What follows belongs to an exercise in optimizing a design on an open flow for small area; a production flow would make more cautious choices. Where RTL was checked, it was by simulation tests only, not by an equivalence proof against the original. The series may have gaps, and a smaller design here may also do less where the tests do not look. No functional check of the RTL was part of run 2. No driver is modelled on the clock port, so clocking that relies on it looks cheaper here than on a real chip.

--- flow/config.mk ---
export PLATFORM = sky130hd
export DESIGN_NAME = opll_top
export DESIGN_NICKNAME = opll_top
export VERILOG_FILES = /design/flow/design.v
export SDC_FILE = /design/flow/constraint.sdc
export NUM_CORES = 4
export LEC_CHECK = 0
export CAP_MARGIN = 20
export CORE_MARGIN = 2
export CORE_UTILIZATION = 35
export SLEW_MARGIN = 20
--- flow/constraint.sdc ---
create_clock -name core_clock -period 9.0 [get_ports {i_CLK}]
set_input_delay 1.8000 -clock core_clock [delete_from_list [all_inputs] [get_ports {i_CLK}]]
set_output_delay 1.8000 -clock core_clock [all_outputs]
set_load 0.01 [all_outputs]
--- flow/design.v ---
module IKAOPLL_srlatch (
    input   wire            i_S,
    input   wire            i_R,
    output  reg             o_Q
);
always @(*) begin
    case({i_S, i_R})
        2'b00: o_Q = o_Q;
        2'b01: o_Q = 1'b0;
        2'b10: o_Q = 1'b1;
        2'b11: o_Q = 1'b0;  
    endcase
end
endmodule
module IKAOPLL_dlatch #(parameter WIDTH = 8) (
    input   wire                    i_EN,
    input   wire    [WIDTH-1:0]     i_D,
    output  reg     [WIDTH-1:0]     o_Q
);
always @(*) begin
    if(i_EN) o_Q = i_D;
    else o_Q = o_Q;
end
endmodule
module IKAOPLL_sr #(parameter WIDTH = 1, parameter LENGTH = 9, parameter TAP0 = LENGTH, parameter TAP1 = LENGTH, parameter TAP2 = LENGTH) (
    input   wire                    i_EMUCLK,
    input   wire                    i_CEN_n,
    input   wire    [WIDTH-1:0]     i_D,
    output  wire    [WIDTH-1:0]     o_Q_TAP0,
    output  wire    [WIDTH-1:0]     o_Q_TAP1,
    output  wire    [WIDTH-1:0]     o_Q_TAP2,
    output  wire    [WIDTH-1:0]     o_Q_LAST
);
reg     [WIDTH-1:0]     sr[0:LENGTH-1];
always @(posedge i_EMUCLK) if(!i_CEN_n) begin
    sr[0] <= i_D;
end
genvar stage;
generate
for(stage = 0; stage < LENGTH-1; stage = stage + 1) begin : primitive_sr
always @(posedge i_EMUCLK) if(!i_CEN_n) begin
    sr[stage + 1] <= sr[stage];
end
end
endgenerate
assign  o_Q_LAST = sr[LENGTH-1];
assign  o_Q_TAP0 = (TAP0 == 0) ? i_D : sr[TAP0-1];
assign  o_Q_TAP1 = (TAP1 == 0) ? i_D : sr[TAP1-1];
assign  o_Q_TAP2 = (TAP2 == 0) ? i_D : sr[TAP2-1];
endmodule
module IKAOPLL_timinggen #(parameter FULLY_SYNCHRONOUS = 1, parameter FAST_RESET = 0) (
    input   wire            i_EMUCLK,  
    input   wire            i_phiM_PCEN_n,
    input   wire            i_IC_n,
    output  wire            o_RST_n,
    output  wire            o_phi1_PCEN_n,  
    output  wire            o_phi1_NCEN_n,  
    output  wire            o_DAC_EN,
    input   wire            i_RHYTHM_EN,
    output  wire            o_CYCLE_00, o_CYCLE_12, o_CYCLE_17, o_CYCLE_20, o_CYCLE_21,
    output  wire            o_CYCLE_D3_ZZ, o_CYCLE_D4, o_CYCLE_D4_ZZ,
    output  wire            o_MnC_SEL, o_INHIBIT_FDBK,
    output  reg             o_HH_TT_SEL,
    output  wire            o_MO_CTRL, o_RO_CTRL
);
wire            phi1ncen_n = o_phi1_NCEN_n;
wire            ic_n_zzzz;
reg             ic_n_negedge;  
wire            phi1_init = ic_n_negedge;
generate
if(FULLY_SYNCHRONOUS == 0) begin : FULLY_SYNCHRONOUS_0_reset_syncchain
    reg     [2:0]   ic_n_internal;
    always @(posedge i_EMUCLK) if(!i_phiM_PCEN_n) begin 
        ic_n_internal[0] <= i_IC_n; 
        ic_n_internal[2:1] <= ic_n_internal[1:0];  
    end
    always @(posedge i_EMUCLK) if(!i_phiM_PCEN_n) begin
        ic_n_negedge <= ic_n_internal[0] & ~ic_n_internal[2];
    end
    assign  ic_n_zzzz = ic_n_internal[1];
    assign  o_RST_n = ic_n_internal[2];
end
else begin : FULLY_SYNCHRONOUS_1_reset_syncchain
    reg     [4:0]   ic_n_internal;
    always @(posedge i_EMUCLK) if(!i_phiM_PCEN_n) begin 
        ic_n_internal[0] <= i_IC_n; 
        ic_n_internal[4:1] <= ic_n_internal[3:0];  
    end
    always @(posedge i_EMUCLK) if(!i_phiM_PCEN_n) begin
        ic_n_negedge <= ic_n_internal[2] & ~ic_n_internal[4];
    end
    assign  ic_n_zzzz = ic_n_internal[3];
    assign  o_RST_n = ic_n_internal[4];
end
endgenerate
reg     [3:0]   phisr;
wire            phi1p = phisr[1];
wire            phi1n = phisr[3];
assign          o_DAC_EN = phisr[0];
generate
if(FAST_RESET == 0) begin : FAST_RESET_0_phi1gen
    always @(posedge i_EMUCLK) if(!i_phiM_PCEN_n) begin
        if(phi1_init)   phisr <= 4'b1111;  
        else      begin phisr[3:1] <= phisr[2:0]; phisr[0] <= ~&{phisr} & phisr[3]; end  
    end
end
else begin : FAST_RESET_1_phi1gen
    always @(posedge i_EMUCLK) if(!(i_phiM_PCEN_n & ic_n_zzzz)) begin
        if(phi1_init)   phisr <= 4'b1111;  
        else      begin phisr[3:1] <= phisr[2:0]; phisr[0] <= ~&{phisr} & phisr[3]; end  
    end
end
endgenerate
generate
if(FAST_RESET == 0) begin : FAST_RESET_0_cenout
    assign  o_phi1_PCEN_n = phi1p | i_phiM_PCEN_n;  
    assign  o_phi1_NCEN_n = phi1n | i_phiM_PCEN_n;
end
else begin : FAST_RESET_1_cenout
    assign  o_phi1_PCEN_n = (phi1p | i_phiM_PCEN_n | ic_n_negedge) & ic_n_zzzz;  
    assign  o_phi1_NCEN_n = (phi1n | i_phiM_PCEN_n | ic_n_negedge) & ic_n_zzzz;
end
endgenerate
reg     [2:0]   mcyccntr_lo;
reg     [1:0]   mcyccntr_hi;
wire    [4:0]   mc = {mcyccntr_hi, mcyccntr_lo};
always @(posedge i_EMUCLK) if(!phi1ncen_n || phi1_init) begin  
    if(phi1_init) begin
        mcyccntr_lo <= 3'd0;
        mcyccntr_hi <= 2'd0;
    end
    else begin
        mcyccntr_lo <= (mcyccntr_lo == 3'd5) ? 3'd0 : mcyccntr_lo + 3'd1;
        if(mcyccntr_lo == 3'd5) mcyccntr_hi <= (mcyccntr_hi == 2'd2) ? 2'd0 : mcyccntr_hi + 2'd1;
    end
end
assign  o_CYCLE_21 = mc == 5'd21;
assign  o_CYCLE_20 = mc == 5'd20;
assign  o_CYCLE_17 = mc == 5'd17;
assign  o_CYCLE_12 = mc == 5'd12;
assign  o_CYCLE_00 = mc == 5'd0;
reg     [1:0]   mc_d4_dly, mc_d3_dly;
assign  o_CYCLE_D4 = mc[4];
assign  o_CYCLE_D4_ZZ = mc_d4_dly[1];
assign  o_CYCLE_D3_ZZ = mc_d3_dly[1];
always @(posedge i_EMUCLK) if(!phi1ncen_n) begin
    mc_d4_dly[1] <= mc_d4_dly[0];
    mc_d4_dly[0] <= mc[4];
    mc_d3_dly[1] <= mc_d3_dly[0];
    mc_d3_dly[0] <= mc[3];
end
assign  o_MnC_SEL       =  &{(~mc[2] | mc[0]), (mc[2] | ~mc[1])};  
assign  o_INHIBIT_FDBK  = ~|{o_MnC_SEL, ((mc == 5'd20) & i_RHYTHM_EN), ((mc == 5'd19) & i_RHYTHM_EN)};
assign  o_MO_CTRL       = ~|{(i_RHYTHM_EN & o_CYCLE_D4_ZZ), ~o_MnC_SEL};
assign  o_RO_CTRL       =  &{(~o_MnC_SEL | o_CYCLE_D4_ZZ), ~(mc == 5'd18), ~(mc == 5'd12), i_RHYTHM_EN};  
always @(posedge i_EMUCLK) if(!phi1ncen_n) o_HH_TT_SEL <= &{o_MnC_SEL, ~((mc[4:1] == 4'b1000) & i_RHYTHM_EN)};
endmodule
module IKAOPLL_reg #(parameter FULLY_SYNCHRONOUS = 1, parameter ALTPATCH_CONFIG_MODE = 0, parameter INSTROM_STYLE = 0) (
    input   wire            i_EMUCLK,  
    input   wire            i_phiM_PCEN_n,
    input   wire            i_RST_n,
    input   wire            i_phi1_PCEN_n,  
    input   wire            i_phi1_NCEN_n,  
    input   wire            i_CS_n,
    input   wire            i_WR_n,
    input   wire            i_A0,
    input   wire    [7:0]   i_D,
    output  wire    [1:0]   o_D,
    output  wire            o_D_OE,
    input   wire            i_ALTPATCH_EN,
    input   wire            i_CYCLE_00, i_CYCLE_12, i_CYCLE_21, i_CYCLE_D3_ZZ, i_CYCLE_D4_ZZ, i_MnC_SEL,
    output  wire    [3:0]   o_TEST,
    output  wire            o_RHYTHM_EN,
    output  wire    [8:0]   o_FNUM,
    output  wire    [2:0]   o_BLOCK,
    output  reg             o_KON,
    output  wire            o_SUSEN,
    output  reg     [5:0]   o_TL,
    output  reg             o_DC, o_DM,
    output  reg     [2:0]   o_FB,
    output  reg             o_AM, o_PM, o_ETYP, o_KSR,
    output  reg     [3:0]   o_MUL,
    output  reg     [1:0]   o_KSL,
    output  wire    [3:0]   o_AR, o_DR, o_RR,
    output  reg     [3:0]   o_SL,
    output  wire            o_EG_ENVCNTR_TEST_DATA,
    input   wire    [9:0]   i_REG_TEST_PHASE,
    input   wire    [6:0]   i_REG_TEST_ATTNLV,
    input   wire    [8:0]   i_REG_TEST_SNDDATA
);
wire            emuclk = i_EMUCLK;
wire            phiMpcen_n = i_phiM_PCEN_n;
wire            phi1pcen_n = i_phi1_PCEN_n;
wire            phi1ncen_n = i_phi1_NCEN_n;
assign  o_D_OE = |{i_CS_n, ~i_WR_n, i_A0, ~i_RST_n};
wire            addrreg_wrrq, datareg_wrrq;
IKAOPLL_rw_synchronizer #(.FULLY_SYNCHRONOUS(FULLY_SYNCHRONOUS)) u_sync_addrreg(
    .i_EMUCLK(emuclk), .i_phiM_PCEN_n(phiMpcen_n), .i_phi1_PCEN_n(phi1pcen_n), .i_phi1_NCEN_n(phi1ncen_n),
    .i_RST_n(i_RST_n), .i_IN(~|{i_CS_n, i_WR_n, i_A0}), .o_OUT(addrreg_wrrq)
);
IKAOPLL_rw_synchronizer #(.FULLY_SYNCHRONOUS(FULLY_SYNCHRONOUS)) u_sync_datareg(
    .i_EMUCLK(emuclk), .i_phiM_PCEN_n(phiMpcen_n), .i_phi1_PCEN_n(phi1pcen_n), .i_phi1_NCEN_n(phi1ncen_n),
    .i_RST_n(i_RST_n), .i_IN(~|{i_CS_n, i_WR_n, ~i_A0}), .o_OUT(datareg_wrrq)
);
wire    [7:0]   dbus_inlatch;
assign  o_EG_ENVCNTR_TEST_DATA = dbus_inlatch[2];
generate
if(FULLY_SYNCHRONOUS == 0) begin : FULLY_SYNCHRONOUS_0_inlatch
wire    [7:0]   dbus_inlatch_temp;
IKAOPLL_dlatch #(.WIDTH(8)) u_dbus_inlatch_temp (
    .i_EN(~|{i_CS_n, i_WR_n, ~i_RST_n}), .i_D(i_D), .o_Q(dbus_inlatch_temp)
);
assign  dbus_inlatch = dbus_inlatch_temp;
end
else begin : FULLY_SYNCHRONOUS_1_inlatch
reg     [7:0]   din_syncchain[0:1];
reg     [1:0]   cs_n_syncchain, wr_n_syncchain;
reg     [7:0]   dbus_inlatch_temp;
wire            cs_n = cs_n_syncchain[1];
wire            wr_n = wr_n_syncchain[1];
wire    [7:0]   din = din_syncchain[1];
always @(posedge emuclk) begin
    din_syncchain[0] <= i_D;
    din_syncchain[1] <= din_syncchain[0];
    cs_n_syncchain[0] <= i_CS_n;
    cs_n_syncchain[1] <= cs_n_syncchain[0];
    wr_n_syncchain[0] <= i_WR_n;
    wr_n_syncchain[1] <= wr_n_syncchain[0];
    if(~|{cs_n, wr_n}) dbus_inlatch_temp <= din;
end
assign  dbus_inlatch = dbus_inlatch_temp;
end
endgenerate
reg     [7:0]   d1reg_addr;
always @(posedge emuclk) if(!phi1ncen_n) if(addrreg_wrrq) d1reg_addr <= dbus_inlatch;
reg     [1:0]   am_reg, pm_reg, etyp_reg, ksr_reg;
reg     [3:0]   mul_reg[0:1];
reg     [1:0]   ksl_reg[0:1];
reg     [3:0]   ar_reg[0:1];
reg     [3:0]   dr_reg[0:1];
reg     [3:0]   sl_reg[0:1];
reg     [3:0]   rr_reg[0:1];
reg     [5:0]   tl_reg;
reg             dc_reg, dm_reg;
reg     [2:0]   fb_reg;
reg     [3:0]   test_reg;
reg     [5:0]   rhythm_reg;
reg             altpatch_en_reg;
assign  o_TEST = test_reg;
assign  o_RHYTHM_EN = rhythm_reg[5];
always @(posedge emuclk)
begin
    if(!i_RST_n) begin
        am_reg <= 2'b00; pm_reg <= 2'b00; etyp_reg <= 2'b00; ksr_reg <= 2'b00;
        mul_reg[0] <= 4'd0; mul_reg[1] <= 4'd0;
        ksl_reg[0] <= 2'd0; ksl_reg[1] <= 2'd0;
        ar_reg[0] <= 4'd0; ar_reg[1] <= 4'd0;
        dr_reg[0] <= 4'd0; dr_reg[1] <= 4'd0;
        sl_reg[0] <= 4'd0; sl_reg[1] <= 4'd0;
        rr_reg[0] <= 4'd0; rr_reg[1] <= 4'd0;
        tl_reg <= 6'd0;
        dc_reg <= 1'b0; dm_reg <= 1'b0;
        fb_reg <= 1'b0;
        test_reg <= 4'b0000;
        rhythm_reg <= 6'b000000;
    end
    else begin if(!phi1ncen_n) begin
        if(datareg_wrrq) begin
                 if(d1reg_addr == 8'h0) {am_reg[0], pm_reg[0], etyp_reg[0], ksr_reg[0], mul_reg[0]} <= dbus_inlatch;
            else if(d1reg_addr == 8'h1) {am_reg[1], pm_reg[1], etyp_reg[1], ksr_reg[1], mul_reg[1]} <= dbus_inlatch;
            else if(d1reg_addr == 8'h2) {ksl_reg[0], tl_reg} <= dbus_inlatch;
            else if(d1reg_addr == 8'h3) {ksl_reg[1], dc_reg, dm_reg, fb_reg} <= {dbus_inlatch[7:6], dbus_inlatch[4:0]};
            else if(d1reg_addr == 8'h4) {ar_reg[0], dr_reg[0]} <= dbus_inlatch;
            else if(d1reg_addr == 8'h5) {ar_reg[1], dr_reg[1]} <= dbus_inlatch;
            else if(d1reg_addr == 8'h6) {sl_reg[0], rr_reg[0]} <= dbus_inlatch;
            else if(d1reg_addr == 8'h7) {sl_reg[1], rr_reg[1]} <= dbus_inlatch;
            else if(d1reg_addr == 8'hE) rhythm_reg <= dbus_inlatch[5:0];
            else if(d1reg_addr == 8'hF) {altpatch_en_reg, test_reg} <= dbus_inlatch[4:0];
        end
    end end
end
reg     [5:0]   d9reg_addr;
always @(posedge emuclk) if(!phi1ncen_n) if(addrreg_wrrq && dbus_inlatch[7:6] == 2'b00) d9reg_addr <= dbus_inlatch[5:0];
reg             d9reg_en;
always @(posedge emuclk) begin
    if(!i_RST_n) d9reg_en <= 1'b0;
    else begin if(!phi1ncen_n) begin
        if(addrreg_wrrq) d9reg_en <= dbus_inlatch[7:6] == 2'b00;
    end end
end
reg     [7:0]   d9reg_data;
always @(posedge emuclk) begin
    if(!i_RST_n) d9reg_data <= 8'h00;
    else begin if(!phi1ncen_n) begin
        if(d9reg_en && datareg_wrrq) d9reg_data <= dbus_inlatch;
    end end
end
reg     [4:0]   d9reg_addrcntr;
always @(posedge emuclk) if(!phi1ncen_n) begin
    if(i_CYCLE_21) d9reg_addrcntr <= 5'd0;
    else d9reg_addrcntr <= d9reg_addrcntr + 5'd1;
end
reg             d9reg_wrdata_queued_n;  
wire            trace_d9reg_addrcntr = ~|{~i_RST_n, addrreg_wrrq, d9reg_wrdata_queued_n};
always @(posedge emuclk) if(!phi1ncen_n) begin
    d9reg_wrdata_queued_n <= ~(trace_d9reg_addrcntr | (d9reg_en && datareg_wrrq));
end
wire            d9reg_addr_match = ~d9reg_addrcntr[4] & (d9reg_addrcntr[3:0] == d9reg_addr[3:0]) & trace_d9reg_addrcntr;
wire            reg10_18_en = ((d9reg_addr[5:4] == 2'b01) & d9reg_addr_match) | ~i_RST_n;
wire            reg20_28_en = ((d9reg_addr[5:4] == 2'b10) & d9reg_addr_match) | ~i_RST_n;
wire            reg30_38_en = ((d9reg_addr[5:4] == 2'b11) & d9reg_addr_match) | ~i_RST_n;
wire            kon_reg;
wire    [3:0]   vol_reg, inst_reg;
IKAOPLL_d9reg #(8) u_fnum_lsbs (.i_EMUCLK(emuclk), .i_phi1_NCEN_n(phi1ncen_n), 
                                .i_EN(reg10_18_en), .i_TAPSEL({i_CYCLE_D4_ZZ, i_CYCLE_D3_ZZ}), .i_D(i_RST_n ? d9reg_data : 8'd0), .o_Q(o_FNUM[7:0]));
IKAOPLL_d9reg #(1) u_fnum_msb  (.i_EMUCLK(emuclk), .i_phi1_NCEN_n(phi1ncen_n), 
                                .i_EN(reg20_28_en), .i_TAPSEL({i_CYCLE_D4_ZZ, i_CYCLE_D3_ZZ}), .i_D(i_RST_n ? d9reg_data[0]: 1'b0), .o_Q(o_FNUM[8]));
IKAOPLL_d9reg #(3) u_block     (.i_EMUCLK(emuclk), .i_phi1_NCEN_n(phi1ncen_n), 
                                .i_EN(reg20_28_en), .i_TAPSEL({i_CYCLE_D4_ZZ, i_CYCLE_D3_ZZ}), .i_D(i_RST_n ? d9reg_data[3:1] : 3'd0), .o_Q(o_BLOCK));
IKAOPLL_d9reg #(1) u_kon       (.i_EMUCLK(emuclk), .i_phi1_NCEN_n(phi1ncen_n), 
                                .i_EN(reg20_28_en), .i_TAPSEL({i_CYCLE_D4_ZZ, i_CYCLE_D3_ZZ}), .i_D(i_RST_n ? d9reg_data[4] : 1'b0), .o_Q(kon_reg));
IKAOPLL_d9reg #(1) u_susen     (.i_EMUCLK(emuclk), .i_phi1_NCEN_n(phi1ncen_n), 
                                .i_EN(reg20_28_en), .i_TAPSEL({i_CYCLE_D4_ZZ, i_CYCLE_D3_ZZ}), .i_D(i_RST_n ? d9reg_data[5] : 1'b0), .o_Q(o_SUSEN));
IKAOPLL_d9reg #(4) u_vol       (.i_EMUCLK(emuclk), .i_phi1_NCEN_n(phi1ncen_n), 
                                .i_EN(reg30_38_en), .i_TAPSEL({i_CYCLE_D4_ZZ, i_CYCLE_D3_ZZ}), .i_D(i_RST_n ? d9reg_data[3:0] : 4'd0), .o_Q(vol_reg));
IKAOPLL_d9reg #(4) u_inst      (.i_EMUCLK(emuclk), .i_phi1_NCEN_n(phi1ncen_n), 
                                .i_EN(reg30_38_en), .i_TAPSEL({i_CYCLE_D4_ZZ, i_CYCLE_D3_ZZ}), .i_D(i_RST_n ? d9reg_data[7:4] : 4'd0), .o_Q(inst_reg));
reg             cyc13;
always @(posedge i_EMUCLK) if(!phi1ncen_n) cyc13 <= i_CYCLE_12;
wire            perc_proc_d = rhythm_reg[5] & cyc13;
reg     [4:0]   perc_proc;
always @(posedge i_EMUCLK) if(!phi1ncen_n) begin
    perc_proc[0] <= perc_proc_d;
    perc_proc[4:1] <= perc_proc[3:0];
end
wire            am_rom, pm_rom, etyp_rom, ksr_rom;
wire    [3:0]   mul_rom;
wire    [1:0]   ksl_rom;
wire    [3:0]   ar_rom;
wire    [3:0]   dr_rom;
wire    [3:0]   sl_rom;
wire    [3:0]   rr_rom;
wire    [5:0]   tl_rom;
wire            dc_rom, dm_rom;
wire    [2:0]   fb_rom;
IKAOPLL_instrom #(INSTROM_STYLE) u_instrom (
    .i_EMUCLK                   (emuclk                     ),
    .i_phi1_PCEN_n              (phi1pcen_n                 ),
    .i_ALTPATCH_EN              (ALTPATCH_CONFIG_MODE ? altpatch_en_reg : i_ALTPATCH_EN),
    .i_INST_ADDR                (inst_reg                   ),
    .i_BD0_SEL(perc_proc_d), .i_HH_SEL(perc_proc[0]), .i_TT_SEL(perc_proc[1]), .i_BD1_SEL(perc_proc[2]), .i_SD_SEL(perc_proc[3]), .i_TC_SEL(perc_proc[4]), 
    .i_MnC_SEL(i_MnC_SEL),
    .o_TL_ROM(tl_rom), .o_DC_ROM(dc_rom), .o_DM_ROM(dm_rom), .o_FB_ROM(fb_rom),
    .o_AM_ROM(am_rom), .o_PM_ROM(pm_rom), .o_ETYP_ROM(etyp_rom), .o_KSR_ROM(ksr_rom),
    .o_MUL_ROM(mul_rom), .o_KSL_ROM(ksl_rom),
    .o_AR_ROM(ar_rom), .o_DR_ROM(dr_rom), .o_SL_ROM(sl_rom), .o_RR_ROM(rr_rom)
);
always @(*) begin
    o_KON = (rhythm_reg[4] & perc_proc_d) |
            (rhythm_reg[0] & perc_proc[0]) |
            (rhythm_reg[2] & perc_proc[1]) |
            (rhythm_reg[4] & perc_proc[2]) |
            (rhythm_reg[3] & perc_proc[3]) | 
            (rhythm_reg[1] & perc_proc[4]) | 
            kon_reg;
end
wire            cust_inst_sel = ~|{perc_proc_d, perc_proc[0], perc_proc[1], perc_proc[2], perc_proc[3], perc_proc[4]} & inst_reg == 4'h0;
reg             m_nc_sel_z, cust_inst_sel_z;
always @(posedge i_EMUCLK) if(!phi1pcen_n) begin  
    m_nc_sel_z <= i_MnC_SEL;
    cust_inst_sel_z <= cust_inst_sel;
end
wire            reg_mod_oe = cust_inst_sel_z &  m_nc_sel_z;  
wire            reg_car_oe = cust_inst_sel_z & ~m_nc_sel_z;  
wire            fdbk_reg_oe = cust_inst_sel_z;  
wire            vol_latch_oe = ~m_nc_sel_z;  
reg             inst_latch_oe;
always @(posedge i_EMUCLK) if(!phi1pcen_n) inst_latch_oe <= perc_proc[0] | perc_proc[1];
wire            rom_general_oe = ~cust_inst_sel_z;
wire            tl_rom_oe = ~|{inst_latch_oe, reg_mod_oe, vol_latch_oe};
reg     [3:0]   vol_reg_latch, inst_reg_latch;
always @(posedge i_EMUCLK) if(!phi1pcen_n) vol_reg_latch <= vol_reg;
always @(posedge i_EMUCLK) if(!phi1pcen_n) inst_reg_latch <= inst_reg;
reg             kon_z;
always @(posedge i_EMUCLK) if(!phi1pcen_n) begin
    kon_z <= o_KON;
end
wire            force_egparam_zero = ~inst_latch_oe & m_nc_sel_z & ~kon_z;
reg     [3:0]   ar_muxed, dr_muxed, rr_muxed;
assign  o_AR = force_egparam_zero ? 4'd0 : ar_muxed;
assign  o_DR = force_egparam_zero ? 4'd0 : dr_muxed;
assign  o_RR = force_egparam_zero ? 4'd0 : rr_muxed;
always @(*) begin
    case({tl_rom_oe, reg_mod_oe, vol_latch_oe, inst_latch_oe})
        4'b1000: o_TL = tl_rom;
        4'b0100: o_TL = tl_reg;
        4'b0010: o_TL = {vol_reg_latch, 2'b00};
        4'b0001: o_TL = {inst_reg_latch, 2'b00};
        default: o_TL = {6{1'b0}};
    endcase
    case({rom_general_oe, fdbk_reg_oe})
        2'b10:   begin o_DC = dc_rom; o_DM = dm_rom; o_FB = fb_rom; end
        2'b01:   begin o_DC = dc_reg; o_DM = dm_reg; o_FB = fb_reg; end
        default: begin o_DC = 1'b0; o_DM = 1'b0; o_FB = {3{1'b0}}; end
    endcase
    case({rom_general_oe, reg_mod_oe, reg_car_oe})
        3'b100: begin
            o_AM = am_rom; o_PM = pm_rom; o_ETYP = etyp_rom; o_KSR = ksr_rom;
            o_MUL = mul_rom;
            o_KSL = ksl_rom;
            ar_muxed = ar_rom; dr_muxed = dr_rom; rr_muxed = rr_rom; o_SL = sl_rom; 
        end
        3'b010: begin
            o_AM = am_reg[0]; o_PM = pm_reg[0]; o_ETYP = etyp_reg[0]; o_KSR = ksr_reg[0];
            o_MUL = mul_reg[0];
            o_KSL = ksl_reg[0];
            ar_muxed = ar_reg[0]; dr_muxed = dr_reg[0]; rr_muxed = rr_reg[0]; o_SL = sl_reg[0]; 
        end
        3'b001: begin
            o_AM = am_reg[1]; o_PM = pm_reg[1]; o_ETYP = etyp_reg[1]; o_KSR = ksr_reg[1];
            o_MUL = mul_reg[1];
            o_KSL = ksl_reg[1];
            ar_muxed = ar_reg[1]; dr_muxed = dr_reg[1]; rr_muxed = rr_reg[1]; o_SL = sl_reg[1]; 
        end
        default: begin
            o_AM = 1'b0; o_PM = 1'b0; o_ETYP = 1'b0; o_KSR = 1'b0;
            o_MUL = {4{1'b0}};
            o_KSL = {2{1'b0}};
            ar_muxed = {4{1'b0}}; dr_muxed = {4{1'b0}}; rr_muxed = {4{1'b0}}; o_SL = {4{1'b0}}; 
        end
    endcase
end
reg     [16:0]  d0_testreg;
reg     [8:0]   d1_testreg;
assign  o_D[0] = d0_testreg[0];
assign  o_D[1] = d1_testreg[8];
always @(posedge emuclk) if(!phi1ncen_n) begin
    if(i_CYCLE_00) d0_testreg <= {i_REG_TEST_ATTNLV, i_REG_TEST_PHASE};
    else d0_testreg <= d0_testreg >> 1;
    if(i_CYCLE_00) d1_testreg <= i_REG_TEST_SNDDATA;
    else d1_testreg <= d1_testreg << 1;
end
endmodule
module IKAOPLL_rw_synchronizer #(parameter FULLY_SYNCHRONOUS = 1) (
    input   wire            i_EMUCLK,
    input   wire            i_phiM_PCEN_n,
    input   wire            i_phi1_PCEN_n,
    input   wire            i_phi1_NCEN_n,
    input   wire            i_RST_n,
    input   wire            i_IN,
    output  wire            o_OUT
);
generate
if(FULLY_SYNCHRONOUS == 0) begin : FULLY_SYNCHRONOUS_0_busrq
wire            busrq_latched;
IKAOPLL_srlatch u_busrq_srlatch (
    .i_S((i_IN & i_RST_n) & ~o_OUT), .i_R(o_OUT | ~i_RST_n), .o_Q(busrq_latched)
);
reg     [2:0]   inreg;
assign          o_OUT = inreg[2];
always @(posedge i_EMUCLK) begin
    if(!i_RST_n) inreg <= 3'b000;
    else begin
        if(!i_phiM_PCEN_n) inreg[0] <= busrq_latched;
        if(!i_phi1_PCEN_n) inreg[1] <= inreg[0];
        if(!i_phi1_NCEN_n) inreg[2] <= inreg[1];
    end
end
end
else begin : FULLY_SYNCHRONOUS_1_busrq
reg     [2:0]   inreg;
assign          o_OUT = inreg[2];
always @(posedge i_EMUCLK) begin
    if(!i_RST_n) inreg <= 3'b000;
    else begin
        if(!i_phiM_PCEN_n) begin
            case({o_OUT, i_IN})
                2'b00: inreg[0] <= inreg[0];
                2'b01: inreg[0] <= 1'b1;
                2'b10: inreg[0] <= 1'b0;
                2'b11: inreg[0] <= 1'b0;
            endcase
        end
        if(!i_phi1_PCEN_n) inreg[1] <= inreg[0];
        if(!i_phi1_NCEN_n) inreg[2] <= inreg[1];
    end
end
end
endgenerate
endmodule
module IKAOPLL_d9reg #(parameter WIDTH = 1) (
    input   wire                    i_EMUCLK,
    input   wire                    i_phi1_NCEN_n,
    input   wire                    i_EN,
    input   wire    [1:0]           i_TAPSEL,
    input   wire    [WIDTH-1:0]     i_D,
    output  reg     [WIDTH-1:0]     o_Q
);
wire    [WIDTH-1:0]     d, q_0, q_1, q_2, q_last;
IKAOPLL_sr #(.WIDTH(WIDTH), .LENGTH(9), .TAP0(2), .TAP1(5), .TAP2(8)) u_d9reg 
(.i_EMUCLK(i_EMUCLK), .i_CEN_n(i_phi1_NCEN_n), .i_D(d), .o_Q_TAP0(q_0), .o_Q_TAP1(q_1), .o_Q_TAP2(q_2), .o_Q_LAST(q_last));
assign  d = i_EN ? i_D : q_last;
always @(*) begin
    case(i_TAPSEL)
        2'd0: o_Q = q_0;
        2'd1: o_Q = q_1;
        2'd2: o_Q = q_2;
        2'd3: o_Q = {WIDTH{1'b0}};
    endcase
end
endmodule
module IKAOPLL_instrom #(parameter INSTROM_STYLE = 0) (
    input   wire            i_EMUCLK,
    input   wire            i_phi1_PCEN_n,  
    input   wire            i_ALTPATCH_EN,
    input   wire    [3:0]   i_INST_ADDR,
    input   wire            i_BD0_SEL, i_HH_SEL, i_TT_SEL, i_BD1_SEL, i_SD_SEL, i_TC_SEL,
    input   wire            i_MnC_SEL,  
    output  wire    [5:0]   o_TL_ROM,
    output  wire            o_DC_ROM, o_DM_ROM,
    output  wire    [2:0]   o_FB_ROM,
    output  wire            o_AM_ROM, o_PM_ROM, o_ETYP_ROM, o_KSR_ROM,
    output  wire    [3:0]   o_MUL_ROM,
    output  wire    [1:0]   o_KSL_ROM,
    output  wire    [3:0]   o_AR_ROM, o_DR_ROM, o_SL_ROM, o_RR_ROM
);
wire            percussion_sel = |{i_BD0_SEL, i_HH_SEL, i_TT_SEL, i_BD1_SEL, i_SD_SEL, i_TC_SEL};
reg     [5:0]   mem_addr;
always @(*) begin
    if(percussion_sel) begin
        case({i_BD0_SEL, i_HH_SEL, i_TT_SEL, i_BD1_SEL, i_SD_SEL, i_TC_SEL})
            6'b100000: mem_addr = {i_ALTPATCH_EN, 1'b1, 4'h0};
            6'b010000: mem_addr = {i_ALTPATCH_EN, 1'b1, 4'h1};
            6'b001000: mem_addr = {i_ALTPATCH_EN, 1'b1, 4'h2};
            6'b000100: mem_addr = {i_ALTPATCH_EN, 1'b1, 4'h3};
            6'b000010: mem_addr = {i_ALTPATCH_EN, 1'b1, 4'h4};
            6'b000001: mem_addr = {i_ALTPATCH_EN, 1'b1, 4'h5};
            default:   mem_addr = {i_ALTPATCH_EN, 1'b1, 4'hF};
        endcase
    end
    else begin
        mem_addr = {i_ALTPATCH_EN, 1'b0, i_INST_ADDR};
    end
end
reg     [62:0]  mem_q;
generate
if(INSTROM_STYLE == 0) begin
always @(posedge i_EMUCLK) if(!i_phi1_PCEN_n) begin
    case(mem_addr)
        6'h00: mem_q <= 63'b000000_0_0_000_00_00_00_00_00000000_0000_00000000_00000000_00000000_00000000;
        6'h01: mem_q <= 63'b011110_1_0_111_00_11_11_10_00010001_0000_11010111_00001000_00000001_00000111;
        6'h02: mem_q <= 63'b011010_0_1_101_00_01_00_10_00110001_0000_11011111_10000111_00100001_00110011;
        6'h03: mem_q <= 63'b011001_0_0_000_00_00_00_10_00110001_1000_11111100_00100100_00010010_00010011;
        6'h04: mem_q <= 63'b001110_0_0_111_00_01_11_10_00010001_0000_10100110_10000100_01110010_00000111;
        6'h05: mem_q <= 63'b011110_0_0_110_00_00_11_10_00100001_0000_11100111_00000110_00000010_00001000;
        6'h06: mem_q <= 63'b010110_0_0_101_00_00_11_10_00010010_0000_11100111_00000001_00000001_00001000;
        6'h07: mem_q <= 63'b011101_0_0_111_00_01_11_00_00010001_0000_10001000_00100001_00010000_00000111;
        6'h08: mem_q <= 63'b101101_1_0_100_00_00_11_00_00110001_0000_10100111_00100010_00000000_00000111;
        6'h09: mem_q <= 63'b011011_0_0_110_00_11_11_00_00010001_0000_01100110_01000101_00010001_00000111;
        6'h0A: mem_q <= 63'b001011_1_1_000_00_11_01_00_00010001_0000_10001111_01010111_01110000_00010111;
        6'h0B: mem_q <= 63'b000011_1_0_001_00_00_00_10_00110001_1000_11111110_10100100_00010000_00000100;
        6'h0C: mem_q <= 63'b100100_0_0_111_01_01_00_10_01110001_0000_11111111_10001000_00100001_00100010;
        6'h0D: mem_q <= 63'b001100_0_0_101_00_11_10_01_00010000_0000_11001111_00100101_00100100_00000010;
        6'h0E: mem_q <= 63'b010101_0_0_011_00_00_00_00_00010001_0100_11001001_10010101_00000000_00110010;
        6'h0F: mem_q <= 63'b001001_0_0_011_00_11_10_00_00010001_1000_11111110_00010100_01000001_00000011;
        6'h10: mem_q <= 63'b011000_0_1_111_00_00_00_00_00010000_0000_11010000_11110000_01100000_10100000;  
        6'h11: mem_q <= 63'b000000_0_0_000_00_00_00_00_00010000_0000_11000000_10000000_10100000_01110000;  
        6'h12: mem_q <= 63'b000000_0_0_000_00_00_00_00_01010000_0000_11110000_10000000_01010000_10010000;  
        6'h13: mem_q <= 63'b000000_0_0_000_00_00_00_00_00000001_0000_00001111_00001000_00000110_00001101;  
        6'h14: mem_q <= 63'b000000_0_0_000_00_00_00_00_00000001_0000_00001101_00001000_00000100_00001000;  
        6'h15: mem_q <= 63'b000000_0_0_000_00_00_00_00_00000001_0000_00001010_00001010_00000101_00000101;  
        6'h16: mem_q <= 63'b000000_0_0_000_00_00_00_00_00000000_0000_00000000_00000000_00000000_00000000;
        6'h17: mem_q <= 63'b000000_0_0_000_00_00_00_00_00000000_0000_00000000_00000000_00000000_00000000;
        6'h18: mem_q <= 63'b000000_0_0_000_00_00_00_00_00000000_0000_00000000_00000000_00000000_00000000;
        6'h19: mem_q <= 63'b000000_0_0_000_00_00_00_00_00000000_0000_00000000_00000000_00000000_00000000;
        6'h1A: mem_q <= 63'b000000_0_0_000_00_00_00_00_00000000_0000_00000000_00000000_00000000_00000000;
        6'h1B: mem_q <= 63'b000000_0_0_000_00_00_00_00_00000000_0000_00000000_00000000_00000000_00000000;
        6'h1C: mem_q <= 63'b000000_0_0_000_00_00_00_00_00000000_0000_00000000_00000000_00000000_00000000;
        6'h1D: mem_q <= 63'b000000_0_0_000_00_00_00_00_00000000_0000_00000000_00000000_00000000_00000000;
        6'h1E: mem_q <= 63'b000000_0_0_000_00_00_00_00_00000000_0000_00000000_00000000_00000000_00000000;
        6'h1F: mem_q <= 63'b000000_0_0_000_00_00_00_00_00000000_0000_00000000_00000000_00000000_00000000;
        6'h20: mem_q <= 63'b000000_0_0_000_00_00_00_00_00000000_0000_00000000_00000000_00000000_00000000;
        6'h21: mem_q <= 63'b000101_0_0_110_00_00_01_00_00110001_0000_11101000_10000001_01000010_00100111;
        6'h22: mem_q <= 63'b010100_0_1_101_00_01_00_10_00110001_0000_11011111_10000110_00100001_00110010;
        6'h23: mem_q <= 63'b001000_0_1_000_00_00_00_11_00010001_0000_11111011_10100010_00100001_00000010;
        6'h24: mem_q <= 63'b001100_0_0_111_00_01_11_10_00010001_0000_10100110_10000100_01100010_00010111;
        6'h25: mem_q <= 63'b011110_0_0_110_00_00_11_10_00100001_0000_11100111_00010110_00000010_00011000;
        6'h26: mem_q <= 63'b000110_0_0_000_00_00_00_00_00100001_0000_10101110_00110010_11111111_01000100;
        6'h27: mem_q <= 63'b011101_0_0_111_00_01_11_00_00010001_0000_10001000_00100001_00010000_00010111;
        6'h28: mem_q <= 63'b100010_1_0_111_00_00_11_00_00110001_0000_10100111_00100010_00000001_00010111;
        6'h29: mem_q <= 63'b100101_0_0_000_00_00_10_11_01010001_0000_01000111_00000011_01110000_00100001;
        6'h2A: mem_q <= 63'b001111_0_1_111_10_00_10_10_01010001_0000_10101010_10000101_01010000_00010010;
        6'h2B: mem_q <= 63'b100100_0_0_111_01_01_00_10_01110001_0000_11111111_10001000_00100001_00100010;
        6'h2C: mem_q <= 63'b010001_0_0_110_00_10_11_10_00010011_0000_01100111_01010100_00010001_10000110;
        6'h2D: mem_q <= 63'b010011_0_0_101_00_00_00_00_00010010_1100_11001001_10010101_00000000_00110010;
        6'h2E: mem_q <= 63'b001100_0_0_000_00_11_11_00_00010011_0000_10011100_01000000_00111111_00110110;
        6'h2F: mem_q <= 63'b001101_0_0_000_00_01_11_01_00010010_0000_11001101_00010101_01010000_01100110;
        6'h30: mem_q <= 63'b011000_0_1_111_00_00_00_00_00010000_0000_11010000_11110000_01100000_10100000;  
        6'h31: mem_q <= 63'b000000_0_0_000_00_00_00_00_00010000_0000_11000000_10000000_10100000_01110000;  
        6'h32: mem_q <= 63'b000000_0_0_000_00_00_00_00_01010000_0000_11110000_10000000_01010000_10010000;  
        6'h33: mem_q <= 63'b000000_0_0_000_00_00_00_00_00000001_0000_00001111_00001000_00000110_00001101;  
        6'h34: mem_q <= 63'b000000_0_0_000_00_00_00_00_00000001_0000_00001101_00001000_00000100_00001000;  
        6'h35: mem_q <= 63'b000000_0_0_000_00_00_00_00_00000001_0000_00001010_00001010_00000101_00000101;  
        6'h36: mem_q <= 63'b000000_0_0_000_00_00_00_00_00000000_0000_00000000_00000000_00000000_00000000;
        6'h37: mem_q <= 63'b000000_0_0_000_00_00_00_00_00000000_0000_00000000_00000000_00000000_00000000;
        6'h38: mem_q <= 63'b000000_0_0_000_00_00_00_00_00000000_0000_00000000_00000000_00000000_00000000;
        6'h39: mem_q <= 63'b000000_0_0_000_00_00_00_00_00000000_0000_00000000_00000000_00000000_00000000;
        6'h3A: mem_q <= 63'b000000_0_0_000_00_00_00_00_00000000_0000_00000000_00000000_00000000_00000000;
        6'h3B: mem_q <= 63'b000000_0_0_000_00_00_00_00_00000000_0000_00000000_00000000_00000000_00000000;
        6'h3C: mem_q <= 63'b000000_0_0_000_00_00_00_00_00000000_0000_00000000_00000000_00000000_00000000;
        6'h3D: mem_q <= 63'b000000_0_0_000_00_00_00_00_00000000_0000_00000000_00000000_00000000_00000000;
        6'h3E: mem_q <= 63'b000000_0_0_000_00_00_00_00_00000000_0000_00000000_00000000_00000000_00000000;
        6'h3F: mem_q <= 63'b000000_0_0_000_00_00_00_00_00000000_0000_00000000_00000000_00000000_00000000;
    endcase
end
end
else if(INSTROM_STYLE == 1) begin
reg     [62:0]  inst_q;
reg     [62:0]  perc_q;
reg             ipsel;  
always @(posedge i_EMUCLK) if(!i_phi1_PCEN_n) ipsel <= mem_addr[4];  
always @(*) mem_q = ipsel ? perc_q : inst_q;
always @(posedge i_EMUCLK) if(!i_phi1_PCEN_n) begin
    case({mem_addr[5], mem_addr[3:0]})
        5'h00: inst_q <= 63'b000000_0_0_000_00_00_00_00_00000000_0000_00000000_00000000_00000000_00000000;
        5'h01: inst_q <= 63'b011110_1_0_111_00_11_11_10_00010001_0000_11010111_00001000_00000001_00000111;
        5'h02: inst_q <= 63'b011010_0_1_101_00_01_00_10_00110001_0000_11011111_10000111_00100001_00110011;
        5'h03: inst_q <= 63'b011001_0_0_000_00_00_00_10_00110001_1000_11111100_00100100_00010010_00010011;
        5'h04: inst_q <= 63'b001110_0_0_111_00_01_11_10_00010001_0000_10100110_10000100_01110010_00000111;
        5'h05: inst_q <= 63'b011110_0_0_110_00_00_11_10_00100001_0000_11100111_00000110_00000010_00001000;
        5'h06: inst_q <= 63'b010110_0_0_101_00_00_11_10_00010010_0000_11100111_00000001_00000001_00001000;
        5'h07: inst_q <= 63'b011101_0_0_111_00_01_11_00_00010001_0000_10001000_00100001_00010000_00000111;
        5'h08: inst_q <= 63'b101101_1_0_100_00_00_11_00_00110001_0000_10100111_00100010_00000000_00000111;
        5'h09: inst_q <= 63'b011011_0_0_110_00_11_11_00_00010001_0000_01100110_01000101_00010001_00000111;
        5'h0A: inst_q <= 63'b001011_1_1_000_00_11_01_00_00010001_0000_10001111_01010111_01110000_00010111;
        5'h0B: inst_q <= 63'b000011_1_0_001_00_00_00_10_00110001_1000_11111110_10100100_00010000_00000100;
        5'h0C: inst_q <= 63'b100100_0_0_111_01_01_00_10_01110001_0000_11111111_10001000_00100001_00100010;
        5'h0D: inst_q <= 63'b001100_0_0_101_00_11_10_01_00010000_0000_11001111_00100101_00100100_00000010;
        5'h0E: inst_q <= 63'b010101_0_0_011_00_00_00_00_00010001_0100_11001001_10010101_00000000_00110010;
        5'h0F: inst_q <= 63'b001001_0_0_011_00_11_10_00_00010001_1000_11111110_00010100_01000001_00000011;
        5'h10: inst_q <= 63'b000000_0_0_000_00_00_00_00_00000000_0000_00000000_00000000_00000000_00000000;
        5'h11: inst_q <= 63'b000101_0_0_110_00_00_01_00_00110001_0000_11101000_10000001_01000010_00100111;
        5'h12: inst_q <= 63'b010100_0_1_101_00_01_00_10_00110001_0000_11011111_10000110_00100001_00110010;
        5'h13: inst_q <= 63'b001000_0_1_000_00_00_00_11_00010001_0000_11111011_10100010_00100001_00000010;
        5'h14: inst_q <= 63'b001100_0_0_111_00_01_11_10_00010001_0000_10100110_10000100_01100010_00010111;
        5'h15: inst_q <= 63'b011110_0_0_110_00_00_11_10_00100001_0000_11100111_00010110_00000010_00011000;
        5'h16: inst_q <= 63'b000110_0_0_000_00_00_00_00_00100001_0000_10101110_00110010_11111111_01000100;
        5'h17: inst_q <= 63'b011101_0_0_111_00_01_11_00_00010001_0000_10001000_00100001_00010000_00010111;
        5'h18: inst_q <= 63'b100010_1_0_111_00_00_11_00_00110001_0000_10100111_00100010_00000001_00010111;
        5'h19: inst_q <= 63'b100101_0_0_000_00_00_10_11_01010001_0000_01000111_00000011_01110000_00100001;
        5'h1A: inst_q <= 63'b001111_0_1_111_10_00_10_10_01010001_0000_10101010_10000101_01010000_00010010;
        5'h1B: inst_q <= 63'b100100_0_0_111_01_01_00_10_01110001_0000_11111111_10001000_00100001_00100010;
        5'h1C: inst_q <= 63'b010001_0_0_110_00_10_11_10_00010011_0000_01100111_01010100_00010001_10000110;
        5'h1D: inst_q <= 63'b010011_0_0_101_00_00_00_00_00010010_1100_11001001_10010101_00000000_00110010;
        5'h1E: inst_q <= 63'b001100_0_0_000_00_11_11_00_00010011_0000_10011100_01000000_00111111_00110110;
        5'h1F: inst_q <= 63'b001101_0_0_000_00_01_11_01_00010010_0000_11001101_00010101_01010000_01100110;
    endcase
    case(mem_addr[2:0])
        3'h0:  perc_q <= 63'b011000_0_1_111_00_00_00_00_00010000_0000_11010000_11110000_01100000_10100000;  
        3'h1:  perc_q <= 63'b000000_0_0_000_00_00_00_00_00010000_0000_11000000_10000000_10100000_01110000;  
        3'h2:  perc_q <= 63'b000000_0_0_000_00_00_00_00_01010000_0000_11110000_10000000_01010000_10010000;  
        3'h3:  perc_q <= 63'b000000_0_0_000_00_00_00_00_00000001_0000_00001111_00001000_00000110_00001101;  
        3'h4:  perc_q <= 63'b000000_0_0_000_00_00_00_00_00000001_0000_00001101_00001000_00000100_00001000;  
        3'h5:  perc_q <= 63'b000000_0_0_000_00_00_00_00_00000001_0000_00001010_00001010_00000101_00000101;  
        default: perc_q <= 63'b000000_0_0_000_00_00_00_00_00000000_0000_00000000_00000000_00000000_00000000;  
    endcase
end
end
else if(INSTROM_STYLE == 2) begin
always @(posedge i_EMUCLK) if(!i_phi1_PCEN_n) begin
    case(mem_addr)
        6'h01: mem_q <= 63'b011110_1_0_111_00_11_11_10_00010001_0000_11010111_00001000_00000001_00000111;
        6'h02: mem_q <= 63'b011010_0_1_101_00_01_00_10_00110001_0000_11011111_10000111_00100001_00110011;
        6'h03: mem_q <= 63'b011001_0_0_000_00_00_00_10_00110001_1000_11111100_00100100_00010010_00010011;
        6'h04: mem_q <= 63'b001110_0_0_111_00_01_11_10_00010001_0000_10100110_10000100_01110010_00000111;
        6'h05: mem_q <= 63'b011110_0_0_110_00_00_11_10_00100001_0000_11100111_00000110_00000010_00001000;
        6'h06: mem_q <= 63'b010110_0_0_101_00_00_11_10_00010010_0000_11100111_00000001_00000001_00001000;
        6'h07: mem_q <= 63'b011101_0_0_111_00_01_11_00_00010001_0000_10001000_00100001_00010000_00000111;
        6'h08: mem_q <= 63'b101101_1_0_100_00_00_11_00_00110001_0000_10100111_00100010_00000000_00000111;
        6'h09: mem_q <= 63'b011011_0_0_110_00_11_11_00_00010001_0000_01100110_01000101_00010001_00000111;
        6'h0A: mem_q <= 63'b001011_1_1_000_00_11_01_00_00010001_0000_10001111_01010111_01110000_00010111;
        6'h0B: mem_q <= 63'b000011_1_0_001_00_00_00_10_00110001_1000_11111110_10100100_00010000_00000100;
        6'h0C: mem_q <= 63'b100100_0_0_111_01_01_00_10_01110001_0000_11111111_10001000_00100001_00100010;
        6'h0D: mem_q <= 63'b001100_0_0_101_00_11_10_01_00010000_0000_11001111_00100101_00100100_00000010;
        6'h0E: mem_q <= 63'b010101_0_0_011_00_00_00_00_00010001_0100_11001001_10010101_00000000_00110010;
        6'h0F: mem_q <= 63'b001001_0_0_011_00_11_10_00_00010001_1000_11111110_00010100_01000001_00000011;
        6'h10: mem_q <= 63'b011000_0_1_111_00_00_00_00_00010000_0000_11010000_11110000_01100000_10100000;  
        6'h11: mem_q <= 63'b000000_0_0_000_00_00_00_00_00010000_0000_11000000_10000000_10100000_01110000;  
        6'h12: mem_q <= 63'b000000_0_0_000_00_00_00_00_01010000_0000_11110000_10000000_01010000_10010000;  
        6'h13: mem_q <= 63'b000000_0_0_000_00_00_00_00_00000001_0000_00001111_00001000_00000110_00001101;  
        6'h14: mem_q <= 63'b000000_0_0_000_00_00_00_00_00000001_0000_00001101_00001000_00000100_00001000;  
        6'h15: mem_q <= 63'b000000_0_0_000_00_00_00_00_00000001_0000_00001010_00001010_00000101_00000101;  
        6'h21: mem_q <= 63'b000101_0_0_110_00_00_01_00_00110001_0000_11101000_10000001_01000010_00100111;
        6'h22: mem_q <= 63'b010100_0_1_101_00_01_00_10_00110001_0000_11011111_10000110_00100001_00110010;
        6'h23: mem_q <= 63'b001000_0_1_000_00_00_00_11_00010001_0000_11111011_10100010_00100001_00000010;
        6'h24: mem_q <= 63'b001100_0_0_111_00_01_11_10_00010001_0000_10100110_10000100_01100010_00010111;
        6'h25: mem_q <= 63'b011110_0_0_110_00_00_11_10_00100001_0000_11100111_00010110_00000010_00011000;
        6'h26: mem_q <= 63'b000110_0_0_000_00_00_00_00_00100001_0000_10101110_00110010_11111111_01000100;
        6'h27: mem_q <= 63'b011101_0_0_111_00_01_11_00_00010001_0000_10001000_00100001_00010000_00010111;
        6'h28: mem_q <= 63'b100010_1_0_111_00_00_11_00_00110001_0000_10100111_00100010_00000001_00010111;
        6'h29: mem_q <= 63'b100101_0_0_000_00_00_10_11_01010001_0000_01000111_00000011_01110000_00100001;
        6'h2A: mem_q <= 63'b001111_0_1_111_10_00_10_10_01010001_0000_10101010_10000101_01010000_00010010;
        6'h2B: mem_q <= 63'b100100_0_0_111_01_01_00_10_01110001_0000_11111111_10001000_00100001_00100010;
        6'h2C: mem_q <= 63'b010001_0_0_110_00_10_11_10_00010011_0000_01100111_01010100_00010001_10000110;
        6'h2D: mem_q <= 63'b010011_0_0_101_00_00_00_00_00010010_1100_11001001_10010101_00000000_00110010;
        6'h2E: mem_q <= 63'b001100_0_0_000_00_11_11_00_00010011_0000_10011100_01000000_00111111_00110110;
        6'h2F: mem_q <= 63'b001101_0_0_000_00_01_11_01_00010010_0000_11001101_00010101_01010000_01100110;
        6'h30: mem_q <= 63'b011000_0_1_111_00_00_00_00_00010000_0000_11010000_11110000_01100000_10100000;  
        6'h31: mem_q <= 63'b000000_0_0_000_00_00_00_00_00010000_0000_11000000_10000000_10100000_01110000;  
        6'h32: mem_q <= 63'b000000_0_0_000_00_00_00_00_01010000_0000_11110000_10000000_01010000_10010000;  
        6'h33: mem_q <= 63'b000000_0_0_000_00_00_00_00_00000001_0000_00001111_00001000_00000110_00001101;  
        6'h34: mem_q <= 63'b000000_0_0_000_00_00_00_00_00000001_0000_00001101_00001000_00000100_00001000;  
        6'h35: mem_q <= 63'b000000_0_0_000_00_00_00_00_00000001_0000_00001010_00001010_00000101_00000101;  
        default: mem_q <= 63'b000000_0_0_000_00_00_00_00_00000000_0000_00000000_00000000_00000000_00000000;   
    endcase
end
end
endgenerate
reg             m_nc_sel_z;
always @(posedge i_EMUCLK) if(!i_phi1_PCEN_n) m_nc_sel_z <= i_MnC_SEL;  
assign  o_RR_ROM   = m_nc_sel_z ? mem_q[7:4] : mem_q[3:0];
assign  o_SL_ROM   = m_nc_sel_z ? mem_q[15:12] : mem_q[11:8];
assign  o_DR_ROM   = m_nc_sel_z ? mem_q[23:20] : mem_q[19:16];
assign  o_AR_ROM   = m_nc_sel_z ? mem_q[31:28] : mem_q[27:24];
assign  o_KSL_ROM  = m_nc_sel_z ? mem_q[35:34] : mem_q[33:32];
assign  o_MUL_ROM  = m_nc_sel_z ? mem_q[43:40] : mem_q[39:36];
assign  o_KSR_ROM  = m_nc_sel_z ? mem_q[45] : mem_q[44];
assign  o_ETYP_ROM = m_nc_sel_z ? mem_q[47] : mem_q[46];
assign  o_PM_ROM   = m_nc_sel_z ? mem_q[49] : mem_q[48];
assign  o_AM_ROM   = m_nc_sel_z ? mem_q[51] : mem_q[50];
assign  o_FB_ROM   = mem_q[54:52];
assign  o_DM_ROM   = mem_q[55];
assign  o_DC_ROM   = mem_q[56];
assign  o_TL_ROM   = mem_q[62:57];
endmodule
module IKAOPLL_lfo (
    input   wire            i_EMUCLK,  
    input   wire            i_phi1_PCEN_n,  
    input   wire            i_phi1_NCEN_n,  
    input   wire            i_RST_n,
    input   wire            i_CYCLE_00, i_CYCLE_21, i_CYCLE_D4, i_CYCLE_D3_ZZ,
    input   wire    [3:0]   i_TEST,
    output  wire    [2:0]   o_PMVAL,
    output  reg     [3:0]   o_AMVAL
);
wire            emuclk = i_EMUCLK;
wire            phi1pcen_n = i_phi1_PCEN_n;
wire            phi1ncen_n = i_phi1_NCEN_n;
reg     [5:0]   prescaler;
wire            prescaler_co = (prescaler == 6'd63) & i_CYCLE_21;
always @(posedge emuclk) if(!phi1ncen_n) begin
    if(i_TEST[1] || ~i_RST_n) prescaler <= 6'd0;
    else begin
        if(i_CYCLE_21) prescaler <= prescaler + 6'd1;
    end
end
reg     [3:0]   pm_prescaler;
wire            pm_prescaler_co = (pm_prescaler == 4'd15) & prescaler_co;
always @(posedge emuclk) if(!phi1ncen_n) begin
    if(i_TEST[1] || ~i_RST_n) pm_prescaler <= 4'd0;
    else begin
        if(prescaler_co) pm_prescaler <= pm_prescaler + 4'd1;
    end
end
reg     [2:0]   pm_cntr;
always @(posedge emuclk) if(!phi1ncen_n) begin
    if(i_TEST[1] || ~i_RST_n) pm_cntr <= 3'd0;
    else begin
        if(pm_prescaler_co || (i_CYCLE_21 && i_TEST[3])) pm_cntr <= pm_cntr + 3'd1;
    end
end
assign  o_PMVAL = pm_cntr;
reg             amval_cntup;
always @(posedge emuclk) if(!phi1pcen_n) if(i_CYCLE_21) amval_cntup <= prescaler_co;
reg             cycle_d3_zzz;
always @(posedge emuclk) if(!phi1ncen_n) cycle_d3_zzz <= i_CYCLE_D3_ZZ;
wire            amval_addend_en0 = amval_cntup | i_TEST[3];  
wire            amval_addend_en1 = ~(i_CYCLE_D4 | cycle_d3_zzz);
wire            amval_addend_src0;  
wire            amval_addend_src1 = i_CYCLE_00;
reg             amval_addend_co_z;  
wire            amval_addend_cin = amval_addend_co_z & amval_addend_en1;
wire            amval_addend_a;  
wire            amval_addend_b = ((amval_addend_src0 & amval_addend_en0) | (amval_addend_src1 & amval_addend_en0)) & amval_addend_en1;
wire    [1:0]   sum = amval_addend_a + amval_addend_b + amval_addend_cin;
always @(posedge emuclk) if(!phi1ncen_n) amval_addend_co_z <= sum[1] & i_RST_n;
wire            amval_sr_000_000_0XX;
wire            amval_sr_1XX_1X1_1XX;
reg             amval_tff;
assign  amval_addend_src0 = amval_tff;
always @(posedge emuclk) if(!phi1ncen_n) begin
    if(i_TEST[1] || ~i_RST_n) amval_tff <= 1'b0;
    else begin
        if((amval_sr_000_000_0XX || amval_sr_1XX_1X1_1XX) && amval_cntup) amval_tff <= ~amval_tff;
    end    
end
reg     [8:0]   amval_sr;
wire            amval_sr_d = ~(~i_RST_n | i_TEST[1] | ~sum[0]);
assign  amval_addend_a = amval_sr[0];
always @(posedge emuclk) if(!phi1ncen_n) begin
    amval_sr[8] <= amval_sr_d;
    amval_sr[7:0] <= amval_sr[8:1];
end
assign  amval_sr_000_000_0XX = ~|{amval_sr[6:0], ~amval_tff, ~i_CYCLE_00};
assign  amval_sr_1XX_1X1_1XX = ~|{~amval_sr[6:5], ~amval_sr[3], ~amval_sr[0], amval_tff, ~i_CYCLE_00};
always @(posedge emuclk) if(!phi1pcen_n) if(i_CYCLE_00) o_AMVAL <= amval_sr[6:3];
endmodule
module IKAOPLL_pg #(parameter USE_PIPELINED_MULTIPLIER = 1) (
    input   wire            i_EMUCLK,  
    input   wire            i_RST_n,
    input   wire            i_phi1_PCEN_n,  
    input   wire            i_phi1_NCEN_n,  
    input   wire            i_CYCLE_17, i_CYCLE_20, i_CYCLE_21,
    input   wire    [3:0]   i_TEST,
    input   wire            i_RHYTHM_EN,
    input   wire    [8:0]   i_FNUM,
    input   wire    [2:0]   i_BLOCK,
    input   wire            i_PM,
    input   wire    [2:0]   i_PMVAL,
    input   wire    [3:0]   i_MUL,
    input   wire            i_PG_PHASE_RST,
    output  wire    [9:0]   o_OP_PHASE
);
wire            emuclk = i_EMUCLK;
wire            phi1pcen_n = i_phi1_PCEN_n;
wire            phi1ncen_n = i_phi1_NCEN_n;
reg     [8:0]   cyc0r_fnum;
reg     [2:0]   cyc0r_block;
reg     [3:0]   cyc0r_mul;
reg             cyc0r_pm;
always @(posedge emuclk) if(!phi1ncen_n) begin
    cyc0r_fnum <= i_FNUM;
    cyc0r_block <= i_BLOCK;
    cyc0r_mul <= i_MUL;
    cyc0r_pm <= i_PM;
end
reg     [18:0]  cyc3r_phase_current;
wire    [18:0]  cyc18r_phase_sr_out;
generate
if(USE_PIPELINED_MULTIPLIER == 1) begin : USE_PIPELINED_MULTIPLIER_1
wire            cyc1c_pmamt_sign = i_PMVAL[2] & cyc0r_pm;
reg     [2:0]   cyc1c_pmamt_val;
always @(*) begin
    case(i_PMVAL[1:0] & {2{cyc0r_pm}})
        2'b00: cyc1c_pmamt_val = 3'b000                  ^ {3{cyc1c_pmamt_sign}};
        2'b01: cyc1c_pmamt_val = {1'b0, cyc0r_fnum[8:7]} ^ {3{cyc1c_pmamt_sign}};
        2'b10: cyc1c_pmamt_val = {cyc0r_fnum[8:6]}       ^ {3{cyc1c_pmamt_sign}};
        2'b11: cyc1c_pmamt_val = {1'b0, cyc0r_fnum[8:7]} ^ {3{cyc1c_pmamt_sign}};
    endcase
end
wire    [9:0]   debug_cyc1c_pmamt_full = {{7{cyc1c_pmamt_sign}}, cyc1c_pmamt_val} + cyc1c_pmamt_sign;
wire    [10:0]  cyc1c_phase_modded_val = {cyc0r_fnum, 1'b0} + {{7{cyc1c_pmamt_sign}}, cyc1c_pmamt_val} + cyc1c_pmamt_sign;
wire            cyc1c_phase_modded_msb = cyc1c_phase_modded_val[10] & ~cyc1c_pmamt_sign;
wire    [10:0]  cyc1c_phase_modded = {cyc1c_phase_modded_msb, cyc1c_phase_modded_val[9:0]}; 
reg     [13:0]  cyc1c_blockshifter0;
reg     [16:0]  cyc1c_blockshifter1;
always @(*) begin
    case(cyc0r_block[1:0])
        2'b00: cyc1c_blockshifter0 = {3'b000, cyc1c_phase_modded};
        2'b01: cyc1c_blockshifter0 = {2'b00, cyc1c_phase_modded, 1'b0};
        2'b10: cyc1c_blockshifter0 = {1'b0, cyc1c_phase_modded, 2'b00};
        2'b11: cyc1c_blockshifter0 = {cyc1c_phase_modded, 3'b000};
    endcase
    case(cyc0r_block[2])
        1'b0: cyc1c_blockshifter1 = {4'b0000, cyc1c_blockshifter0[13:1]};
        1'b1: cyc1c_blockshifter1 = {cyc1c_blockshifter0, 3'b000};
    endcase
end
reg     [3:0]   cyc1r_mul;
reg     [16:0]  cyc1r_phase_shifted;
reg     [18:0]  cyc1r_phase_prev;
always @(posedge emuclk) if(!phi1ncen_n) begin
    case(cyc0r_mul)
        4'h0: cyc1r_mul <= 4'd0;
        4'h1: cyc1r_mul <= 4'd1;
        4'h2: cyc1r_mul <= 4'd2;
        4'h3: cyc1r_mul <= 4'd3;
        4'h4: cyc1r_mul <= 4'd4;
        4'h5: cyc1r_mul <= 4'd5;
        4'h6: cyc1r_mul <= 4'd6;
        4'h7: cyc1r_mul <= 4'd7;
        4'h8: cyc1r_mul <= 4'd8;
        4'h9: cyc1r_mul <= 4'd9;
        4'hA: cyc1r_mul <= 4'd10;
        4'hB: cyc1r_mul <= 4'd10;
        4'hC: cyc1r_mul <= 4'd12;
        4'hD: cyc1r_mul <= 4'd12;
        4'hE: cyc1r_mul <= 4'd15;
        4'hF: cyc1r_mul <= 4'd15;
    endcase
    cyc1r_phase_shifted <= cyc1c_blockshifter1;
    cyc1r_phase_prev <= ~(i_PG_PHASE_RST | i_TEST[2]) ? cyc18r_phase_sr_out : 19'd0;
end
reg     [20:0]  cyc2r_phase_multiplied;  
reg     [18:0]  cyc2r_phase_prev;
always @(posedge emuclk) if(!phi1ncen_n) begin
    if(cyc1r_mul == 4'd0) cyc2r_phase_multiplied <= {5'b00000, cyc1r_phase_shifted[16:1]};
    else begin
        cyc2r_phase_multiplied <= cyc1r_phase_shifted * cyc1r_mul;
    end
    cyc2r_phase_prev <= cyc1r_phase_prev;
end
always @(posedge emuclk) if(!phi1ncen_n) begin
    cyc3r_phase_current <= cyc2r_phase_multiplied[18:0] + cyc2r_phase_prev;
end
end
else begin : USE_PIPELINED_MULTIPLIER_0
wire            cyc1c_pmamt_sign = i_PMVAL[2] & cyc0r_pm;
reg     [2:0]   cyc1c_pmamt_val;
always @(*) begin
    case(i_PMVAL[1:0] & {2{cyc0r_pm}})
        2'b00: cyc1c_pmamt_val = 3'b000                  ^ {3{cyc1c_pmamt_sign}};
        2'b01: cyc1c_pmamt_val = {1'b0, cyc0r_fnum[8:7]} ^ {3{cyc1c_pmamt_sign}};
        2'b10: cyc1c_pmamt_val = {cyc0r_fnum[8:6]}       ^ {3{cyc1c_pmamt_sign}};
        2'b11: cyc1c_pmamt_val = {1'b0, cyc0r_fnum[8:7]} ^ {3{cyc1c_pmamt_sign}};
    endcase
end
wire    [10:0]  cyc1c_phase_modded_val = {cyc0r_fnum, 1'b0} + {{7{cyc1c_pmamt_sign}}, cyc1c_pmamt_val} + cyc1c_pmamt_sign;
wire            cyc1c_phase_modded_sign = cyc1c_phase_modded_val[10] & ~cyc1c_pmamt_sign;
wire    [10:0]  cyc1c_phase_modded = {cyc1c_phase_modded_sign, cyc1c_phase_modded_val[9:0]}; 
reg     [13:0]  cyc1c_blockshifter0;
reg     [16:0]  cyc1c_blockshifter1;
always @(*) begin
    case(cyc0r_block[1:0])
        2'b00: cyc1c_blockshifter0 = {3'b000, cyc1c_phase_modded};
        2'b01: cyc1c_blockshifter0 = {2'b00, cyc1c_phase_modded, 1'b0};
        2'b10: cyc1c_blockshifter0 = {1'b0, cyc1c_phase_modded, 2'b00};
        2'b11: cyc1c_blockshifter0 = {cyc1c_phase_modded, 3'b000};
    endcase
    case(cyc0r_block[2])
        1'b0: cyc1c_blockshifter1 = {4'b0000, cyc1c_blockshifter0[13:1]};
        1'b1: cyc1c_blockshifter1 = {cyc1c_blockshifter0, 3'b000};
    endcase
end
reg     [20:0]  cyc1c_phase_multiplied;
always @(*) begin
    case(cyc0r_mul)
        4'h0: cyc1c_phase_multiplied = {5'b00000, cyc1c_blockshifter1[16:1]};
        4'h1: cyc1c_phase_multiplied = cyc1c_blockshifter1 * 4'd1;
        4'h2: cyc1c_phase_multiplied = cyc1c_blockshifter1 * 4'd2;
        4'h3: cyc1c_phase_multiplied = cyc1c_blockshifter1 * 4'd3;
        4'h4: cyc1c_phase_multiplied = cyc1c_blockshifter1 * 4'd4;
        4'h5: cyc1c_phase_multiplied = cyc1c_blockshifter1 * 4'd5;
        4'h6: cyc1c_phase_multiplied = cyc1c_blockshifter1 * 4'd6;
        4'h7: cyc1c_phase_multiplied = cyc1c_blockshifter1 * 4'd7;
        4'h8: cyc1c_phase_multiplied = cyc1c_blockshifter1 * 4'd8;
        4'h9: cyc1c_phase_multiplied = cyc1c_blockshifter1 * 4'd9;
        4'hA: cyc1c_phase_multiplied = cyc1c_blockshifter1 * 4'd10;
        4'hB: cyc1c_phase_multiplied = cyc1c_blockshifter1 * 4'd10;
        4'hC: cyc1c_phase_multiplied = cyc1c_blockshifter1 * 4'd12;
        4'hD: cyc1c_phase_multiplied = cyc1c_blockshifter1 * 4'd12;
        4'hE: cyc1c_phase_multiplied = cyc1c_blockshifter1 * 4'd15;
        4'hF: cyc1c_phase_multiplied = cyc1c_blockshifter1 * 4'd15;
    endcase
end
wire    [18:0]  cyc1c_phase_prev;
reg     [18:0]  cyc1r_phase_multiplied;
reg     [18:0]  cyc1r_phase_prev;
always @(posedge emuclk) if(!phi1ncen_n) begin
    cyc1r_phase_multiplied <= cyc1c_phase_multiplied[18:0];
    cyc1r_phase_prev <= ~(~i_PG_PHASE_RST | i_TEST[2]) ? cyc18r_phase_sr_out : 19'd0;
end
reg     [18:0]  cyc2r_phase_current;
always @(posedge emuclk) if(!phi1ncen_n) begin
    cyc2r_phase_current <= cyc1r_phase_multiplied + cyc1r_phase_prev;
end
always @(posedge emuclk) if(!phi1ncen_n) begin
    cyc3r_phase_current <= cyc2r_phase_current;
end
end
endgenerate
IKAOPLL_sr #(.WIDTH(19), .LENGTH(15)) u_cyc4r_cyc18r_phase_sr
(.i_EMUCLK(emuclk), .i_CEN_n(phi1ncen_n), .i_D(i_RST_n ? cyc3r_phase_current : 19'd0), .o_Q_LAST(cyc18r_phase_sr_out),
 .o_Q_TAP0(), .o_Q_TAP1(), .o_Q_TAP2());  
wire            hh_phase_en = i_CYCLE_17 & i_RHYTHM_EN;
wire            sd_phase_en = i_CYCLE_20 & i_RHYTHM_EN;
wire            tc_phase_en = i_CYCLE_21 & i_RHYTHM_EN;
reg     [3:0]   hh_phase_z;
reg     [1:0]   tc_phase_z;
always @(posedge emuclk) if(!phi1pcen_n) begin
    if(i_CYCLE_17)  hh_phase_z <= {cyc18r_phase_sr_out[17:16], cyc18r_phase_sr_out[12:11]};
    if(!i_RST_n) tc_phase_z <= 2'b00;  
    else if(tc_phase_en) tc_phase_z <= {cyc18r_phase_sr_out[14], cyc18r_phase_sr_out[12]};
end
wire            hh_phase_z_d17 = hh_phase_z[3];
wire            hh_phase_z_d16 = hh_phase_z[2];
wire            hh_phase_z_d12 = hh_phase_z[1];
wire            hh_phase_z_d11 = hh_phase_z[0];
wire            tc_phase_z_d14 = tc_phase_z[1];
wire            tc_phase_z_d12 = tc_phase_z[0];
wire            scramble_phase = |{(hh_phase_z_d16 ^ hh_phase_z_d11),
                                   (hh_phase_z_d12 ^ tc_phase_z_d14),
                                   (tc_phase_z_d14 ^ tc_phase_z_d12)};
wire            noise_out;
wire            noise_inv = noise_out ^ scramble_phase;
reg     [9:0]   rhythm_phase;
always @(*) begin
    case({hh_phase_en, sd_phase_en, tc_phase_en})
        3'b100:  rhythm_phase = {scramble_phase, 1'b0, {2{noise_inv}}, ~noise_inv, 1'b1, 1'b0, ~noise_inv, 2'b00};  
        3'b010:  rhythm_phase = {hh_phase_z_d17, noise_out ^ hh_phase_z_d17, 8'b0000_0000};  
        3'b001:  rhythm_phase = {scramble_phase, 1'b1, 8'b0000_0000};
        default: rhythm_phase = 10'b00_0000_0000;
    endcase
end
wire            pgmem_out_en = ~((i_CYCLE_17 | i_CYCLE_20 | i_CYCLE_21) & i_RHYTHM_EN);
assign  o_OP_PHASE = rhythm_phase | (cyc18r_phase_sr_out[18:9] & {10{pgmem_out_en}});
reg     [22:0]  noise_lfsr;
wire            noise_lfsr_zero = noise_lfsr == 23'd0;
assign  noise_out = noise_lfsr[22];
always @(posedge emuclk) begin
    if(!i_RST_n) noise_lfsr <= 23'd0;  
    else begin if(!phi1ncen_n) begin
        noise_lfsr[0] <= (noise_lfsr[22] ^ noise_lfsr[8]) | noise_lfsr_zero | i_TEST[1];
        noise_lfsr[22:1] <= noise_lfsr[21:0];
    end end
end
reg     [4:0]   debug_cyccntr;
reg     [9:0]   debug_phasereg_static[0:17];
always @(posedge emuclk) if(!phi1ncen_n) begin
    if(i_CYCLE_21) debug_cyccntr <= 5'd0;
    else debug_cyccntr <= debug_cyccntr + 5'd1;
    case(debug_cyccntr)
        5'd0 : debug_phasereg_static[0]  <= o_OP_PHASE;  
        5'd3 : debug_phasereg_static[1]  <= o_OP_PHASE;  
        5'd1 : debug_phasereg_static[2]  <= o_OP_PHASE;  
        5'd4 : debug_phasereg_static[3]  <= o_OP_PHASE;  
        5'd2 : debug_phasereg_static[4]  <= o_OP_PHASE;  
        5'd5 : debug_phasereg_static[5]  <= o_OP_PHASE;  
        5'd6 : debug_phasereg_static[6]  <= o_OP_PHASE;  
        5'd9 : debug_phasereg_static[7]  <= o_OP_PHASE;  
        5'd7 : debug_phasereg_static[8]  <= o_OP_PHASE;  
        5'd10: debug_phasereg_static[9]  <= o_OP_PHASE;  
        5'd8 : debug_phasereg_static[10] <= o_OP_PHASE;  
        5'd11: debug_phasereg_static[11] <= o_OP_PHASE;  
        5'd12: debug_phasereg_static[12] <= o_OP_PHASE;  
        5'd15: debug_phasereg_static[13] <= o_OP_PHASE;  
        5'd13: debug_phasereg_static[14] <= o_OP_PHASE;  
        5'd16: debug_phasereg_static[15] <= o_OP_PHASE;  
        5'd14: debug_phasereg_static[16] <= o_OP_PHASE;  
        5'd17: debug_phasereg_static[17] <= o_OP_PHASE;  
        default: ;
    endcase
end
endmodule
module IKAOPLL_eg (
    input   wire            i_EMUCLK,  
    input   wire            i_RST_n,
    input   wire            i_phi1_PCEN_n,  
    input   wire            i_phi1_NCEN_n,  
    input   wire            i_CYCLE_00, i_CYCLE_21, i_MnC_SEL, i_HH_TT_SEL,
    input   wire    [3:0]   i_TEST,
    input   wire    [8:0]   i_FNUM,
    input   wire    [2:0]   i_BLOCK,
    input   wire            i_KON,
    input   wire            i_SUSEN,
    input   wire    [5:0]   i_TL,
    input   wire            i_ETYP,
    input   wire            i_AM,
    input   wire    [3:0]   i_AMVAL,
    input   wire            i_KSR,
    input   wire    [1:0]   i_KSL,
    input   wire    [3:0]   i_AR, i_DR, i_RR, i_SL,
    input   wire            i_EG_ENVCNTR_TEST_DATA,
    output  wire            o_PG_PHASE_RST,
    output  wire    [6:0]   o_OP_ATTNLV,
    output  wire            o_OP_ATTNLV_MAX
);
wire            emuclk = i_EMUCLK;
wire            phi1pcen_n = i_phi1_PCEN_n;
wire            phi1ncen_n = i_phi1_NCEN_n;
reg     [1:0]   eg_prescaler;
reg             eg_prescaler_d0_z;
wire            serial_val_latch = i_CYCLE_00 & eg_prescaler_d0_z;
always @(posedge emuclk) begin
    if(!i_RST_n) eg_prescaler <= 2'd0;
    else begin if(!phi1ncen_n) begin
        if(i_CYCLE_21) eg_prescaler <= eg_prescaler + 2'd1;
    end end
    if(!phi1ncen_n) eg_prescaler_d0_z <= eg_prescaler[0];
end
reg     [17:0]  envcntr_sr;
reg             envcntr_adder_co_z;
wire    [1:0]   envcntr_adder = ((envcntr_adder_co_z | i_CYCLE_00) & eg_prescaler == 2'd3) + envcntr_sr[0];
always @(posedge emuclk) if(!phi1ncen_n) begin
    envcntr_adder_co_z <= envcntr_adder[1] & i_RST_n;  
    envcntr_sr[17] <= envcntr_adder[0] & i_RST_n;
    envcntr_sr[16] <= i_TEST[3] ? i_EG_ENVCNTR_TEST_DATA : envcntr_sr[17];
    envcntr_sr[15:0] <= envcntr_sr[16:1]; 
end
reg     [1:0]   envcntr;
always @(posedge emuclk) if(!phi1pcen_n) if(serial_val_latch) envcntr <= envcntr_sr[1:0];
reg     [16:0]  debug_envcntr;
always @(posedge emuclk) if(!phi1pcen_n) if(serial_val_latch) debug_envcntr <= envcntr_sr[16:0];
reg             rst_z;
reg             det_one;
reg     [16:0]  zb_sr;
always @(posedge emuclk) if(!phi1ncen_n) begin
    rst_z <= ~i_RST_n;
    det_one <= ~(~(i_CYCLE_00 | rst_z) & (envcntr_sr[17] | ~det_one));
    zb_sr[16] <= det_one & envcntr_sr[17];
    zb_sr[15:0] <= zb_sr[16:1];
end
reg     [3:0]   conseczerobitcntr;
always @(posedge emuclk) if(!phi1pcen_n) if(serial_val_latch) begin
    conseczerobitcntr[3] <= zb_sr[7] | zb_sr[8] | zb_sr[9] | zb_sr[10] | zb_sr[11] | zb_sr[12];
    conseczerobitcntr[2] <= zb_sr[3] | zb_sr[4] | zb_sr[5] | zb_sr[6]  | zb_sr[11] | zb_sr[12];
    conseczerobitcntr[1] <= zb_sr[1] | zb_sr[2] | zb_sr[5] | zb_sr[6]  | zb_sr[9]  | zb_sr[10];
    conseczerobitcntr[0] <= zb_sr[0] | zb_sr[2] | zb_sr[4] | zb_sr[6]  | zb_sr[8]  | zb_sr[10] | zb_sr[12];
end
wire    [1:0]   cyc2c_next_envstat;
wire    [1:0]   cyc17r_envstat, cyc19r_envstat;
IKAOPLL_sr #(.WIDTH(2), .LENGTH(18), .TAP0(16)) u_cyc2r_cyc19r_envstatreg
(.i_EMUCLK(i_EMUCLK), .i_CEN_n(i_phi1_NCEN_n), .i_D(cyc2c_next_envstat), .o_Q_TAP0(cyc17r_envstat), .o_Q_LAST(cyc19r_envstat),
 .o_Q_TAP1(), .o_Q_TAP2());
wire            cyc2c_decay_end, cyc2c_attnlv_min, cyc18c_attnlv_quite;  
reg             cyc18r_kon, cyc19r_kon;
reg             cyc18r_attnlv_quite, cyc19r_attnlv_quite;
always @(posedge emuclk) if(!phi1ncen_n) begin
    cyc18r_kon <= i_KON;
    cyc19r_kon <= cyc18r_kon;
    cyc18r_attnlv_quite <= cyc18c_attnlv_quite;
    cyc19r_attnlv_quite <= cyc18r_attnlv_quite;
end
wire            cyc18c_start_attack = cyc17r_envstat == 2'd3 & cyc18c_attnlv_quite & i_KON;
reg             cyc18r_start_attack, cyc19r_start_attack;
always @(posedge emuclk) if(!phi1ncen_n) begin
    cyc18r_start_attack <= cyc18c_start_attack;
    cyc19r_start_attack <= cyc18r_start_attack;
end
reg     [14:0]  hh_tt_start_attack_dly;  
assign  o_PG_PHASE_RST = i_HH_TT_SEL ? hh_tt_start_attack_dly[14] : cyc18r_start_attack;
always @(posedge emuclk) if(!phi1ncen_n) begin
    hh_tt_start_attack_dly[0] <= cyc18r_start_attack;
    hh_tt_start_attack_dly[14:1] <= hh_tt_start_attack_dly[13:0];
end
wire    [1:0]   envstat_masked = cyc17r_envstat & {2{~cyc18c_start_attack}};
assign  cyc2c_next_envstat[1] = |{~i_RST_n,
                                  ~cyc19r_start_attack & ~cyc19r_kon,
                                  ~cyc19r_start_attack &  cyc19r_envstat == 2'd3,
                                  ~cyc19r_start_attack &  cyc19r_envstat == 2'd2,
                                  ~cyc19r_start_attack &  cyc19r_envstat == 2'd1 &  cyc2c_decay_end};
assign  cyc2c_next_envstat[0] = |{~i_RST_n,
                                  ~cyc19r_start_attack & ~cyc19r_kon,
                                  ~cyc19r_start_attack &  cyc19r_envstat == 2'd3,
                                  ~cyc19r_start_attack &  cyc19r_envstat == 2'd1 & ~cyc2c_decay_end,
                                  ~cyc19r_start_attack &  cyc19r_envstat == 2'd0 &  cyc2c_attnlv_min};
wire    [1:0]   cyc0c_egparam_sel = {( i_KON & cyc17r_envstat == 2'd3 & ~cyc18c_attnlv_quite), (~i_KON & ~i_SUSEN & ~i_MnC_SEL & ~i_ETYP)};
reg     [3:0]   cyc0r_egparam_muxed;
reg     [3:0]   cyc0r_ksr_factor;
always @(posedge emuclk) if(!phi1ncen_n) begin
    case(cyc0c_egparam_sel)
        2'b10: cyc0r_egparam_muxed <= 4'd12;  
        2'b01: cyc0r_egparam_muxed <= 4'd7;   
        2'b00: begin
            case(envstat_masked)
                2'd0: cyc0r_egparam_muxed <= i_AR;
                2'd1: cyc0r_egparam_muxed <= i_DR;
                2'd2: cyc0r_egparam_muxed <= i_ETYP ? 4'd0 : i_RR;
                2'd3: cyc0r_egparam_muxed <= i_SUSEN ? 4'd5 : i_RR;
            endcase
        end
        2'b11: cyc0r_egparam_muxed <= 4'd15;  
    endcase
    cyc0r_ksr_factor <= i_KSR ? {i_BLOCK[2:0], i_FNUM[8]} : {2'b00, i_BLOCK[2:1]};
end
wire    [4:0]   cyc1c_egparam_scaled = cyc0r_egparam_muxed + cyc0r_ksr_factor[3:2];
wire    [3:0]   cyc1c_egparam_saturated = cyc1c_egparam_scaled[4] ? 4'd15 : cyc1c_egparam_scaled[3:0];  
reg     [1:0]   cyc1r_eg_prescaler;
reg     [3:0]   cyc1r_egparam_saturated;
reg     [3:0]   cyc1r_attenrate;  
reg             cyc1r_envdeltaweight_intensity;
reg     [1:0]   cyc1r_ksr_factor_lo;
reg             cyc1r_egparam_zero;
always @(posedge emuclk) if(!phi1ncen_n) begin
    cyc1r_eg_prescaler <= eg_prescaler;
    cyc1r_egparam_saturated <= cyc1c_egparam_saturated;
    cyc1r_attenrate <= conseczerobitcntr;
    cyc1r_envdeltaweight_intensity <= (cyc0r_ksr_factor[1]      & ~envcntr[0]) |
							          (cyc0r_ksr_factor[0]      &  envcntr == 2'd0) |
							          (cyc0r_ksr_factor == 2'd3 &  envcntr == 2'd1);
    cyc1r_ksr_factor_lo <= cyc0r_ksr_factor[1:0];
    cyc1r_egparam_zero <= cyc0r_egparam_muxed == 4'd0;
end
wire    [3:0]   cyc2c_egparam_final = cyc1r_egparam_saturated + cyc1r_attenrate;  
wire            cyc2c_slow_atten = (cyc2c_egparam_final == 4'd12 & cyc1r_egparam_saturated < 4'd12 & ~cyc1r_egparam_zero) |
                                   (cyc2c_egparam_final == 4'd13 & cyc1r_egparam_saturated < 4'd12 & ~cyc1r_egparam_zero & cyc1r_ksr_factor_lo[1]) |
                                   (cyc2c_egparam_final == 4'd14 & cyc1r_egparam_saturated < 4'd12 & ~cyc1r_egparam_zero & cyc1r_ksr_factor_lo[0]);
wire            cyc2c_attn_act = (~cyc19r_attnlv_quite & cyc19r_envstat[1]      & ~cyc19r_start_attack) |
                                 (~cyc19r_attnlv_quite & cyc19r_envstat == 2'd1 & ~cyc19r_start_attack & ~cyc2c_decay_end);
wire    [3:0]   cyc2c_attndelta_sel;
assign  cyc2c_attndelta_sel[0] =  cyc2c_slow_atten | 
                                 (cyc1r_egparam_saturated == 4'd12 & ~cyc1r_envdeltaweight_intensity);
assign  cyc2c_attndelta_sel[1] = (cyc1r_egparam_saturated == 4'd12 &  cyc1r_envdeltaweight_intensity) |
                                 (cyc1r_egparam_saturated == 4'd13 & ~cyc1r_envdeltaweight_intensity);
assign  cyc2c_attndelta_sel[2] = (cyc1r_egparam_saturated == 4'd13 &                               cyc1r_envdeltaweight_intensity) |
                                 (cyc1r_egparam_saturated == 4'd14 &                              ~cyc1r_envdeltaweight_intensity) |
                                 (cyc1r_egparam_saturated == 4'd12 & cyc1r_eg_prescaler == 2'd3 & ~cyc1r_envdeltaweight_intensity & cyc2c_attn_act) |
                                 (cyc1r_egparam_saturated == 4'd12 & cyc1r_eg_prescaler[0]      &  cyc1r_envdeltaweight_intensity & cyc2c_attn_act) |
                                 (cyc1r_egparam_saturated == 4'd13 & cyc1r_eg_prescaler[0]      & ~cyc1r_envdeltaweight_intensity & cyc2c_attn_act) |
                                 (cyc2c_slow_atten                 & cyc1r_eg_prescaler == 2'd3                                   & cyc2c_attn_act);
assign  cyc2c_attndelta_sel[3] = (cyc1r_egparam_saturated == 4'd14 &  cyc1r_envdeltaweight_intensity) |
                                  cyc1r_egparam_saturated == 4'd15;
wire            cyc2c_dec_attnlv = cyc19r_envstat == 2'd0 & cyc19r_kon & cyc1r_egparam_saturated != 4'd15 & ~cyc2c_attnlv_min;
wire    [6:0]   cyc19r_attnlv;
wire    [6:0]   cyc19r_attnlv_masked = cyc2c_dec_attnlv ? ~cyc19r_attnlv : 7'd0;
wire    [6:0]   cyc2c_attndelta_in0 = cyc2c_attndelta_sel[0] ? {{4{cyc2c_dec_attnlv}}, cyc19r_attnlv_masked[6:4]} : 7'd0;
wire    [6:0]   cyc2c_attndelta_in1 = cyc2c_attndelta_sel[1] ? {{3{cyc2c_dec_attnlv}}, cyc19r_attnlv_masked[6:3]} : 7'd0;
wire    [6:0]   cyc2c_attndelta_in2 = cyc2c_attndelta_sel[2] ? {{2{cyc2c_dec_attnlv}}, cyc19r_attnlv_masked[6:3], cyc2c_attn_act | cyc19r_attnlv_masked[2]} : 7'd0;
wire    [6:0]   cyc2c_attndelta_in3 = cyc2c_attndelta_sel[3] ? {{1{cyc2c_dec_attnlv}}, cyc19r_attnlv_masked[6:3], cyc2c_attn_act | cyc19r_attnlv_masked[2], cyc19r_attnlv_masked[1]} : 7'd0;
wire    [6:0]   cyc2c_attndelta = cyc2c_attndelta_in0 | cyc2c_attndelta_in1 | cyc2c_attndelta_in2 | cyc2c_attndelta_in3;
wire            cyc2c_curr_attnlv_en = ~(cyc1r_egparam_saturated == 4'd15 & cyc19r_start_attack);
wire            cyc2c_curr_attnlv_force_max = (cyc19r_attnlv_quite & |{cyc19r_envstat} & ~cyc19r_start_attack) | ~i_RST_n;
wire    [6:0]   cyc2c_curr_attnlv = cyc2c_curr_attnlv_force_max ? 7'd127 :
                                                                  cyc2c_curr_attnlv_en ? cyc19r_attnlv : 7'd0;
wire    [6:0]   cyc2c_next_attnlv = cyc2c_curr_attnlv + cyc2c_attndelta;  
reg     [6:0]   cyc2r_attnlv;
always @(posedge emuclk) if(!phi1ncen_n) cyc2r_attnlv <= i_RST_n ? cyc2c_next_attnlv : 7'd127;
wire    [6:0]   cyc17r_attnlv, cyc18r_attnlv;
IKAOPLL_sr #(.WIDTH(7), .LENGTH(17), .TAP0(15), .TAP1(16)) u_cyc3r_cyc19r_attnlvreg
(.i_EMUCLK(i_EMUCLK), .i_CEN_n(phi1ncen_n), .i_D(cyc2r_attnlv), .o_Q_TAP0(cyc17r_attnlv), .o_Q_TAP1(cyc18r_attnlv), .o_Q_LAST(cyc19r_attnlv),
 .o_Q_TAP2());
assign  cyc18c_attnlv_quite = cyc17r_attnlv[6:2] == 5'b11111;
reg     [3:0]   cyc18r_sl;
always @(posedge emuclk) if(!phi1ncen_n) cyc18r_sl <= i_SL;
reg     [3:0]   cyc19r_sl;
always @(posedge emuclk) if(!phi1ncen_n) cyc19r_sl <= cyc18r_sl;
assign  cyc2c_attnlv_min = cyc19r_attnlv == 7'd0;
assign  o_OP_ATTNLV_MAX = cyc19r_attnlv == 7'd127;
assign  cyc2c_decay_end = cyc19r_attnlv[6:3] == cyc19r_sl;
reg     [6:0]   cyc18c_ksval_base;
always @(*) begin
    case(i_FNUM[8:5])
        4'h0: cyc18c_ksval_base = 7'd0;
        4'h1: cyc18c_ksval_base = 7'd32;
        4'h2: cyc18c_ksval_base = 7'd40;
        4'h3: cyc18c_ksval_base = 7'd45;
        4'h4: cyc18c_ksval_base = 7'd48;
        4'h5: cyc18c_ksval_base = 7'd51;
        4'h6: cyc18c_ksval_base = 7'd53;
        4'h7: cyc18c_ksval_base = 7'd55;
        4'h8: cyc18c_ksval_base = 7'd56;
        4'h9: cyc18c_ksval_base = 7'd58;
        4'hA: cyc18c_ksval_base = 7'd59;
        4'hB: cyc18c_ksval_base = 7'd60;
        4'hC: cyc18c_ksval_base = 7'd61;
        4'hD: cyc18c_ksval_base = 7'd62;
        4'hE: cyc18c_ksval_base = 7'd63;
        4'hF: cyc18c_ksval_base = 7'd64;
    endcase
end
wire    [3:0]   cyc18c_ksval_adder_hi = cyc18c_ksval_base[5:3] + i_BLOCK;
wire    [5:0]   cyc18c_ksval = (cyc18c_ksval_adder_hi[3] | cyc18c_ksval_base[6]) ? {cyc18c_ksval_adder_hi[2:0], cyc18c_ksval_base[2:0]} : 6'd0;
reg     [6:0]   cyc18c_ksval_shifted;
always @(*) begin
    case(i_KSL)
        2'd0: cyc18c_ksval_shifted = 7'd0;
        2'd1: cyc18c_ksval_shifted = {2'b00, cyc18c_ksval[5:1]};
        2'd2: cyc18c_ksval_shifted = {1'b0, cyc18c_ksval};
        2'd3: cyc18c_ksval_shifted = {cyc18c_ksval, 1'b0};
    endcase
end
reg     [7:0]   cyc18r_ksval_tl;
always @(posedge emuclk) if(!phi1ncen_n) cyc18r_ksval_tl <= cyc18c_ksval_shifted + {i_TL, 1'b0};
reg     [7:0]   cyc18r_am;
always @(posedge emuclk) if(!phi1ncen_n) cyc18r_am <= i_AM;
wire    [7:0]   cyc19c_ksval_am = cyc18r_ksval_tl[6:0] + (cyc18r_am ? i_AMVAL : 4'd0);
wire    [7:0]   cyc19c_attnlv_scaled = cyc19c_ksval_am[6:0] + cyc18r_attnlv;
wire            cyc19c_ksval_ovfl = cyc18r_ksval_tl[7] | cyc19c_ksval_am[7] | cyc19c_attnlv_scaled[7];
wire    [6:0]   cyc19c_attnlv_saturated = cyc19c_ksval_ovfl ? 7'd127 : cyc19c_attnlv_scaled[6:0];
reg     [6:0]   cyc19r_final_attnlv;
always @(posedge emuclk) if(!phi1ncen_n) cyc19r_final_attnlv <= i_TEST[0] ? 7'd0 : cyc19c_attnlv_saturated;
assign  o_OP_ATTNLV = cyc19r_final_attnlv;
reg     [4:0]   debug_cyccntr;
reg     [6:0]   debug_envreg_static[0:17];
reg     [1:0]   debug_envstat_static[0:17];
reg     [1:0]   debug_cyc2r_next_envstat;
always @(posedge emuclk) if(!phi1ncen_n) begin
    if(i_CYCLE_21) debug_cyccntr <= 5'd0;
    else debug_cyccntr <= debug_cyccntr + 5'd1;
    case(debug_cyccntr)
        5'd1 : debug_envreg_static[0]  <= ~o_OP_ATTNLV;  
        5'd4 : debug_envreg_static[1]  <= ~o_OP_ATTNLV;  
        5'd2 : debug_envreg_static[2]  <= ~o_OP_ATTNLV;  
        5'd5 : debug_envreg_static[3]  <= ~o_OP_ATTNLV;  
        5'd3 : debug_envreg_static[4]  <= ~o_OP_ATTNLV;  
        5'd6 : debug_envreg_static[5]  <= ~o_OP_ATTNLV;  
        5'd7 : debug_envreg_static[6]  <= ~o_OP_ATTNLV;  
        5'd10: debug_envreg_static[7]  <= ~o_OP_ATTNLV;  
        5'd8 : debug_envreg_static[8]  <= ~o_OP_ATTNLV;  
        5'd11: debug_envreg_static[9]  <= ~o_OP_ATTNLV;  
        5'd9 : debug_envreg_static[10] <= ~o_OP_ATTNLV;  
        5'd12: debug_envreg_static[11] <= ~o_OP_ATTNLV;  
        5'd13: debug_envreg_static[12] <= ~o_OP_ATTNLV;  
        5'd16: debug_envreg_static[13] <= ~o_OP_ATTNLV;  
        5'd14: debug_envreg_static[14] <= ~o_OP_ATTNLV;  
        5'd17: debug_envreg_static[15] <= ~o_OP_ATTNLV;  
        5'd15: debug_envreg_static[16] <= ~o_OP_ATTNLV;  
        5'd0 : debug_envreg_static[17] <= ~o_OP_ATTNLV;  
        default: ;
    endcase
    debug_cyc2r_next_envstat <= cyc2c_next_envstat;
    case(debug_cyccntr)
        5'd2 : debug_envstat_static[0]  <= debug_cyc2r_next_envstat;  
        5'd5 : debug_envstat_static[1]  <= debug_cyc2r_next_envstat;  
        5'd3 : debug_envstat_static[2]  <= debug_cyc2r_next_envstat;  
        5'd6 : debug_envstat_static[3]  <= debug_cyc2r_next_envstat;  
        5'd4 : debug_envstat_static[4]  <= debug_cyc2r_next_envstat;  
        5'd7 : debug_envstat_static[5]  <= debug_cyc2r_next_envstat;  
        5'd8 : debug_envstat_static[6]  <= debug_cyc2r_next_envstat;  
        5'd11: debug_envstat_static[7]  <= debug_cyc2r_next_envstat;  
        5'd9 : debug_envstat_static[8]  <= debug_cyc2r_next_envstat;  
        5'd12: debug_envstat_static[9]  <= debug_cyc2r_next_envstat;  
        5'd10: debug_envstat_static[10] <= debug_cyc2r_next_envstat;  
        5'd13: debug_envstat_static[11] <= debug_cyc2r_next_envstat;  
        5'd14: debug_envstat_static[12] <= debug_cyc2r_next_envstat;  
        5'd17: debug_envstat_static[13] <= debug_cyc2r_next_envstat;  
        5'd15: debug_envstat_static[14] <= debug_cyc2r_next_envstat;  
        5'd0 : debug_envstat_static[15] <= debug_cyc2r_next_envstat;  
        5'd16: debug_envstat_static[16] <= debug_cyc2r_next_envstat;  
        5'd1 : debug_envstat_static[17] <= debug_cyc2r_next_envstat;  
        default: ;
    endcase
end
endmodule
module IKAOPLL_op (
    input   wire            i_EMUCLK,  
    input   wire            i_RST_n,
    input   wire            i_phi1_PCEN_n,  
    input   wire            i_phi1_NCEN_n,  
    input   wire            i_CYCLE_00, i_CYCLE_21, i_HH_TT_SEL, i_INHIBIT_FDBK,
    input   wire    [3:0]   i_TEST,
    input   wire            i_DC, i_DM,
    input   wire    [2:0]   i_FB,
    input   wire    [9:0]   i_OP_PHASE,
    input   wire    [6:0]   i_OP_ATTNLV,
    input   wire            i_OP_ATTNLV_MAX,
    output  wire    [8:0]   o_DAC_OPDATA
);
wire            emuclk = i_EMUCLK;
wire            phi1pcen_n = i_phi1_PCEN_n;
wire            phi1ncen_n = i_phi1_NCEN_n;
reg             cyc18r_dc, cyc18r_dm;
reg     [2:0]   cyc18r_fb;
always @(posedge emuclk) if(!phi1ncen_n) begin
    cyc18r_dc <= i_DC;
    cyc18r_dm <= i_DM;
    cyc18r_fb <= i_FB;
end
reg     [9:0]   cyc19c_op_fdbk;
wire    [9:0]   cyc19c_phase_modded = i_OP_PHASE + cyc19c_op_fdbk;
wire    [7:0]   cyc19c_logsin_addr = cyc19c_phase_modded[8] ? ~cyc19c_phase_modded[7:0] : cyc19c_phase_modded[7:0];  
wire    [45:0]  cyc19c_logsin_data;
IKAOPLL_logsinrom u_cyc19c_logsinrom (.i_EMUCLK(emuclk), .i_CEN_n(phi1pcen_n), .i_ADDR(cyc19c_logsin_addr[5:1]), .o_DATA(cyc19c_logsin_data));
wire    [45:0]  ls = cyc19c_logsin_data;
reg     [10:0]  cyc19c_logsin_op0, cyc19c_logsin_op1;
always @(*) begin
    case(cyc19c_logsin_addr[7:6])
        2'd0: cyc19c_logsin_op0 = {ls[45], ls[44], ls[42], ls[40], ls[36], ls[32], ls[27], ls[22], ls[17], ls[11],  ls[4]};
        2'd1: cyc19c_logsin_op0 = {  1'b0,   1'b0, ls[43], ls[41], ls[37], ls[33], ls[28], ls[23], ls[18], ls[12],  ls[5]};
        2'd2: cyc19c_logsin_op0 = {  1'b0,   1'b0,   1'b0,   1'b0, ls[38], ls[34], ls[29], ls[24], ls[19], ls[13],  ls[6]};
        2'd3: cyc19c_logsin_op0 = {  1'b0,   1'b0,   1'b0,   1'b0,   1'b0,   1'b0, ls[30], ls[25], ls[20], ls[14],  ls[7]};
    endcase
    case(cyc19c_logsin_addr[7:6])
        2'd0: cyc19c_logsin_op1 = {  1'b0,   1'b0, ls[39], ls[39], ls[35], ls[31], ls[26], ls[21], ls[15],  ls[8],  ls[0]} & {10{~cyc19c_logsin_addr[0]}};
        2'd1: cyc19c_logsin_op1 = {  1'b0,   1'b0,   1'b0,   1'b0,   1'b0,   1'b0,   1'b0,   1'b0, ls[16],  ls[9],  ls[1]} & {10{~cyc19c_logsin_addr[0]}};
        2'd2: cyc19c_logsin_op1 = {  1'b0,   1'b0,   1'b0,   1'b0,   1'b0,   1'b0,   1'b0,   1'b0,   1'b0, ls[10],  ls[2]} & {10{~cyc19c_logsin_addr[0]}};
        2'd3: cyc19c_logsin_op1 = {  1'b0,   1'b0,   1'b0,   1'b0,   1'b0,   1'b0,   1'b0,   1'b0,   1'b0,   1'b0,  ls[3]} & {10{~cyc19c_logsin_addr[0]}};
    endcase 
end
reg     [11:0]  cyc19r_lswave_raw;
reg             cyc19r_lswave_sign;
reg             cyc19r_dc, cyc19r_dm;
always @(posedge emuclk) if(!phi1ncen_n) begin
    cyc19r_lswave_raw <= cyc19c_logsin_op0 + cyc19c_logsin_op1;
    cyc19r_lswave_sign <= cyc19c_phase_modded[9];
    cyc19r_dc <= cyc18r_dc;
    cyc19r_dm <= cyc18r_dm;
end
wire    [12:0]  cyc20c_lswave_attenuated = cyc19r_lswave_raw + {i_OP_ATTNLV, 4'd0};  
wire    [11:0]  cyc20c_lswave_saturated = cyc20c_lswave_attenuated[12] ? 11'd0 : ~cyc20c_lswave_attenuated[11:0];  
wire    [47:0]  cyc20c_exp_data;
IKAOPLL_exprom u_cyc20c_exprom (.i_EMUCLK(emuclk), .i_CEN_n(phi1pcen_n), .i_ADDR(cyc20c_lswave_saturated[5:1]), .o_DATA(cyc20c_exp_data));
wire    [47:0]  e = cyc20c_exp_data;
reg     [9:0]   cyc20c_exp_op0, cyc20c_exp_op1;
always @(*) begin
    case(cyc20c_lswave_saturated[7:6])
        2'd0: cyc20c_exp_op0 = {  1'b0,   1'b0,  e[39],  e[35],  e[31],  e[27],  e[23],  e[15],   e[8],   e[0]};
        2'd1: cyc20c_exp_op0 = {  1'b0,  e[43],  e[40],  e[36],  e[32],  e[28],  e[24],  e[16],   e[9],   e[1]};
        2'd2: cyc20c_exp_op0 = { e[46],  e[44],  e[41],  e[37],  e[33],  e[29],  e[25],  e[17],  e[10],   e[2]};
        2'd3: cyc20c_exp_op0 = { e[47],  e[45],  e[42],  e[38],  e[34],  e[30],  e[26],  e[18],  e[11],   e[3]};
    endcase
    case(cyc20c_lswave_saturated[7:6])
        2'd0: cyc20c_exp_op1 = {  1'b0,   1'b0,   1'b0,   1'b0,   1'b0,   1'b0,   1'b0,  e[19],  e[12],   e[4]} & {7'b0000000, {3{cyc20c_lswave_saturated[0]}}};
        2'd1: cyc20c_exp_op1 = {  1'b0,   1'b0,   1'b0,   1'b0,   1'b0,   1'b0,   1'b0,  e[20],  e[13],   e[5]} & {7'b0000000, {3{cyc20c_lswave_saturated[0]}}};
        2'd2: cyc20c_exp_op1 = {  1'b0,   1'b0,   1'b0,   1'b0,   1'b0,   1'b0,   1'b0,  e[21],   1'b0,   e[6]} & {7'b0000000, {3{cyc20c_lswave_saturated[0]}}};
        2'd3: cyc20c_exp_op1 = {  1'b0,   1'b0,   1'b0,   1'b0,   1'b0,   1'b0,   1'b0,  e[22],  e[14],   e[7]} & {7'b0000000, {3{cyc20c_lswave_saturated[0]}}};
    endcase 
end
reg     [9:0]   cyc20r_fpwave_mantissa;
reg     [3:0]   cyc20r_fpwave_exponent;
reg             cyc20r_fpwave_sign;
reg             cyc20r_dc, cyc20r_dm, cyc20r_attnlv_max;
always @(posedge emuclk) if(!phi1ncen_n) begin
    cyc20r_fpwave_mantissa <= cyc20c_exp_op0 + cyc20c_exp_op1;  
    cyc20r_fpwave_exponent <= cyc20c_lswave_saturated[11:8];
    cyc20r_fpwave_sign <= cyc19r_lswave_sign;
    cyc20r_dc <= cyc19r_dc;
    cyc20r_dm <= cyc19r_dm;
    cyc20r_attnlv_max <= i_OP_ATTNLV_MAX;
end
wire            cyc21c_fpwave_shifter_mute =  cyc20r_attnlv_max | 
                                             ( i_INHIBIT_FDBK & cyc20r_dm & cyc20r_fpwave_sign) | 
                                             (~i_INHIBIT_FDBK & cyc20r_dc & cyc20r_fpwave_sign);
wire            cyc21c_intwave_flip = cyc20r_fpwave_sign & ~cyc20r_attnlv_max;
reg     [10:0]  cyc21c_fpwave_shifter0, cyc21c_fpwave_shifter1;
always @(*) begin
    case(cyc20r_fpwave_exponent[1:0])
        2'd0: cyc21c_fpwave_shifter0 = {4'b0001, cyc20r_fpwave_mantissa[9:3]};
        2'd1: cyc21c_fpwave_shifter0 = {3'b001, cyc20r_fpwave_mantissa[9:2]};
        2'd2: cyc21c_fpwave_shifter0 = {2'b01, cyc20r_fpwave_mantissa[9:1]};
        2'd3: cyc21c_fpwave_shifter0 = {1'b1, cyc20r_fpwave_mantissa[9:0]};
    endcase
    if(cyc21c_fpwave_shifter_mute) cyc21c_fpwave_shifter1 = 11'd0;
    else begin
        case(cyc20r_fpwave_exponent[3:2])
            2'd0: cyc21c_fpwave_shifter1 = 11'd0;
            2'd1: cyc21c_fpwave_shifter1 = {8'b0, cyc21c_fpwave_shifter0[10:8]};
            2'd2: cyc21c_fpwave_shifter1 = {4'b0, cyc21c_fpwave_shifter0[10:4]};
            2'd3: cyc21c_fpwave_shifter1 = cyc21c_fpwave_shifter0;
        endcase
    end
end
wire    [11:0]  cyc21c_intwave_flipped = cyc21c_intwave_flip ? {1'b1, ~cyc21c_fpwave_shifter1} : {1'b0, cyc21c_fpwave_shifter1};
assign  o_DAC_OPDATA = cyc21c_intwave_flipped[11:3];
wire    [11:0]  cyc21c_mod_z_tap6, cyc21c_mod_zz_tap6;
wire    [11:0]  cyc21c_mod_z_tap9, cyc21c_mod_zz_tap9;
wire    [12:0]  cyc21c_modsum = {cyc21c_mod_z_tap6[11], cyc21c_mod_z_tap6} + {cyc21c_mod_zz_tap6[11], cyc21c_mod_zz_tap6};
wire    [11:0]  op_z_reg_d = i_RST_n ? (i_INHIBIT_FDBK ? cyc21c_intwave_flipped : cyc21c_mod_z_tap9) : 12'd0;
IKAOPLL_sr #(.WIDTH(12), .LENGTH(9), .TAP0(6)) u_op_z_reg
(.i_EMUCLK(i_EMUCLK), .i_CEN_n(phi1ncen_n), .i_D(op_z_reg_d), .o_Q_TAP0(cyc21c_mod_z_tap6), .o_Q_LAST(cyc21c_mod_z_tap9),
 .o_Q_TAP1(), .o_Q_TAP2());
wire    [11:0]  op_zz_reg_d = i_RST_n ? (i_INHIBIT_FDBK ? cyc21c_mod_z_tap9 : cyc21c_mod_zz_tap9) : 12'd0;
IKAOPLL_sr #(.WIDTH(12), .LENGTH(9), .TAP0(6)) u_op_zz_reg
(.i_EMUCLK(i_EMUCLK), .i_CEN_n(phi1ncen_n), .i_D(op_zz_reg_d), .o_Q_TAP0(cyc21c_mod_zz_tap6), .o_Q_LAST(cyc21c_mod_zz_tap9),
 .o_Q_TAP1(), .o_Q_TAP2());
reg     [8:0]   cyc21r_intwave;
reg     [11:0]  cyc21r_modsum;
reg             cyc21r_inhibit_fdbk;
always @(posedge emuclk) if(!phi1ncen_n) begin
    cyc21r_intwave <= cyc21c_intwave_flipped[8:0];  
    cyc21r_modsum <= cyc21c_modsum[12:1];  
    cyc21r_inhibit_fdbk <= i_INHIBIT_FDBK;
end
always @(*) begin
    case({i_HH_TT_SEL, cyc21r_inhibit_fdbk})
        2'b10: begin
            case(cyc18r_fb)
                3'd1: cyc19c_op_fdbk = {{4{cyc21r_modsum[11]}}, cyc21r_modsum[11:6]}; 
                3'd2: cyc19c_op_fdbk = {{3{cyc21r_modsum[11]}}, cyc21r_modsum[11:5]}; 
                3'd3: cyc19c_op_fdbk = {{2{cyc21r_modsum[11]}}, cyc21r_modsum[11:4]}; 
                3'd4: cyc19c_op_fdbk = {{1{cyc21r_modsum[11]}}, cyc21r_modsum[11:3]}; 
                3'd5: cyc19c_op_fdbk = cyc21r_modsum[11:2];
                3'd6: cyc19c_op_fdbk = cyc21r_modsum[10:1];
                3'd7: cyc19c_op_fdbk = cyc21r_modsum[9:0];
                3'd0: cyc19c_op_fdbk = 10'd0;
            endcase
        end
        2'b01: cyc19c_op_fdbk = {cyc21r_intwave, 1'b0};
        default: cyc19c_op_fdbk = 10'd0;
    endcase
end
reg     [4:0]   debug_cyccntr;
reg     [11:0]  debug_opwavereg_static[0:17];
always @(posedge emuclk) if(!phi1ncen_n) begin
    if(i_CYCLE_21) debug_cyccntr <= 5'd0;
    else debug_cyccntr <= debug_cyccntr + 5'd1;
    case(debug_cyccntr)
        5'd2 : debug_opwavereg_static[0]  <= cyc21c_intwave_flipped;  
        5'd5 : debug_opwavereg_static[1]  <= cyc21c_intwave_flipped;  
        5'd3 : debug_opwavereg_static[2]  <= cyc21c_intwave_flipped;  
        5'd6 : debug_opwavereg_static[3]  <= cyc21c_intwave_flipped;  
        5'd4 : debug_opwavereg_static[4]  <= cyc21c_intwave_flipped;  
        5'd7 : debug_opwavereg_static[5]  <= cyc21c_intwave_flipped;  
        5'd8 : debug_opwavereg_static[6]  <= cyc21c_intwave_flipped;  
        5'd11: debug_opwavereg_static[7]  <= cyc21c_intwave_flipped;  
        5'd9 : debug_opwavereg_static[8]  <= cyc21c_intwave_flipped;  
        5'd12: debug_opwavereg_static[9]  <= cyc21c_intwave_flipped;  
        5'd10: debug_opwavereg_static[10] <= cyc21c_intwave_flipped;  
        5'd13: debug_opwavereg_static[11] <= cyc21c_intwave_flipped;  
        5'd14: debug_opwavereg_static[12] <= cyc21c_intwave_flipped;  
        5'd17: debug_opwavereg_static[13] <= cyc21c_intwave_flipped;  
        5'd15: debug_opwavereg_static[14] <= cyc21c_intwave_flipped;  
        5'd0 : debug_opwavereg_static[15] <= cyc21c_intwave_flipped;  
        5'd16: debug_opwavereg_static[16] <= cyc21c_intwave_flipped;  
        5'd1 : debug_opwavereg_static[17] <= cyc21c_intwave_flipped;  
        default: ;
    endcase
end
endmodule
module IKAOPLL_logsinrom (
    input   wire            i_EMUCLK,  
    input   wire            i_CEN_n,  
    input   wire    [4:0]   i_ADDR,
    output  reg     [45:0]  o_DATA
);
always @(posedge i_EMUCLK) if(!i_CEN_n) begin
    case(i_ADDR)
        5'd0 : o_DATA <= 46'b11100111110100011101111_00110011001110101111010;
        5'd1 : o_DATA <= 46'b10110101101100111101110_11000011100110000011010;
        5'd2 : o_DATA <= 46'b10100101111101011000100_01011110001010100001010;
        5'd3 : o_DATA <= 46'b10100001010111111111001_00101011100010010010011;
        5'd4 : o_DATA <= 46'b10100001000110110110010_11110010001110010101001;
        5'd5 : o_DATA <= 46'b01110101010110110010011_00100010000110100110010;
        5'd6 : o_DATA <= 46'b01110101000110010011000_11010011100010000101001;
        5'd7 : o_DATA <= 46'b01110001010101010101001_01000110000010010010001;
        5'd8 : o_DATA <= 46'b01110001000001001011111_10111011101010010111011;
        5'd9 : o_DATA <= 46'b01110001000000001011110_00101010101010101111001;
        5'd10: o_DATA <= 46'b01001101110011001101101_10111110001010111110000;
        5'd11: o_DATA <= 46'b01001101110010001100101_11100101010001100010111;
        5'd12: o_DATA <= 46'b01001101100011000100110_11010111110110100011000;
        5'd13: o_DATA <= 46'b01001101100010000010111_01000001010111011111011;
        5'd14: o_DATA <= 46'b01001001110011000010110_11000001001011000011011;
        5'd15: o_DATA <= 46'b01001001110001000100001_01110001101001011111110;
        5'd16: o_DATA <= 46'b01001001110000000100000_11101000110101110010111;
        5'd17: o_DATA <= 46'b01001000100101001010011_01111110110100101100100;
        5'd18: o_DATA <= 46'b01001000100101001000010_01111000001111110100010;
        5'd19: o_DATA <= 46'b01001000100100001000010_11100100000111001111011;
        5'd20: o_DATA <= 46'b00011100010111001110001_11110100011001001110111;
        5'd21: o_DATA <= 46'b00011100010111001100000_11011100100001010100111;
        5'd22: o_DATA <= 46'b00011100010110001010001_11001100101011001101010;
        5'd23: o_DATA <= 46'b00011100010110000000011_10010101110001101110111;
        5'd24: o_DATA <= 46'b00011100000111000010010_10011101000101111001111;
        5'd25: o_DATA <= 46'b00011100000101000110011_00001001011001110100101;
        5'd26: o_DATA <= 46'b00011100000101000100011_00000001000101110100111;
        5'd27: o_DATA <= 46'b00011100000100000110000_00011101010001110010110;
        5'd28: o_DATA <= 46'b00011100000100000000001_10011001001001100100111;
        5'd29: o_DATA <= 46'b00011000010101000010001_10000101011001100000110;
        5'd30: o_DATA <= 46'b00011000010101000010000_00001001001001100010100;
        5'd31: o_DATA <= 46'b00011000010001001000010_00010101010101000100101;
    endcase
end
endmodule
module IKAOPLL_exprom (
    input   wire            i_EMUCLK,  
    input   wire            i_CEN_n,  
    input   wire    [4:0]   i_ADDR,
    output  reg     [47:0]  o_DATA
);
always @(posedge i_EMUCLK) if(!i_CEN_n) begin
    case(i_ADDR)
        5'd0 : o_DATA <= 48'b1001011100010110010001100_11000000011101010110000;
        5'd1 : o_DATA <= 48'b1001011101010010001000010_11101001001000100000000;
        5'd2 : o_DATA <= 48'b1001011101010010001001111_11001010011001110111011;
        5'd3 : o_DATA <= 48'b1001011101110000010110000_11001010011101010110001;
        5'd4 : o_DATA <= 48'b1001011101110100000110110_11100011001000110010000;
        5'd5 : o_DATA <= 48'b1001011101110101001011001_11100001001001010011010;
        5'd6 : o_DATA <= 48'b1001011101110101111000110_11000000011101110111000;
        5'd7 : o_DATA <= 48'b1001011101110111110101001_11001000011000010101010;
        5'd8 : o_DATA <= 48'b1011001100110011100100111_11001001011100010110001;
        5'd9 : o_DATA <= 48'b1011001100110011111110010_11000010011001111110011;
        5'd10: o_DATA <= 48'b1011101000100010111011101_11000010011101010110101;
        5'd11: o_DATA <= 48'b1110100000000100100010011_11101011001000110010101;
        5'd12: o_DATA <= 48'b1110100000001100000101100_11001011011100011110101;
        5'd13: o_DATA <= 48'b1110100000001100011101011_11000000011011110110011;
        5'd14: o_DATA <= 48'b1110100001001001001010100_11000000011111010110001;
        5'd15: o_DATA <= 48'b1110100001001011000011010_11001001011010110110111;
        5'd16: o_DATA <= 48'b1110100001001011010110101_11101001001110011010101;
        5'd17: o_DATA <= 48'b1110100001001111101100000_11100110001001110010011;
        5'd18: o_DATA <= 48'b1110100001001111101101111_11100110101101001010001;
        5'd19: o_DATA <= 48'b1110100001111100110000001_11001111011001110111101;
        5'd20: o_DATA <= 48'b1110100001111100110011110_11101111001110010011011;
        5'd21: o_DATA <= 48'b1110110000111000101111001_11100110001110110010101;
        5'd22: o_DATA <= 48'b1110110010110000011100110_11101110001010111010100;
        5'd23: o_DATA <= 48'b1110110010110011010001101_11101000001101011011010;
        5'd24: o_DATA <= 48'b1110110010110111001001011_11100001001001111011110;
        5'd25: o_DATA <= 48'b1110110010110111011110100_11111001000011011000000;
        5'd26: o_DATA <= 48'b1110111010010101010111011_11101000001111111011101;
        5'd27: o_DATA <= 48'b1110111111000000100001100_11100100101000001011011;
        5'd28: o_DATA <= 48'b1110111111000000111000011_11101100101000001010110;
        5'd29: o_DATA <= 48'b1110111111000000111101101_11101101001110111011010;
        5'd30: o_DATA <= 48'b1110111111000110100111110_11000001011100010110011;
        5'd31: o_DATA <= 48'b1110111111000111111010001_11101000001000110011101;
    endcase
end
endmodule
module IKAOPLL_dac (
    input   wire            i_EMUCLK,  
    input   wire            i_RST_n,
    input   wire            i_phi1_NCEN_n,  
    input   wire            i_DAC_EN, i_CYCLE_00, i_MO_CTRL, i_RO_CTRL, i_INHIBIT_FDBK,
    input   wire            i_RHYTHM_EN,
    output  wire    [8:0]   o_REG_TEST_SNDDATA,
    input   wire    [8:0]   i_DAC_OPDATA,
    output  wire                o_DAC_EN_MO,
    output  wire                o_DAC_EN_RO,
    output  wire                o_IMP_NOFLUC_SIGN,
    output  wire        [7:0]   o_IMP_NOFLUC_MAG,
    output  wire signed [9:0]   o_IMP_FLUC_SIGNED_MO,    
    output  wire signed [9:0]   o_IMP_FLUC_SIGNED_RO,
    input   wire signed [4:0]   i_ACC_SIGNED_MOVOL,
    input   wire signed [4:0]   i_ACC_SIGNED_ROVOL,
    output  reg                 o_ACC_SIGNED_STRB,
    output  reg  signed [15:0]  o_ACC_SIGNED
);
wire            emuclk = i_EMUCLK;
wire            phi1ncen_n = i_phi1_NCEN_n;
wire            perc_sr_shift_n = ~(~i_RHYTHM_EN | i_RO_CTRL) & i_RST_n;
wire    [8:0]   perc_sr_q;
wire    [8:0]   perc_sr_d = i_INHIBIT_FDBK ? ((i_RHYTHM_EN & i_RST_n) ? perc_sr_q : 9'd0) : i_DAC_OPDATA;
IKAOPLL_sr #(.WIDTH(9), .LENGTH(5)) u_percussion_sr
(.i_EMUCLK(emuclk), .i_CEN_n(phi1ncen_n | perc_sr_shift_n), .i_D(perc_sr_d), .o_Q_LAST(perc_sr_q),
 .o_Q_TAP0(), .o_Q_TAP1(), .o_Q_TAP2());
reg     [8:0]   snddata_signmag;
assign  o_REG_TEST_SNDDATA = snddata_signmag;
always @(posedge emuclk) if(!phi1ncen_n) begin
    snddata_signmag[8] <= perc_sr_d[8];
    snddata_signmag[7:0] <= perc_sr_d[8] ? ~perc_sr_d[7:0] : perc_sr_d[7:0];
end
reg             mo_ctrl_z, ro_ctrl_z;
wire            fm_dac_en = mo_ctrl_z & i_DAC_EN;
wire            perc_dac_en = ro_ctrl_z & i_DAC_EN;
assign  o_DAC_EN_MO = fm_dac_en;
assign  o_DAC_EN_RO = perc_dac_en;
always @(posedge emuclk) if(!phi1ncen_n) begin
    mo_ctrl_z <= i_MO_CTRL;
    ro_ctrl_z <= i_RO_CTRL;
end
assign  o_IMP_NOFLUC_SIGN = snddata_signmag[8];
assign  o_IMP_NOFLUC_MAG = snddata_signmag[7:0];
wire signed [9:0]   dac_out = snddata_signmag[8] ? {2'b11, ~snddata_signmag[7:0]}: {2'b00, snddata_signmag[7:0]} + 10'b1;
wire signed [9:0]   dac_zlv = snddata_signmag[8] ? 10'h3FF : 10'h1;  
assign  o_IMP_FLUC_SIGNED_MO = fm_dac_en   ? dac_out : dac_zlv;
assign  o_IMP_FLUC_SIGNED_RO = perc_dac_en ? dac_out : dac_zlv;
reg         [2:0]   cyc0_dly;
reg                 dac_acc_en;
reg signed  [16:0]  dac_acc;
always @(posedge emuclk) if(!phi1ncen_n) begin
    cyc0_dly[0] <= i_CYCLE_00;
    cyc0_dly[2:1] <= cyc0_dly[1:0];
    dac_acc_en <= ~i_INHIBIT_FDBK;
    if(cyc0_dly[2]) begin
        dac_acc <= 17'sd0;
             if(dac_acc >  17'sd32767) o_ACC_SIGNED <= 16'sd32767;
        else if(dac_acc < -17'sd32768) o_ACC_SIGNED <= -16'sd32768;
        else o_ACC_SIGNED <= dac_acc[15:0];
    end
    else begin if(dac_acc_en) begin
        if(ro_ctrl_z) dac_acc <= dac_acc + ($signed(snddata_signmag[8] ? {1'b1, ~snddata_signmag[7:0]} : {1'b0, snddata_signmag[7:0]}) * i_ACC_SIGNED_ROVOL);
        else          dac_acc <= dac_acc + ($signed(snddata_signmag[8] ? {1'b1, ~snddata_signmag[7:0]} : {1'b0, snddata_signmag[7:0]}) * i_ACC_SIGNED_MOVOL);
    end end
end
reg     [4:0]   dac_acc_outcyc;
always @(posedge emuclk) if(!phi1ncen_n) begin
    if(cyc0_dly[2]) dac_acc_outcyc <= 5'd0;
    else dac_acc_outcyc <= dac_acc_outcyc + 5'd1;
    if(dac_acc_outcyc == 5'd1) o_ACC_SIGNED_STRB <= 1'b1;
    else if(dac_acc_outcyc == 5'd10) o_ACC_SIGNED_STRB <= 1'b0;
end
endmodule
module IKAOPLL #(
    parameter FULLY_SYNCHRONOUS = 1,         
    parameter FAST_RESET = 0,                
    parameter ALTPATCH_CONFIG_MODE = 0,      
    parameter USE_PIPELINED_MULTIPLIER = 0   
    ) (
    input   wire                i_XIN_EMUCLK,  
    input   wire                i_phiM_PCEN_n,  
    input   wire                i_IC_n,
    input   wire                i_ALTPATCH_EN,
    input   wire                i_CS_n,
    input   wire                i_WR_n,
    input   wire                i_A0,
    input   wire        [7:0]   i_D,
    output  wire        [1:0]   o_D,  
    output  wire                o_D_OE,
    output  wire                o_DAC_EN_MO,
    output  wire                o_DAC_EN_RO,
    output  wire                o_IMP_NOFLUC_SIGN,
    output  wire        [7:0]   o_IMP_NOFLUC_MAG,
    output  wire signed [9:0]   o_IMP_FLUC_SIGNED_MO,    
    output  wire signed [9:0]   o_IMP_FLUC_SIGNED_RO,
    input   wire signed [4:0]   i_ACC_SIGNED_MOVOL,
    input   wire signed [4:0]   i_ACC_SIGNED_ROVOL,
    output  wire                o_ACC_SIGNED_STRB,
    output  wire signed [15:0]  o_ACC_SIGNED
);
wire            emuclk = i_XIN_EMUCLK;
wire            phi1pcen_n, phi1ncen_n, dac_en;
wire            rst_n;
wire            cycle_00, cycle_12, cycle_17, cycle_20, cycle_21;
wire            cycle_d4, cycle_d3_zz, cycle_d4_zz;
wire            m_nc_sel, inhibit_fdbk, hh_tt_sel;
wire            mo_ctrl, ro_ctrl;
wire    [3:0]   test;
wire            rhythm_en;
wire    [8:0]   fnum;
wire    [2:0]   block;
wire            kon, susen;
wire    [5:0]   tl;
wire            dc, dm;
wire    [2:0]   fb;
wire            am, pm, etyp, ksr;
wire    [3:0]   mul;
wire    [1:0]   ksl;
wire    [3:0]   ar, dr, rr, sl;
wire            eg_envcntr_test_data;
wire    [8:0]   reg_test_snddata;
wire    [2:0]   pmval;  
wire    [3:0]   amval;
wire            pg_phase_rst;
wire    [9:0]   op_phase;
wire    [6:0]   op_attnlv;
wire            op_attnlv_max;
wire    [8:0]   dac_opdata;
IKAOPLL_timinggen #(.FULLY_SYNCHRONOUS(FULLY_SYNCHRONOUS), .FAST_RESET(FAST_RESET)) u_TIMINGGEN (
    .i_EMUCLK                   (emuclk                     ),
    .i_phiM_PCEN_n              (i_phiM_PCEN_n              ),
    .i_IC_n                     (i_IC_n                     ),
    .o_RST_n                    (rst_n                      ),
    .o_phi1_PCEN_n              (phi1pcen_n                 ),
    .o_phi1_NCEN_n              (phi1ncen_n                 ),
    .o_DAC_EN                   (dac_en                     ),
    .i_RHYTHM_EN                (rhythm_en                  ),
    .o_CYCLE_00                 (cycle_00                   ), 
    .o_CYCLE_12                 (cycle_12                   ), 
    .o_CYCLE_17                 (cycle_17                   ), 
    .o_CYCLE_20                 (cycle_20                   ), 
    .o_CYCLE_21                 (cycle_21                   ),
    .o_CYCLE_D4                 (cycle_d4                   ),
    .o_CYCLE_D3_ZZ              (cycle_d3_zz                ),
    .o_CYCLE_D4_ZZ              (cycle_d4_zz                ),
    .o_MnC_SEL                  (m_nc_sel                   ),
    .o_INHIBIT_FDBK             (inhibit_fdbk               ),
    .o_HH_TT_SEL                (hh_tt_sel                  ),
    .o_MO_CTRL                  (mo_ctrl                    ),
    .o_RO_CTRL                  (ro_ctrl                    )
);
IKAOPLL_reg #(.FULLY_SYNCHRONOUS(FULLY_SYNCHRONOUS), .ALTPATCH_CONFIG_MODE(ALTPATCH_CONFIG_MODE), .INSTROM_STYLE(0)) u_REG (
    .i_EMUCLK                   (emuclk                     ),
    .i_phiM_PCEN_n              (i_phiM_PCEN_n              ),
    .i_RST_n                    (rst_n                      ),
    .i_phi1_PCEN_n              (phi1pcen_n                 ),
    .i_phi1_NCEN_n              (phi1ncen_n                 ),
    .i_CS_n                     (i_CS_n                     ),
    .i_WR_n                     (i_WR_n                     ),
    .i_A0                       (i_A0                       ),
    .i_D                        (i_D                        ),
    .o_D                        (o_D                        ),
    .o_D_OE                     (o_D_OE                     ),
    .i_ALTPATCH_EN              (i_ALTPATCH_EN              ),
    .i_CYCLE_00                 (cycle_00                   ),
    .i_CYCLE_12                 (cycle_12                   ),
    .i_CYCLE_21                 (cycle_21                   ),
    .i_CYCLE_D3_ZZ              (cycle_d3_zz                ),
    .i_CYCLE_D4_ZZ              (cycle_d4_zz                ),
    .i_MnC_SEL                  (m_nc_sel                   ),
    .o_TEST                     (test                       ),
    .o_RHYTHM_EN                (rhythm_en                  ),
    .o_FNUM                     (fnum                       ),
    .o_BLOCK                    (block                      ),
    .o_KON                      (kon                        ),
    .o_SUSEN                    (susen                      ),
    .o_TL                       (tl                         ),
    .o_DC                       (dc                         ), 
    .o_DM                       (dm                         ),
    .o_FB                       (fb                         ),
    .o_AM                       (am                         ),
    .o_PM                       (pm                         ),
    .o_ETYP                     (etyp                       ),
    .o_KSR                      (ksr                        ),
    .o_MUL                      (mul                        ),
    .o_KSL                      (ksl                        ),
    .o_AR                       (ar                         ),
    .o_DR                       (dr                         ),
    .o_RR                       (rr                         ),
    .o_SL                       (sl                         ),
    .o_EG_ENVCNTR_TEST_DATA     (eg_envcntr_test_data       ),
    .i_REG_TEST_PHASE           (op_phase                   ),
    .i_REG_TEST_ATTNLV          (op_attnlv                  ),
    .i_REG_TEST_SNDDATA         (reg_test_snddata           )
);
IKAOPLL_lfo u_LFO (
    .i_EMUCLK                   (emuclk                     ),
    .i_RST_n                    (rst_n                      ),
    .i_phi1_PCEN_n              (phi1pcen_n                 ),
    .i_phi1_NCEN_n              (phi1ncen_n                 ),
    .i_CYCLE_00                 (cycle_00                   ),
    .i_CYCLE_21                 (cycle_21                   ),
    .i_CYCLE_D4                 (cycle_d4                   ),
    .i_CYCLE_D3_ZZ              (cycle_d3_zz                ),
    .i_TEST                     (test                       ),
    .o_PMVAL                    (pmval                      ),
    .o_AMVAL                    (amval                      )
);
IKAOPLL_pg #(.USE_PIPELINED_MULTIPLIER(USE_PIPELINED_MULTIPLIER)) u_PG (
    .i_EMUCLK                   (emuclk                     ),
    .i_RST_n                    (rst_n                      ),
    .i_phi1_PCEN_n              (phi1pcen_n                 ),
    .i_phi1_NCEN_n              (phi1ncen_n                 ),
    .i_CYCLE_17                 (cycle_17                   ),
    .i_CYCLE_20                 (cycle_20                   ),
    .i_CYCLE_21                 (cycle_21                   ),
    .i_TEST                     (test                       ),
    .i_RHYTHM_EN                (rhythm_en                  ),
    .i_FNUM                     (fnum                       ),
    .i_BLOCK                    (block                      ),
    .i_PM                       (pm                         ),
    .i_PMVAL                    (pmval                      ),
    .i_MUL                      (mul                        ),
    .i_PG_PHASE_RST             (pg_phase_rst               ),
    .o_OP_PHASE                 (op_phase                   )
);
IKAOPLL_eg u_EG (
    .i_EMUCLK                   (emuclk                     ),
    .i_RST_n                    (rst_n                      ),
    .i_phi1_PCEN_n              (phi1pcen_n                 ),
    .i_phi1_NCEN_n              (phi1ncen_n                 ),
    .i_CYCLE_00                 (cycle_00                   ),
    .i_CYCLE_21                 (cycle_21                   ),
    .i_MnC_SEL                  (m_nc_sel                   ),
    .i_HH_TT_SEL                (hh_tt_sel                  ),
    .i_TEST                     (test                       ),
    .i_FNUM                     (fnum                       ),
    .i_BLOCK                    (block                      ),
    .i_KON                      (kon                        ),
    .i_SUSEN                    (susen                      ),
    .i_TL                       (tl                         ),
    .i_ETYP                     (etyp                       ),
    .i_AM                       (am                         ),
    .i_AMVAL                    (amval                      ),
    .i_KSR                      (ksr                        ),
    .i_KSL                      (ksl                        ),
    .i_AR                       (ar                         ),
    .i_DR                       (dr                         ),
    .i_RR                       (rr                         ),
    .i_SL                       (sl                         ),
    .i_EG_ENVCNTR_TEST_DATA     (eg_envcntr_test_data       ),
    .o_PG_PHASE_RST             (pg_phase_rst               ),
    .o_OP_ATTNLV                (op_attnlv                  ),
    .o_OP_ATTNLV_MAX            (op_attnlv_max              )
);
IKAOPLL_op u_OP (
    .i_EMUCLK                   (emuclk                     ),
    .i_RST_n                    (rst_n                      ),
    .i_phi1_PCEN_n              (phi1pcen_n                 ),
    .i_phi1_NCEN_n              (phi1ncen_n                 ),
    .i_CYCLE_00                 (cycle_00                   ),
    .i_CYCLE_21                 (cycle_21                   ),
    .i_HH_TT_SEL                (hh_tt_sel                  ),
    .i_INHIBIT_FDBK             (inhibit_fdbk               ),
    .i_TEST                     (test                       ),
    .i_DC                       (dc                         ),
    .i_DM                       (dm                         ),
    .i_FB                       (fb                         ),
    .i_OP_PHASE                 (op_phase                   ),
    .i_OP_ATTNLV                (op_attnlv                  ),
    .i_OP_ATTNLV_MAX            (op_attnlv_max              ),
    .o_DAC_OPDATA               (dac_opdata                 )
);
IKAOPLL_dac u_DAC (
    .i_EMUCLK                   (emuclk                     ),
    .i_RST_n                    (rst_n                      ),
    .i_phi1_NCEN_n              (phi1ncen_n                 ),
    .i_DAC_EN                   (dac_en                     ),
    .i_CYCLE_00                 (cycle_00                   ),
    .i_MO_CTRL                  (mo_ctrl                    ),
    .i_RO_CTRL                  (ro_ctrl                    ),
    .i_INHIBIT_FDBK             (inhibit_fdbk               ),
    .i_RHYTHM_EN                (rhythm_en                  ),
    .o_REG_TEST_SNDDATA         (reg_test_snddata           ),
    .i_DAC_OPDATA               (dac_opdata                 ),
    .o_DAC_EN_MO                (o_DAC_EN_MO                ),
    .o_DAC_EN_RO                (o_DAC_EN_RO                ),
    .o_IMP_NOFLUC_SIGN          (o_IMP_NOFLUC_SIGN          ),
    .o_IMP_NOFLUC_MAG           (o_IMP_NOFLUC_MAG           ),
    .o_IMP_FLUC_SIGNED_MO       (o_IMP_FLUC_SIGNED_MO       ),
    .o_IMP_FLUC_SIGNED_RO       (o_IMP_FLUC_SIGNED_RO       ),
    .i_ACC_SIGNED_MOVOL         (i_ACC_SIGNED_MOVOL         ),
    .i_ACC_SIGNED_ROVOL         (i_ACC_SIGNED_ROVOL         ),
    .o_ACC_SIGNED_STRB          (o_ACC_SIGNED_STRB          ),
    .o_ACC_SIGNED               (o_ACC_SIGNED               )
);
endmodule 
module opll_top (
    input   wire                i_CLK,
    input   wire                i_IC_n,
    input   wire                i_ALTPATCH_EN,
    input   wire                i_CS_n,
    input   wire                i_WR_n,
    input   wire                i_A0,
    input   wire        [7:0]   i_D,
    output  wire        [1:0]   o_D,
    output  wire                o_D_OE,
    output  wire                o_DAC_EN_MO,
    output  wire                o_DAC_EN_RO,
    output  wire                o_IMP_NOFLUC_SIGN,
    output  wire        [7:0]   o_IMP_NOFLUC_MAG,
    output  wire signed [9:0]   o_IMP_FLUC_SIGNED_MO,
    output  wire signed [9:0]   o_IMP_FLUC_SIGNED_RO,
    input   wire signed [4:0]   i_ACC_SIGNED_MOVOL,
    input   wire signed [4:0]   i_ACC_SIGNED_ROVOL,
    output  wire                o_ACC_SIGNED_STRB,
    output  wire signed [15:0]  o_ACC_SIGNED
);
IKAOPLL #(
    .FULLY_SYNCHRONOUS          (1),
    .FAST_RESET                 (1),
    .ALTPATCH_CONFIG_MODE       (0),
    .USE_PIPELINED_MULTIPLIER   (1)
) u_IKAOPLL (
    .i_XIN_EMUCLK               (i_CLK),
    .i_phiM_PCEN_n              (1'b0),
    .i_IC_n                     (i_IC_n),
    .i_ALTPATCH_EN              (i_ALTPATCH_EN),
    .i_CS_n                     (i_CS_n),
    .i_WR_n                     (i_WR_n),
    .i_A0                       (i_A0),
    .i_D                        (i_D),
    .o_D                        (o_D),
    .o_D_OE                     (o_D_OE),
    .o_DAC_EN_MO                (o_DAC_EN_MO),
    .o_DAC_EN_RO                (o_DAC_EN_RO),
    .o_IMP_NOFLUC_SIGN          (o_IMP_NOFLUC_SIGN),
    .o_IMP_NOFLUC_MAG           (o_IMP_NOFLUC_MAG),
    .o_IMP_FLUC_SIGNED_MO       (o_IMP_FLUC_SIGNED_MO),
    .o_IMP_FLUC_SIGNED_RO       (o_IMP_FLUC_SIGNED_RO),
    .i_ACC_SIGNED_MOVOL         (i_ACC_SIGNED_MOVOL),
    .i_ACC_SIGNED_ROVOL         (i_ACC_SIGNED_ROVOL),
    .o_ACC_SIGNED_STRB          (o_ACC_SIGNED_STRB),
    .o_ACC_SIGNED               (o_ACC_SIGNED)
);
endmodule
--- flow/run.sh ---
#!/bin/bash
# synth_recipe.tcl (not shown) runs the flow's synth.tcl, then flattens the netlist and writes it again
# the make line also repeats each setting of config.mk as NAME=value (left out here)
make -C /OpenROAD-flow-scripts/flow DESIGN_CONFIG=/design/flow/config.mk WORK_HOME=/design/flow/orfs CLKGATE_MAP_FILE= SYNTH_SCRIPT=/design/flow/synth_recipe.tcl finish
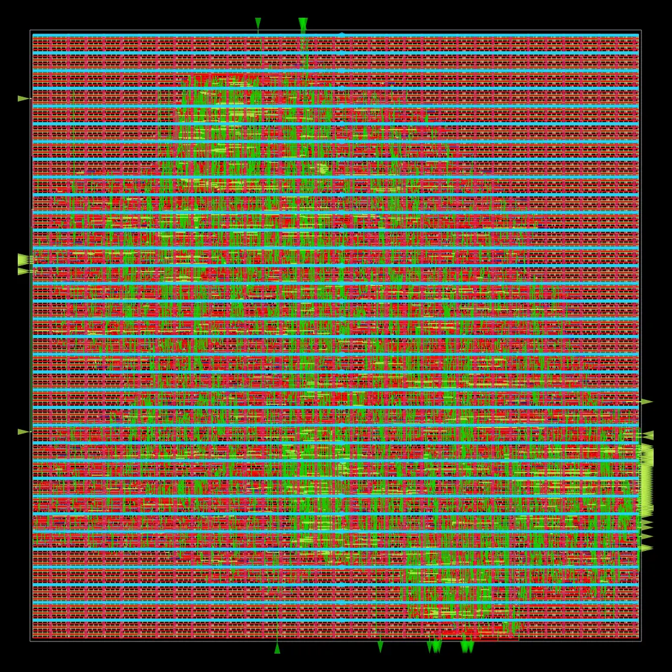
run_1/layout.png
final WL: 171.0 mm
Post-Layout Inst Area: 85350 sq um
row cnt: 170
DIE WIDTH: 469.1 microns

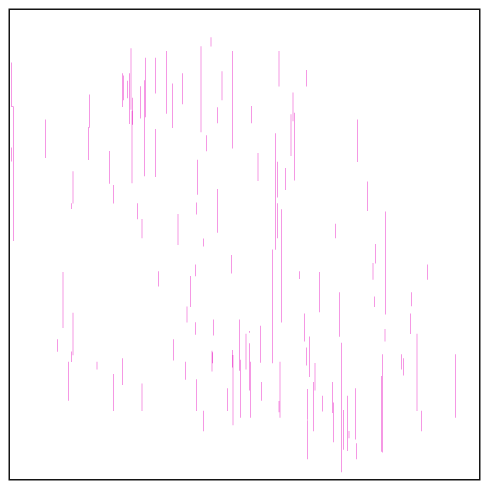
run_1/layer_met4.png
Scale: 1 px per micron.
share of all routed wire: 2.6%
longest straight run: 134 microns
main direction: vertical
wire length on this layer: 4510 microns
nets with wire on the layer: 68

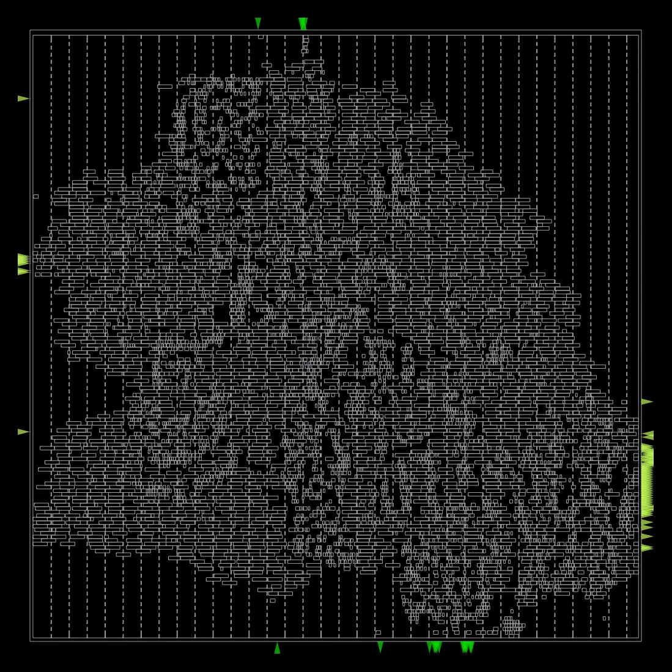
run_1/placement.png
seq_cells: 1653
Fillers: 20020
core box area: 214800 sq um

==> out/metrics.cfg, run 1 <==
[finish]
clk_share_pct=6.714
bufAreaShareNonClock_pct=1.605
regMostFlops=u_IKAOPLL.u_PG.u_cyc4r_cyc18r_phase_sr.sr
final_common_cell=edfxtp_1
utilization_pct=39.73
nNonClkBuffers=154
multi_input_area_sq_um=25580
largest_reg_flops=285
n_antenna_cell=2
seqCellArea_sq_um=48210

[clock_network]
cts_tree=yes
cts_resized=0
numCtsBuffers=171
post_cts_buffers=0
htreeDepth=4
clock_latency_ns=0.80

[logic_synthesis]
synth-edff-count=1510
synth_area_sq_um=75720
synth_xor_area_share_pct=2.490

[detailed_routing]
viasPerCell=5.150
wl_met1_mm=79.21
wl_met3_mm=8.599
drc=0
drt-initial-drc-count=4258

[placement]
place_ws_ns=1.794
dp_hpwl_mm=113.9
gp_congestion=0.8733

[sta]
min_period_ns=7.095
worst_slack_ns=1.905
finalSetupTns_ns=0
worst_pin_slew_ns=1.094
hold_slack_ns=0.3233
slew_violations=0
hold_viol=0
rsz0062_at_grt=false

[worst_setup_path]
worst-path-stages=24
critPathMaxStageDelay_ns=0.97
crit_top_cell=o21a_1
r2r-start=u_IKAOPLL.u_OP.cyc18r_fb[1]

[global_routing]
gr-total-overflow=0
grt_max_degree=194
met1_usage_pct=21.94
first_global_vias=44580
grt-busiest-layer=met2
grt_pass1_wl_mm=265.7
gr-usage-met3_pct=2.454

[run_status]
outcome=finished clean

[floorplan]
n_tap_cell=2838

==> run 2: too many edits to list; what changed since run 1 <==
flow/design.v: 1932 -> 1937 lines; modules unchanged: 8
  IKAOPLL_timinggen: edited, 107 -> 109 lines
  IKAOPLL_reg: edited, 286 -> 313 lines
  IKAOPLL_instrom: edited, 224 -> 226 lines
  IKAOPLL_pg: edited, 237 -> 181 lines
  IKAOPLL_eg: edited, 280 -> 293 lines
  IKAOPLL_op: edited, 175 -> 182 lines
  IKAOPLL_logsinrom: edited, 43 -> 45 lines
  IKAOPLL_exprom: edited, 43 -> 45 lines
  IKAOPLL: edited, 224 -> 230 lines
==> module IKAOPLL_exprom as of run 2 <==
module IKAOPLL_exprom (
    input   wire            i_EMUCLK,  
    input   wire            i_CEN_n,  
    input   wire    [4:0]   i_ADDR,
    output  reg     [47:0]  o_DATA
);
reg     [4:0]   addr_z;
always @(posedge i_EMUCLK) if(!i_CEN_n) addr_z <= i_ADDR;
always @(*) begin
    case(addr_z)
        5'd0 : o_DATA = 48'b1001011100010110010001100_11000000011101010110000;
        5'd1 : o_DATA = 48'b1001011101010010001000010_11101001001000100000000;
        5'd2 : o_DATA = 48'b1001011101010010001001111_11001010011001110111011;
        5'd3 : o_DATA = 48'b1001011101110000010110000_11001010011101010110001;
        5'd4 : o_DATA = 48'b1001011101110100000110110_11100011001000110010000;
        5'd5 : o_DATA = 48'b1001011101110101001011001_11100001001001010011010;
        5'd6 : o_DATA = 48'b1001011101110101111000110_11000000011101110111000;
        5'd7 : o_DATA = 48'b1001011101110111110101001_11001000011000010101010;
        5'd8 : o_DATA = 48'b1011001100110011100100111_11001001011100010110001;
        5'd9 : o_DATA = 48'b1011001100110011111110010_11000010011001111110011;
        5'd10: o_DATA = 48'b1011101000100010111011101_11000010011101010110101;
        5'd11: o_DATA = 48'b1110100000000100100010011_11101011001000110010101;
        5'd12: o_DATA = 48'b1110100000001100000101100_11001011011100011110101;
        5'd13: o_DATA = 48'b1110100000001100011101011_11000000011011110110011;
        5'd14: o_DATA = 48'b1110100001001001001010100_11000000011111010110001;
        5'd15: o_DATA = 48'b1110100001001011000011010_11001001011010110110111;
        5'd16: o_DATA = 48'b1110100001001011010110101_11101001001110011010101;
        5'd17: o_DATA = 48'b1110100001001111101100000_11100110001001110010011;
        5'd18: o_DATA = 48'b1110100001001111101101111_11100110101101001010001;
        5'd19: o_DATA = 48'b1110100001111100110000001_11001111011001110111101;
        5'd20: o_DATA = 48'b1110100001111100110011110_11101111001110010011011;
        5'd21: o_DATA = 48'b1110110000111000101111001_11100110001110110010101;
        5'd22: o_DATA = 48'b1110110010110000011100110_11101110001010111010100;
        5'd23: o_DATA = 48'b1110110010110011010001101_11101000001101011011010;
        5'd24: o_DATA = 48'b1110110010110111001001011_11100001001001111011110;
        5'd25: o_DATA = 48'b1110110010110111011110100_11111001000011011000000;
        5'd26: o_DATA = 48'b1110111010010101010111011_11101000001111111011101;
        5'd27: o_DATA = 48'b1110111111000000100001100_11100100101000001011011;
        5'd28: o_DATA = 48'b1110111111000000111000011_11101100101000001010110;
        5'd29: o_DATA = 48'b1110111111000000111101101_11101101001110111011010;
        5'd30: o_DATA = 48'b1110111111000110100111110_11000001011100010110011;
        5'd31: o_DATA = 48'b1110111111000111111010001_11101000001000110011101;
    endcase
end
endmodule
==> module IKAOPLL_pg as of run 2 <==
module IKAOPLL_pg #(parameter USE_PIPELINED_MULTIPLIER = 1) (
    input   wire            i_EMUCLK,  
    input   wire    [3:0]   i_DSEL,  
    input   wire            i_RST_n,
    input   wire            i_phi1_PCEN_n,  
    input   wire            i_phi1_NCEN_n,  
    input   wire            i_CYCLE_17, i_CYCLE_20, i_CYCLE_21,
    input   wire    [3:0]   i_TEST,
    input   wire            i_RHYTHM_EN,
    input   wire    [8:0]   i_FNUM,
    input   wire    [2:0]   i_BLOCK,
    input   wire            i_PM,
    input   wire    [2:0]   i_PMVAL,
    input   wire    [3:0]   i_MUL,
    input   wire            i_PG_PHASE_RST,
    output  wire    [9:0]   o_OP_PHASE
);
wire            emuclk = i_EMUCLK;
wire            phi1pcen_n = i_phi1_PCEN_n;
wire            phi1ncen_n = i_phi1_NCEN_n;
reg     [8:0]   cyc0r_fnum;
reg     [2:0]   cyc0r_block;
reg     [3:0]   cyc0r_mul;
reg             cyc0r_pm;
always @(posedge emuclk) if(!phi1ncen_n) begin
    cyc0r_fnum <= i_FNUM;
    cyc0r_block <= i_BLOCK;
    cyc0r_mul <= i_MUL;
    cyc0r_pm <= i_PM;
end
wire    [18:0]  cyc18r_phase_sr_out;
wire            cyc1c_pmamt_sign = i_PMVAL[2] & cyc0r_pm;
reg     [2:0]   cyc1c_pmamt_val;
always @(*) begin
    case(i_PMVAL[1:0] & {2{cyc0r_pm}})
        2'b00: cyc1c_pmamt_val = 3'b000                  ^ {3{cyc1c_pmamt_sign}};
        2'b01: cyc1c_pmamt_val = {1'b0, cyc0r_fnum[8:7]} ^ {3{cyc1c_pmamt_sign}};
        2'b10: cyc1c_pmamt_val = {cyc0r_fnum[8:6]}       ^ {3{cyc1c_pmamt_sign}};
        2'b11: cyc1c_pmamt_val = {1'b0, cyc0r_fnum[8:7]} ^ {3{cyc1c_pmamt_sign}};
    endcase
end
wire    [9:0]   debug_cyc1c_pmamt_full = {{7{cyc1c_pmamt_sign}}, cyc1c_pmamt_val} + cyc1c_pmamt_sign;
wire    [10:0]  cyc1c_phase_modded_val = {cyc0r_fnum, 1'b0} + {{7{cyc1c_pmamt_sign}}, cyc1c_pmamt_val} + cyc1c_pmamt_sign;
wire            cyc1c_phase_modded_msb = cyc1c_phase_modded_val[10] & ~cyc1c_pmamt_sign;
wire    [10:0]  cyc1c_phase_modded = {cyc1c_phase_modded_msb, cyc1c_phase_modded_val[9:0]}; 
reg     [13:0]  cyc1c_blockshifter0;
reg     [16:0]  cyc1c_blockshifter1;
always @(*) begin
    case(cyc0r_block[1:0])
        2'b00: cyc1c_blockshifter0 = {3'b000, cyc1c_phase_modded};
        2'b01: cyc1c_blockshifter0 = {2'b00, cyc1c_phase_modded, 1'b0};
        2'b10: cyc1c_blockshifter0 = {1'b0, cyc1c_phase_modded, 2'b00};
        2'b11: cyc1c_blockshifter0 = {cyc1c_phase_modded, 3'b000};
    endcase
    case(cyc0r_block[2])
        1'b0: cyc1c_blockshifter1 = {4'b0000, cyc1c_blockshifter0[13:1]};
        1'b1: cyc1c_blockshifter1 = {cyc1c_blockshifter0, 3'b000};
    endcase
end
reg     [3:0]   cyc1r_mul;
reg     [16:0]  cyc1r_phase_shifted;
always @(posedge emuclk) if(!phi1ncen_n) begin
    case(cyc0r_mul)
        4'h0: cyc1r_mul <= 4'd0;
        4'h1: cyc1r_mul <= 4'd1;
        4'h2: cyc1r_mul <= 4'd2;
        4'h3: cyc1r_mul <= 4'd3;
        4'h4: cyc1r_mul <= 4'd4;
        4'h5: cyc1r_mul <= 4'd5;
        4'h6: cyc1r_mul <= 4'd6;
        4'h7: cyc1r_mul <= 4'd7;
        4'h8: cyc1r_mul <= 4'd8;
        4'h9: cyc1r_mul <= 4'd9;
        4'hA: cyc1r_mul <= 4'd10;
        4'hB: cyc1r_mul <= 4'd10;
        4'hC: cyc1r_mul <= 4'd12;
        4'hD: cyc1r_mul <= 4'd12;
        4'hE: cyc1r_mul <= 4'd15;
        4'hF: cyc1r_mul <= 4'd15;
    endcase
    cyc1r_phase_shifted <= cyc1c_blockshifter1;
end
reg     [20:0]  cyc2r_phase_multiplied;  
always @(posedge emuclk) if(!phi1ncen_n) begin
    if(cyc1r_mul == 4'd0) cyc2r_phase_multiplied <= {5'b00000, cyc1r_phase_shifted[16:1]};
    else begin
        cyc2r_phase_multiplied <= cyc1r_phase_shifted * cyc1r_mul;
    end
end
wire    [19:0]  phase_out_ext = {1'b0, cyc18r_phase_sr_out};
wire    [4:0]   prev_dig_raw = ({5{i_DSEL[0]}} & phase_out_ext[4:0]) |
                               ({5{i_DSEL[1]}} & phase_out_ext[9:5]) |
                               ({5{i_DSEL[2]}} & phase_out_ext[14:10]) |
                               ({5{i_DSEL[3]}} & phase_out_ext[19:15]);
wire    [4:0]   prev_dig = (i_PG_PHASE_RST | i_TEST[2]) ? 5'd0 : prev_dig_raw;
reg     [39:0]  prev_ser;
always @(posedge emuclk) prev_ser <= {prev_ser[34:0], prev_dig};
wire    [4:0]   prev_ser_last = prev_ser[39:35];
wire    [19:0]  mul_ext = {1'b0, cyc2r_phase_multiplied[18:0]};
wire    [4:0]   mul_dig = ({5{i_DSEL[0]}} & mul_ext[4:0]) |
                          ({5{i_DSEL[1]}} & mul_ext[9:5]) |
                          ({5{i_DSEL[2]}} & mul_ext[14:10]) |
                          ({5{i_DSEL[3]}} & mul_ext[19:15]);
reg             sum_carry;
wire    [5:0]   sum_dig = mul_dig + prev_ser_last + (sum_carry & ~i_DSEL[0]);
always @(posedge emuclk) sum_carry <= sum_dig[5];
reg     [314:0] cur_ser;
always @(posedge emuclk) cur_ser <= {cur_ser[309:0], (i_RST_n ? sum_dig[4:0] : 5'd0)};
reg     [18:0]  cyc18r_phase_reg;
always @(posedge emuclk) if(!phi1ncen_n) cyc18r_phase_reg <= {cur_ser[59*5+:4], cur_ser[60*5+:5], cur_ser[61*5+:5], cur_ser[62*5+:5]};
assign  cyc18r_phase_sr_out = cyc18r_phase_reg;
wire            hh_phase_en = i_CYCLE_17 & i_RHYTHM_EN;
wire            sd_phase_en = i_CYCLE_20 & i_RHYTHM_EN;
wire            tc_phase_en = i_CYCLE_21 & i_RHYTHM_EN;
reg     [3:0]   hh_phase_z;
reg     [1:0]   tc_phase_z;
always @(posedge emuclk) if(!phi1pcen_n) begin
    if(i_CYCLE_17)  hh_phase_z <= {cyc18r_phase_sr_out[17:16], cyc18r_phase_sr_out[12:11]};
    if(!i_RST_n) tc_phase_z <= 2'b00;  
    else if(tc_phase_en) tc_phase_z <= {cyc18r_phase_sr_out[14], cyc18r_phase_sr_out[12]};
end
wire            hh_phase_z_d17 = hh_phase_z[3];
wire            hh_phase_z_d16 = hh_phase_z[2];
wire            hh_phase_z_d12 = hh_phase_z[1];
wire            hh_phase_z_d11 = hh_phase_z[0];
wire            tc_phase_z_d14 = tc_phase_z[1];
wire            tc_phase_z_d12 = tc_phase_z[0];
wire            scramble_phase = |{(hh_phase_z_d16 ^ hh_phase_z_d11),
                                   (hh_phase_z_d12 ^ tc_phase_z_d14),
                                   (tc_phase_z_d14 ^ tc_phase_z_d12)};
wire            noise_out;
wire            noise_inv = noise_out ^ scramble_phase;
reg     [9:0]   rhythm_phase;
always @(*) begin
    case({hh_phase_en, sd_phase_en, tc_phase_en})
        3'b100:  rhythm_phase = {scramble_phase, 1'b0, {2{noise_inv}}, ~noise_inv, 1'b1, 1'b0, ~noise_inv, 2'b00};  
        3'b010:  rhythm_phase = {hh_phase_z_d17, noise_out ^ hh_phase_z_d17, 8'b0000_0000};  
        3'b001:  rhythm_phase = {scramble_phase, 1'b1, 8'b0000_0000};
        default: rhythm_phase = 10'b00_0000_0000;
    endcase
end
wire            pgmem_out_en = ~((i_CYCLE_17 | i_CYCLE_20 | i_CYCLE_21) & i_RHYTHM_EN);
assign  o_OP_PHASE = rhythm_phase | (cyc18r_phase_sr_out[18:9] & {10{pgmem_out_en}});
reg     [22:0]  noise_lfsr;
wire            noise_lfsr_zero = noise_lfsr == 23'd0;
assign  noise_out = noise_lfsr[22];
always @(posedge emuclk) begin
    if(!i_RST_n) noise_lfsr <= 23'd0;  
    else begin if(!phi1ncen_n) begin
        noise_lfsr[0] <= (noise_lfsr[22] ^ noise_lfsr[8]) | noise_lfsr_zero | i_TEST[1];
        noise_lfsr[22:1] <= noise_lfsr[21:0];
    end end
end
reg     [4:0]   debug_cyccntr;
reg     [9:0]   debug_phasereg_static[0:17];
always @(posedge emuclk) if(!phi1ncen_n) begin
    if(i_CYCLE_21) debug_cyccntr <= 5'd0;
    else debug_cyccntr <= debug_cyccntr + 5'd1;
    case(debug_cyccntr)
        5'd0 : debug_phasereg_static[0]  <= o_OP_PHASE;  
        5'd3 : debug_phasereg_static[1]  <= o_OP_PHASE;  
        5'd1 : debug_phasereg_static[2]  <= o_OP_PHASE;  
        5'd4 : debug_phasereg_static[3]  <= o_OP_PHASE;  
        5'd2 : debug_phasereg_static[4]  <= o_OP_PHASE;  
        5'd5 : debug_phasereg_static[5]  <= o_OP_PHASE;  
        5'd6 : debug_phasereg_static[6]  <= o_OP_PHASE;  
        5'd9 : debug_phasereg_static[7]  <= o_OP_PHASE;  
        5'd7 : debug_phasereg_static[8]  <= o_OP_PHASE;  
        5'd10: debug_phasereg_static[9]  <= o_OP_PHASE;  
        5'd8 : debug_phasereg_static[10] <= o_OP_PHASE;  
        5'd11: debug_phasereg_static[11] <= o_OP_PHASE;  
        5'd12: debug_phasereg_static[12] <= o_OP_PHASE;  
        5'd15: debug_phasereg_static[13] <= o_OP_PHASE;  
        5'd13: debug_phasereg_static[14] <= o_OP_PHASE;  
        5'd16: debug_phasereg_static[15] <= o_OP_PHASE;  
        5'd14: debug_phasereg_static[16] <= o_OP_PHASE;  
        5'd17: debug_phasereg_static[17] <= o_OP_PHASE;  
        default: ;
    endcase
end
endmodule
==> module IKAOPLL_logsinrom as of run 2 <==
module IKAOPLL_logsinrom (
    input   wire            i_EMUCLK,  
    input   wire            i_CEN_n,  
    input   wire    [4:0]   i_ADDR,
    output  reg     [45:0]  o_DATA
);
reg     [4:0]   addr_z;
always @(posedge i_EMUCLK) if(!i_CEN_n) addr_z <= i_ADDR;
always @(*) begin
    case(addr_z)
        5'd0 : o_DATA = 46'b11100111110100011101111_00110011001110101111010;
        5'd1 : o_DATA = 46'b10110101101100111101110_11000011100110000011010;
        5'd2 : o_DATA = 46'b10100101111101011000100_01011110001010100001010;
        5'd3 : o_DATA = 46'b10100001010111111111001_00101011100010010010011;
        5'd4 : o_DATA = 46'b10100001000110110110010_11110010001110010101001;
        5'd5 : o_DATA = 46'b01110101010110110010011_00100010000110100110010;
        5'd6 : o_DATA = 46'b01110101000110010011000_11010011100010000101001;
        5'd7 : o_DATA = 46'b01110001010101010101001_01000110000010010010001;
        5'd8 : o_DATA = 46'b01110001000001001011111_10111011101010010111011;
        5'd9 : o_DATA = 46'b01110001000000001011110_00101010101010101111001;
        5'd10: o_DATA = 46'b01001101110011001101101_10111110001010111110000;
        5'd11: o_DATA = 46'b01001101110010001100101_11100101010001100010111;
        5'd12: o_DATA = 46'b01001101100011000100110_11010111110110100011000;
        5'd13: o_DATA = 46'b01001101100010000010111_01000001010111011111011;
        5'd14: o_DATA = 46'b01001001110011000010110_11000001001011000011011;
        5'd15: o_DATA = 46'b01001001110001000100001_01110001101001011111110;
        5'd16: o_DATA = 46'b01001001110000000100000_11101000110101110010111;
        5'd17: o_DATA = 46'b01001000100101001010011_01111110110100101100100;
        5'd18: o_DATA = 46'b01001000100101001000010_01111000001111110100010;
        5'd19: o_DATA = 46'b01001000100100001000010_11100100000111001111011;
        5'd20: o_DATA = 46'b00011100010111001110001_11110100011001001110111;
        5'd21: o_DATA = 46'b00011100010111001100000_11011100100001010100111;
        5'd22: o_DATA = 46'b00011100010110001010001_11001100101011001101010;
        5'd23: o_DATA = 46'b00011100010110000000011_10010101110001101110111;
        5'd24: o_DATA = 46'b00011100000111000010010_10011101000101111001111;
        5'd25: o_DATA = 46'b00011100000101000110011_00001001011001110100101;
        5'd26: o_DATA = 46'b00011100000101000100011_00000001000101110100111;
        5'd27: o_DATA = 46'b00011100000100000110000_00011101010001110010110;
        5'd28: o_DATA = 46'b00011100000100000000001_10011001001001100100111;
        5'd29: o_DATA = 46'b00011000010101000010001_10000101011001100000110;
        5'd30: o_DATA = 46'b00011000010101000010000_00001001001001100010100;
        5'd31: o_DATA = 46'b00011000010001001000010_00010101010101000100101;
    endcase
end
endmodule
--- a/flow/config.mk
+++ b/flow/config.mk
@@ -6,6 +6,8 @@
 export NUM_CORES = 4
 export LEC_CHECK = 0
+export ABC_AREA = 1
 export CAP_MARGIN = 20
 export CORE_MARGIN = 2
-export CORE_UTILIZATION = 35
+export CORE_UTILIZATION = 50
+export CTS_CLUSTER_SIZE = 25
 export SLEW_MARGIN = 20
==> run 2 against run 1 <==
  * Setup slack gained 0.65 ns
  * First-iteration DRC count fell by 6.8%
  * Hold slack got worse by 0.0066 ns
  * Critical path type unchanged
  * Highest routed layer is now met5
==> out/metrics.cfg, run 2 <==
[logic_synthesis]
synth.most_common_cell=nand2_1
synth.largest_area_cell=dfxtp_1
synth-compound-area-share_pct=8.559
synth.top_cell.area_share_pct=36.35
synth_area_sq_um=64040
synth-edff-count=505
synth_xor_area_share_pct=1.356
synth_nets=6752
synthArstFlopShare_pct=0
seq_area_frac_synth_pct=60.03
syn_avg_cell_area_sq_um=10.09

[finish]
largest_reg_flops=315
area_growth_pct=12.41
regMostFlops=u_IKAOPLL.u_PG.cur_ser
finalInstanceArea_sq_um=71990
inv_count=673
n_antenna_cell=2
multi_input_area_sq_um=22330
final_nets=6863
nFlopsAndLatches=1668
clk_share_pct=7.701
bufAreaShareNonClock_pct=1.463
nNonClkBuffers=114
final_common_cell=nand2_1
drive_gt1_share_pct=6.266
fillCellCount=10970

[clock_network]
cts_resized=0
post_cts_buffers=0
cts_tree=yes
numCtsBuffers=162
clk_path_buf_depth=3
clock_latency_ns=0.80
htreeDepth=4

[sta]
rsz0062_at_grt=false
slew_headroom_pct=28.90
worst_pin_slew_ns=1.061
hold_slack_ns=0.3167
hold_viol=0
min_period_ns=6.446
clock_skew_ns=0.04654
slew_violations=0
fin_crit_sh_pct=71.63
worst_slack_ns=2.554
finalSetupTns_ns=0

[placement]
placement.cell_area_sq_um=66430
dp_hpwl_mm=106.4
place_ws_ns=2.477
gp_congestion=0.9568

[global_routing]
grt_pass1_wl_mm=232.1
grt-busiest-layer=met2
gr-usage-met3_pct=3.942
gr-total-overflow=0
met1_usage_pct=32.91
grt_max_degree=159
first_global_vias=41320

[worst_setup_path]
critPathLaunch=u_IKAOPLL.u_TIMINGGEN.mcyccntr_lo[0]
r2r-start=u_IKAOPLL.u_TIMINGGEN.mcyccntr_lo[0]
r2r-end=u_IKAOPLL.u_OP.cyc19r_lswave_raw[10]
worst-path-stages=31
crit_top_cell=inv_1
critPathMaxStageDelay_ns=0.69
cpMaxStageDelayCell=xor2_1
path_max_fanout=15
cp-end-kind=register

[detailed_routing]
drt-initial-drc-count=3970
wl_met1_mm=70.63
drc=0
viasPerCell=5.244
top_layer=met5
dr.pass1.iters=6
wl_met3_mm=8.995

[run_status]
outcome=finished clean

[floorplan]
dieWidth_microns=361.9
n_tap_cell=1662
core_sq_um=127400

[min_path]
holdPathStages=0

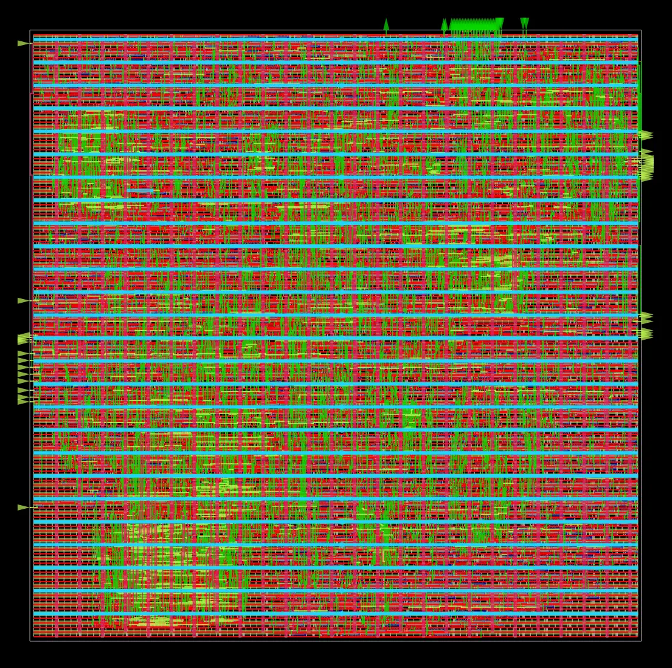
run_2/layout.png
Finished Layout Cells: 8255
row cnt: 131
final WL: 149.1 mm
die height: 361.9 microns
post-layout util: 56.53%

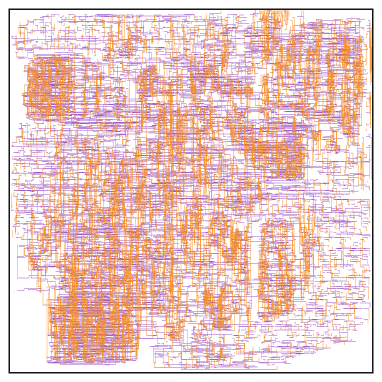
run_2/wires.png
Scale: 1 px per micron. Two of the layers only.
| layer | colour | wire length |
|---|---|---|
| metal 2 | orange | 65.5 mm |
| metal 1 | purple | 70.6 mm |
WL/cell: 18.06 microns
via count: 43290
total global-route track usage: 22.67%

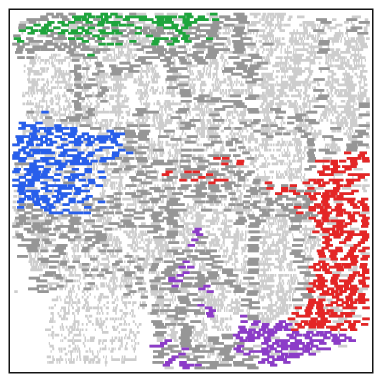
run_2/flops_by_reg.png
Scale: 1 px per micron.
| name in the netlist | colour | sequential cells |
|---|---|---|
| u_IKAOPLL.u_OP.op_zz_ser | green | 108 |
| u_IKAOPLL.u_PG.cur_ser | red | 315 |
| u_IKAOPLL.u_EG.att_ser | purple | 142 |
| u_IKAOPLL.u_REG.d9_ser | blue | 216 |
storage element area: 38450 sq um
sequential cell area share: 53.41%

==> run 3: changes to the inputs <==
--- a/flow/design.v
+++ b/flow/design.v
@@ -896,33 +896,12 @@
     endcase
 end
-reg     [3:0]   cyc1r_mul;
-reg     [16:0]  cyc1r_phase_shifted;
-always @(posedge emuclk) if(!phi1ncen_n) begin
+reg     [3:0]   cyc1c_mul;
+always @(*) begin
     case(cyc0r_mul)
-        4'h0: cyc1r_mul <= 4'd0;
-        4'h1: cyc1r_mul <= 4'd1;
-        4'h2: cyc1r_mul <= 4'd2;
-        4'h3: cyc1r_mul <= 4'd3;
-        4'h4: cyc1r_mul <= 4'd4;
-        4'h5: cyc1r_mul <= 4'd5;
-        4'h6: cyc1r_mul <= 4'd6;
-        4'h7: cyc1r_mul <= 4'd7;
-        4'h8: cyc1r_mul <= 4'd8;
-        4'h9: cyc1r_mul <= 4'd9;
-        4'hA: cyc1r_mul <= 4'd10;
-        4'hB: cyc1r_mul <= 4'd10;
-        4'hC: cyc1r_mul <= 4'd12;
-        4'hD: cyc1r_mul <= 4'd12;
-        4'hE: cyc1r_mul <= 4'd15;
-        4'hF: cyc1r_mul <= 4'd15;
+        4'hB: cyc1c_mul = 4'd10;
+        4'hD: cyc1c_mul = 4'd12;
+        4'hE: cyc1c_mul = 4'd15;
+        default: cyc1c_mul = cyc0r_mul;
     endcase
-    cyc1r_phase_shifted <= cyc1c_blockshifter1;
-end
-reg     [20:0]  cyc2r_phase_multiplied;  
-always @(posedge emuclk) if(!phi1ncen_n) begin
-    if(cyc1r_mul == 4'd0) cyc2r_phase_multiplied <= {5'b00000, cyc1r_phase_shifted[16:1]};
-    else begin
-        cyc2r_phase_multiplied <= cyc1r_phase_shifted * cyc1r_mul;
-    end
 end
 wire    [19:0]  phase_out_ext = {1'b0, cyc18r_phase_sr_out};
@@ -932,19 +911,22 @@
                                ({5{i_DSEL[3]}} & phase_out_ext[19:15]);
 wire    [4:0]   prev_dig = (i_PG_PHASE_RST | i_TEST[2]) ? 5'd0 : prev_dig_raw;
-reg     [39:0]  prev_ser;
-always @(posedge emuclk) prev_ser <= {prev_ser[34:0], prev_dig};
-wire    [4:0]   prev_ser_last = prev_ser[39:35];
-wire    [19:0]  mul_ext = {1'b0, cyc2r_phase_multiplied[18:0]};
-wire    [4:0]   mul_dig = ({5{i_DSEL[0]}} & mul_ext[4:0]) |
-                          ({5{i_DSEL[1]}} & mul_ext[9:5]) |
-                          ({5{i_DSEL[2]}} & mul_ext[14:10]) |
-                          ({5{i_DSEL[3]}} & mul_ext[19:15]);
+wire            mul_zero = cyc1c_mul == 4'd0;
+wire    [19:0]  mul_x = mul_zero ? {4'b0000, cyc1c_blockshifter1[16:1]} : {3'b000, cyc1c_blockshifter1};
+wire    [3:0]   mul_m = mul_zero ? 4'd1 : cyc1c_mul;
+wire    [4:0]   mul_x_dig = ({5{i_DSEL[0]}} & mul_x[4:0]) |
+                            ({5{i_DSEL[1]}} & mul_x[9:5]) |
+                            ({5{i_DSEL[2]}} & mul_x[14:10]) |
+                            ({5{i_DSEL[3]}} & mul_x[19:15]);
+reg     [3:0]   mul_carry;
+wire    [8:0]   mul_prod = mul_x_dig * mul_m + (mul_carry & {4{~i_DSEL[0]}});
+always @(posedge emuclk) mul_carry <= mul_prod[8:5];
+wire    [4:0]   mul_dig = {mul_prod[4] & ~i_DSEL[3], mul_prod[3:0]};  
 reg             sum_carry;
-wire    [5:0]   sum_dig = mul_dig + prev_ser_last + (sum_carry & ~i_DSEL[0]);
+wire    [5:0]   sum_dig = mul_dig + prev_dig + (sum_carry & ~i_DSEL[0]);
 always @(posedge emuclk) sum_carry <= sum_dig[5];
-reg     [314:0] cur_ser;
-always @(posedge emuclk) cur_ser <= {cur_ser[309:0], (i_RST_n ? sum_dig[4:0] : 5'd0)};
+reg     [354:0] cur_ser;
+always @(posedge emuclk) cur_ser <= {cur_ser[349:0], (i_RST_n ? sum_dig[4:0] : 5'd0)};
 reg     [18:0]  cyc18r_phase_reg;
-always @(posedge emuclk) if(!phi1ncen_n) cyc18r_phase_reg <= {cur_ser[59*5+:4], cur_ser[60*5+:5], cur_ser[61*5+:5], cur_ser[62*5+:5]};
+always @(posedge emuclk) if(!phi1ncen_n) cyc18r_phase_reg <= {cur_ser[67*5+:4], cur_ser[68*5+:5], cur_ser[69*5+:5], cur_ser[70*5+:5]};
 assign  cyc18r_phase_sr_out = cyc18r_phase_reg;
 wire            hh_phase_en = i_CYCLE_17 & i_RHYTHM_EN;
@@ -1501,40 +1483,37 @@
 reg     [4:0]   addr_z;
 always @(posedge i_EMUCLK) if(!i_CEN_n) addr_z <= i_ADDR;
-always @(*) begin
-    case(addr_z)
-        5'd0 : o_DATA = 46'b11100111110100011101111_00110011001110101111010;
-        5'd1 : o_DATA = 46'b10110101101100111101110_11000011100110000011010;
-        5'd2 : o_DATA = 46'b10100101111101011000100_01011110001010100001010;
-        5'd3 : o_DATA = 46'b10100001010111111111001_00101011100010010010011;
-        5'd4 : o_DATA = 46'b10100001000110110110010_11110010001110010101001;
-        5'd5 : o_DATA = 46'b01110101010110110010011_00100010000110100110010;
-        5'd6 : o_DATA = 46'b01110101000110010011000_11010011100010000101001;
-        5'd7 : o_DATA = 46'b01110001010101010101001_01000110000010010010001;
-        5'd8 : o_DATA = 46'b01110001000001001011111_10111011101010010111011;
-        5'd9 : o_DATA = 46'b01110001000000001011110_00101010101010101111001;
-        5'd10: o_DATA = 46'b01001101110011001101101_10111110001010111110000;
-        5'd11: o_DATA = 46'b01001101110010001100101_11100101010001100010111;
-        5'd12: o_DATA = 46'b01001101100011000100110_11010111110110100011000;
-        5'd13: o_DATA = 46'b01001101100010000010111_01000001010111011111011;
-        5'd14: o_DATA = 46'b01001001110011000010110_11000001001011000011011;
-        5'd15: o_DATA = 46'b01001001110001000100001_01110001101001011111110;
-        5'd16: o_DATA = 46'b01001001110000000100000_11101000110101110010111;
-        5'd17: o_DATA = 46'b01001000100101001010011_01111110110100101100100;
-        5'd18: o_DATA = 46'b01001000100101001000010_01111000001111110100010;
-        5'd19: o_DATA = 46'b01001000100100001000010_11100100000111001111011;
-        5'd20: o_DATA = 46'b00011100010111001110001_11110100011001001110111;
-        5'd21: o_DATA = 46'b00011100010111001100000_11011100100001010100111;
-        5'd22: o_DATA = 46'b00011100010110001010001_11001100101011001101010;
-        5'd23: o_DATA = 46'b00011100010110000000011_10010101110001101110111;
-        5'd24: o_DATA = 46'b00011100000111000010010_10011101000101111001111;
-        5'd25: o_DATA = 46'b00011100000101000110011_00001001011001110100101;
-        5'd26: o_DATA = 46'b00011100000101000100011_00000001000101110100111;
-        5'd27: o_DATA = 46'b00011100000100000110000_00011101010001110010110;
-        5'd28: o_DATA = 46'b00011100000100000000001_10011001001001100100111;
-        5'd29: o_DATA = 46'b00011000010101000010001_10000101011001100000110;
-        5'd30: o_DATA = 46'b00011000010101000010000_00001001001001100010100;
-        5'd31: o_DATA = 46'b00011000010001001000010_00010101010101000100101;
-    endcase
-end
+always @(*) o_DATA =
+    ({46{addr_z == 5'd0}} & 46'b11100111110100011101111_00110011001110101111010) |
+    ({46{addr_z == 5'd1}} & 46'b10110101101100111101110_11000011100110000011010) |
+    ({46{addr_z == 5'd2}} & 46'b10100101111101011000100_01011110001010100001010) |
+    ({46{addr_z == 5'd3}} & 46'b10100001010111111111001_00101011100010010010011) |
+    ({46{addr_z == 5'd4}} & 46'b10100001000110110110010_11110010001110010101001) |
+    ({46{addr_z == 5'd5}} & 46'b01110101010110110010011_00100010000110100110010) |
+    ({46{addr_z == 5'd6}} & 46'b01110101000110010011000_11010011100010000101001) |
+    ({46{addr_z == 5'd7}} & 46'b01110001010101010101001_01000110000010010010001) |
+    ({46{addr_z == 5'd8}} & 46'b01110001000001001011111_10111011101010010111011) |
+    ({46{addr_z == 5'd9}} & 46'b01110001000000001011110_00101010101010101111001) |
+    ({46{addr_z == 5'd10}} & 46'b01001101110011001101101_10111110001010111110000) |
+    ({46{addr_z == 5'd11}} & 46'b01001101110010001100101_11100101010001100010111) |
+    ({46{addr_z == 5'd12}} & 46'b01001101100011000100110_11010111110110100011000) |
+    ({46{addr_z == 5'd13}} & 46'b01001101100010000010111_01000001010111011111011) |
+    ({46{addr_z == 5'd14}} & 46'b01001001110011000010110_11000001001011000011011) |
+    ({46{addr_z == 5'd15}} & 46'b01001001110001000100001_01110001101001011111110) |
+    ({46{addr_z == 5'd16}} & 46'b01001001110000000100000_11101000110101110010111) |
+    ({46{addr_z == 5'd17}} & 46'b01001000100101001010011_01111110110100101100100) |
+    ({46{addr_z == 5'd18}} & 46'b01001000100101001000010_01111000001111110100010) |
+    ({46{addr_z == 5'd19}} & 46'b01001000100100001000010_11100100000111001111011) |
+    ({46{addr_z == 5'd20}} & 46'b00011100010111001110001_11110100011001001110111) |
+    ({46{addr_z == 5'd21}} & 46'b00011100010111001100000_11011100100001010100111) |
+    ({46{addr_z == 5'd22}} & 46'b00011100010110001010001_11001100101011001101010) |
+    ({46{addr_z == 5'd23}} & 46'b00011100010110000000011_10010101110001101110111) |
+    ({46{addr_z == 5'd24}} & 46'b00011100000111000010010_10011101000101111001111) |
+    ({46{addr_z == 5'd25}} & 46'b00011100000101000110011_00001001011001110100101) |
+    ({46{addr_z == 5'd26}} & 46'b00011100000101000100011_00000001000101110100111) |
+    ({46{addr_z == 5'd27}} & 46'b00011100000100000110000_00011101010001110010110) |
+    ({46{addr_z == 5'd28}} & 46'b00011100000100000000001_10011001001001100100111) |
+    ({46{addr_z == 5'd29}} & 46'b00011000010101000010001_10000101011001100000110) |
+    ({46{addr_z == 5'd30}} & 46'b00011000010101000010000_00001001001001100010100) |
+    ({46{addr_z == 5'd31}} & 46'b00011000010001001000010_00010101010101000100101);
 endmodule
 module IKAOPLL_exprom (
@@ -1546,40 +1525,37 @@
 reg     [4:0]   addr_z;
 always @(posedge i_EMUCLK) if(!i_CEN_n) addr_z <= i_ADDR;
-always @(*) begin
-    case(addr_z)
-        5'd0 : o_DATA = 48'b1001011100010110010001100_11000000011101010110000;
-        5'd1 : o_DATA = 48'b1001011101010010001000010_11101001001000100000000;
-        5'd2 : o_DATA = 48'b1001011101010010001001111_11001010011001110111011;
-        5'd3 : o_DATA = 48'b1001011101110000010110000_11001010011101010110001;
-        5'd4 : o_DATA = 48'b1001011101110100000110110_11100011001000110010000;
-        5'd5 : o_DATA = 48'b1001011101110101001011001_11100001001001010011010;
-        5'd6 : o_DATA = 48'b1001011101110101111000110_11000000011101110111000;
-        5'd7 : o_DATA = 48'b1001011101110111110101001_11001000011000010101010;
-        5'd8 : o_DATA = 48'b1011001100110011100100111_11001001011100010110001;
-        5'd9 : o_DATA = 48'b1011001100110011111110010_11000010011001111110011;
-        5'd10: o_DATA = 48'b1011101000100010111011101_11000010011101010110101;
-        5'd11: o_DATA = 48'b1110100000000100100010011_11101011001000110010101;
-        5'd12: o_DATA = 48'b1110100000001100000101100_11001011011100011110101;
-        5'd13: o_DATA = 48'b1110100000001100011101011_11000000011011110110011;
-        5'd14: o_DATA = 48'b1110100001001001001010100_11000000011111010110001;
-        5'd15: o_DATA = 48'b1110100001001011000011010_11001001011010110110111;
-        5'd16: o_DATA = 48'b1110100001001011010110101_11101001001110011010101;
-        5'd17: o_DATA = 48'b1110100001001111101100000_11100110001001110010011;
-        5'd18: o_DATA = 48'b1110100001001111101101111_11100110101101001010001;
-        5'd19: o_DATA = 48'b1110100001111100110000001_11001111011001110111101;
-        5'd20: o_DATA = 48'b1110100001111100110011110_11101111001110010011011;
-        5'd21: o_DATA = 48'b1110110000111000101111001_11100110001110110010101;
-        5'd22: o_DATA = 48'b1110110010110000011100110_11101110001010111010100;
-        5'd23: o_DATA = 48'b1110110010110011010001101_11101000001101011011010;
-        5'd24: o_DATA = 48'b1110110010110111001001011_11100001001001111011110;
-        5'd25: o_DATA = 48'b1110110010110111011110100_11111001000011011000000;
-        5'd26: o_DATA = 48'b1110111010010101010111011_11101000001111111011101;
-        5'd27: o_DATA = 48'b1110111111000000100001100_11100100101000001011011;
-        5'd28: o_DATA = 48'b1110111111000000111000011_11101100101000001010110;
-        5'd29: o_DATA = 48'b1110111111000000111101101_11101101001110111011010;
-        5'd30: o_DATA = 48'b1110111111000110100111110_11000001011100010110011;
-        5'd31: o_DATA = 48'b1110111111000111111010001_11101000001000110011101;
-    endcase
-end
+always @(*) o_DATA =
+    ({48{addr_z == 5'd0}} & 48'b1001011100010110010001100_11000000011101010110000) |
+    ({48{addr_z == 5'd1}} & 48'b1001011101010010001000010_11101001001000100000000) |
+    ({48{addr_z == 5'd2}} & 48'b1001011101010010001001111_11001010011001110111011) |
+    ({48{addr_z == 5'd3}} & 48'b1001011101110000010110000_11001010011101010110001) |
+    ({48{addr_z == 5'd4}} & 48'b1001011101110100000110110_11100011001000110010000) |
+    ({48{addr_z == 5'd5}} & 48'b1001011101110101001011001_11100001001001010011010) |
+    ({48{addr_z == 5'd6}} & 48'b1001011101110101111000110_11000000011101110111000) |
+    ({48{addr_z == 5'd7}} & 48'b1001011101110111110101001_11001000011000010101010) |
+    ({48{addr_z == 5'd8}} & 48'b1011001100110011100100111_11001001011100010110001) |
+    ({48{addr_z == 5'd9}} & 48'b1011001100110011111110010_11000010011001111110011) |
+    ({48{addr_z == 5'd10}} & 48'b1011101000100010111011101_11000010011101010110101) |
+    ({48{addr_z == 5'd11}} & 48'b1110100000000100100010011_11101011001000110010101) |
+    ({48{addr_z == 5'd12}} & 48'b1110100000001100000101100_11001011011100011110101) |
+    ({48{addr_z == 5'd13}} & 48'b1110100000001100011101011_11000000011011110110011) |
+    ({48{addr_z == 5'd14}} & 48'b1110100001001001001010100_11000000011111010110001) |
+    ({48{addr_z == 5'd15}} & 48'b1110100001001011000011010_11001001011010110110111) |
+    ({48{addr_z == 5'd16}} & 48'b1110100001001011010110101_11101001001110011010101) |
+    ({48{addr_z == 5'd17}} & 48'b1110100001001111101100000_11100110001001110010011) |
+    ({48{addr_z == 5'd18}} & 48'b1110100001001111101101111_11100110101101001010001) |
+    ({48{addr_z == 5'd19}} & 48'b1110100001111100110000001_11001111011001110111101) |
+    ({48{addr_z == 5'd20}} & 48'b1110100001111100110011110_11101111001110010011011) |
+    ({48{addr_z == 5'd21}} & 48'b1110110000111000101111001_11100110001110110010101) |
+    ({48{addr_z == 5'd22}} & 48'b1110110010110000011100110_11101110001010111010100) |
+    ({48{addr_z == 5'd23}} & 48'b1110110010110011010001101_11101000001101011011010) |
+    ({48{addr_z == 5'd24}} & 48'b1110110010110111001001011_11100001001001111011110) |
+    ({48{addr_z == 5'd25}} & 48'b1110110010110111011110100_11111001000011011000000) |
+    ({48{addr_z == 5'd26}} & 48'b1110111010010101010111011_11101000001111111011101) |
+    ({48{addr_z == 5'd27}} & 48'b1110111111000000100001100_11100100101000001011011) |
+    ({48{addr_z == 5'd28}} & 48'b1110111111000000111000011_11101100101000001010110) |
+    ({48{addr_z == 5'd29}} & 48'b1110111111000000111101101_11101101001110111011010) |
+    ({48{addr_z == 5'd30}} & 48'b1110111111000110100111110_11000001011100010110011) |
+    ({48{addr_z == 5'd31}} & 48'b1110111111000111111010001_11101000001000110011101);
 endmodule
 module IKAOPLL_dac (
--- a/flow/config.mk
+++ b/flow/config.mk
@@ -10,4 +10,5 @@
 export CORE_MARGIN = 2
 export CORE_UTILIZATION = 50
-export CTS_CLUSTER_SIZE = 25
+export CTS_CLUSTER_DIAMETER = 100
+export CTS_CLUSTER_SIZE = 24
 export SLEW_MARGIN = 20
==> run 3 against run 2 <==
  * Fmax decreased by 9.8%
  * Critical path depth increased by 5
  * Non-clock buffer count decreased by 2
  * Register-to-register slack got worse by 0.70 ns
  * Via count decreased by 7.3%
  * Count of clock-buffer cells in the layout decreased by 100
  * Setup slack got worse by 0.70 ns
  * Clock skew increased by 0.011 ns
  * Largest cell class unchanged
==> out/metrics.cfg, run 3 <==
[run_status]
outcome=finished clean

[logic_synthesis]
synth_xor_area_share_pct=1.587
synthArstFlopShare_pct=0
synth.most_common_cell=dfxtp_1
synth.top_cell.area_share_pct=36.51
synth_area_sq_um=59060
synth-compound-area-share_pct=9.061
synth.largest_area_cell=dfxtp_1
synth_nets=6228
synth-edff-count=465
syn_avg_cell_area_sq_um=10.06

[global_routing]
met1_usage_pct=32.90
gr-usage-met3_pct=2.672
gr-total-overflow=0
grt-busiest-layer=met2
track_usage_pct=24.13
grt_pass1_wl_mm=226.7
grt_max_degree=175

[floorplan]
start_util_pct=50.22
dieWidth_microns=347.7
core_sq_um=117600
n_tap_cell=1536

[worst_setup_path]
cpMaxStageDelayCell=xor2_1
crit_top_cell=nand2_1
critPathLaunch=u_IKAOPLL.u_TIMINGGEN.mcyccntr_lo[1]
worst-path-stages=36
r2r-end=u_IKAOPLL.u_OP.cyc19r_lswave_raw[10]
critPathMaxStageDelay_ns=0.73
r2r_cells=36
r2r-start=u_IKAOPLL.u_TIMINGGEN.mcyccntr_lo[1]
cp_top_family=simple AND/OR/NAND/NOR gates
path_max_fanout=12

[detailed_routing]
wl_met3_mm=7.553
top_layer=met4
wl_met1_mm=64.63
viasPerCell=5.357
drt-initial-drc-count=3436
drc=0
dr.pass1.iters=6

[clock_network]
cts_tree=yes
post_cts_buffers=0
clock_latency_ns=0.72
htreeDepth=3
clk_path_buf_depth=3
numCtsBuffers=79

[placement]
gp_congestion=1.013
dp_hpwl_mm=106.0
place_ws_ns=1.907
placement.cell_area_sq_um=61450

[sta]
finalSetupTns_ns=0
slew_violations=0
clock_skew_ns=0.05802
worst_pin_slew_ns=1.070
hold_slack_ns=0.2962
rsz0062_at_grt=false
fin_crit_sh_pct=79.44
slew_headroom_pct=26.80

[finish]
clk_share_pct=3.860
inv_count=674
final_common_cell=dfxtp_1
bufAreaShareNonClock_pct=1.621
multi_input_area_sq_um=20430
drive_gt1_share_pct=3.325
n_antenna_cell=0
seqCellArea_sq_um=35530
nFlopsAndLatches=1542
largest_reg_flops=355
regMostFlops=u_IKAOPLL.u_PG.cur_ser

[min_path]
holdPathStages=0
min_from=u_IKAOPLL.u_REG.d9_ser[72]

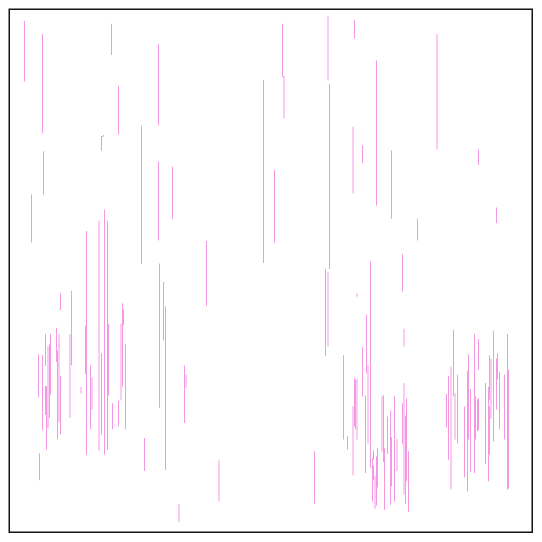
run_3/layer_met4.png
Scale: 1.5 px per micron.
final WL: 145.3 mm
via count: 40120

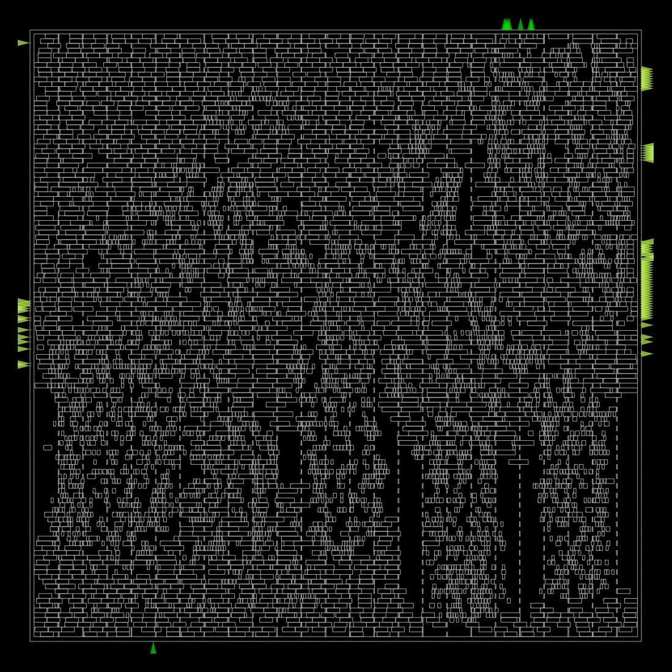
run_3/placement.png
sequential cell area share: 55.58%
Finished Layout Cells: 7490
row cnt: 126
Fillers: 10530

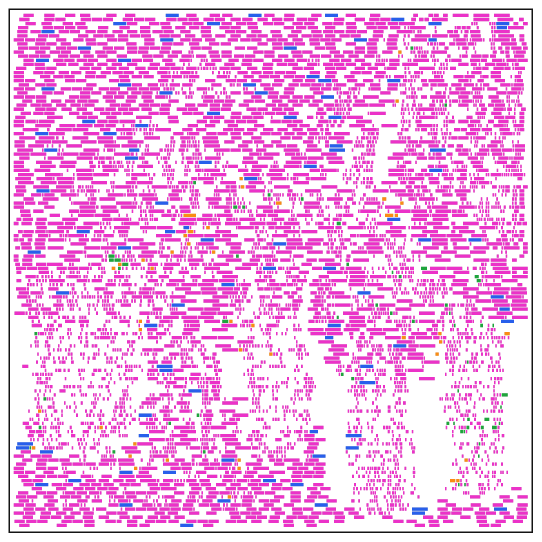
run_3/sizes.png
Scale: 1.5 px per micron.
| size | colour | cells |
|---|---|---|
| _0 and _1 cells | magenta | 5756 |
| _6 and larger | blue | 96 |
| _3 and _4 cells | orange | 44 |
| _2 cells | green | 58 |
Post-Layout Inst Area: 63920 sq um
worst setup margin: 1.850 ns
Non-clk bufs: 112
P&R area growth vs syn: 8.231%

==> run 4: changes to the inputs <==
--- a/flow/design.v
+++ b/flow/design.v
@@ -57,5 +57,6 @@
     output  wire            o_phi1_NCEN_n,  
     output  wire            o_DAC_EN,
-    output  wire    [3:0]   o_DSEL,  
+    output  wire    [3:0]   o_DSEL,
+    output  wire    [4:0]   o_MC,  
     input   wire            i_RHYTHM_EN,
     output  wire            o_CYCLE_00, o_CYCLE_12, o_CYCLE_17, o_CYCLE_20, o_CYCLE_21,
@@ -127,4 +128,5 @@
 reg     [1:0]   mcyccntr_hi;
 wire    [4:0]   mc = {mcyccntr_hi, mcyccntr_lo};
+assign  o_MC = mc;
 always @(posedge i_EMUCLK) if(!phi1ncen_n || phi1_init) begin  
     if(phi1_init) begin
@@ -161,4 +163,6 @@
     input   wire            i_EMUCLK,  
     input   wire    [3:0]   i_DSEL,  
+    input   wire            i_START_ATTACK,
+    output  wire            o_START_ATTACK_DLY13,
     input   wire            i_phiM_PCEN_n,
     input   wire            i_RST_n,
@@ -252,34 +256,28 @@
 assign  o_TEST = test_reg;
 assign  o_RHYTHM_EN = rhythm_reg[5];
-always @(posedge emuclk)
-begin
-    if(!i_RST_n) begin
-        am_reg <= 2'b00; pm_reg <= 2'b00; etyp_reg <= 2'b00; ksr_reg <= 2'b00;
-        mul_reg[0] <= 4'd0; mul_reg[1] <= 4'd0;
-        ksl_reg[0] <= 2'd0; ksl_reg[1] <= 2'd0;
-        ar_reg[0] <= 4'd0; ar_reg[1] <= 4'd0;
-        dr_reg[0] <= 4'd0; dr_reg[1] <= 4'd0;
-        sl_reg[0] <= 4'd0; sl_reg[1] <= 4'd0;
-        rr_reg[0] <= 4'd0; rr_reg[1] <= 4'd0;
-        tl_reg <= 6'd0;
-        dc_reg <= 1'b0; dm_reg <= 1'b0;
-        fb_reg <= 1'b0;
-        test_reg <= 4'b0000;
-        rhythm_reg <= 6'b000000;
-    end
-    else begin if(!phi1ncen_n) begin
-        if(datareg_wrrq) begin
-                 if(d1reg_addr == 8'h0) {am_reg[0], pm_reg[0], etyp_reg[0], ksr_reg[0], mul_reg[0]} <= dbus_inlatch;
-            else if(d1reg_addr == 8'h1) {am_reg[1], pm_reg[1], etyp_reg[1], ksr_reg[1], mul_reg[1]} <= dbus_inlatch;
-            else if(d1reg_addr == 8'h2) {ksl_reg[0], tl_reg} <= dbus_inlatch;
-            else if(d1reg_addr == 8'h3) {ksl_reg[1], dc_reg, dm_reg, fb_reg} <= {dbus_inlatch[7:6], dbus_inlatch[4:0]};
-            else if(d1reg_addr == 8'h4) {ar_reg[0], dr_reg[0]} <= dbus_inlatch;
-            else if(d1reg_addr == 8'h5) {ar_reg[1], dr_reg[1]} <= dbus_inlatch;
-            else if(d1reg_addr == 8'h6) {sl_reg[0], rr_reg[0]} <= dbus_inlatch;
-            else if(d1reg_addr == 8'h7) {sl_reg[1], rr_reg[1]} <= dbus_inlatch;
-            else if(d1reg_addr == 8'hE) rhythm_reg <= dbus_inlatch[5:0];
-            else if(d1reg_addr == 8'hF) {altpatch_en_reg, test_reg} <= dbus_inlatch[4:0];
-        end
-    end end
+wire            d1_we = ~phi1ncen_n & datareg_wrrq;
+wire    [7:0]   d1_wd = i_RST_n ? dbus_inlatch : 8'h00;
+wire    [9:0]   d1_en;
+assign  d1_en[0] = ~i_RST_n | (d1_we & d1reg_addr == 8'h0);
+assign  d1_en[1] = ~i_RST_n | (d1_we & d1reg_addr == 8'h1);
+assign  d1_en[2] = ~i_RST_n | (d1_we & d1reg_addr == 8'h2);
+assign  d1_en[3] = ~i_RST_n | (d1_we & d1reg_addr == 8'h3);
+assign  d1_en[4] = ~i_RST_n | (d1_we & d1reg_addr == 8'h4);
+assign  d1_en[5] = ~i_RST_n | (d1_we & d1reg_addr == 8'h5);
+assign  d1_en[6] = ~i_RST_n | (d1_we & d1reg_addr == 8'h6);
+assign  d1_en[7] = ~i_RST_n | (d1_we & d1reg_addr == 8'h7);
+assign  d1_en[8] = ~i_RST_n | (d1_we & d1reg_addr == 8'hE);
+assign  d1_en[9] = ~i_RST_n | (d1_we & d1reg_addr == 8'hF);
+always @(posedge emuclk) begin
+    if(d1_en[0]) {am_reg[0], pm_reg[0], etyp_reg[0], ksr_reg[0], mul_reg[0]} <= d1_wd;
+    if(d1_en[1]) {am_reg[1], pm_reg[1], etyp_reg[1], ksr_reg[1], mul_reg[1]} <= d1_wd;
+    if(d1_en[2]) {ksl_reg[0], tl_reg} <= d1_wd;
+    if(d1_en[3]) {ksl_reg[1], dc_reg, dm_reg, fb_reg} <= {d1_wd[7:6], d1_wd[4:0]};
+    if(d1_en[4]) {ar_reg[0], dr_reg[0]} <= d1_wd;
+    if(d1_en[5]) {ar_reg[1], dr_reg[1]} <= d1_wd;
+    if(d1_en[6]) {sl_reg[0], rr_reg[0]} <= d1_wd;
+    if(d1_en[7]) {sl_reg[1], rr_reg[1]} <= d1_wd;
+    if(d1_en[8]) rhythm_reg <= d1_wd[5:0];
+    if(d1_en[9]) test_reg <= d1_wd[3:0];
 end
 reg     [5:0]   d9reg_addr;
@@ -313,13 +311,14 @@
 wire            reg20_28_en = ((d9reg_addr[5:4] == 2'b10) & d9reg_addr_match) | ~i_RST_n;
 wire            reg30_38_en = ((d9reg_addr[5:4] == 2'b11) & d9reg_addr_match) | ~i_RST_n;
-wire    [23:0]  d9_wdata = i_RST_n ? {2'b00, d9reg_data[7:4], d9reg_data[3:0], d9reg_data[5], d9reg_data[4], d9reg_data[3:1], d9reg_data[0], d9reg_data[7:0]} : 24'd0;
-wire    [23:0]  d9_wen   = {{2{~i_RST_n}}, {8{reg30_38_en}}, {6{reg20_28_en}}, {8{reg10_18_en}}};
+reg     [215:0] d9_ser;
+wire    [5:0]   d9_ser_last = d9_ser[215:210];
+assign  o_START_ATTACK_DLY13 = d9_ser[19*6+5];
+wire    [23:0]  d9_wdata = i_RST_n ? {d9_ser_last[4], i_START_ATTACK, d9reg_data[7:4], d9reg_data[3:0], d9reg_data[5], d9reg_data[4], d9reg_data[3:1], d9reg_data[0], d9reg_data[7:0]} : 24'd0;
+wire    [23:0]  d9_wen   = {2'b11, {8{reg30_38_en}}, {6{reg20_28_en}}, {8{reg10_18_en}}};
 wire    [5:0]   d9_wdata_dig = ({6{i_DSEL[0]}} & d9_wdata[5:0])   | ({6{i_DSEL[1]}} & d9_wdata[11:6]) |
                                ({6{i_DSEL[2]}} & d9_wdata[17:12]) | ({6{i_DSEL[3]}} & d9_wdata[23:18]);
 wire    [5:0]   d9_wen_dig   = ({6{i_DSEL[0]}} & d9_wen[5:0])     | ({6{i_DSEL[1]}} & d9_wen[11:6]) |
                                ({6{i_DSEL[2]}} & d9_wen[17:12])   | ({6{i_DSEL[3]}} & d9_wen[23:18]);
-reg     [215:0] d9_ser;
-wire    [5:0]   d9_ser_last = d9_ser[215:210];
-always @(posedge emuclk) d9_ser <= {d9_ser[209:0], (d9_wen_dig & d9_wdata_dig) | (~d9_wen_dig & d9_ser_last)};
+always @(posedge emuclk) d9_ser <= {d9_ser[209:0], i_RST_n ? ((d9_wen_dig & d9_wdata_dig) | (~d9_wen_dig & d9_ser_last)) : 6'd0};
 wire    [23:0]  d9_n_tap2 = {d9_ser[7*6+:6],  d9_ser[8*6+:6],  d9_ser[9*6+:6],  d9_ser[10*6+:6]};
 wire    [23:0]  d9_n_tap5 = {d9_ser[19*6+:6], d9_ser[20*6+:6], d9_ser[21*6+:6], d9_ser[22*6+:6]};
@@ -852,5 +851,8 @@
     input   wire    [3:0]   i_MUL,
     input   wire            i_PG_PHASE_RST,
-    output  wire    [9:0]   o_OP_PHASE
+    output  wire    [9:0]   o_OP_PHASE,
+    input   wire            i_ENVSTAT1_CYC2R,
+    output  wire            o_ENVSTAT1_CYC17R,
+    output  wire            o_ENVSTAT1_CYC19R
 );
 wire            emuclk = i_EMUCLK;
@@ -905,9 +907,5 @@
     endcase
 end
-wire    [19:0]  phase_out_ext = {1'b0, cyc18r_phase_sr_out};
-wire    [4:0]   prev_dig_raw = ({5{i_DSEL[0]}} & phase_out_ext[4:0]) |
-                               ({5{i_DSEL[1]}} & phase_out_ext[9:5]) |
-                               ({5{i_DSEL[2]}} & phase_out_ext[14:10]) |
-                               ({5{i_DSEL[3]}} & phase_out_ext[19:15]);
+wire    [4:0]   prev_dig_raw = {cur_ser[71*5+4] & ~i_DSEL[3], cur_ser[71*5+:4]};  
 wire    [4:0]   prev_dig = (i_PG_PHASE_RST | i_TEST[2]) ? 5'd0 : prev_dig_raw;
 wire            mul_zero = cyc1c_mul == 4'd0;
@@ -920,14 +918,18 @@
 reg     [3:0]   mul_carry;
 wire    [8:0]   mul_prod = mul_x_dig * mul_m + (mul_carry & {4{~i_DSEL[0]}});
-always @(posedge emuclk) mul_carry <= mul_prod[8:5];
+always @(posedge emuclk) mul_carry <= i_RST_n ? mul_prod[8:5] : 4'd0;
 wire    [4:0]   mul_dig = {mul_prod[4] & ~i_DSEL[3], mul_prod[3:0]};  
 reg             sum_carry;
 wire    [5:0]   sum_dig = mul_dig + prev_dig + (sum_carry & ~i_DSEL[0]);
-always @(posedge emuclk) sum_carry <= sum_dig[5];
-reg     [354:0] cur_ser;
-always @(posedge emuclk) cur_ser <= {cur_ser[349:0], (i_RST_n ? sum_dig[4:0] : 5'd0)};
-reg     [18:0]  cyc18r_phase_reg;
-always @(posedge emuclk) if(!phi1ncen_n) cyc18r_phase_reg <= {cur_ser[67*5+:4], cur_ser[68*5+:5], cur_ser[69*5+:5], cur_ser[70*5+:5]};
-assign  cyc18r_phase_sr_out = cyc18r_phase_reg;
+always @(posedge emuclk) sum_carry <= i_RST_n & sum_dig[5];
+reg     [369:0] cur_ser;
+wire    [4:0]   cur_ser_d = {(i_DSEL[3] ? ~i_ENVSTAT1_CYC2R : sum_dig[4]), sum_dig[3:0]};
+always @(posedge emuclk) cur_ser <= {cur_ser[364:0], (i_RST_n ? cur_ser_d : 5'd0)};
+assign  o_ENVSTAT1_CYC17R = ~cur_ser[59*5+4];
+assign  o_ENVSTAT1_CYC19R = ~cur_ser[67*5+4];
+wire    [18:0]  cyc18p_phase = {cur_ser[69*5+:4], cur_ser[70*5+:5], cur_ser[71*5+:5], cur_ser[72*5+:5]};
+wire    [18:9]  cyc18n_phase = {cur_ser[71*5+:4], cur_ser[72*5+:5], cur_ser[73*5+4]};
+assign  cyc18r_phase_sr_out[18:9] = i_DSEL[1] ? cyc18p_phase[18:9] : cyc18n_phase;
+assign  cyc18r_phase_sr_out[8:0] = cyc18p_phase[8:0];  
 wire            hh_phase_en = i_CYCLE_17 & i_RHYTHM_EN;
 wire            sd_phase_en = i_CYCLE_20 & i_RHYTHM_EN;
@@ -1002,4 +1004,5 @@
 module IKAOPLL_eg (
     input   wire            i_EMUCLK,  
+    input   wire    [4:0]   i_MC,  
     input   wire    [3:0]   i_DSEL,  
     input   wire            i_RST_n,
@@ -1022,5 +1025,10 @@
     output  wire            o_PG_PHASE_RST,
     output  wire    [6:0]   o_OP_ATTNLV,
-    output  wire            o_OP_ATTNLV_MAX
+    output  wire            o_OP_ATTNLV_MAX,
+    output  reg             o_ENVSTAT1_CYC2R,
+    output  wire            o_START_ATTACK,
+    input   wire            i_START_ATTACK_DLY13,
+    input   wire            i_ENVSTAT1_CYC17R,
+    input   wire            i_ENVSTAT1_CYC19R
 );
 wire            emuclk = i_EMUCLK;
@@ -1052,23 +1060,39 @@
 reg             rst_z;
 reg             det_one;
-reg     [16:0]  zb_sr;
+reg     [3:0]   zb_pos;
+reg     [3:0]   cyc_idx;
+always @(*) begin
+    case(i_MC)
+        5'd1:  cyc_idx = 4'd1;
+        5'd2:  cyc_idx = 4'd2;
+        5'd3:  cyc_idx = 4'd3;
+        5'd4:  cyc_idx = 4'd4;
+        5'd5:  cyc_idx = 4'd5;
+        5'd8:  cyc_idx = 4'd6;
+        5'd9:  cyc_idx = 4'd7;
+        5'd10: cyc_idx = 4'd8;
+        5'd11: cyc_idx = 4'd9;
+        5'd12: cyc_idx = 4'd10;
+        5'd13: cyc_idx = 4'd11;
+        5'd16: cyc_idx = 4'd12;
+        5'd17: cyc_idx = 4'd13;
+        default: cyc_idx = 4'd0;
+    endcase
+end
 always @(posedge emuclk) if(!phi1ncen_n) begin
     rst_z <= ~i_RST_n;
     det_one <= ~(~(i_CYCLE_00 | rst_z) & (envcntr_sr[17] | ~det_one));
-    zb_sr[16] <= det_one & envcntr_sr[17];
-    zb_sr[15:0] <= zb_sr[16:1];
+    if(i_CYCLE_00) zb_pos <= 4'd0;
+    else if(det_one & envcntr_sr[17]) zb_pos <= cyc_idx;
 end
 reg     [3:0]   conseczerobitcntr;
 always @(posedge emuclk) if(!phi1pcen_n) if(serial_val_latch) begin
-    conseczerobitcntr[3] <= zb_sr[7] | zb_sr[8] | zb_sr[9] | zb_sr[10] | zb_sr[11] | zb_sr[12];
-    conseczerobitcntr[2] <= zb_sr[3] | zb_sr[4] | zb_sr[5] | zb_sr[6]  | zb_sr[11] | zb_sr[12];
-    conseczerobitcntr[1] <= zb_sr[1] | zb_sr[2] | zb_sr[5] | zb_sr[6]  | zb_sr[9]  | zb_sr[10];
-    conseczerobitcntr[0] <= zb_sr[0] | zb_sr[2] | zb_sr[4] | zb_sr[6]  | zb_sr[8]  | zb_sr[10] | zb_sr[12];
+    conseczerobitcntr <= zb_pos;
 end
 wire    [1:0]   cyc2c_next_envstat;
 wire    [1:0]   cyc17r_envstat, cyc19r_envstat;
-IKAOPLL_sr #(.WIDTH(1), .LENGTH(18), .TAP0(16)) u_cyc2r_cyc19r_envstatreg
-(.i_EMUCLK(i_EMUCLK), .i_CEN_n(i_phi1_NCEN_n), .i_D(cyc2c_next_envstat[1]), .o_Q_TAP0(cyc17r_envstat[1]), .o_Q_LAST(cyc19r_envstat[1]),
- .o_Q_TAP1(), .o_Q_TAP2());
+always @(posedge emuclk) if(!phi1ncen_n) o_ENVSTAT1_CYC2R <= cyc2c_next_envstat[1];
+assign  cyc17r_envstat[1] = i_ENVSTAT1_CYC17R;
+assign  cyc19r_envstat[1] = i_ENVSTAT1_CYC19R;
 wire            cyc2c_decay_end, cyc2c_attnlv_min, cyc18c_attnlv_quite;  
 reg             cyc18r_kon, cyc19r_kon;
@@ -1086,9 +1110,9 @@
     cyc19r_start_attack <= cyc18r_start_attack;
 end
-reg     [14:0]  hh_tt_start_attack_dly;  
-assign  o_PG_PHASE_RST = i_HH_TT_SEL ? hh_tt_start_attack_dly[14] : cyc18r_start_attack;
+reg             hh_tt_start_attack_dly14;  
+assign  o_START_ATTACK = cyc18r_start_attack;
+assign  o_PG_PHASE_RST = i_HH_TT_SEL ? hh_tt_start_attack_dly14 : cyc18r_start_attack;
 always @(posedge emuclk) if(!phi1ncen_n) begin
-    hh_tt_start_attack_dly[0] <= cyc18r_start_attack;
-    hh_tt_start_attack_dly[14:1] <= hh_tt_start_attack_dly[13:0];
+    hh_tt_start_attack_dly14 <= i_START_ATTACK_DLY13;
 end
 wire    [1:0]   envstat_masked = cyc17r_envstat & {2{~cyc18c_start_attack}};
@@ -1181,5 +1205,5 @@
                           i_DSEL[2] ? att_word[5:4] : att_word[7:6];
 reg     [141:0] att_ser;
-always @(posedge emuclk) att_ser <= {att_ser[139:0], att_dig};
+always @(posedge emuclk) att_ser <= {att_ser[139:0], (i_RST_n ? att_dig : 2'b11)};
 wire    [7:0]   cyc17r_att_word = {att_ser[59*2+:2], att_ser[60*2+:2], att_ser[61*2+:2], att_ser[62*2+:2]};
 wire    [7:0]   cyc18r_att_word = {att_ser[63*2+:2], att_ser[64*2+:2], att_ser[65*2+:2], att_ser[66*2+:2]};
@@ -1610,4 +1634,5 @@
 reg                 dac_acc_en;
 reg signed  [16:0]  dac_acc;
+wire signed [4:0]   acc_vol = ro_ctrl_z ? i_ACC_SIGNED_ROVOL : i_ACC_SIGNED_MOVOL;
 always @(posedge emuclk) if(!phi1ncen_n) begin
     cyc0_dly[0] <= i_CYCLE_00;
@@ -1621,6 +1646,5 @@
     end
     else begin if(dac_acc_en) begin
-        if(ro_ctrl_z) dac_acc <= dac_acc + ($signed(snddata_signmag[8] ? {1'b1, ~snddata_signmag[7:0]} : {1'b0, snddata_signmag[7:0]}) * i_ACC_SIGNED_ROVOL);
-        else          dac_acc <= dac_acc + ($signed(snddata_signmag[8] ? {1'b1, ~snddata_signmag[7:0]} : {1'b0, snddata_signmag[7:0]}) * i_ACC_SIGNED_MOVOL);
+        dac_acc <= dac_acc + ($signed(snddata_signmag[8] ? {1'b1, ~snddata_signmag[7:0]} : {1'b0, snddata_signmag[7:0]}) * acc_vol);
     end end
 end
@@ -1663,4 +1687,5 @@
 wire            phi1pcen_n, phi1ncen_n, dac_en;
 wire    [3:0]   dsel;
+wire    [4:0]   mc;
 wire            rst_n;
 wire            cycle_00, cycle_12, cycle_17, cycle_20, cycle_21;
@@ -1685,4 +1710,6 @@
 wire    [3:0]   amval;
 wire            pg_phase_rst;
+wire            envstat1_cyc2r, envstat1_cyc17r, envstat1_cyc19r;
+wire            eg_start_attack, eg_start_attack_dly13;
 wire    [9:0]   op_phase;
 wire    [6:0]   op_attnlv;
@@ -1698,4 +1725,5 @@
     .o_DAC_EN                   (dac_en                     ),
     .o_DSEL                     (dsel                       ),
+    .o_MC                       (mc                         ),
     .i_RHYTHM_EN                (rhythm_en                  ),
     .o_CYCLE_00                 (cycle_00                   ), 
@@ -1715,4 +1743,6 @@
 IKAOPLL_reg #(.FULLY_SYNCHRONOUS(FULLY_SYNCHRONOUS), .ALTPATCH_CONFIG_MODE(ALTPATCH_CONFIG_MODE), .INSTROM_STYLE(0)) u_REG (
     .i_EMUCLK                   (emuclk                     ),
+    .i_START_ATTACK             (eg_start_attack            ),
+    .o_START_ATTACK_DLY13       (eg_start_attack_dly13      ),
     .i_DSEL                     (dsel                       ),
     .i_phiM_PCEN_n              (i_phiM_PCEN_n              ),
@@ -1788,8 +1818,12 @@
     .i_MUL                      (mul                        ),
     .i_PG_PHASE_RST             (pg_phase_rst               ),
-    .o_OP_PHASE                 (op_phase                   )
+    .o_OP_PHASE                 (op_phase                   ),
+    .i_ENVSTAT1_CYC2R           (envstat1_cyc2r             ),
+    .o_ENVSTAT1_CYC17R          (envstat1_cyc17r            ),
+    .o_ENVSTAT1_CYC19R          (envstat1_cyc19r            )
 );
 IKAOPLL_eg u_EG (
     .i_EMUCLK                   (emuclk                     ),
+    .i_MC                       (mc                         ),
     .i_DSEL                     (dsel                       ),
     .i_RST_n                    (rst_n                      ),
@@ -1818,5 +1852,10 @@
     .o_PG_PHASE_RST             (pg_phase_rst               ),
     .o_OP_ATTNLV                (op_attnlv                  ),
-    .o_OP_ATTNLV_MAX            (op_attnlv_max              )
+    .o_OP_ATTNLV_MAX            (op_attnlv_max              ),
+    .o_ENVSTAT1_CYC2R           (envstat1_cyc2r             ),
+    .o_START_ATTACK             (eg_start_attack            ),
+    .i_START_ATTACK_DLY13       (eg_start_attack_dly13      ),
+    .i_ENVSTAT1_CYC17R          (envstat1_cyc17r            ),
+    .i_ENVSTAT1_CYC19R          (envstat1_cyc19r            )
 );
 IKAOPLL_op u_OP (
==> flow/flow/run.sh (new file) <==
#!/bin/bash
set -e
export BUFFER_PORTS_ARGS="-buffer_cell sky130_fd_sc_hd__buf_1"
export CTS_ARGS="-sink_clustering_enable -repair_clock_nets -sink_clustering_size 28 -sink_clustering_max_diameter 90 -dont_use_dummy_load"
bash standard.sh > standard.log 2>&1
==> flow/standard.sh (new file) <==
#!/bin/bash
# synth_recipe.tcl (not shown) runs the flow's synth.tcl, then flattens the netlist and writes it again
# the make line also repeats each setting of config.mk as NAME=value (left out here)
make -C /OpenROAD-flow-scripts/flow DESIGN_CONFIG=/design/flow/config.mk WORK_HOME=/design/flow/orfs CLKGATE_MAP_FILE= SYNTH_SCRIPT=/design/flow/synth_recipe.tcl "${@:-finish}"
--- a/flow/config.mk
+++ b/flow/config.mk
@@ -10,5 +10,5 @@
 export CORE_MARGIN = 2
 export CORE_UTILIZATION = 50
-export CTS_CLUSTER_DIAMETER = 100
-export CTS_CLUSTER_SIZE = 24
+export CTS_CLUSTER_DIAMETER = 90
+export CTS_CLUSTER_SIZE = 28
 export SLEW_MARGIN = 20
removed: flow/run.sh
==> run 4 against run 3 <==
  * Clock skew is 0.036 ns higher
  * Sequential share of layout area is 3.0 points higher
  * Via count is 6.9% lower
  * Register-to-register slack better by 0.35 ns
  * Global-route usage is 0.41 points lower
  * Setup slack better by 0.35 ns
  * Critical path type unchanged
==> out/metrics.cfg, run 4 <==
[sta]
fin_crit_sh_pct=75.50
min_period_ns=6.795
worst_pin_slew_ns=1.043
rsz0062_at_grt=false
hold_slack_ns=0.2457
finalSetupTns_ns=0
slew_headroom_pct=29.76
hold_viol=0

[worst_setup_path]
critPathLaunch=u_IKAOPLL.u_LFO.pm_cntr[2]
path_max_fanout=8
r2r_cells=35
worst-path-stages=35
cp_top_family=adder cells
critPathMaxStageDelay_ns=0.54
cpMaxStageDelayCell=fa_1
r2r-end=u_IKAOPLL.u_PG.cur_ser[4]
crit_top_cell=nand2_1

[global_routing]
met1_usage_pct=32.36
gr-total-overflow=0
gr-usage-met3_pct=2.824
track_usage_pct=23.72
grt-busiest-layer=met2
first_global_vias=35640

[finish]
bufAreaShareNonClock_pct=1.004
fillCellCount=9997
regMostFlops=u_IKAOPLL.u_PG.cur_ser
final_common_cell=nand2_1
inv_count=601
seqCellArea_sq_um=34620
multi_input_area_sq_um=18000
drive_gt1_share_pct=3.439

[floorplan]
core_sq_um=110200
die_h_microns=336.9
rows=122
dieWidth_microns=336.9

[min_path]
holdPathStages=0
min_from=u_IKAOPLL.u_REG.d9_ser[18]

[logic_synthesis]
synthArstFlopShare_pct=0
synth.top_cell.area_share_pct=36.68
synth.most_common_cell=nand2_1
synth_xor_area_share_pct=1.425
synth.largest_area_cell=dfxtp_1
synth-edff-count=476

[clock_network]
clk_path_buf_depth=3
cts_resized=0
numCtsBuffers=69

[detailed_routing]
route.vias.total=37350
viasPerCell=5.348
dr.pass1.iters=6
totalWireLength_mm=134.7
top_layer=met4
drc=0
wl_met3_mm=7.260

[placement]
placement.cell_area_sq_um=57340
dp_hpwl_mm=99.12
place_ws_ns=2.132

[run_status]
outcome=finished clean

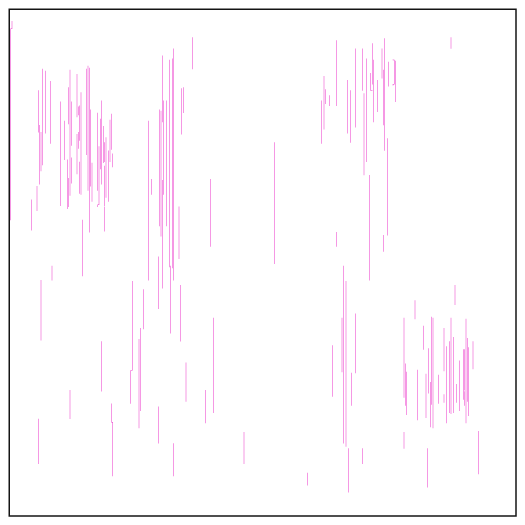
run_4/layer_met4.png
Scale: 1.5 px per micron.
share of all routed wire: 4.3%
main direction: vertical

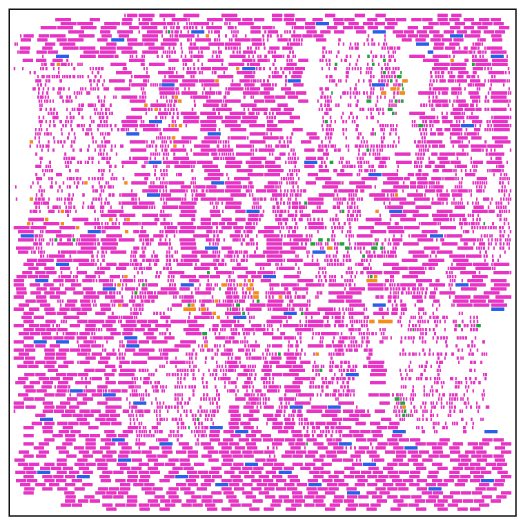
run_4/sizes.png
Scale: 1.5 px per micron.
P&R area growth vs syn: 6.620%
worst setup margin: 2.205 ns
Post-Layout Inst Area: 59070 sq um

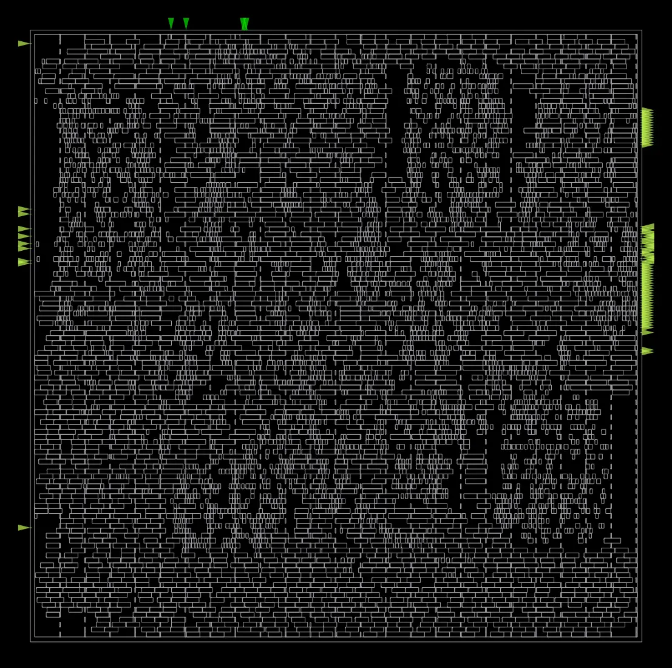
run_4/placement.png
seq_cells: 1491
sequential cell area share: 58.61%
post-layout util: 53.59%
TAP cells: 1488

==> run 5: changes to the inputs <==
==> flow/run.sh (new file) <==
#!/bin/bash
# synth_recipe.tcl (not shown) runs the flow's synth.tcl, then flattens the netlist and writes it again
# the make line also repeats each setting of config.mk as NAME=value (left out here)
make -C /OpenROAD-flow-scripts/flow DESIGN_CONFIG=/design/flow/config.mk WORK_HOME=/design/flow/orfs CLKGATE_MAP_FILE= SYNTH_SCRIPT=/design/flow/synth_recipe.tcl finish
--- a/flow/config.mk
+++ b/flow/config.mk
@@ -10,5 +10,5 @@
 export CORE_MARGIN = 2
 export CORE_UTILIZATION = 50
-export CTS_CLUSTER_DIAMETER = 90
-export CTS_CLUSTER_SIZE = 28
+export CTS_CLUSTER_DIAMETER = 100
+export CTS_CLUSTER_SIZE = 24
 export SLEW_MARGIN = 20
removed: flow/flow/run.sh
removed: flow/standard.sh
==> run 5 against run 4 <==
  * Critical path depth decreased by 3
  * Routed wire length increased by 2.4%
  * Final area increased by 1.8%
==> out/metrics.cfg, run 5 <==
[run_status]
outcome=finished clean

[placement]
gp_congestion=0.9519
dp_cells=6917
numPortBuffers=74
placement.cell_area_sq_um=57830
dp_hpwl_mm=102.1
place_ws_ns=1.831

[sta]
clock_skew_ns=0.05127
slew_violations=0
fin_crit_sh_pct=76.43
worst_pin_slew_ns=1.197
rsz0062_at_grt=false
slew_headroom_pct=19.37
hold_slack_ns=0.3118
worst_slack_ns=2.121
hold_viol=0
min_period_ns=6.879
finalSetupTns_ns=0

[detailed_routing]
viasPerCell=5.314
routedWlPerCell_microns=19.59
drc=0
top_layer=met4
drt-initial-drc-count=3305
wl_met3_mm=6.847
dr.pass1.iters=6
wl_met1_mm=61.07

[logic_synthesis]
synth_top_family_by_area=simple AND/OR/NAND/NOR gates
synthTopCellsByCount=nand2_1, dfxtp_1, inv_1, edfxtp_1, nor2_1
synthArstFlopShare_pct=0
synth.most_common_cell=nand2_1
synth_area_sq_um=55400
synth-compound-area-share_pct=7.636
synth-edff-count=476
syn_avg_cell_area_sq_um=10.20
synth.largest_area_cell=dfxtp_1
synth_warnings=24
synth.top_cell.area_share_pct=36.68
seq_area_frac_synth_pct=62.48
synth_xor_area_share_pct=1.425
synth.top_cells.by_area=dfxtp_1, edfxtp_1, nand2_1
synth_nets=5708
synth_cell_type_count=66

[clock_network]
post_cts_buffers=0
numCtsBuffers=75
cts_resized=0
clock_latency_ns=0.71
cts_tree=yes
postCtsHoldBufs=0
clk_path_buf_depth=3
ctsRootBufferMaster=clkbuf_16
htreeDepth=3

[finish]
final_nets=5784
drive_gt1_share_pct=3.838
finalInstanceArea_sq_um=60150
regMostFlops=u_IKAOPLL.u_PG.cur_ser
multi_input_area_sq_um=18000
nNonClkBuffers=118
bufAreaShareNonClock_pct=1.801
largest_reg_flops=366
final_common_cell=nand2_1
inv_count=601
area_growth_pct=8.580
n_antenna_cell=2
multi_input_area_share_pct=29.93
nFlopsAndLatches=1491
clk_share_pct=3.852
comb.multi_input.count=3219

[worst_setup_path]
worst-path-stages=32
cp_top_family=adder cells
r2r_slack_ns=2.12
critical_path_arrival_ns=7.47
path_max_fanout=8
cpMaxStageDelayCell=fa_1
r2r_cells=32
cp-end-kind=register
r2r-end=u_IKAOPLL.u_PG.cur_ser[4]
critPathLaunch=u_IKAOPLL.u_LFO.pm_cntr[2]
r2r-start=u_IKAOPLL.u_LFO.pm_cntr[2]
critPathMaxStageDelay_ns=0.54

[min_path]
min_from=u_IKAOPLL.u_EG.att_ser[0]
holdPathStages=0
hp-class=reg2reg

[global_routing]
track_usage_pct=24.32
met1_usage_pct=32.59
gr-total-overflow=0
first_global_vias=36040
grt_pass1_wl_mm=211.1
grt_max_degree=119
gr-usage-met3_pct=2.991
grt-busiest-layer=met2

[floorplan]
die_h_microns=336.9
n_tap_cell=1488
die_area_sq_um=113500
start_util_pct=50.27
rows=122
dieWidth_microns=336.9

[flow_run]
maxCapViolations=0

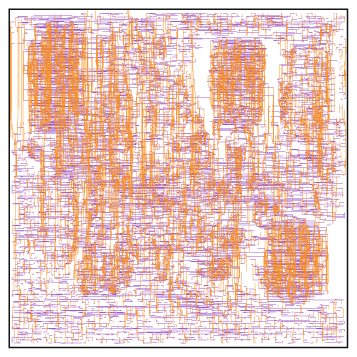
run_5/wires.png
Scale: 1 px per micron. Two of the layers only.
final WL: 137.9 mm
via count: 37410

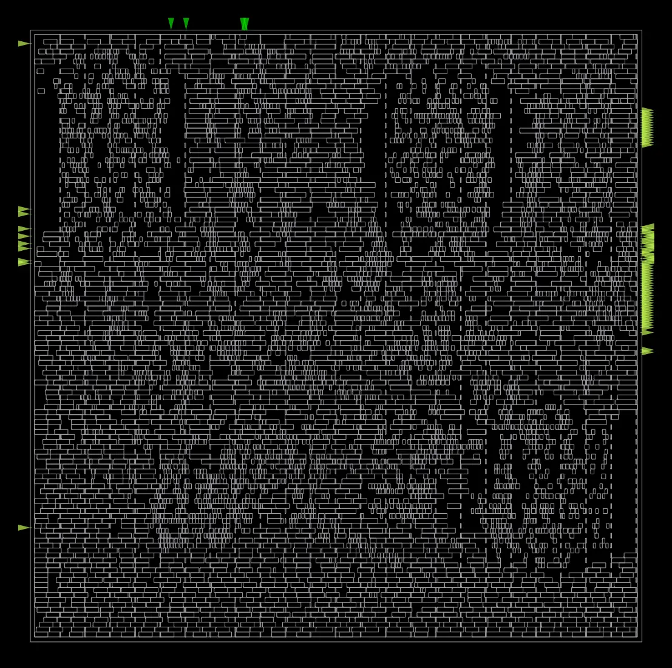
run_5/placement.png
sequential cell area share: 57.55%
Fillers: 9845
core box area: 110200 sq um
Finished Layout Cells: 7040

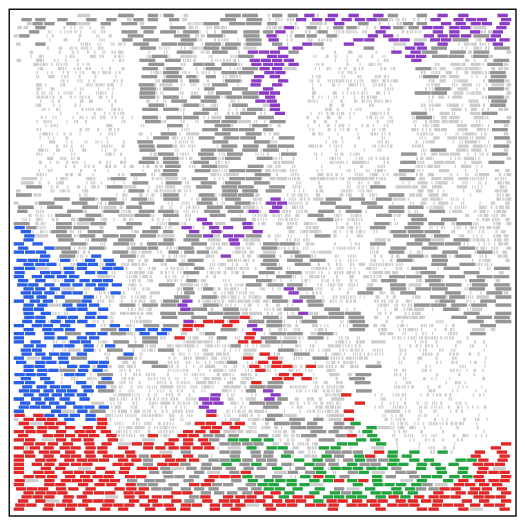
run_5/flops_by_reg.png
Scale: 1.5 px per micron.
post-layout util: 54.58%
storage element area: 34620 sq um

==> run 6: changes to the inputs <==
==> flow/flow/run.sh (new file) <==
#!/bin/bash
set -e
export BUFFER_PORTS_ARGS="-buffer_cell sky130_fd_sc_hd__buf_1"
export CTS_ARGS="-sink_clustering_enable -repair_clock_nets -sink_clustering_size 24 -sink_clustering_max_diameter 100 -dont_use_dummy_load"
bash standard.sh > standard.log 2>&1
==> flow/standard.sh (new file) <==
#!/bin/bash
# synth_recipe.tcl (not shown) runs the flow's synth.tcl, then flattens the netlist and writes it again
# the make line also repeats each setting of config.mk as NAME=value (left out here)
make -C /OpenROAD-flow-scripts/flow DESIGN_CONFIG=/design/flow/config.mk WORK_HOME=/design/flow/orfs CLKGATE_MAP_FILE= SYNTH_SCRIPT=/design/flow/synth_recipe.tcl "${@:-finish}"
removed: flow/run.sh
==> run 6 against run 5 <==
  * Die area unchanged
  * Count of clock-buffer cells in the layout decreased by 30
  * Final area down 1.5%
  * Register-to-register slack improved by 0.12 ns
  * Critical path type unchanged
  * Area after synthesis unchanged
  * Still clean on timing, DRC and antenna
  * Clock skew up 0.062 ns
==> out/metrics.cfg, run 6 <==
[flow_run]
maxCapViolations=0

[finish]
comb.multi_input.count=3219
n_antenna_cell=0
final_nets=5783
bufAreaShareNonClock_pct=1.001
fillCellCount=9971
largest_reg_flops=366
drive_gt1_share_pct=3.562
seqCellArea_sq_um=34620
sh_seq_area_pct=58.43
multi_input_area_sq_um=18000

[clock_network]
clock_latency_ns=0.69
ctsRootBufferMaster=clkbuf_16
numCtsBuffers=76

[logic_synthesis]
syn_avg_cell_area_sq_um=10.20
synth_top_family_by_area=simple AND/OR/NAND/NOR gates
synth_xor_area_share_pct=1.425
seq_area_frac_synth_pct=62.48
synth.most_common_cell=nand2_1

[run_status]
outcome=finished clean

[detailed_routing]
drt-initial-drc-count=3309
wl_met3_mm=7.021
top_layer=met4
wl_met1_mm=60.42
dr.pass1.iters=6

[placement]
dp_cells=6915
dp_hpwl_mm=99.12
numPortBuffers=74
gp_congestion=0.9767

[worst_setup_path]
path_max_fanout=8
worst-path-stages=35
crit_top_cell=nand2_1
r2r_slack_ns=2.24
critPathMaxStageDelay_ns=0.54

[sta]
finalSetupTns_ns=0
min_period_ns=6.762

[global_routing]
grt_max_degree=135
met1_usage_pct=32.35
gr-usage-met3_pct=2.657

[floorplan]
start_util_pct=50.27
n_tap_cell=1488

[min_path]
hp-class=reg2reg

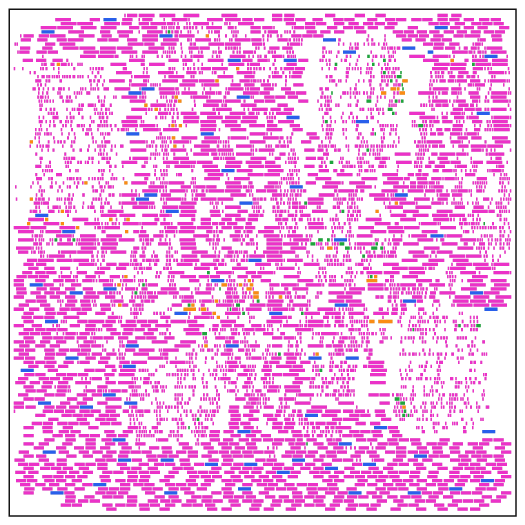
run_6/sizes.png
Scale: 1.5 px per micron.
| size | colour | cells |
|---|---|---|
| _6 and larger | blue | 77 |
| _3 and _4 cells | orange | 57 |
| _0 and _1 cells | magenta | 5307 |
| _2 cells | green | 62 |

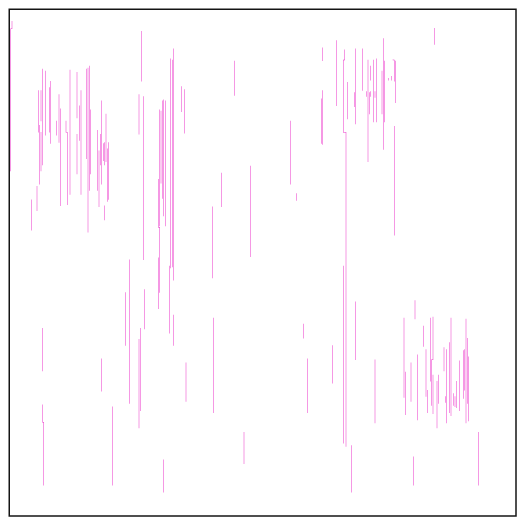
run_6/layer_met4.png
Scale: 1.5 px per micron.
via count: 37390
final WL: 134.7 mm

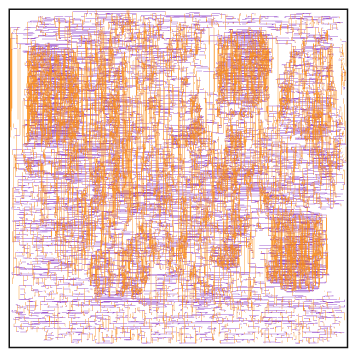
run_6/wires.png
Scale: 1 px per micron. Two of the layers only.
| layer | colour | wire length |
|---|---|---|
| metal 1 | purple | 60.4 mm |
| metal 2 | orange | 61.7 mm |
WL/cell: 19.26 microns
total global-route track usage: 23.68%

==> run 7: changes to the inputs <==
==> flow/flow/run.sh (replaced) <==
#!/bin/bash
set -e
export BUFFER_PORTS_ARGS="-buffer_cell sky130_fd_sc_hd__buf_1"
export CTS_ARGS="-sink_clustering_enable -repair_clock_nets -sink_clustering_size 32 -sink_clustering_max_diameter 100 -dont_use_dummy_load"
bash standard.sh > standard.log 2>&1
--- a/flow/config.mk
+++ b/flow/config.mk
@@ -9,6 +9,7 @@
 export CAP_MARGIN = 20
 export CORE_MARGIN = 2
-export CORE_UTILIZATION = 50
+export CORE_UTILIZATION = 60
 export CTS_CLUSTER_DIAMETER = 100
-export CTS_CLUSTER_SIZE = 24
+export CTS_CLUSTER_SIZE = 32
+export PLACE_DENSITY = 0.72
 export SLEW_MARGIN = 20
==> run 7 against run 6 <==
  * Flip-flop and latch count is the same
  * Synthesized cell count is the same
  * Highest routed layer is now met5
  * Critical path type unchanged
  * Sequential share of layout area grew 0.96 points
  * Critical endpoint unchanged
  * Non-clock buffer count shrank 8
  * Fmax shrank 0.40%
  * Clock skew shrank 0.0063 ns
  * Critical path depth is the same
  * Setup slack lost 0.027 ns
==> out/metrics.cfg, run 7 <==
[run_status]
outcome=finished clean

[detailed_routing]
drt-initial-drc-count=3807
totalWireLength_mm=135.4
wl_met1_mm=57.22
routedWlPerCell_microns=20.33
top_layer=met5
dr.pass1.iters=8
wl_met3_mm=9.284
viasPerCell=5.698
route.vias.total=37950
drc=0

[global_routing]
first_global_vias=36480
met1_usage_pct=38.72
grt-busiest-layer=met2
grt_pass1_wl_mm=207.9
gr-total-overflow=0
track_usage_pct=28.48

[logic_synthesis]
synthTopCellsByCount=nand2_1, dfxtp_1, inv_1, edfxtp_1, nor2_1
synth_xor_area_share_pct=1.425
synth-compound-area-share_pct=7.636
synth_warnings=24
synth-edff-count=476
synth.top_cells.by_area=dfxtp_1, edfxtp_1, nand2_1
synth_area_sq_um=55400
synth_cell_type_count=66
synth.most_common_cell=nand2_1
seq_area_frac_synth_pct=62.48
synth_top_family_by_area=simple AND/OR/NAND/NOR gates
synth.top_cell.area_share_pct=36.68
synthArstFlopShare_pct=0
synth_nets=5708
syn_avg_cell_area_sq_um=10.20

[worst_setup_path]
cpMaxStageDelayCell=fa_1
r2r-start=u_IKAOPLL.u_LFO.pm_cntr[2]
r2r-end=u_IKAOPLL.u_PG.cur_ser[4]
r2r_cells=35
worst-path-stages=35
critical_path_arrival_ns=7.36
path_max_fanout=8
critPathMaxStageDelay_ns=0.54
crit_top_cell=nand2_1
cp-end-kind=register

[finish]
inv_count=601
nFlopsAndLatches=1491
comb.multi_input.count=3219
largest_reg_flops=366
final_common_cell=nand2_1
multi_input_area_sq_um=18000
bufAreaShareNonClock_pct=0.9146
multi_input_area_share_pct=30.89
final_nets=5754
drive_gt1_share_pct=3.051
regMostFlops=u_IKAOPLL.u_PG.cur_ser
final_cells=6660

[floorplan]
dieWidth_microns=307.9
start_util_pct=60.53
core_sq_um=91520
die_area_sq_um=94780

[sta]
min_period_ns=6.789
finalSetupTns_ns=0
rsz0062_at_grt=false
slew_headroom_pct=26.33
hold_slack_ns=0.2682
worst_pin_slew_ns=1.098
fin_crit_sh_pct=75.43
hold_viol=0
finalSetupViolCount=0

[min_path]
hp-class=reg2reg
min_from=u_IKAOPLL.u_PG.cur_ser[116]

[clock_network]
htreeDepth=2
clk_path_buf_depth=3
numCtsBuffers=55
cts_tree=yes
cts_resized=0
clock_latency_ns=0.71
post_cts_buffers=0
ctsRootBufferMaster=clkbuf_16

[placement]
gp_congestion=1.041
dp_cells=6605
numPortBuffers=74
place_ws_ns=2.123
placement.cell_area_sq_um=56900

[flow_run]
maxCapViolations=0

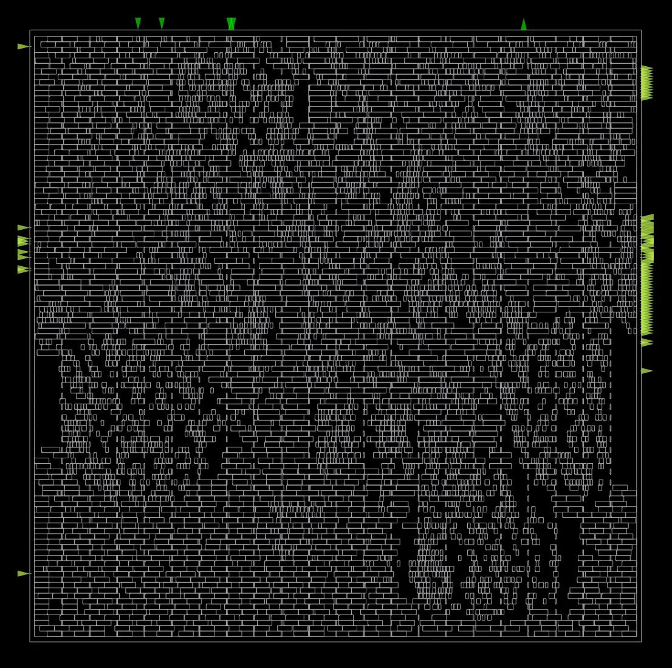
run_7/placement.png
row cnt: 111
Fillers: 7230

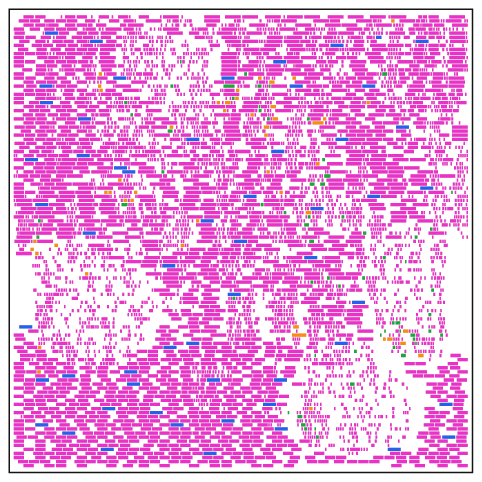
run_7/sizes.png
Scale: 1.5 px per micron.
worst setup margin: 2.211 ns
Post-Layout Inst Area: 58280 sq um
Non-clk bufs: 108
P&R area growth vs syn: 5.197%

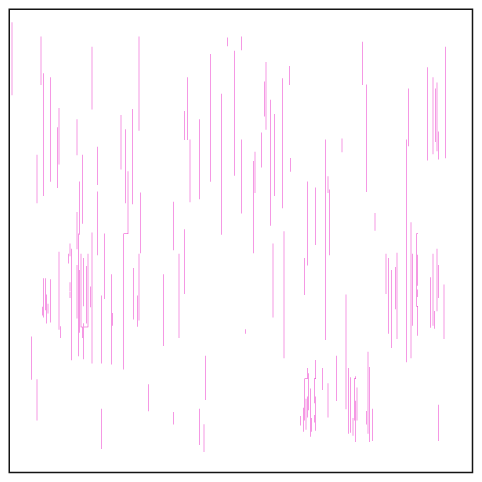
run_7/layer_met4.png
Scale: 1.5 px per micron.
main direction: vertical
nets with wire on the layer: 117
longest straight run: 148 microns

==> run 8: changes to the inputs <==
--- a/flow/design.v
+++ b/flow/design.v
@@ -239,6 +239,11 @@
 end
 endgenerate
-reg     [7:0]   d1reg_addr;
-always @(posedge emuclk) if(!phi1ncen_n) if(addrreg_wrrq) d1reg_addr <= dbus_inlatch;
+reg             d1reg_addr_hit;
+reg     [3:0]   d1reg_addr_lo;
+always @(posedge emuclk) if(!phi1ncen_n) if(addrreg_wrrq) begin
+    d1reg_addr_hit <= (dbus_inlatch[7:4] == 4'h0) & (~dbus_inlatch[3] | (dbus_inlatch[2] & dbus_inlatch[1]));
+    d1reg_addr_lo <= dbus_inlatch[3:0];
+end
+wire    [8:0]   d1reg_addr = {~d1reg_addr_hit, 4'h0, d1reg_addr_lo};
 reg     [1:0]   am_reg, pm_reg, etyp_reg, ksr_reg;
 reg     [3:0]   mul_reg[0:1];
@@ -259,14 +264,14 @@
 wire    [7:0]   d1_wd = i_RST_n ? dbus_inlatch : 8'h00;
 wire    [9:0]   d1_en;
-assign  d1_en[0] = ~i_RST_n | (d1_we & d1reg_addr == 8'h0);
-assign  d1_en[1] = ~i_RST_n | (d1_we & d1reg_addr == 8'h1);
-assign  d1_en[2] = ~i_RST_n | (d1_we & d1reg_addr == 8'h2);
-assign  d1_en[3] = ~i_RST_n | (d1_we & d1reg_addr == 8'h3);
-assign  d1_en[4] = ~i_RST_n | (d1_we & d1reg_addr == 8'h4);
-assign  d1_en[5] = ~i_RST_n | (d1_we & d1reg_addr == 8'h5);
-assign  d1_en[6] = ~i_RST_n | (d1_we & d1reg_addr == 8'h6);
-assign  d1_en[7] = ~i_RST_n | (d1_we & d1reg_addr == 8'h7);
-assign  d1_en[8] = ~i_RST_n | (d1_we & d1reg_addr == 8'hE);
-assign  d1_en[9] = ~i_RST_n | (d1_we & d1reg_addr == 8'hF);
+assign  d1_en[0] = ~i_RST_n | (d1_we & d1reg_addr == 9'h0);
+assign  d1_en[1] = ~i_RST_n | (d1_we & d1reg_addr == 9'h1);
+assign  d1_en[2] = ~i_RST_n | (d1_we & d1reg_addr == 9'h2);
+assign  d1_en[3] = ~i_RST_n | (d1_we & d1reg_addr == 9'h3);
+assign  d1_en[4] = ~i_RST_n | (d1_we & d1reg_addr == 9'h4);
+assign  d1_en[5] = ~i_RST_n | (d1_we & d1reg_addr == 9'h5);
+assign  d1_en[6] = ~i_RST_n | (d1_we & d1reg_addr == 9'h6);
+assign  d1_en[7] = ~i_RST_n | (d1_we & d1reg_addr == 9'h7);
+assign  d1_en[8] = ~i_RST_n | (d1_we & d1reg_addr == 9'hE);
+assign  d1_en[9] = ~i_RST_n | (d1_we & d1reg_addr == 9'hF);
 always @(posedge emuclk) begin
     if(d1_en[0]) {am_reg[0], pm_reg[0], etyp_reg[0], ksr_reg[0], mul_reg[0]} <= d1_wd;
@@ -1641,6 +1646,6 @@
     if(cyc0_dly[2]) begin
         dac_acc <= 17'sd0;
-             if(dac_acc >  17'sd32767) o_ACC_SIGNED <= 16'sd32767;
-        else if(dac_acc < -17'sd32768) o_ACC_SIGNED <= -16'sd32768;
+             if(dac_acc[16:15] == 2'b01) o_ACC_SIGNED <= 16'sd32767;   
+        else if(dac_acc[16:15] == 2'b10) o_ACC_SIGNED <= -16'sd32768;  
         else o_ACC_SIGNED <= dac_acc[15:0];
     end
==> run 8 against run 7 <==
  * Count of clock-buffer cells in the layout stayed put
  * Area after synthesis down 0.38%
  * Non-clock buffer count is 6 higher
  * Sequential share of layout area decreased by 0.054 points
  * Via count decreased by 0.98%
  * Die area shrank 0.38%
==> out/metrics.cfg, run 8 <==
[run_status]
outcome=finished clean

[finish]
inv_count=628
final_nets=5741
nFlopsAndLatches=1488
fillCellCount=7278
largest_reg_flops=366
bufAreaShareNonClock_pct=1.050
n_antenna_cell=0
nNonClkBuffers=114
clk_share_pct=2.366
sh_seq_area_pct=59.34

[placement]
numPortBuffers=74
gp_congestion=1.030
place_ws_ns=2.280

[worst_setup_path]
r2r_cells=33
critPathLaunch=u_IKAOPLL.u_LFO.pm_cntr[2]
cp_top_family=adder cells
critPathMaxStageDelay_ns=0.56
path_max_fanout=9
r2r-end=u_IKAOPLL.u_PG.cur_ser[4]
critical_path_arrival_ns=7.38
crit_top_cell=nand2_1

[clock_network]
clk_path_buf_depth=3
numCtsBuffers=55
ctsRootBufferMaster=clkbuf_16
htreeDepth=2
post_cts_buffers=0
cts_tree=yes
postCtsHoldBufs=0

[detailed_routing]
wl_met3_mm=9.036
top_layer=met4
viasPerCell=5.653
drc=0
dr.pass1.iters=9
drt-initial-drc-count=3676

[global_routing]
grt_max_degree=111
gr-total-overflow=0
gr-usage-met3_pct=4.102
grt-busiest-layer=met2

[min_path]
hp-class=reg2reg
min_from=u_IKAOPLL.u_PG.cur_ser[225]

[sta]
slew_violations=0
finalSetupTns_ns=0
worst_pin_slew_ns=1.014
clock_skew_ns=0.1347
min_period_ns=6.788
hold_viol=0
rsz0062_at_grt=false
hold_slack_ns=0.2659

[logic_synthesis]
synth-compound-area-share_pct=8.017
synth.top_cell.area_share_pct=36.82
synth.largest_area_cell=dfxtp_1
synth_top_family_by_area=simple AND/OR/NAND/NOR gates
synth-edff-count=473
synth_cell_type_count=62
synthArstFlopShare_pct=0
synth.most_common_cell=dfxtp_1

[floorplan]
die_area_sq_um=94420
dieWidth_microns=307.3
core_sq_um=91390

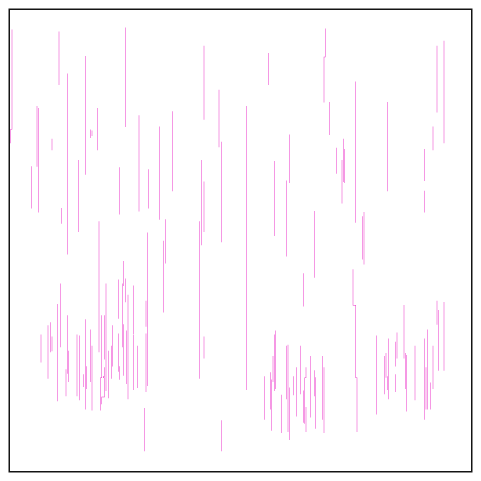
run_8/layer_met4.png
Scale: 1.5 px per micron.
via count: 37570
final WL: 130.7 mm

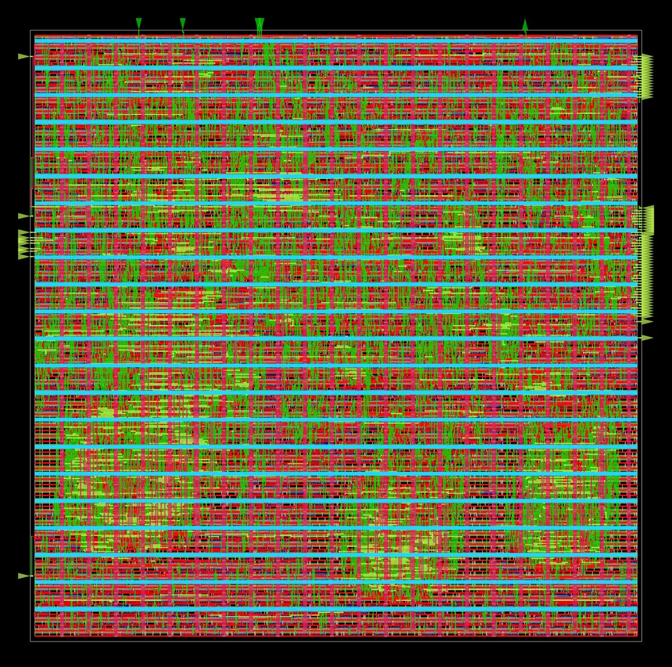
run_8/layout.png
die height: 307.3 microns
io pins: 75
post-layout util: 63.66%

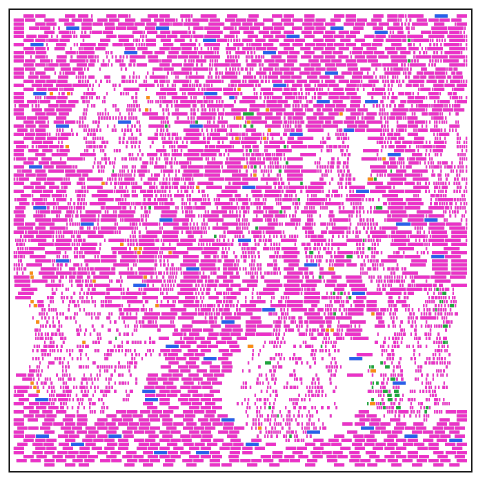
run_8/sizes.png
Scale: 1.5 px per micron.
worst setup margin: 2.212 ns
Post-Layout Inst Area: 58180 sq um

==> run 9: changes to the inputs <==
--- a/flow/design.v
+++ b/flow/design.v
@@ -412,7 +412,6 @@
 wire            rom_general_oe = ~cust_inst_sel_z;
 wire            tl_rom_oe = ~|{inst_latch_oe, reg_mod_oe, vol_latch_oe};
-reg     [3:0]   vol_reg_latch, inst_reg_latch;
-always @(posedge i_EMUCLK) if(!phi1pcen_n) vol_reg_latch <= vol_reg;
-always @(posedge i_EMUCLK) if(!phi1pcen_n) inst_reg_latch <= inst_reg;
+wire    [3:0]   vol_reg_latch  = d9_n_q[17:14];
+wire    [3:0]   inst_reg_latch = d9_n_q[21:18];
 reg             kon_z;
 always @(posedge i_EMUCLK) if(!phi1pcen_n) begin
==> run 9 against run 8 <==
  * Die area fell by 0.47%
  * Register-to-register slack got worse by 0.22 ns
  * Core utilization rose by 0.33 points
  * Count of clock-buffer cells in the layout rose by 1
  * Clock skew fell by 0.032 ns
  * Final area fell by 0.54%
  * Area after synthesis fell by 0.48%
  * Still clean
  * Setup slack got worse by 0.22 ns
==> out/metrics.cfg, run 9 <==
[sta]
worst_pin_slew_ns=1.079
finalSetupViolCount=0
hold_slack_ns=0.2722
slew_headroom_pct=28.10
fin_crit_sh_pct=77.88
rsz0062_at_grt=false
hold_viol=0
worst_slack_ns=1.990
clock_skew_ns=0.1030
finalSetupTns_ns=0
min_period_ns=7.010

[finish]
final_cells=6627
fillCellCount=7120
n_antenna_cell=1
nNonClkBuffers=111
largest_reg_flops=366
sh_seq_area_pct=59.25
comb.multi_input.count=3203
seqCellArea_sq_um=34280
regMostFlops=u_IKAOPLL.u_PG.cur_ser
area_growth_pct=5.356
multi_input_area_sq_um=17890
clk_share_pct=2.422
final_common_cell=nand2_1
inv_count=600
final_nets=5730
utilization_pct=63.99
multi_input_area_share_pct=30.91
bufAreaShareNonClock_pct=0.9600

[clock_network]
post_cts_buffers=0
cts_tree=yes
clk_path_buf_depth=3
ctsRootBufferMaster=clkbuf_16
postCtsHoldBufs=0
clock_latency_ns=0.73

[logic_synthesis]
synth_top_family_by_area=simple AND/OR/NAND/NOR gates
synth.most_common_cell=nand2_1
seq_area_frac_synth_pct=62.42
synth.largest_area_cell=dfxtp_1
synth-compound-area-share_pct=7.916
synthTopCellsByCount=nand2_1, dfxtp_1, inv_1, edfxtp_1, nor2_1
synth_nets=5682
synthArstFlopShare_pct=0
syn_avg_cell_area_sq_um=10.16
synth_xor_area_share_pct=1.451
synth_warnings=24
synth_cell_type_count=65
synth.top_cells.by_area=dfxtp_1, edfxtp_1, nand2_1
synth.top_cell.area_share_pct=37.00
synth-edff-count=465
synth_area_sq_um=54920

[global_routing]
grt-busiest-layer=met2
track_usage_pct=28.34
met1_usage_pct=38.65
gr-usage-met3_pct=3.363

[floorplan]
n_tap_cell=1176
start_util_pct=60.74
num_io_pins=75
rows=110

[flow_run]
maxCapViolations=0

[worst_setup_path]
critPathMaxStageDelay_ns=0.54
path_max_fanout=8
cp_top_family=adder cells
cp-end-kind=register
r2r-start=u_IKAOPLL.u_PG.cyc0r_pm
r2r-end=u_IKAOPLL.u_PG.cur_ser[4]
r2r_cells=36
worst-path-stages=36
cpMaxStageDelayCell=fa_1
critPathLaunch=u_IKAOPLL.u_PG.cyc0r_pm

[detailed_routing]
wl_met3_mm=8.749
wl_met1_mm=57.34
drc=0
top_layer=met5
routedWlPerCell_microns=20.13
viasPerCell=5.679
drt-initial-drc-count=3692

[placement]
dp_cells=6570
dp_hpwl_mm=97.42
placement.cell_area_sq_um=56460
gp_congestion=1.016
place_ws_ns=2.086
numPortBuffers=74

[min_path]
min_from=u_IKAOPLL.u_OP.op_z_ser[1]
holdPathStages=0

[run_status]
outcome=finished clean

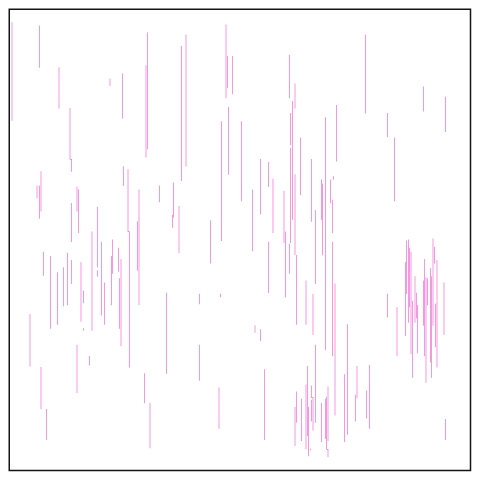
run_9/layer_met4.png
Scale: 1.5 px per micron.
share of all routed wire: 3.9%
nets with wire on the layer: 112
final WL: 133.4 mm
via count: 37640

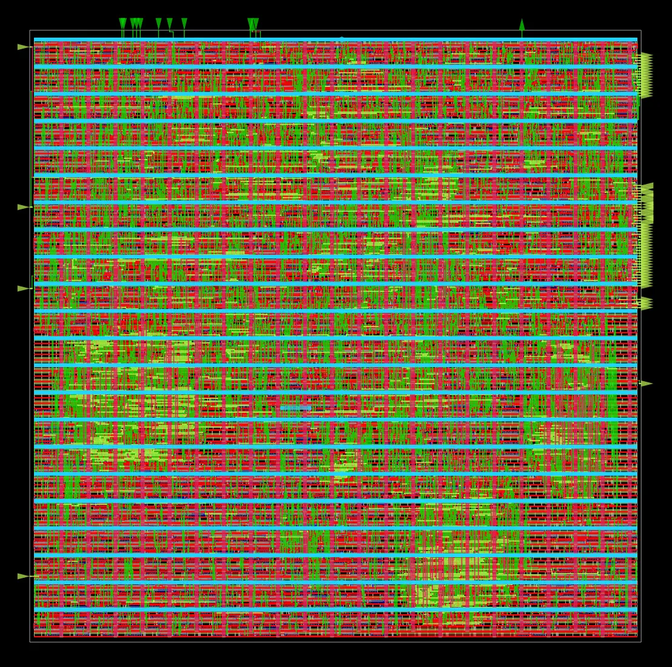
run_9/layout.png
Post-Layout Inst Area: 57870 sq um
DIE WIDTH: 306.6 microns

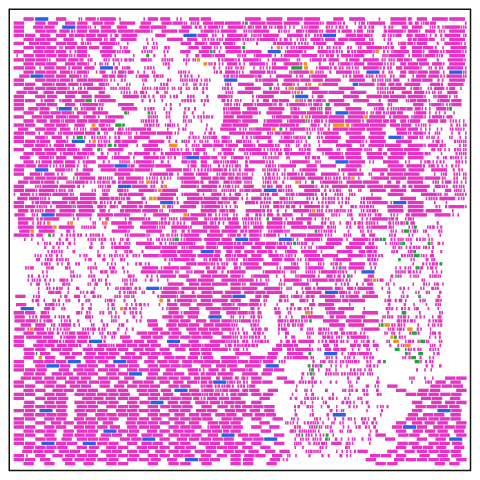
run_9/sizes.png
Scale: 1.5 px per micron.
| size | colour | cells |
|---|---|---|
| _6 and larger | blue | 57 |
| _3 and _4 cells | orange | 46 |
| _2 cells | green | 73 |
| _0 and _1 cells | magenta | 5274 |

==> run 10: changes to the inputs <==
==> flow/flow/run.sh (replaced) <==
#!/bin/bash
set -e
export BUFFER_PORTS_ARGS="-buffer_cell sky130_fd_sc_hd__buf_1"
export CTS_ARGS="-sink_clustering_enable -repair_clock_nets -sink_clustering_size 28 -sink_clustering_max_diameter 100 -dont_use_dummy_load"
bash standard.sh > standard.log 2>&1
--- a/flow/config.mk
+++ b/flow/config.mk
@@ -11,5 +11,5 @@
 export CORE_UTILIZATION = 60
 export CTS_CLUSTER_DIAMETER = 100
-export CTS_CLUSTER_SIZE = 32
+export CTS_CLUSTER_SIZE = 28
 export PLACE_DENSITY = 0.72
 export SLEW_MARGIN = 20
==> run 10 against run 9 <==
  * Still clean
  * Hold slack better by 0.018 ns
  * Flip-flop and latch count did not move
  * Routed wire length is 0.74% higher
==> out/metrics.cfg, run 10 <==
[flow_run]
maxCapViolations=0

[sta]
clock_skew_ns=0.08676
hold_slack_ns=0.2906
hold_viol=0
min_period_ns=6.960
worst_slack_ns=2.040
finalSetupViolCount=0
slew_violations=0
slew_headroom_pct=27.55
rsz0062_at_grt=false

[worst_setup_path]
cp-end-kind=register
critical_path_arrival_ns=7.47
crit_top_cell=nand2_1
cp_top_family=adder cells
r2r-end=u_IKAOPLL.u_PG.mul_carry[3]
path_max_fanout=8
r2r_slack_ns=2.04
worst-path-stages=36
r2r_cells=36
cpMaxStageDelayCell=fa_1

[logic_synthesis]
seq_area_frac_synth_pct=62.42
synth_warnings=24
synth.top_cells.by_area=dfxtp_1, edfxtp_1, nand2_1
syn_avg_cell_area_sq_um=10.16
synth_xor_area_share_pct=1.451
synth_top_family_by_area=simple AND/OR/NAND/NOR gates
synth_nets=5682
synth.most_common_cell=nand2_1

[detailed_routing]
dr.pass1.iters=8
wl_met3_mm=9.159
wl_met1_mm=57.01
viasPerCell=5.688
drt-initial-drc-count=3676

[global_routing]
grt-busiest-layer=met2
grt_max_degree=105
gr-total-overflow=0
met1_usage_pct=38.46
first_global_vias=36840

[finish]
seqCellArea_sq_um=34280
inv_count=600
nFlopsAndLatches=1480
comb.multi_input.count=3203
regMostFlops=u_IKAOPLL.u_PG.cur_ser
final_common_cell=nand2_1
final_nets=5740
sh_seq_area_pct=58.99
largest_reg_flops=366
multi_input_area_share_pct=30.78
nNonClkBuffers=111

[clock_network]
numCtsBuffers=66
htreeDepth=3
cts_resized=0
ctsRootBufferMaster=clkbuf_16
clk_path_buf_depth=3
postCtsHoldBufs=0

[placement]
place_ws_ns=2.086
dp_hpwl_mm=97.42
dp_cells=6570
gp_congestion=1.016

[run_status]
outcome=finished clean

[min_path]
min_from=u_IKAOPLL.u_PG.cur_ser[186]
hp-class=reg2reg
holdPathStages=0

[floorplan]
dieWidth_microns=306.6
num_io_pins=75
n_tap_cell=1176
start_util_pct=60.74

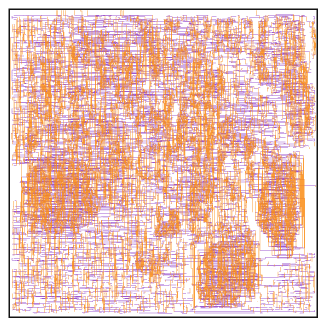
run_10/wires.png
Scale: 1 px per micron. Two of the layers only.
via count: 37760
total global-route track usage: 28.64%
WL/cell: 20.24 microns
final WL: 134.4 mm

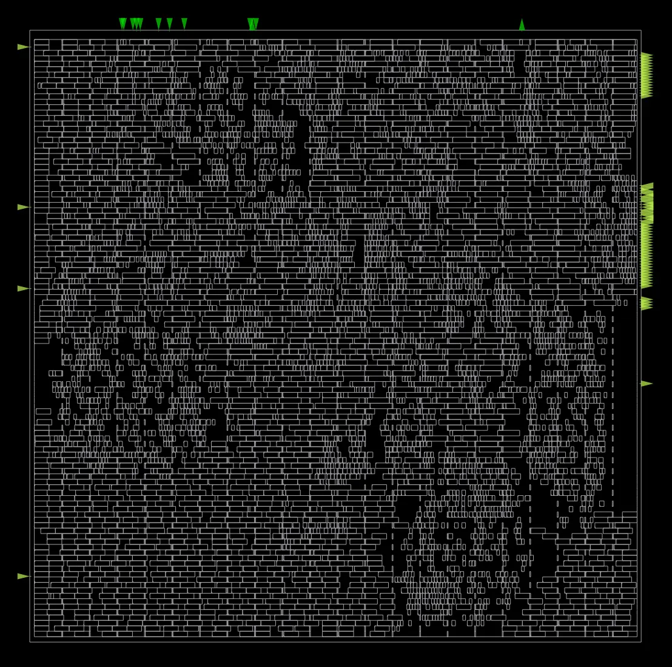
run_10/placement.png
Finished Layout Cells: 6638
Fillers: 7090

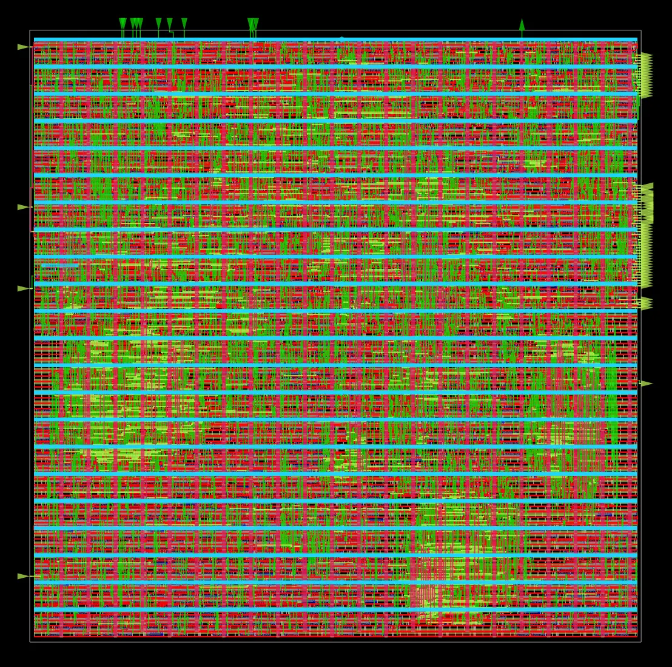
run_10/layout.png
row cnt: 110
Post-Layout Inst Area: 58120 sq um
die height: 306.6 microns
post-layout util: 64.27%

==> run 11: changes to the inputs <==
--- a/flow/design.v
+++ b/flow/design.v
@@ -329,19 +329,15 @@
 wire    [23:0]  d9_n_tap5 = {d9_ser[19*6+:6], d9_ser[20*6+:6], d9_ser[21*6+:6], d9_ser[22*6+:6]};
 wire    [23:0]  d9_n_tap8 = {d9_ser[31*6+:6], d9_ser[32*6+:6], d9_ser[33*6+:6], d9_ser[34*6+:6]};
-wire    [23:0]  d9_p_tap2 = {d9_ser[5*6+:6],  d9_ser[6*6+:6],  d9_ser[7*6+:6],  d9_ser[8*6+:6]};
-wire    [23:0]  d9_p_tap5 = {d9_ser[17*6+:6], d9_ser[18*6+:6], d9_ser[19*6+:6], d9_ser[20*6+:6]};
-wire    [23:0]  d9_p_tap8 = {d9_ser[29*6+:6], d9_ser[30*6+:6], d9_ser[31*6+:6], d9_ser[32*6+:6]};
-reg     [23:0]  d9_n_q, d9_p_q;
+reg     [23:0]  d9_n_q;
 always @(*) begin
     case({i_CYCLE_D4_ZZ, i_CYCLE_D3_ZZ})
-        2'd0: begin d9_n_q = d9_n_tap2; d9_p_q = d9_p_tap2; end
-        2'd1: begin d9_n_q = d9_n_tap5; d9_p_q = d9_p_tap5; end
-        2'd2: begin d9_n_q = d9_n_tap8; d9_p_q = d9_p_tap8; end
-        2'd3: begin d9_n_q = 24'd0;     d9_p_q = 24'd0;     end
+        2'd0: begin d9_n_q = d9_n_tap2; end
+        2'd1: begin d9_n_q = d9_n_tap5; end
+        2'd2: begin d9_n_q = d9_n_tap8; end
+        2'd3: begin d9_n_q = 24'd0;     end
     endcase
 end
 wire            kon_reg;         
-wire            kon_reg_p;       
-wire    [3:0]   vol_reg, inst_reg;   
+wire    [3:0]   inst_reg;
 assign  o_FNUM[7:0] = d9_n_q[7:0];
 assign  o_FNUM[8]   = d9_n_q[8];
@@ -349,7 +345,5 @@
 assign  kon_reg     = d9_n_q[12];
 assign  o_SUSEN     = d9_n_q[13];
-assign  kon_reg_p   = d9_p_q[12];
-assign  vol_reg     = d9_p_q[17:14];
-assign  inst_reg    = d9_p_q[21:18];
+assign  inst_reg    = d9_n_q[21:18];
 reg             cyc13;
 always @(posedge i_EMUCLK) if(!phi1ncen_n) cyc13 <= i_CYCLE_12;
@@ -391,31 +385,17 @@
             kon_reg;
 end
-wire            kon_p = (rhythm_reg[4] & perc_proc_d) |
-                        (rhythm_reg[0] & perc_proc[0]) |
-                        (rhythm_reg[2] & perc_proc[1]) |
-                        (rhythm_reg[4] & perc_proc[2]) |
-                        (rhythm_reg[3] & perc_proc[3]) | 
-                        (rhythm_reg[1] & perc_proc[4]) | 
-                        kon_reg_p;
 wire            cust_inst_sel = ~|{perc_proc_d, perc_proc[0], perc_proc[1], perc_proc[2], perc_proc[3], perc_proc[4]} & inst_reg == 4'h0;
-reg             m_nc_sel_z, cust_inst_sel_z;
-always @(posedge i_EMUCLK) if(!phi1pcen_n) begin  
-    m_nc_sel_z <= i_MnC_SEL;
-    cust_inst_sel_z <= cust_inst_sel;
-end
+wire            m_nc_sel_z = i_MnC_SEL;
+wire            cust_inst_sel_z = cust_inst_sel;
 wire            reg_mod_oe = cust_inst_sel_z &  m_nc_sel_z;  
 wire            reg_car_oe = cust_inst_sel_z & ~m_nc_sel_z;  
 wire            fdbk_reg_oe = cust_inst_sel_z;  
 wire            vol_latch_oe = ~m_nc_sel_z;  
-reg             inst_latch_oe;
-always @(posedge i_EMUCLK) if(!phi1pcen_n) inst_latch_oe <= perc_proc[0] | perc_proc[1];
+wire            inst_latch_oe = perc_proc[0] | perc_proc[1];
 wire            rom_general_oe = ~cust_inst_sel_z;
 wire            tl_rom_oe = ~|{inst_latch_oe, reg_mod_oe, vol_latch_oe};
 wire    [3:0]   vol_reg_latch  = d9_n_q[17:14];
 wire    [3:0]   inst_reg_latch = d9_n_q[21:18];
-reg             kon_z;
-always @(posedge i_EMUCLK) if(!phi1pcen_n) begin
-    kon_z <= kon_p;
-end
+wire            kon_z = o_KON;
 wire            force_egparam_zero = ~inst_latch_oe & m_nc_sel_z & ~kon_z;
 reg     [3:0]   ar_muxed, dr_muxed, rr_muxed;
@@ -578,6 +558,7 @@
 generate
 if(INSTROM_STYLE == 0) begin
-reg     [5:0]   mem_addr_z;
-always @(posedge i_EMUCLK) if(!i_phi1_PCEN_n) mem_addr_z <= mem_addr;
+reg             altpatch_z;
+always @(posedge i_EMUCLK) if(!i_phi1_PCEN_n) altpatch_z <= i_ALTPATCH_EN;
+wire    [5:0]   mem_addr_z = {altpatch_z, mem_addr[4:0]};
 always @(*) begin
     case(mem_addr_z)
@@ -751,6 +732,5 @@
 end
 endgenerate
-reg             m_nc_sel_z;
-always @(posedge i_EMUCLK) if(!i_phi1_PCEN_n) m_nc_sel_z <= i_MnC_SEL;  
+wire            m_nc_sel_z = i_MnC_SEL;  
 assign  o_RR_ROM   = m_nc_sel_z ? mem_q[7:4] : mem_q[3:0];
 assign  o_SL_ROM   = m_nc_sel_z ? mem_q[15:12] : mem_q[11:8];
@@ -1551,6 +1531,5 @@
     output  reg     [47:0]  o_DATA
 );
-reg     [4:0]   addr_z;
-always @(posedge i_EMUCLK) if(!i_CEN_n) addr_z <= i_ADDR;
+wire    [4:0]   addr_z = i_ADDR;
 always @(*) o_DATA =
     ({48{addr_z == 5'd0}} & 48'b1001011100010110010001100_11000000011101010110000) |
==> flow/flow/run.sh (replaced) <==
#!/bin/bash
set -e
export BUFFER_PORTS_ARGS="-buffer_cell sky130_fd_sc_hd__buf_1"
export CTS_ARGS="-sink_clustering_enable -repair_clock_nets -sink_clustering_size 32 -sink_clustering_max_diameter 100 -dont_use_dummy_load"
bash standard.sh > standard.log 2>&1
--- a/flow/config.mk
+++ b/flow/config.mk
@@ -11,5 +11,6 @@
 export CORE_UTILIZATION = 60
 export CTS_CLUSTER_DIAMETER = 100
-export CTS_CLUSTER_SIZE = 28
+export CTS_CLUSTER_SIZE = 32
+export GPL_TIMING_DRIVEN = 0
 export PLACE_DENSITY = 0.72
 export SLEW_MARGIN = 20
==> run 11 against run 10 <==
  * Still clean on timing, DRC and antenna
  * First-iteration DRC count is 15% higher
  * Register-to-register slack worse by 1.1 ns
  * Routed wire length grew 1.5%
  * Flip-flop and latch count is 14 lower
  * Critical path depth shrank 2
  * Clock skew is 0.019 ns higher
  * Count of clock-buffer cells in the layout fell by 12
  * Fmax fell by 14%
  * Setup slack got worse by 1.1 ns
  * Die area shrank 1.4%
==> out/metrics.cfg, run 11 <==
[floorplan]
rows=110
start_util_pct=60.32
num_io_pins=75
dieWidth_microns=304.4
core_sq_um=89740
die_area_sq_um=92640
n_tap_cell=1176

[finish]
multi_input_area_sq_um=17540
sh_seq_area_pct=58.87
multi_input_area_share_pct=30.50
utilization_pct=64.10
clk_share_pct=2.349
fillCellCount=7182
inv_count=610
nFlopsAndLatches=1466
comb.multi_input.count=3079
finalInstanceArea_sq_um=57520
n_antenna_cell=0
bufAreaShareNonClock_pct=1.742
final_nets=5696
nNonClkBuffers=200
largest_reg_flops=366
seqCellArea_sq_um=33860

[worst_setup_path]
path_max_fanout=8
cp-end-kind=register
critPathLaunch=u_IKAOPLL.u_PG.cyc0r_pm
r2r-start=u_IKAOPLL.u_PG.cyc0r_pm
worst-path-stages=34
r2r_slack_ns=0.89
r2r_cells=34
r2r-end=u_IKAOPLL.u_PG.cur_ser[4]
cp_top_family=adder cells
critical_path_arrival_ns=8.63
crit_top_cell=inv_1

[sta]
hold_slack_ns=0.2703
slew_violations=0
hold_viol=0
min_period_ns=8.108
clock_skew_ns=0.1056
slew_headroom_pct=25.41
finalSetupTns_ns=0
finalSetupViolCount=0
worst_pin_slew_ns=1.115
fin_crit_sh_pct=90.09
rsz0062_at_grt=false

[logic_synthesis]
synth.top_cell.area_share_pct=37.54
synth.most_common_cell=dfxtp_1
synth_warnings=24
synth_cell_type_count=63
synth_nets=5553
seq_area_frac_synth_pct=62.56
synthTopCellsByCount=dfxtp_1, nand2_1, inv_1, nor2_1, edfxtp_1
synth_xor_area_share_pct=1.891
synth_area_sq_um=54130
synth_top_family_by_area=simple AND/OR/NAND/NOR gates
synth-edff-count=451
synth-seq-cells=1466
synth-compound-area-share_pct=8.481
syn_avg_cell_area_sq_um=10.28
synth.top_cells.by_area=dfxtp_1, edfxtp_1, nand2_1
synth.largest_area_cell=dfxtp_1

[detailed_routing]
drc=0
viasPerCell=5.702
dr.pass1.iters=7
wl_met3_mm=9.860
drt-initial-drc-count=4221
routedWlPerCell_microns=20.71
top_layer=met4

[clock_network]
postCtsHoldBufs=0
clk_path_buf_depth=3
post_cts_buffers=0
clock_latency_ns=0.70
cts_resized=0
htreeDepth=2
cts_tree=yes
ctsRootBufferMaster=clkbuf_16

[global_routing]
gr-usage-met3_pct=3.809
grt-busiest-layer=met2
track_usage_pct=29.10
met1_usage_pct=38.98

[min_path]
holdPathStages=0
min_from=u_IKAOPLL.u_PG.cur_ser[73]
hp-class=reg2reg

[placement]
place_ws_ns=0.9659
dp_hpwl_mm=101.6
placement.cell_area_sq_um=56150
numPortBuffers=74
gp_congestion=1.065
dp_cells=6530

[run_status]
outcome=finished clean

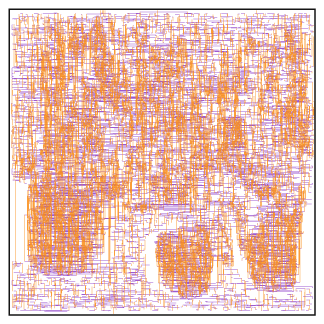
run_11/wires.png
Scale: 1 px per micron. Two of the layers only.
| layer | colour | wire length |
|---|---|---|
| metal 1 | purple | 56.5 mm |
| metal 2 | orange | 63.3 mm |

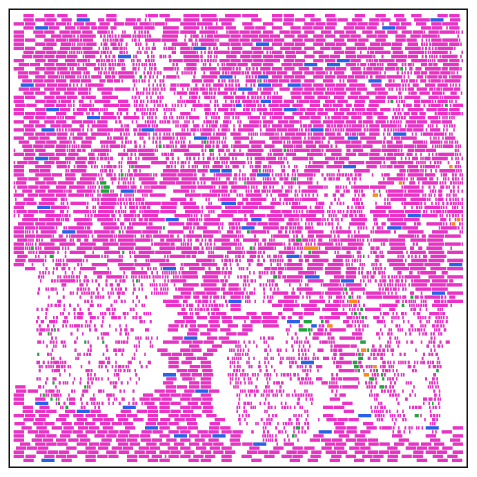
run_11/sizes.png
Scale: 1.5 px per micron.
| size | colour | cells |
|---|---|---|
| _3 and _4 cells | orange | 11 |
| _2 cells | green | 71 |
| _0 and _1 cells | magenta | 5261 |
| _6 and larger | blue | 66 |

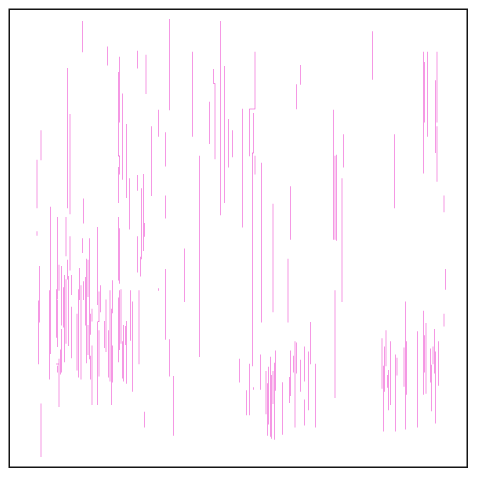
run_11/layer_met4.png
Scale: 1.5 px per micron.
main direction: vertical
share of all routed wire: 4.9%
via count: 37550
final WL: 136.4 mm


==> layout pictures side by side <==
Placement view.
(a)
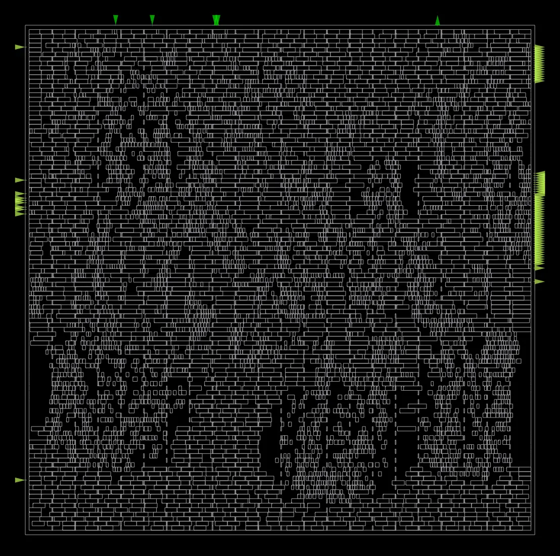
(b)
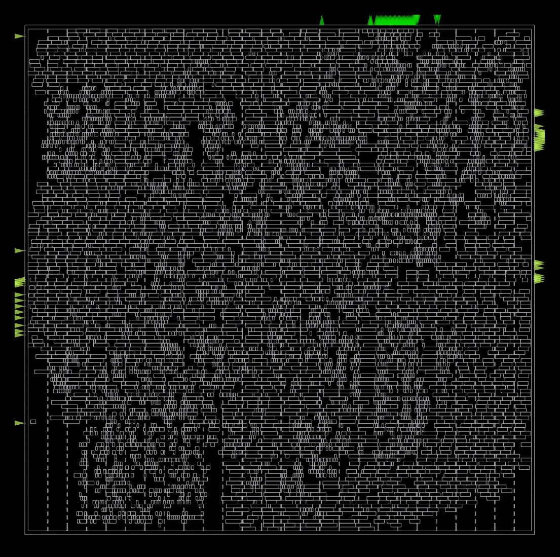
(a) -> run 8
(b) -> run 2


## Gallery

Sequential cells coloured by netlist name.
image #1
Scale: 1.5 px per micron.
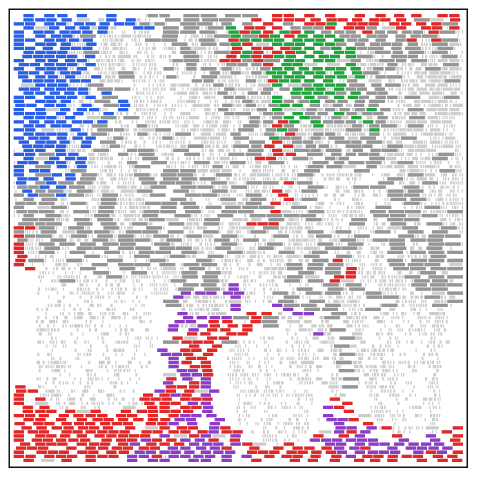
image #2
Scale: 1.5 px per micron.
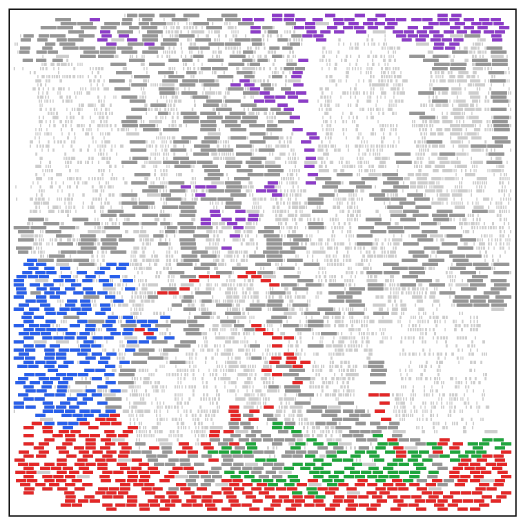
image #3
Scale: 1.5 px per micron.
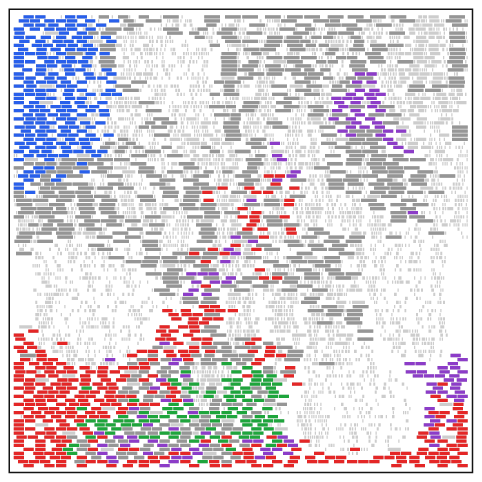
image #4
Scale: 1 px per micron.
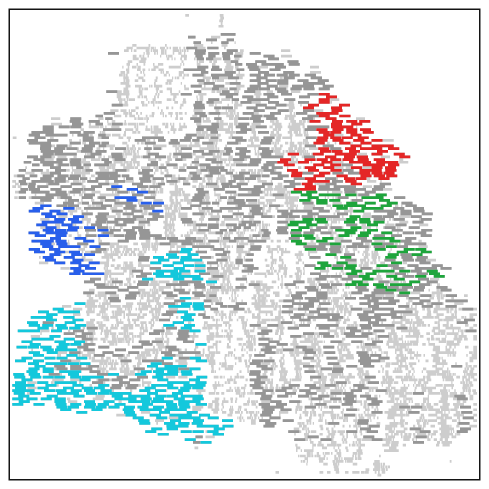
image #5
Scale: 1.5 px per micron.
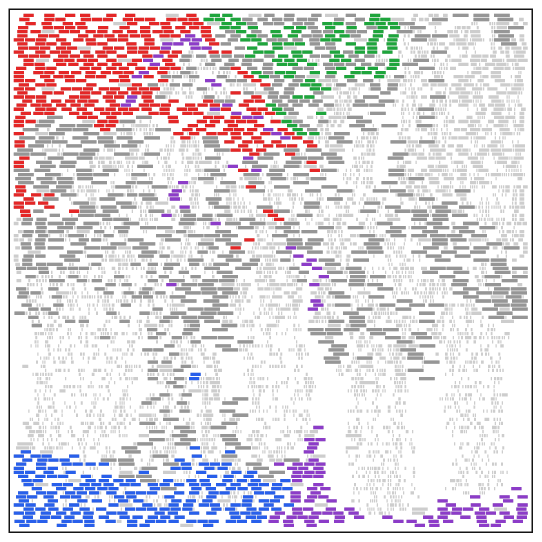
- largest die: image #4
- most cells: image #4
- image #1 = run 11
- image #5 = run 3
- image #3 = run 7
- image #4 = run 1
- image #2 = run 4

Key to image #3:
| name in the netlist | colour | sequential cells |
|---|---|---|
| u_IKAOPLL.u_REG.d9_ser | blue | 216 |
| u_IKAOPLL.u_EG.att_ser | purple | 142 |
| u_IKAOPLL.u_OP.op_zz_ser | green | 108 |
| u_IKAOPLL.u_PG.cur_ser | red | 366 |

[port drivers added, routing unchanged]
No port has a modelled driver above. Below, the same layouts with a new extraction and two added sets of constraints.
Step 1, drivers: a clkbuf_16 drives i_CLK and a buf_2 each remaining input, both assumed.
Step 2 also shifts input and output timing later by t, the mid clock arrival at the registers, as if the neighbouring blocks saw the same clock.
Slacks: no drivers / after step 1 / after step 2; pairs: no drivers / after step 1.
| run | t (ns) | setup WS [ns] | worst hold slack (ns) |
|---|---|---|---|
| run 1 | 0.879 | 1.905 / 1.905 / 1.804 | 0.323 / 0.323 / 0.323 |
| run 2 | 0.854 | 2.554 / 2.554 / 2.501 | 0.317 / 0.317 / 0.317 |
| run 3 | 0.766 | 1.850 / 1.850 / 1.850 | 0.296 / 0.296 / 0.296 |
| run 4 | 0.715 | 2.205 / 2.205 / 2.026 | 0.246 / 0.246 / 0.246 |
| run 5 | 0.761 | 2.121 / 2.121 / 1.777 | 0.312 / 0.312 / 0.312 |
| run 6 | 0.721 | 2.238 / 2.238 / 2.057 | 0.301 / 0.301 / 0.301 |
| run 7 | 0.727 | 2.211 / 2.211 / 2.083 | 0.268 / 0.268 / 0.268 |
| run 8 | 0.725 | 2.212 / 2.212 / 2.212 | 0.266 / 0.266 / 0.266 |
| run 9 | 0.741 | 1.990 / 1.990 / 1.990 | 0.272 / 0.272 / 0.272 |
| run 10 | 0.691 | 2.040 / 2.040 / 2.040 | 0.291 / 0.291 / 0.291 |
| run 11 | 0.713 | 0.892 / 0.892 / 0.892 | 0.270 / 0.270 / 0.270 |
After both steps every run listed still meets setup and hold. For run 5, which loses most, drivers alone change the setup slack by 0.000 ns; drivers and shift together by -0.344 ns.
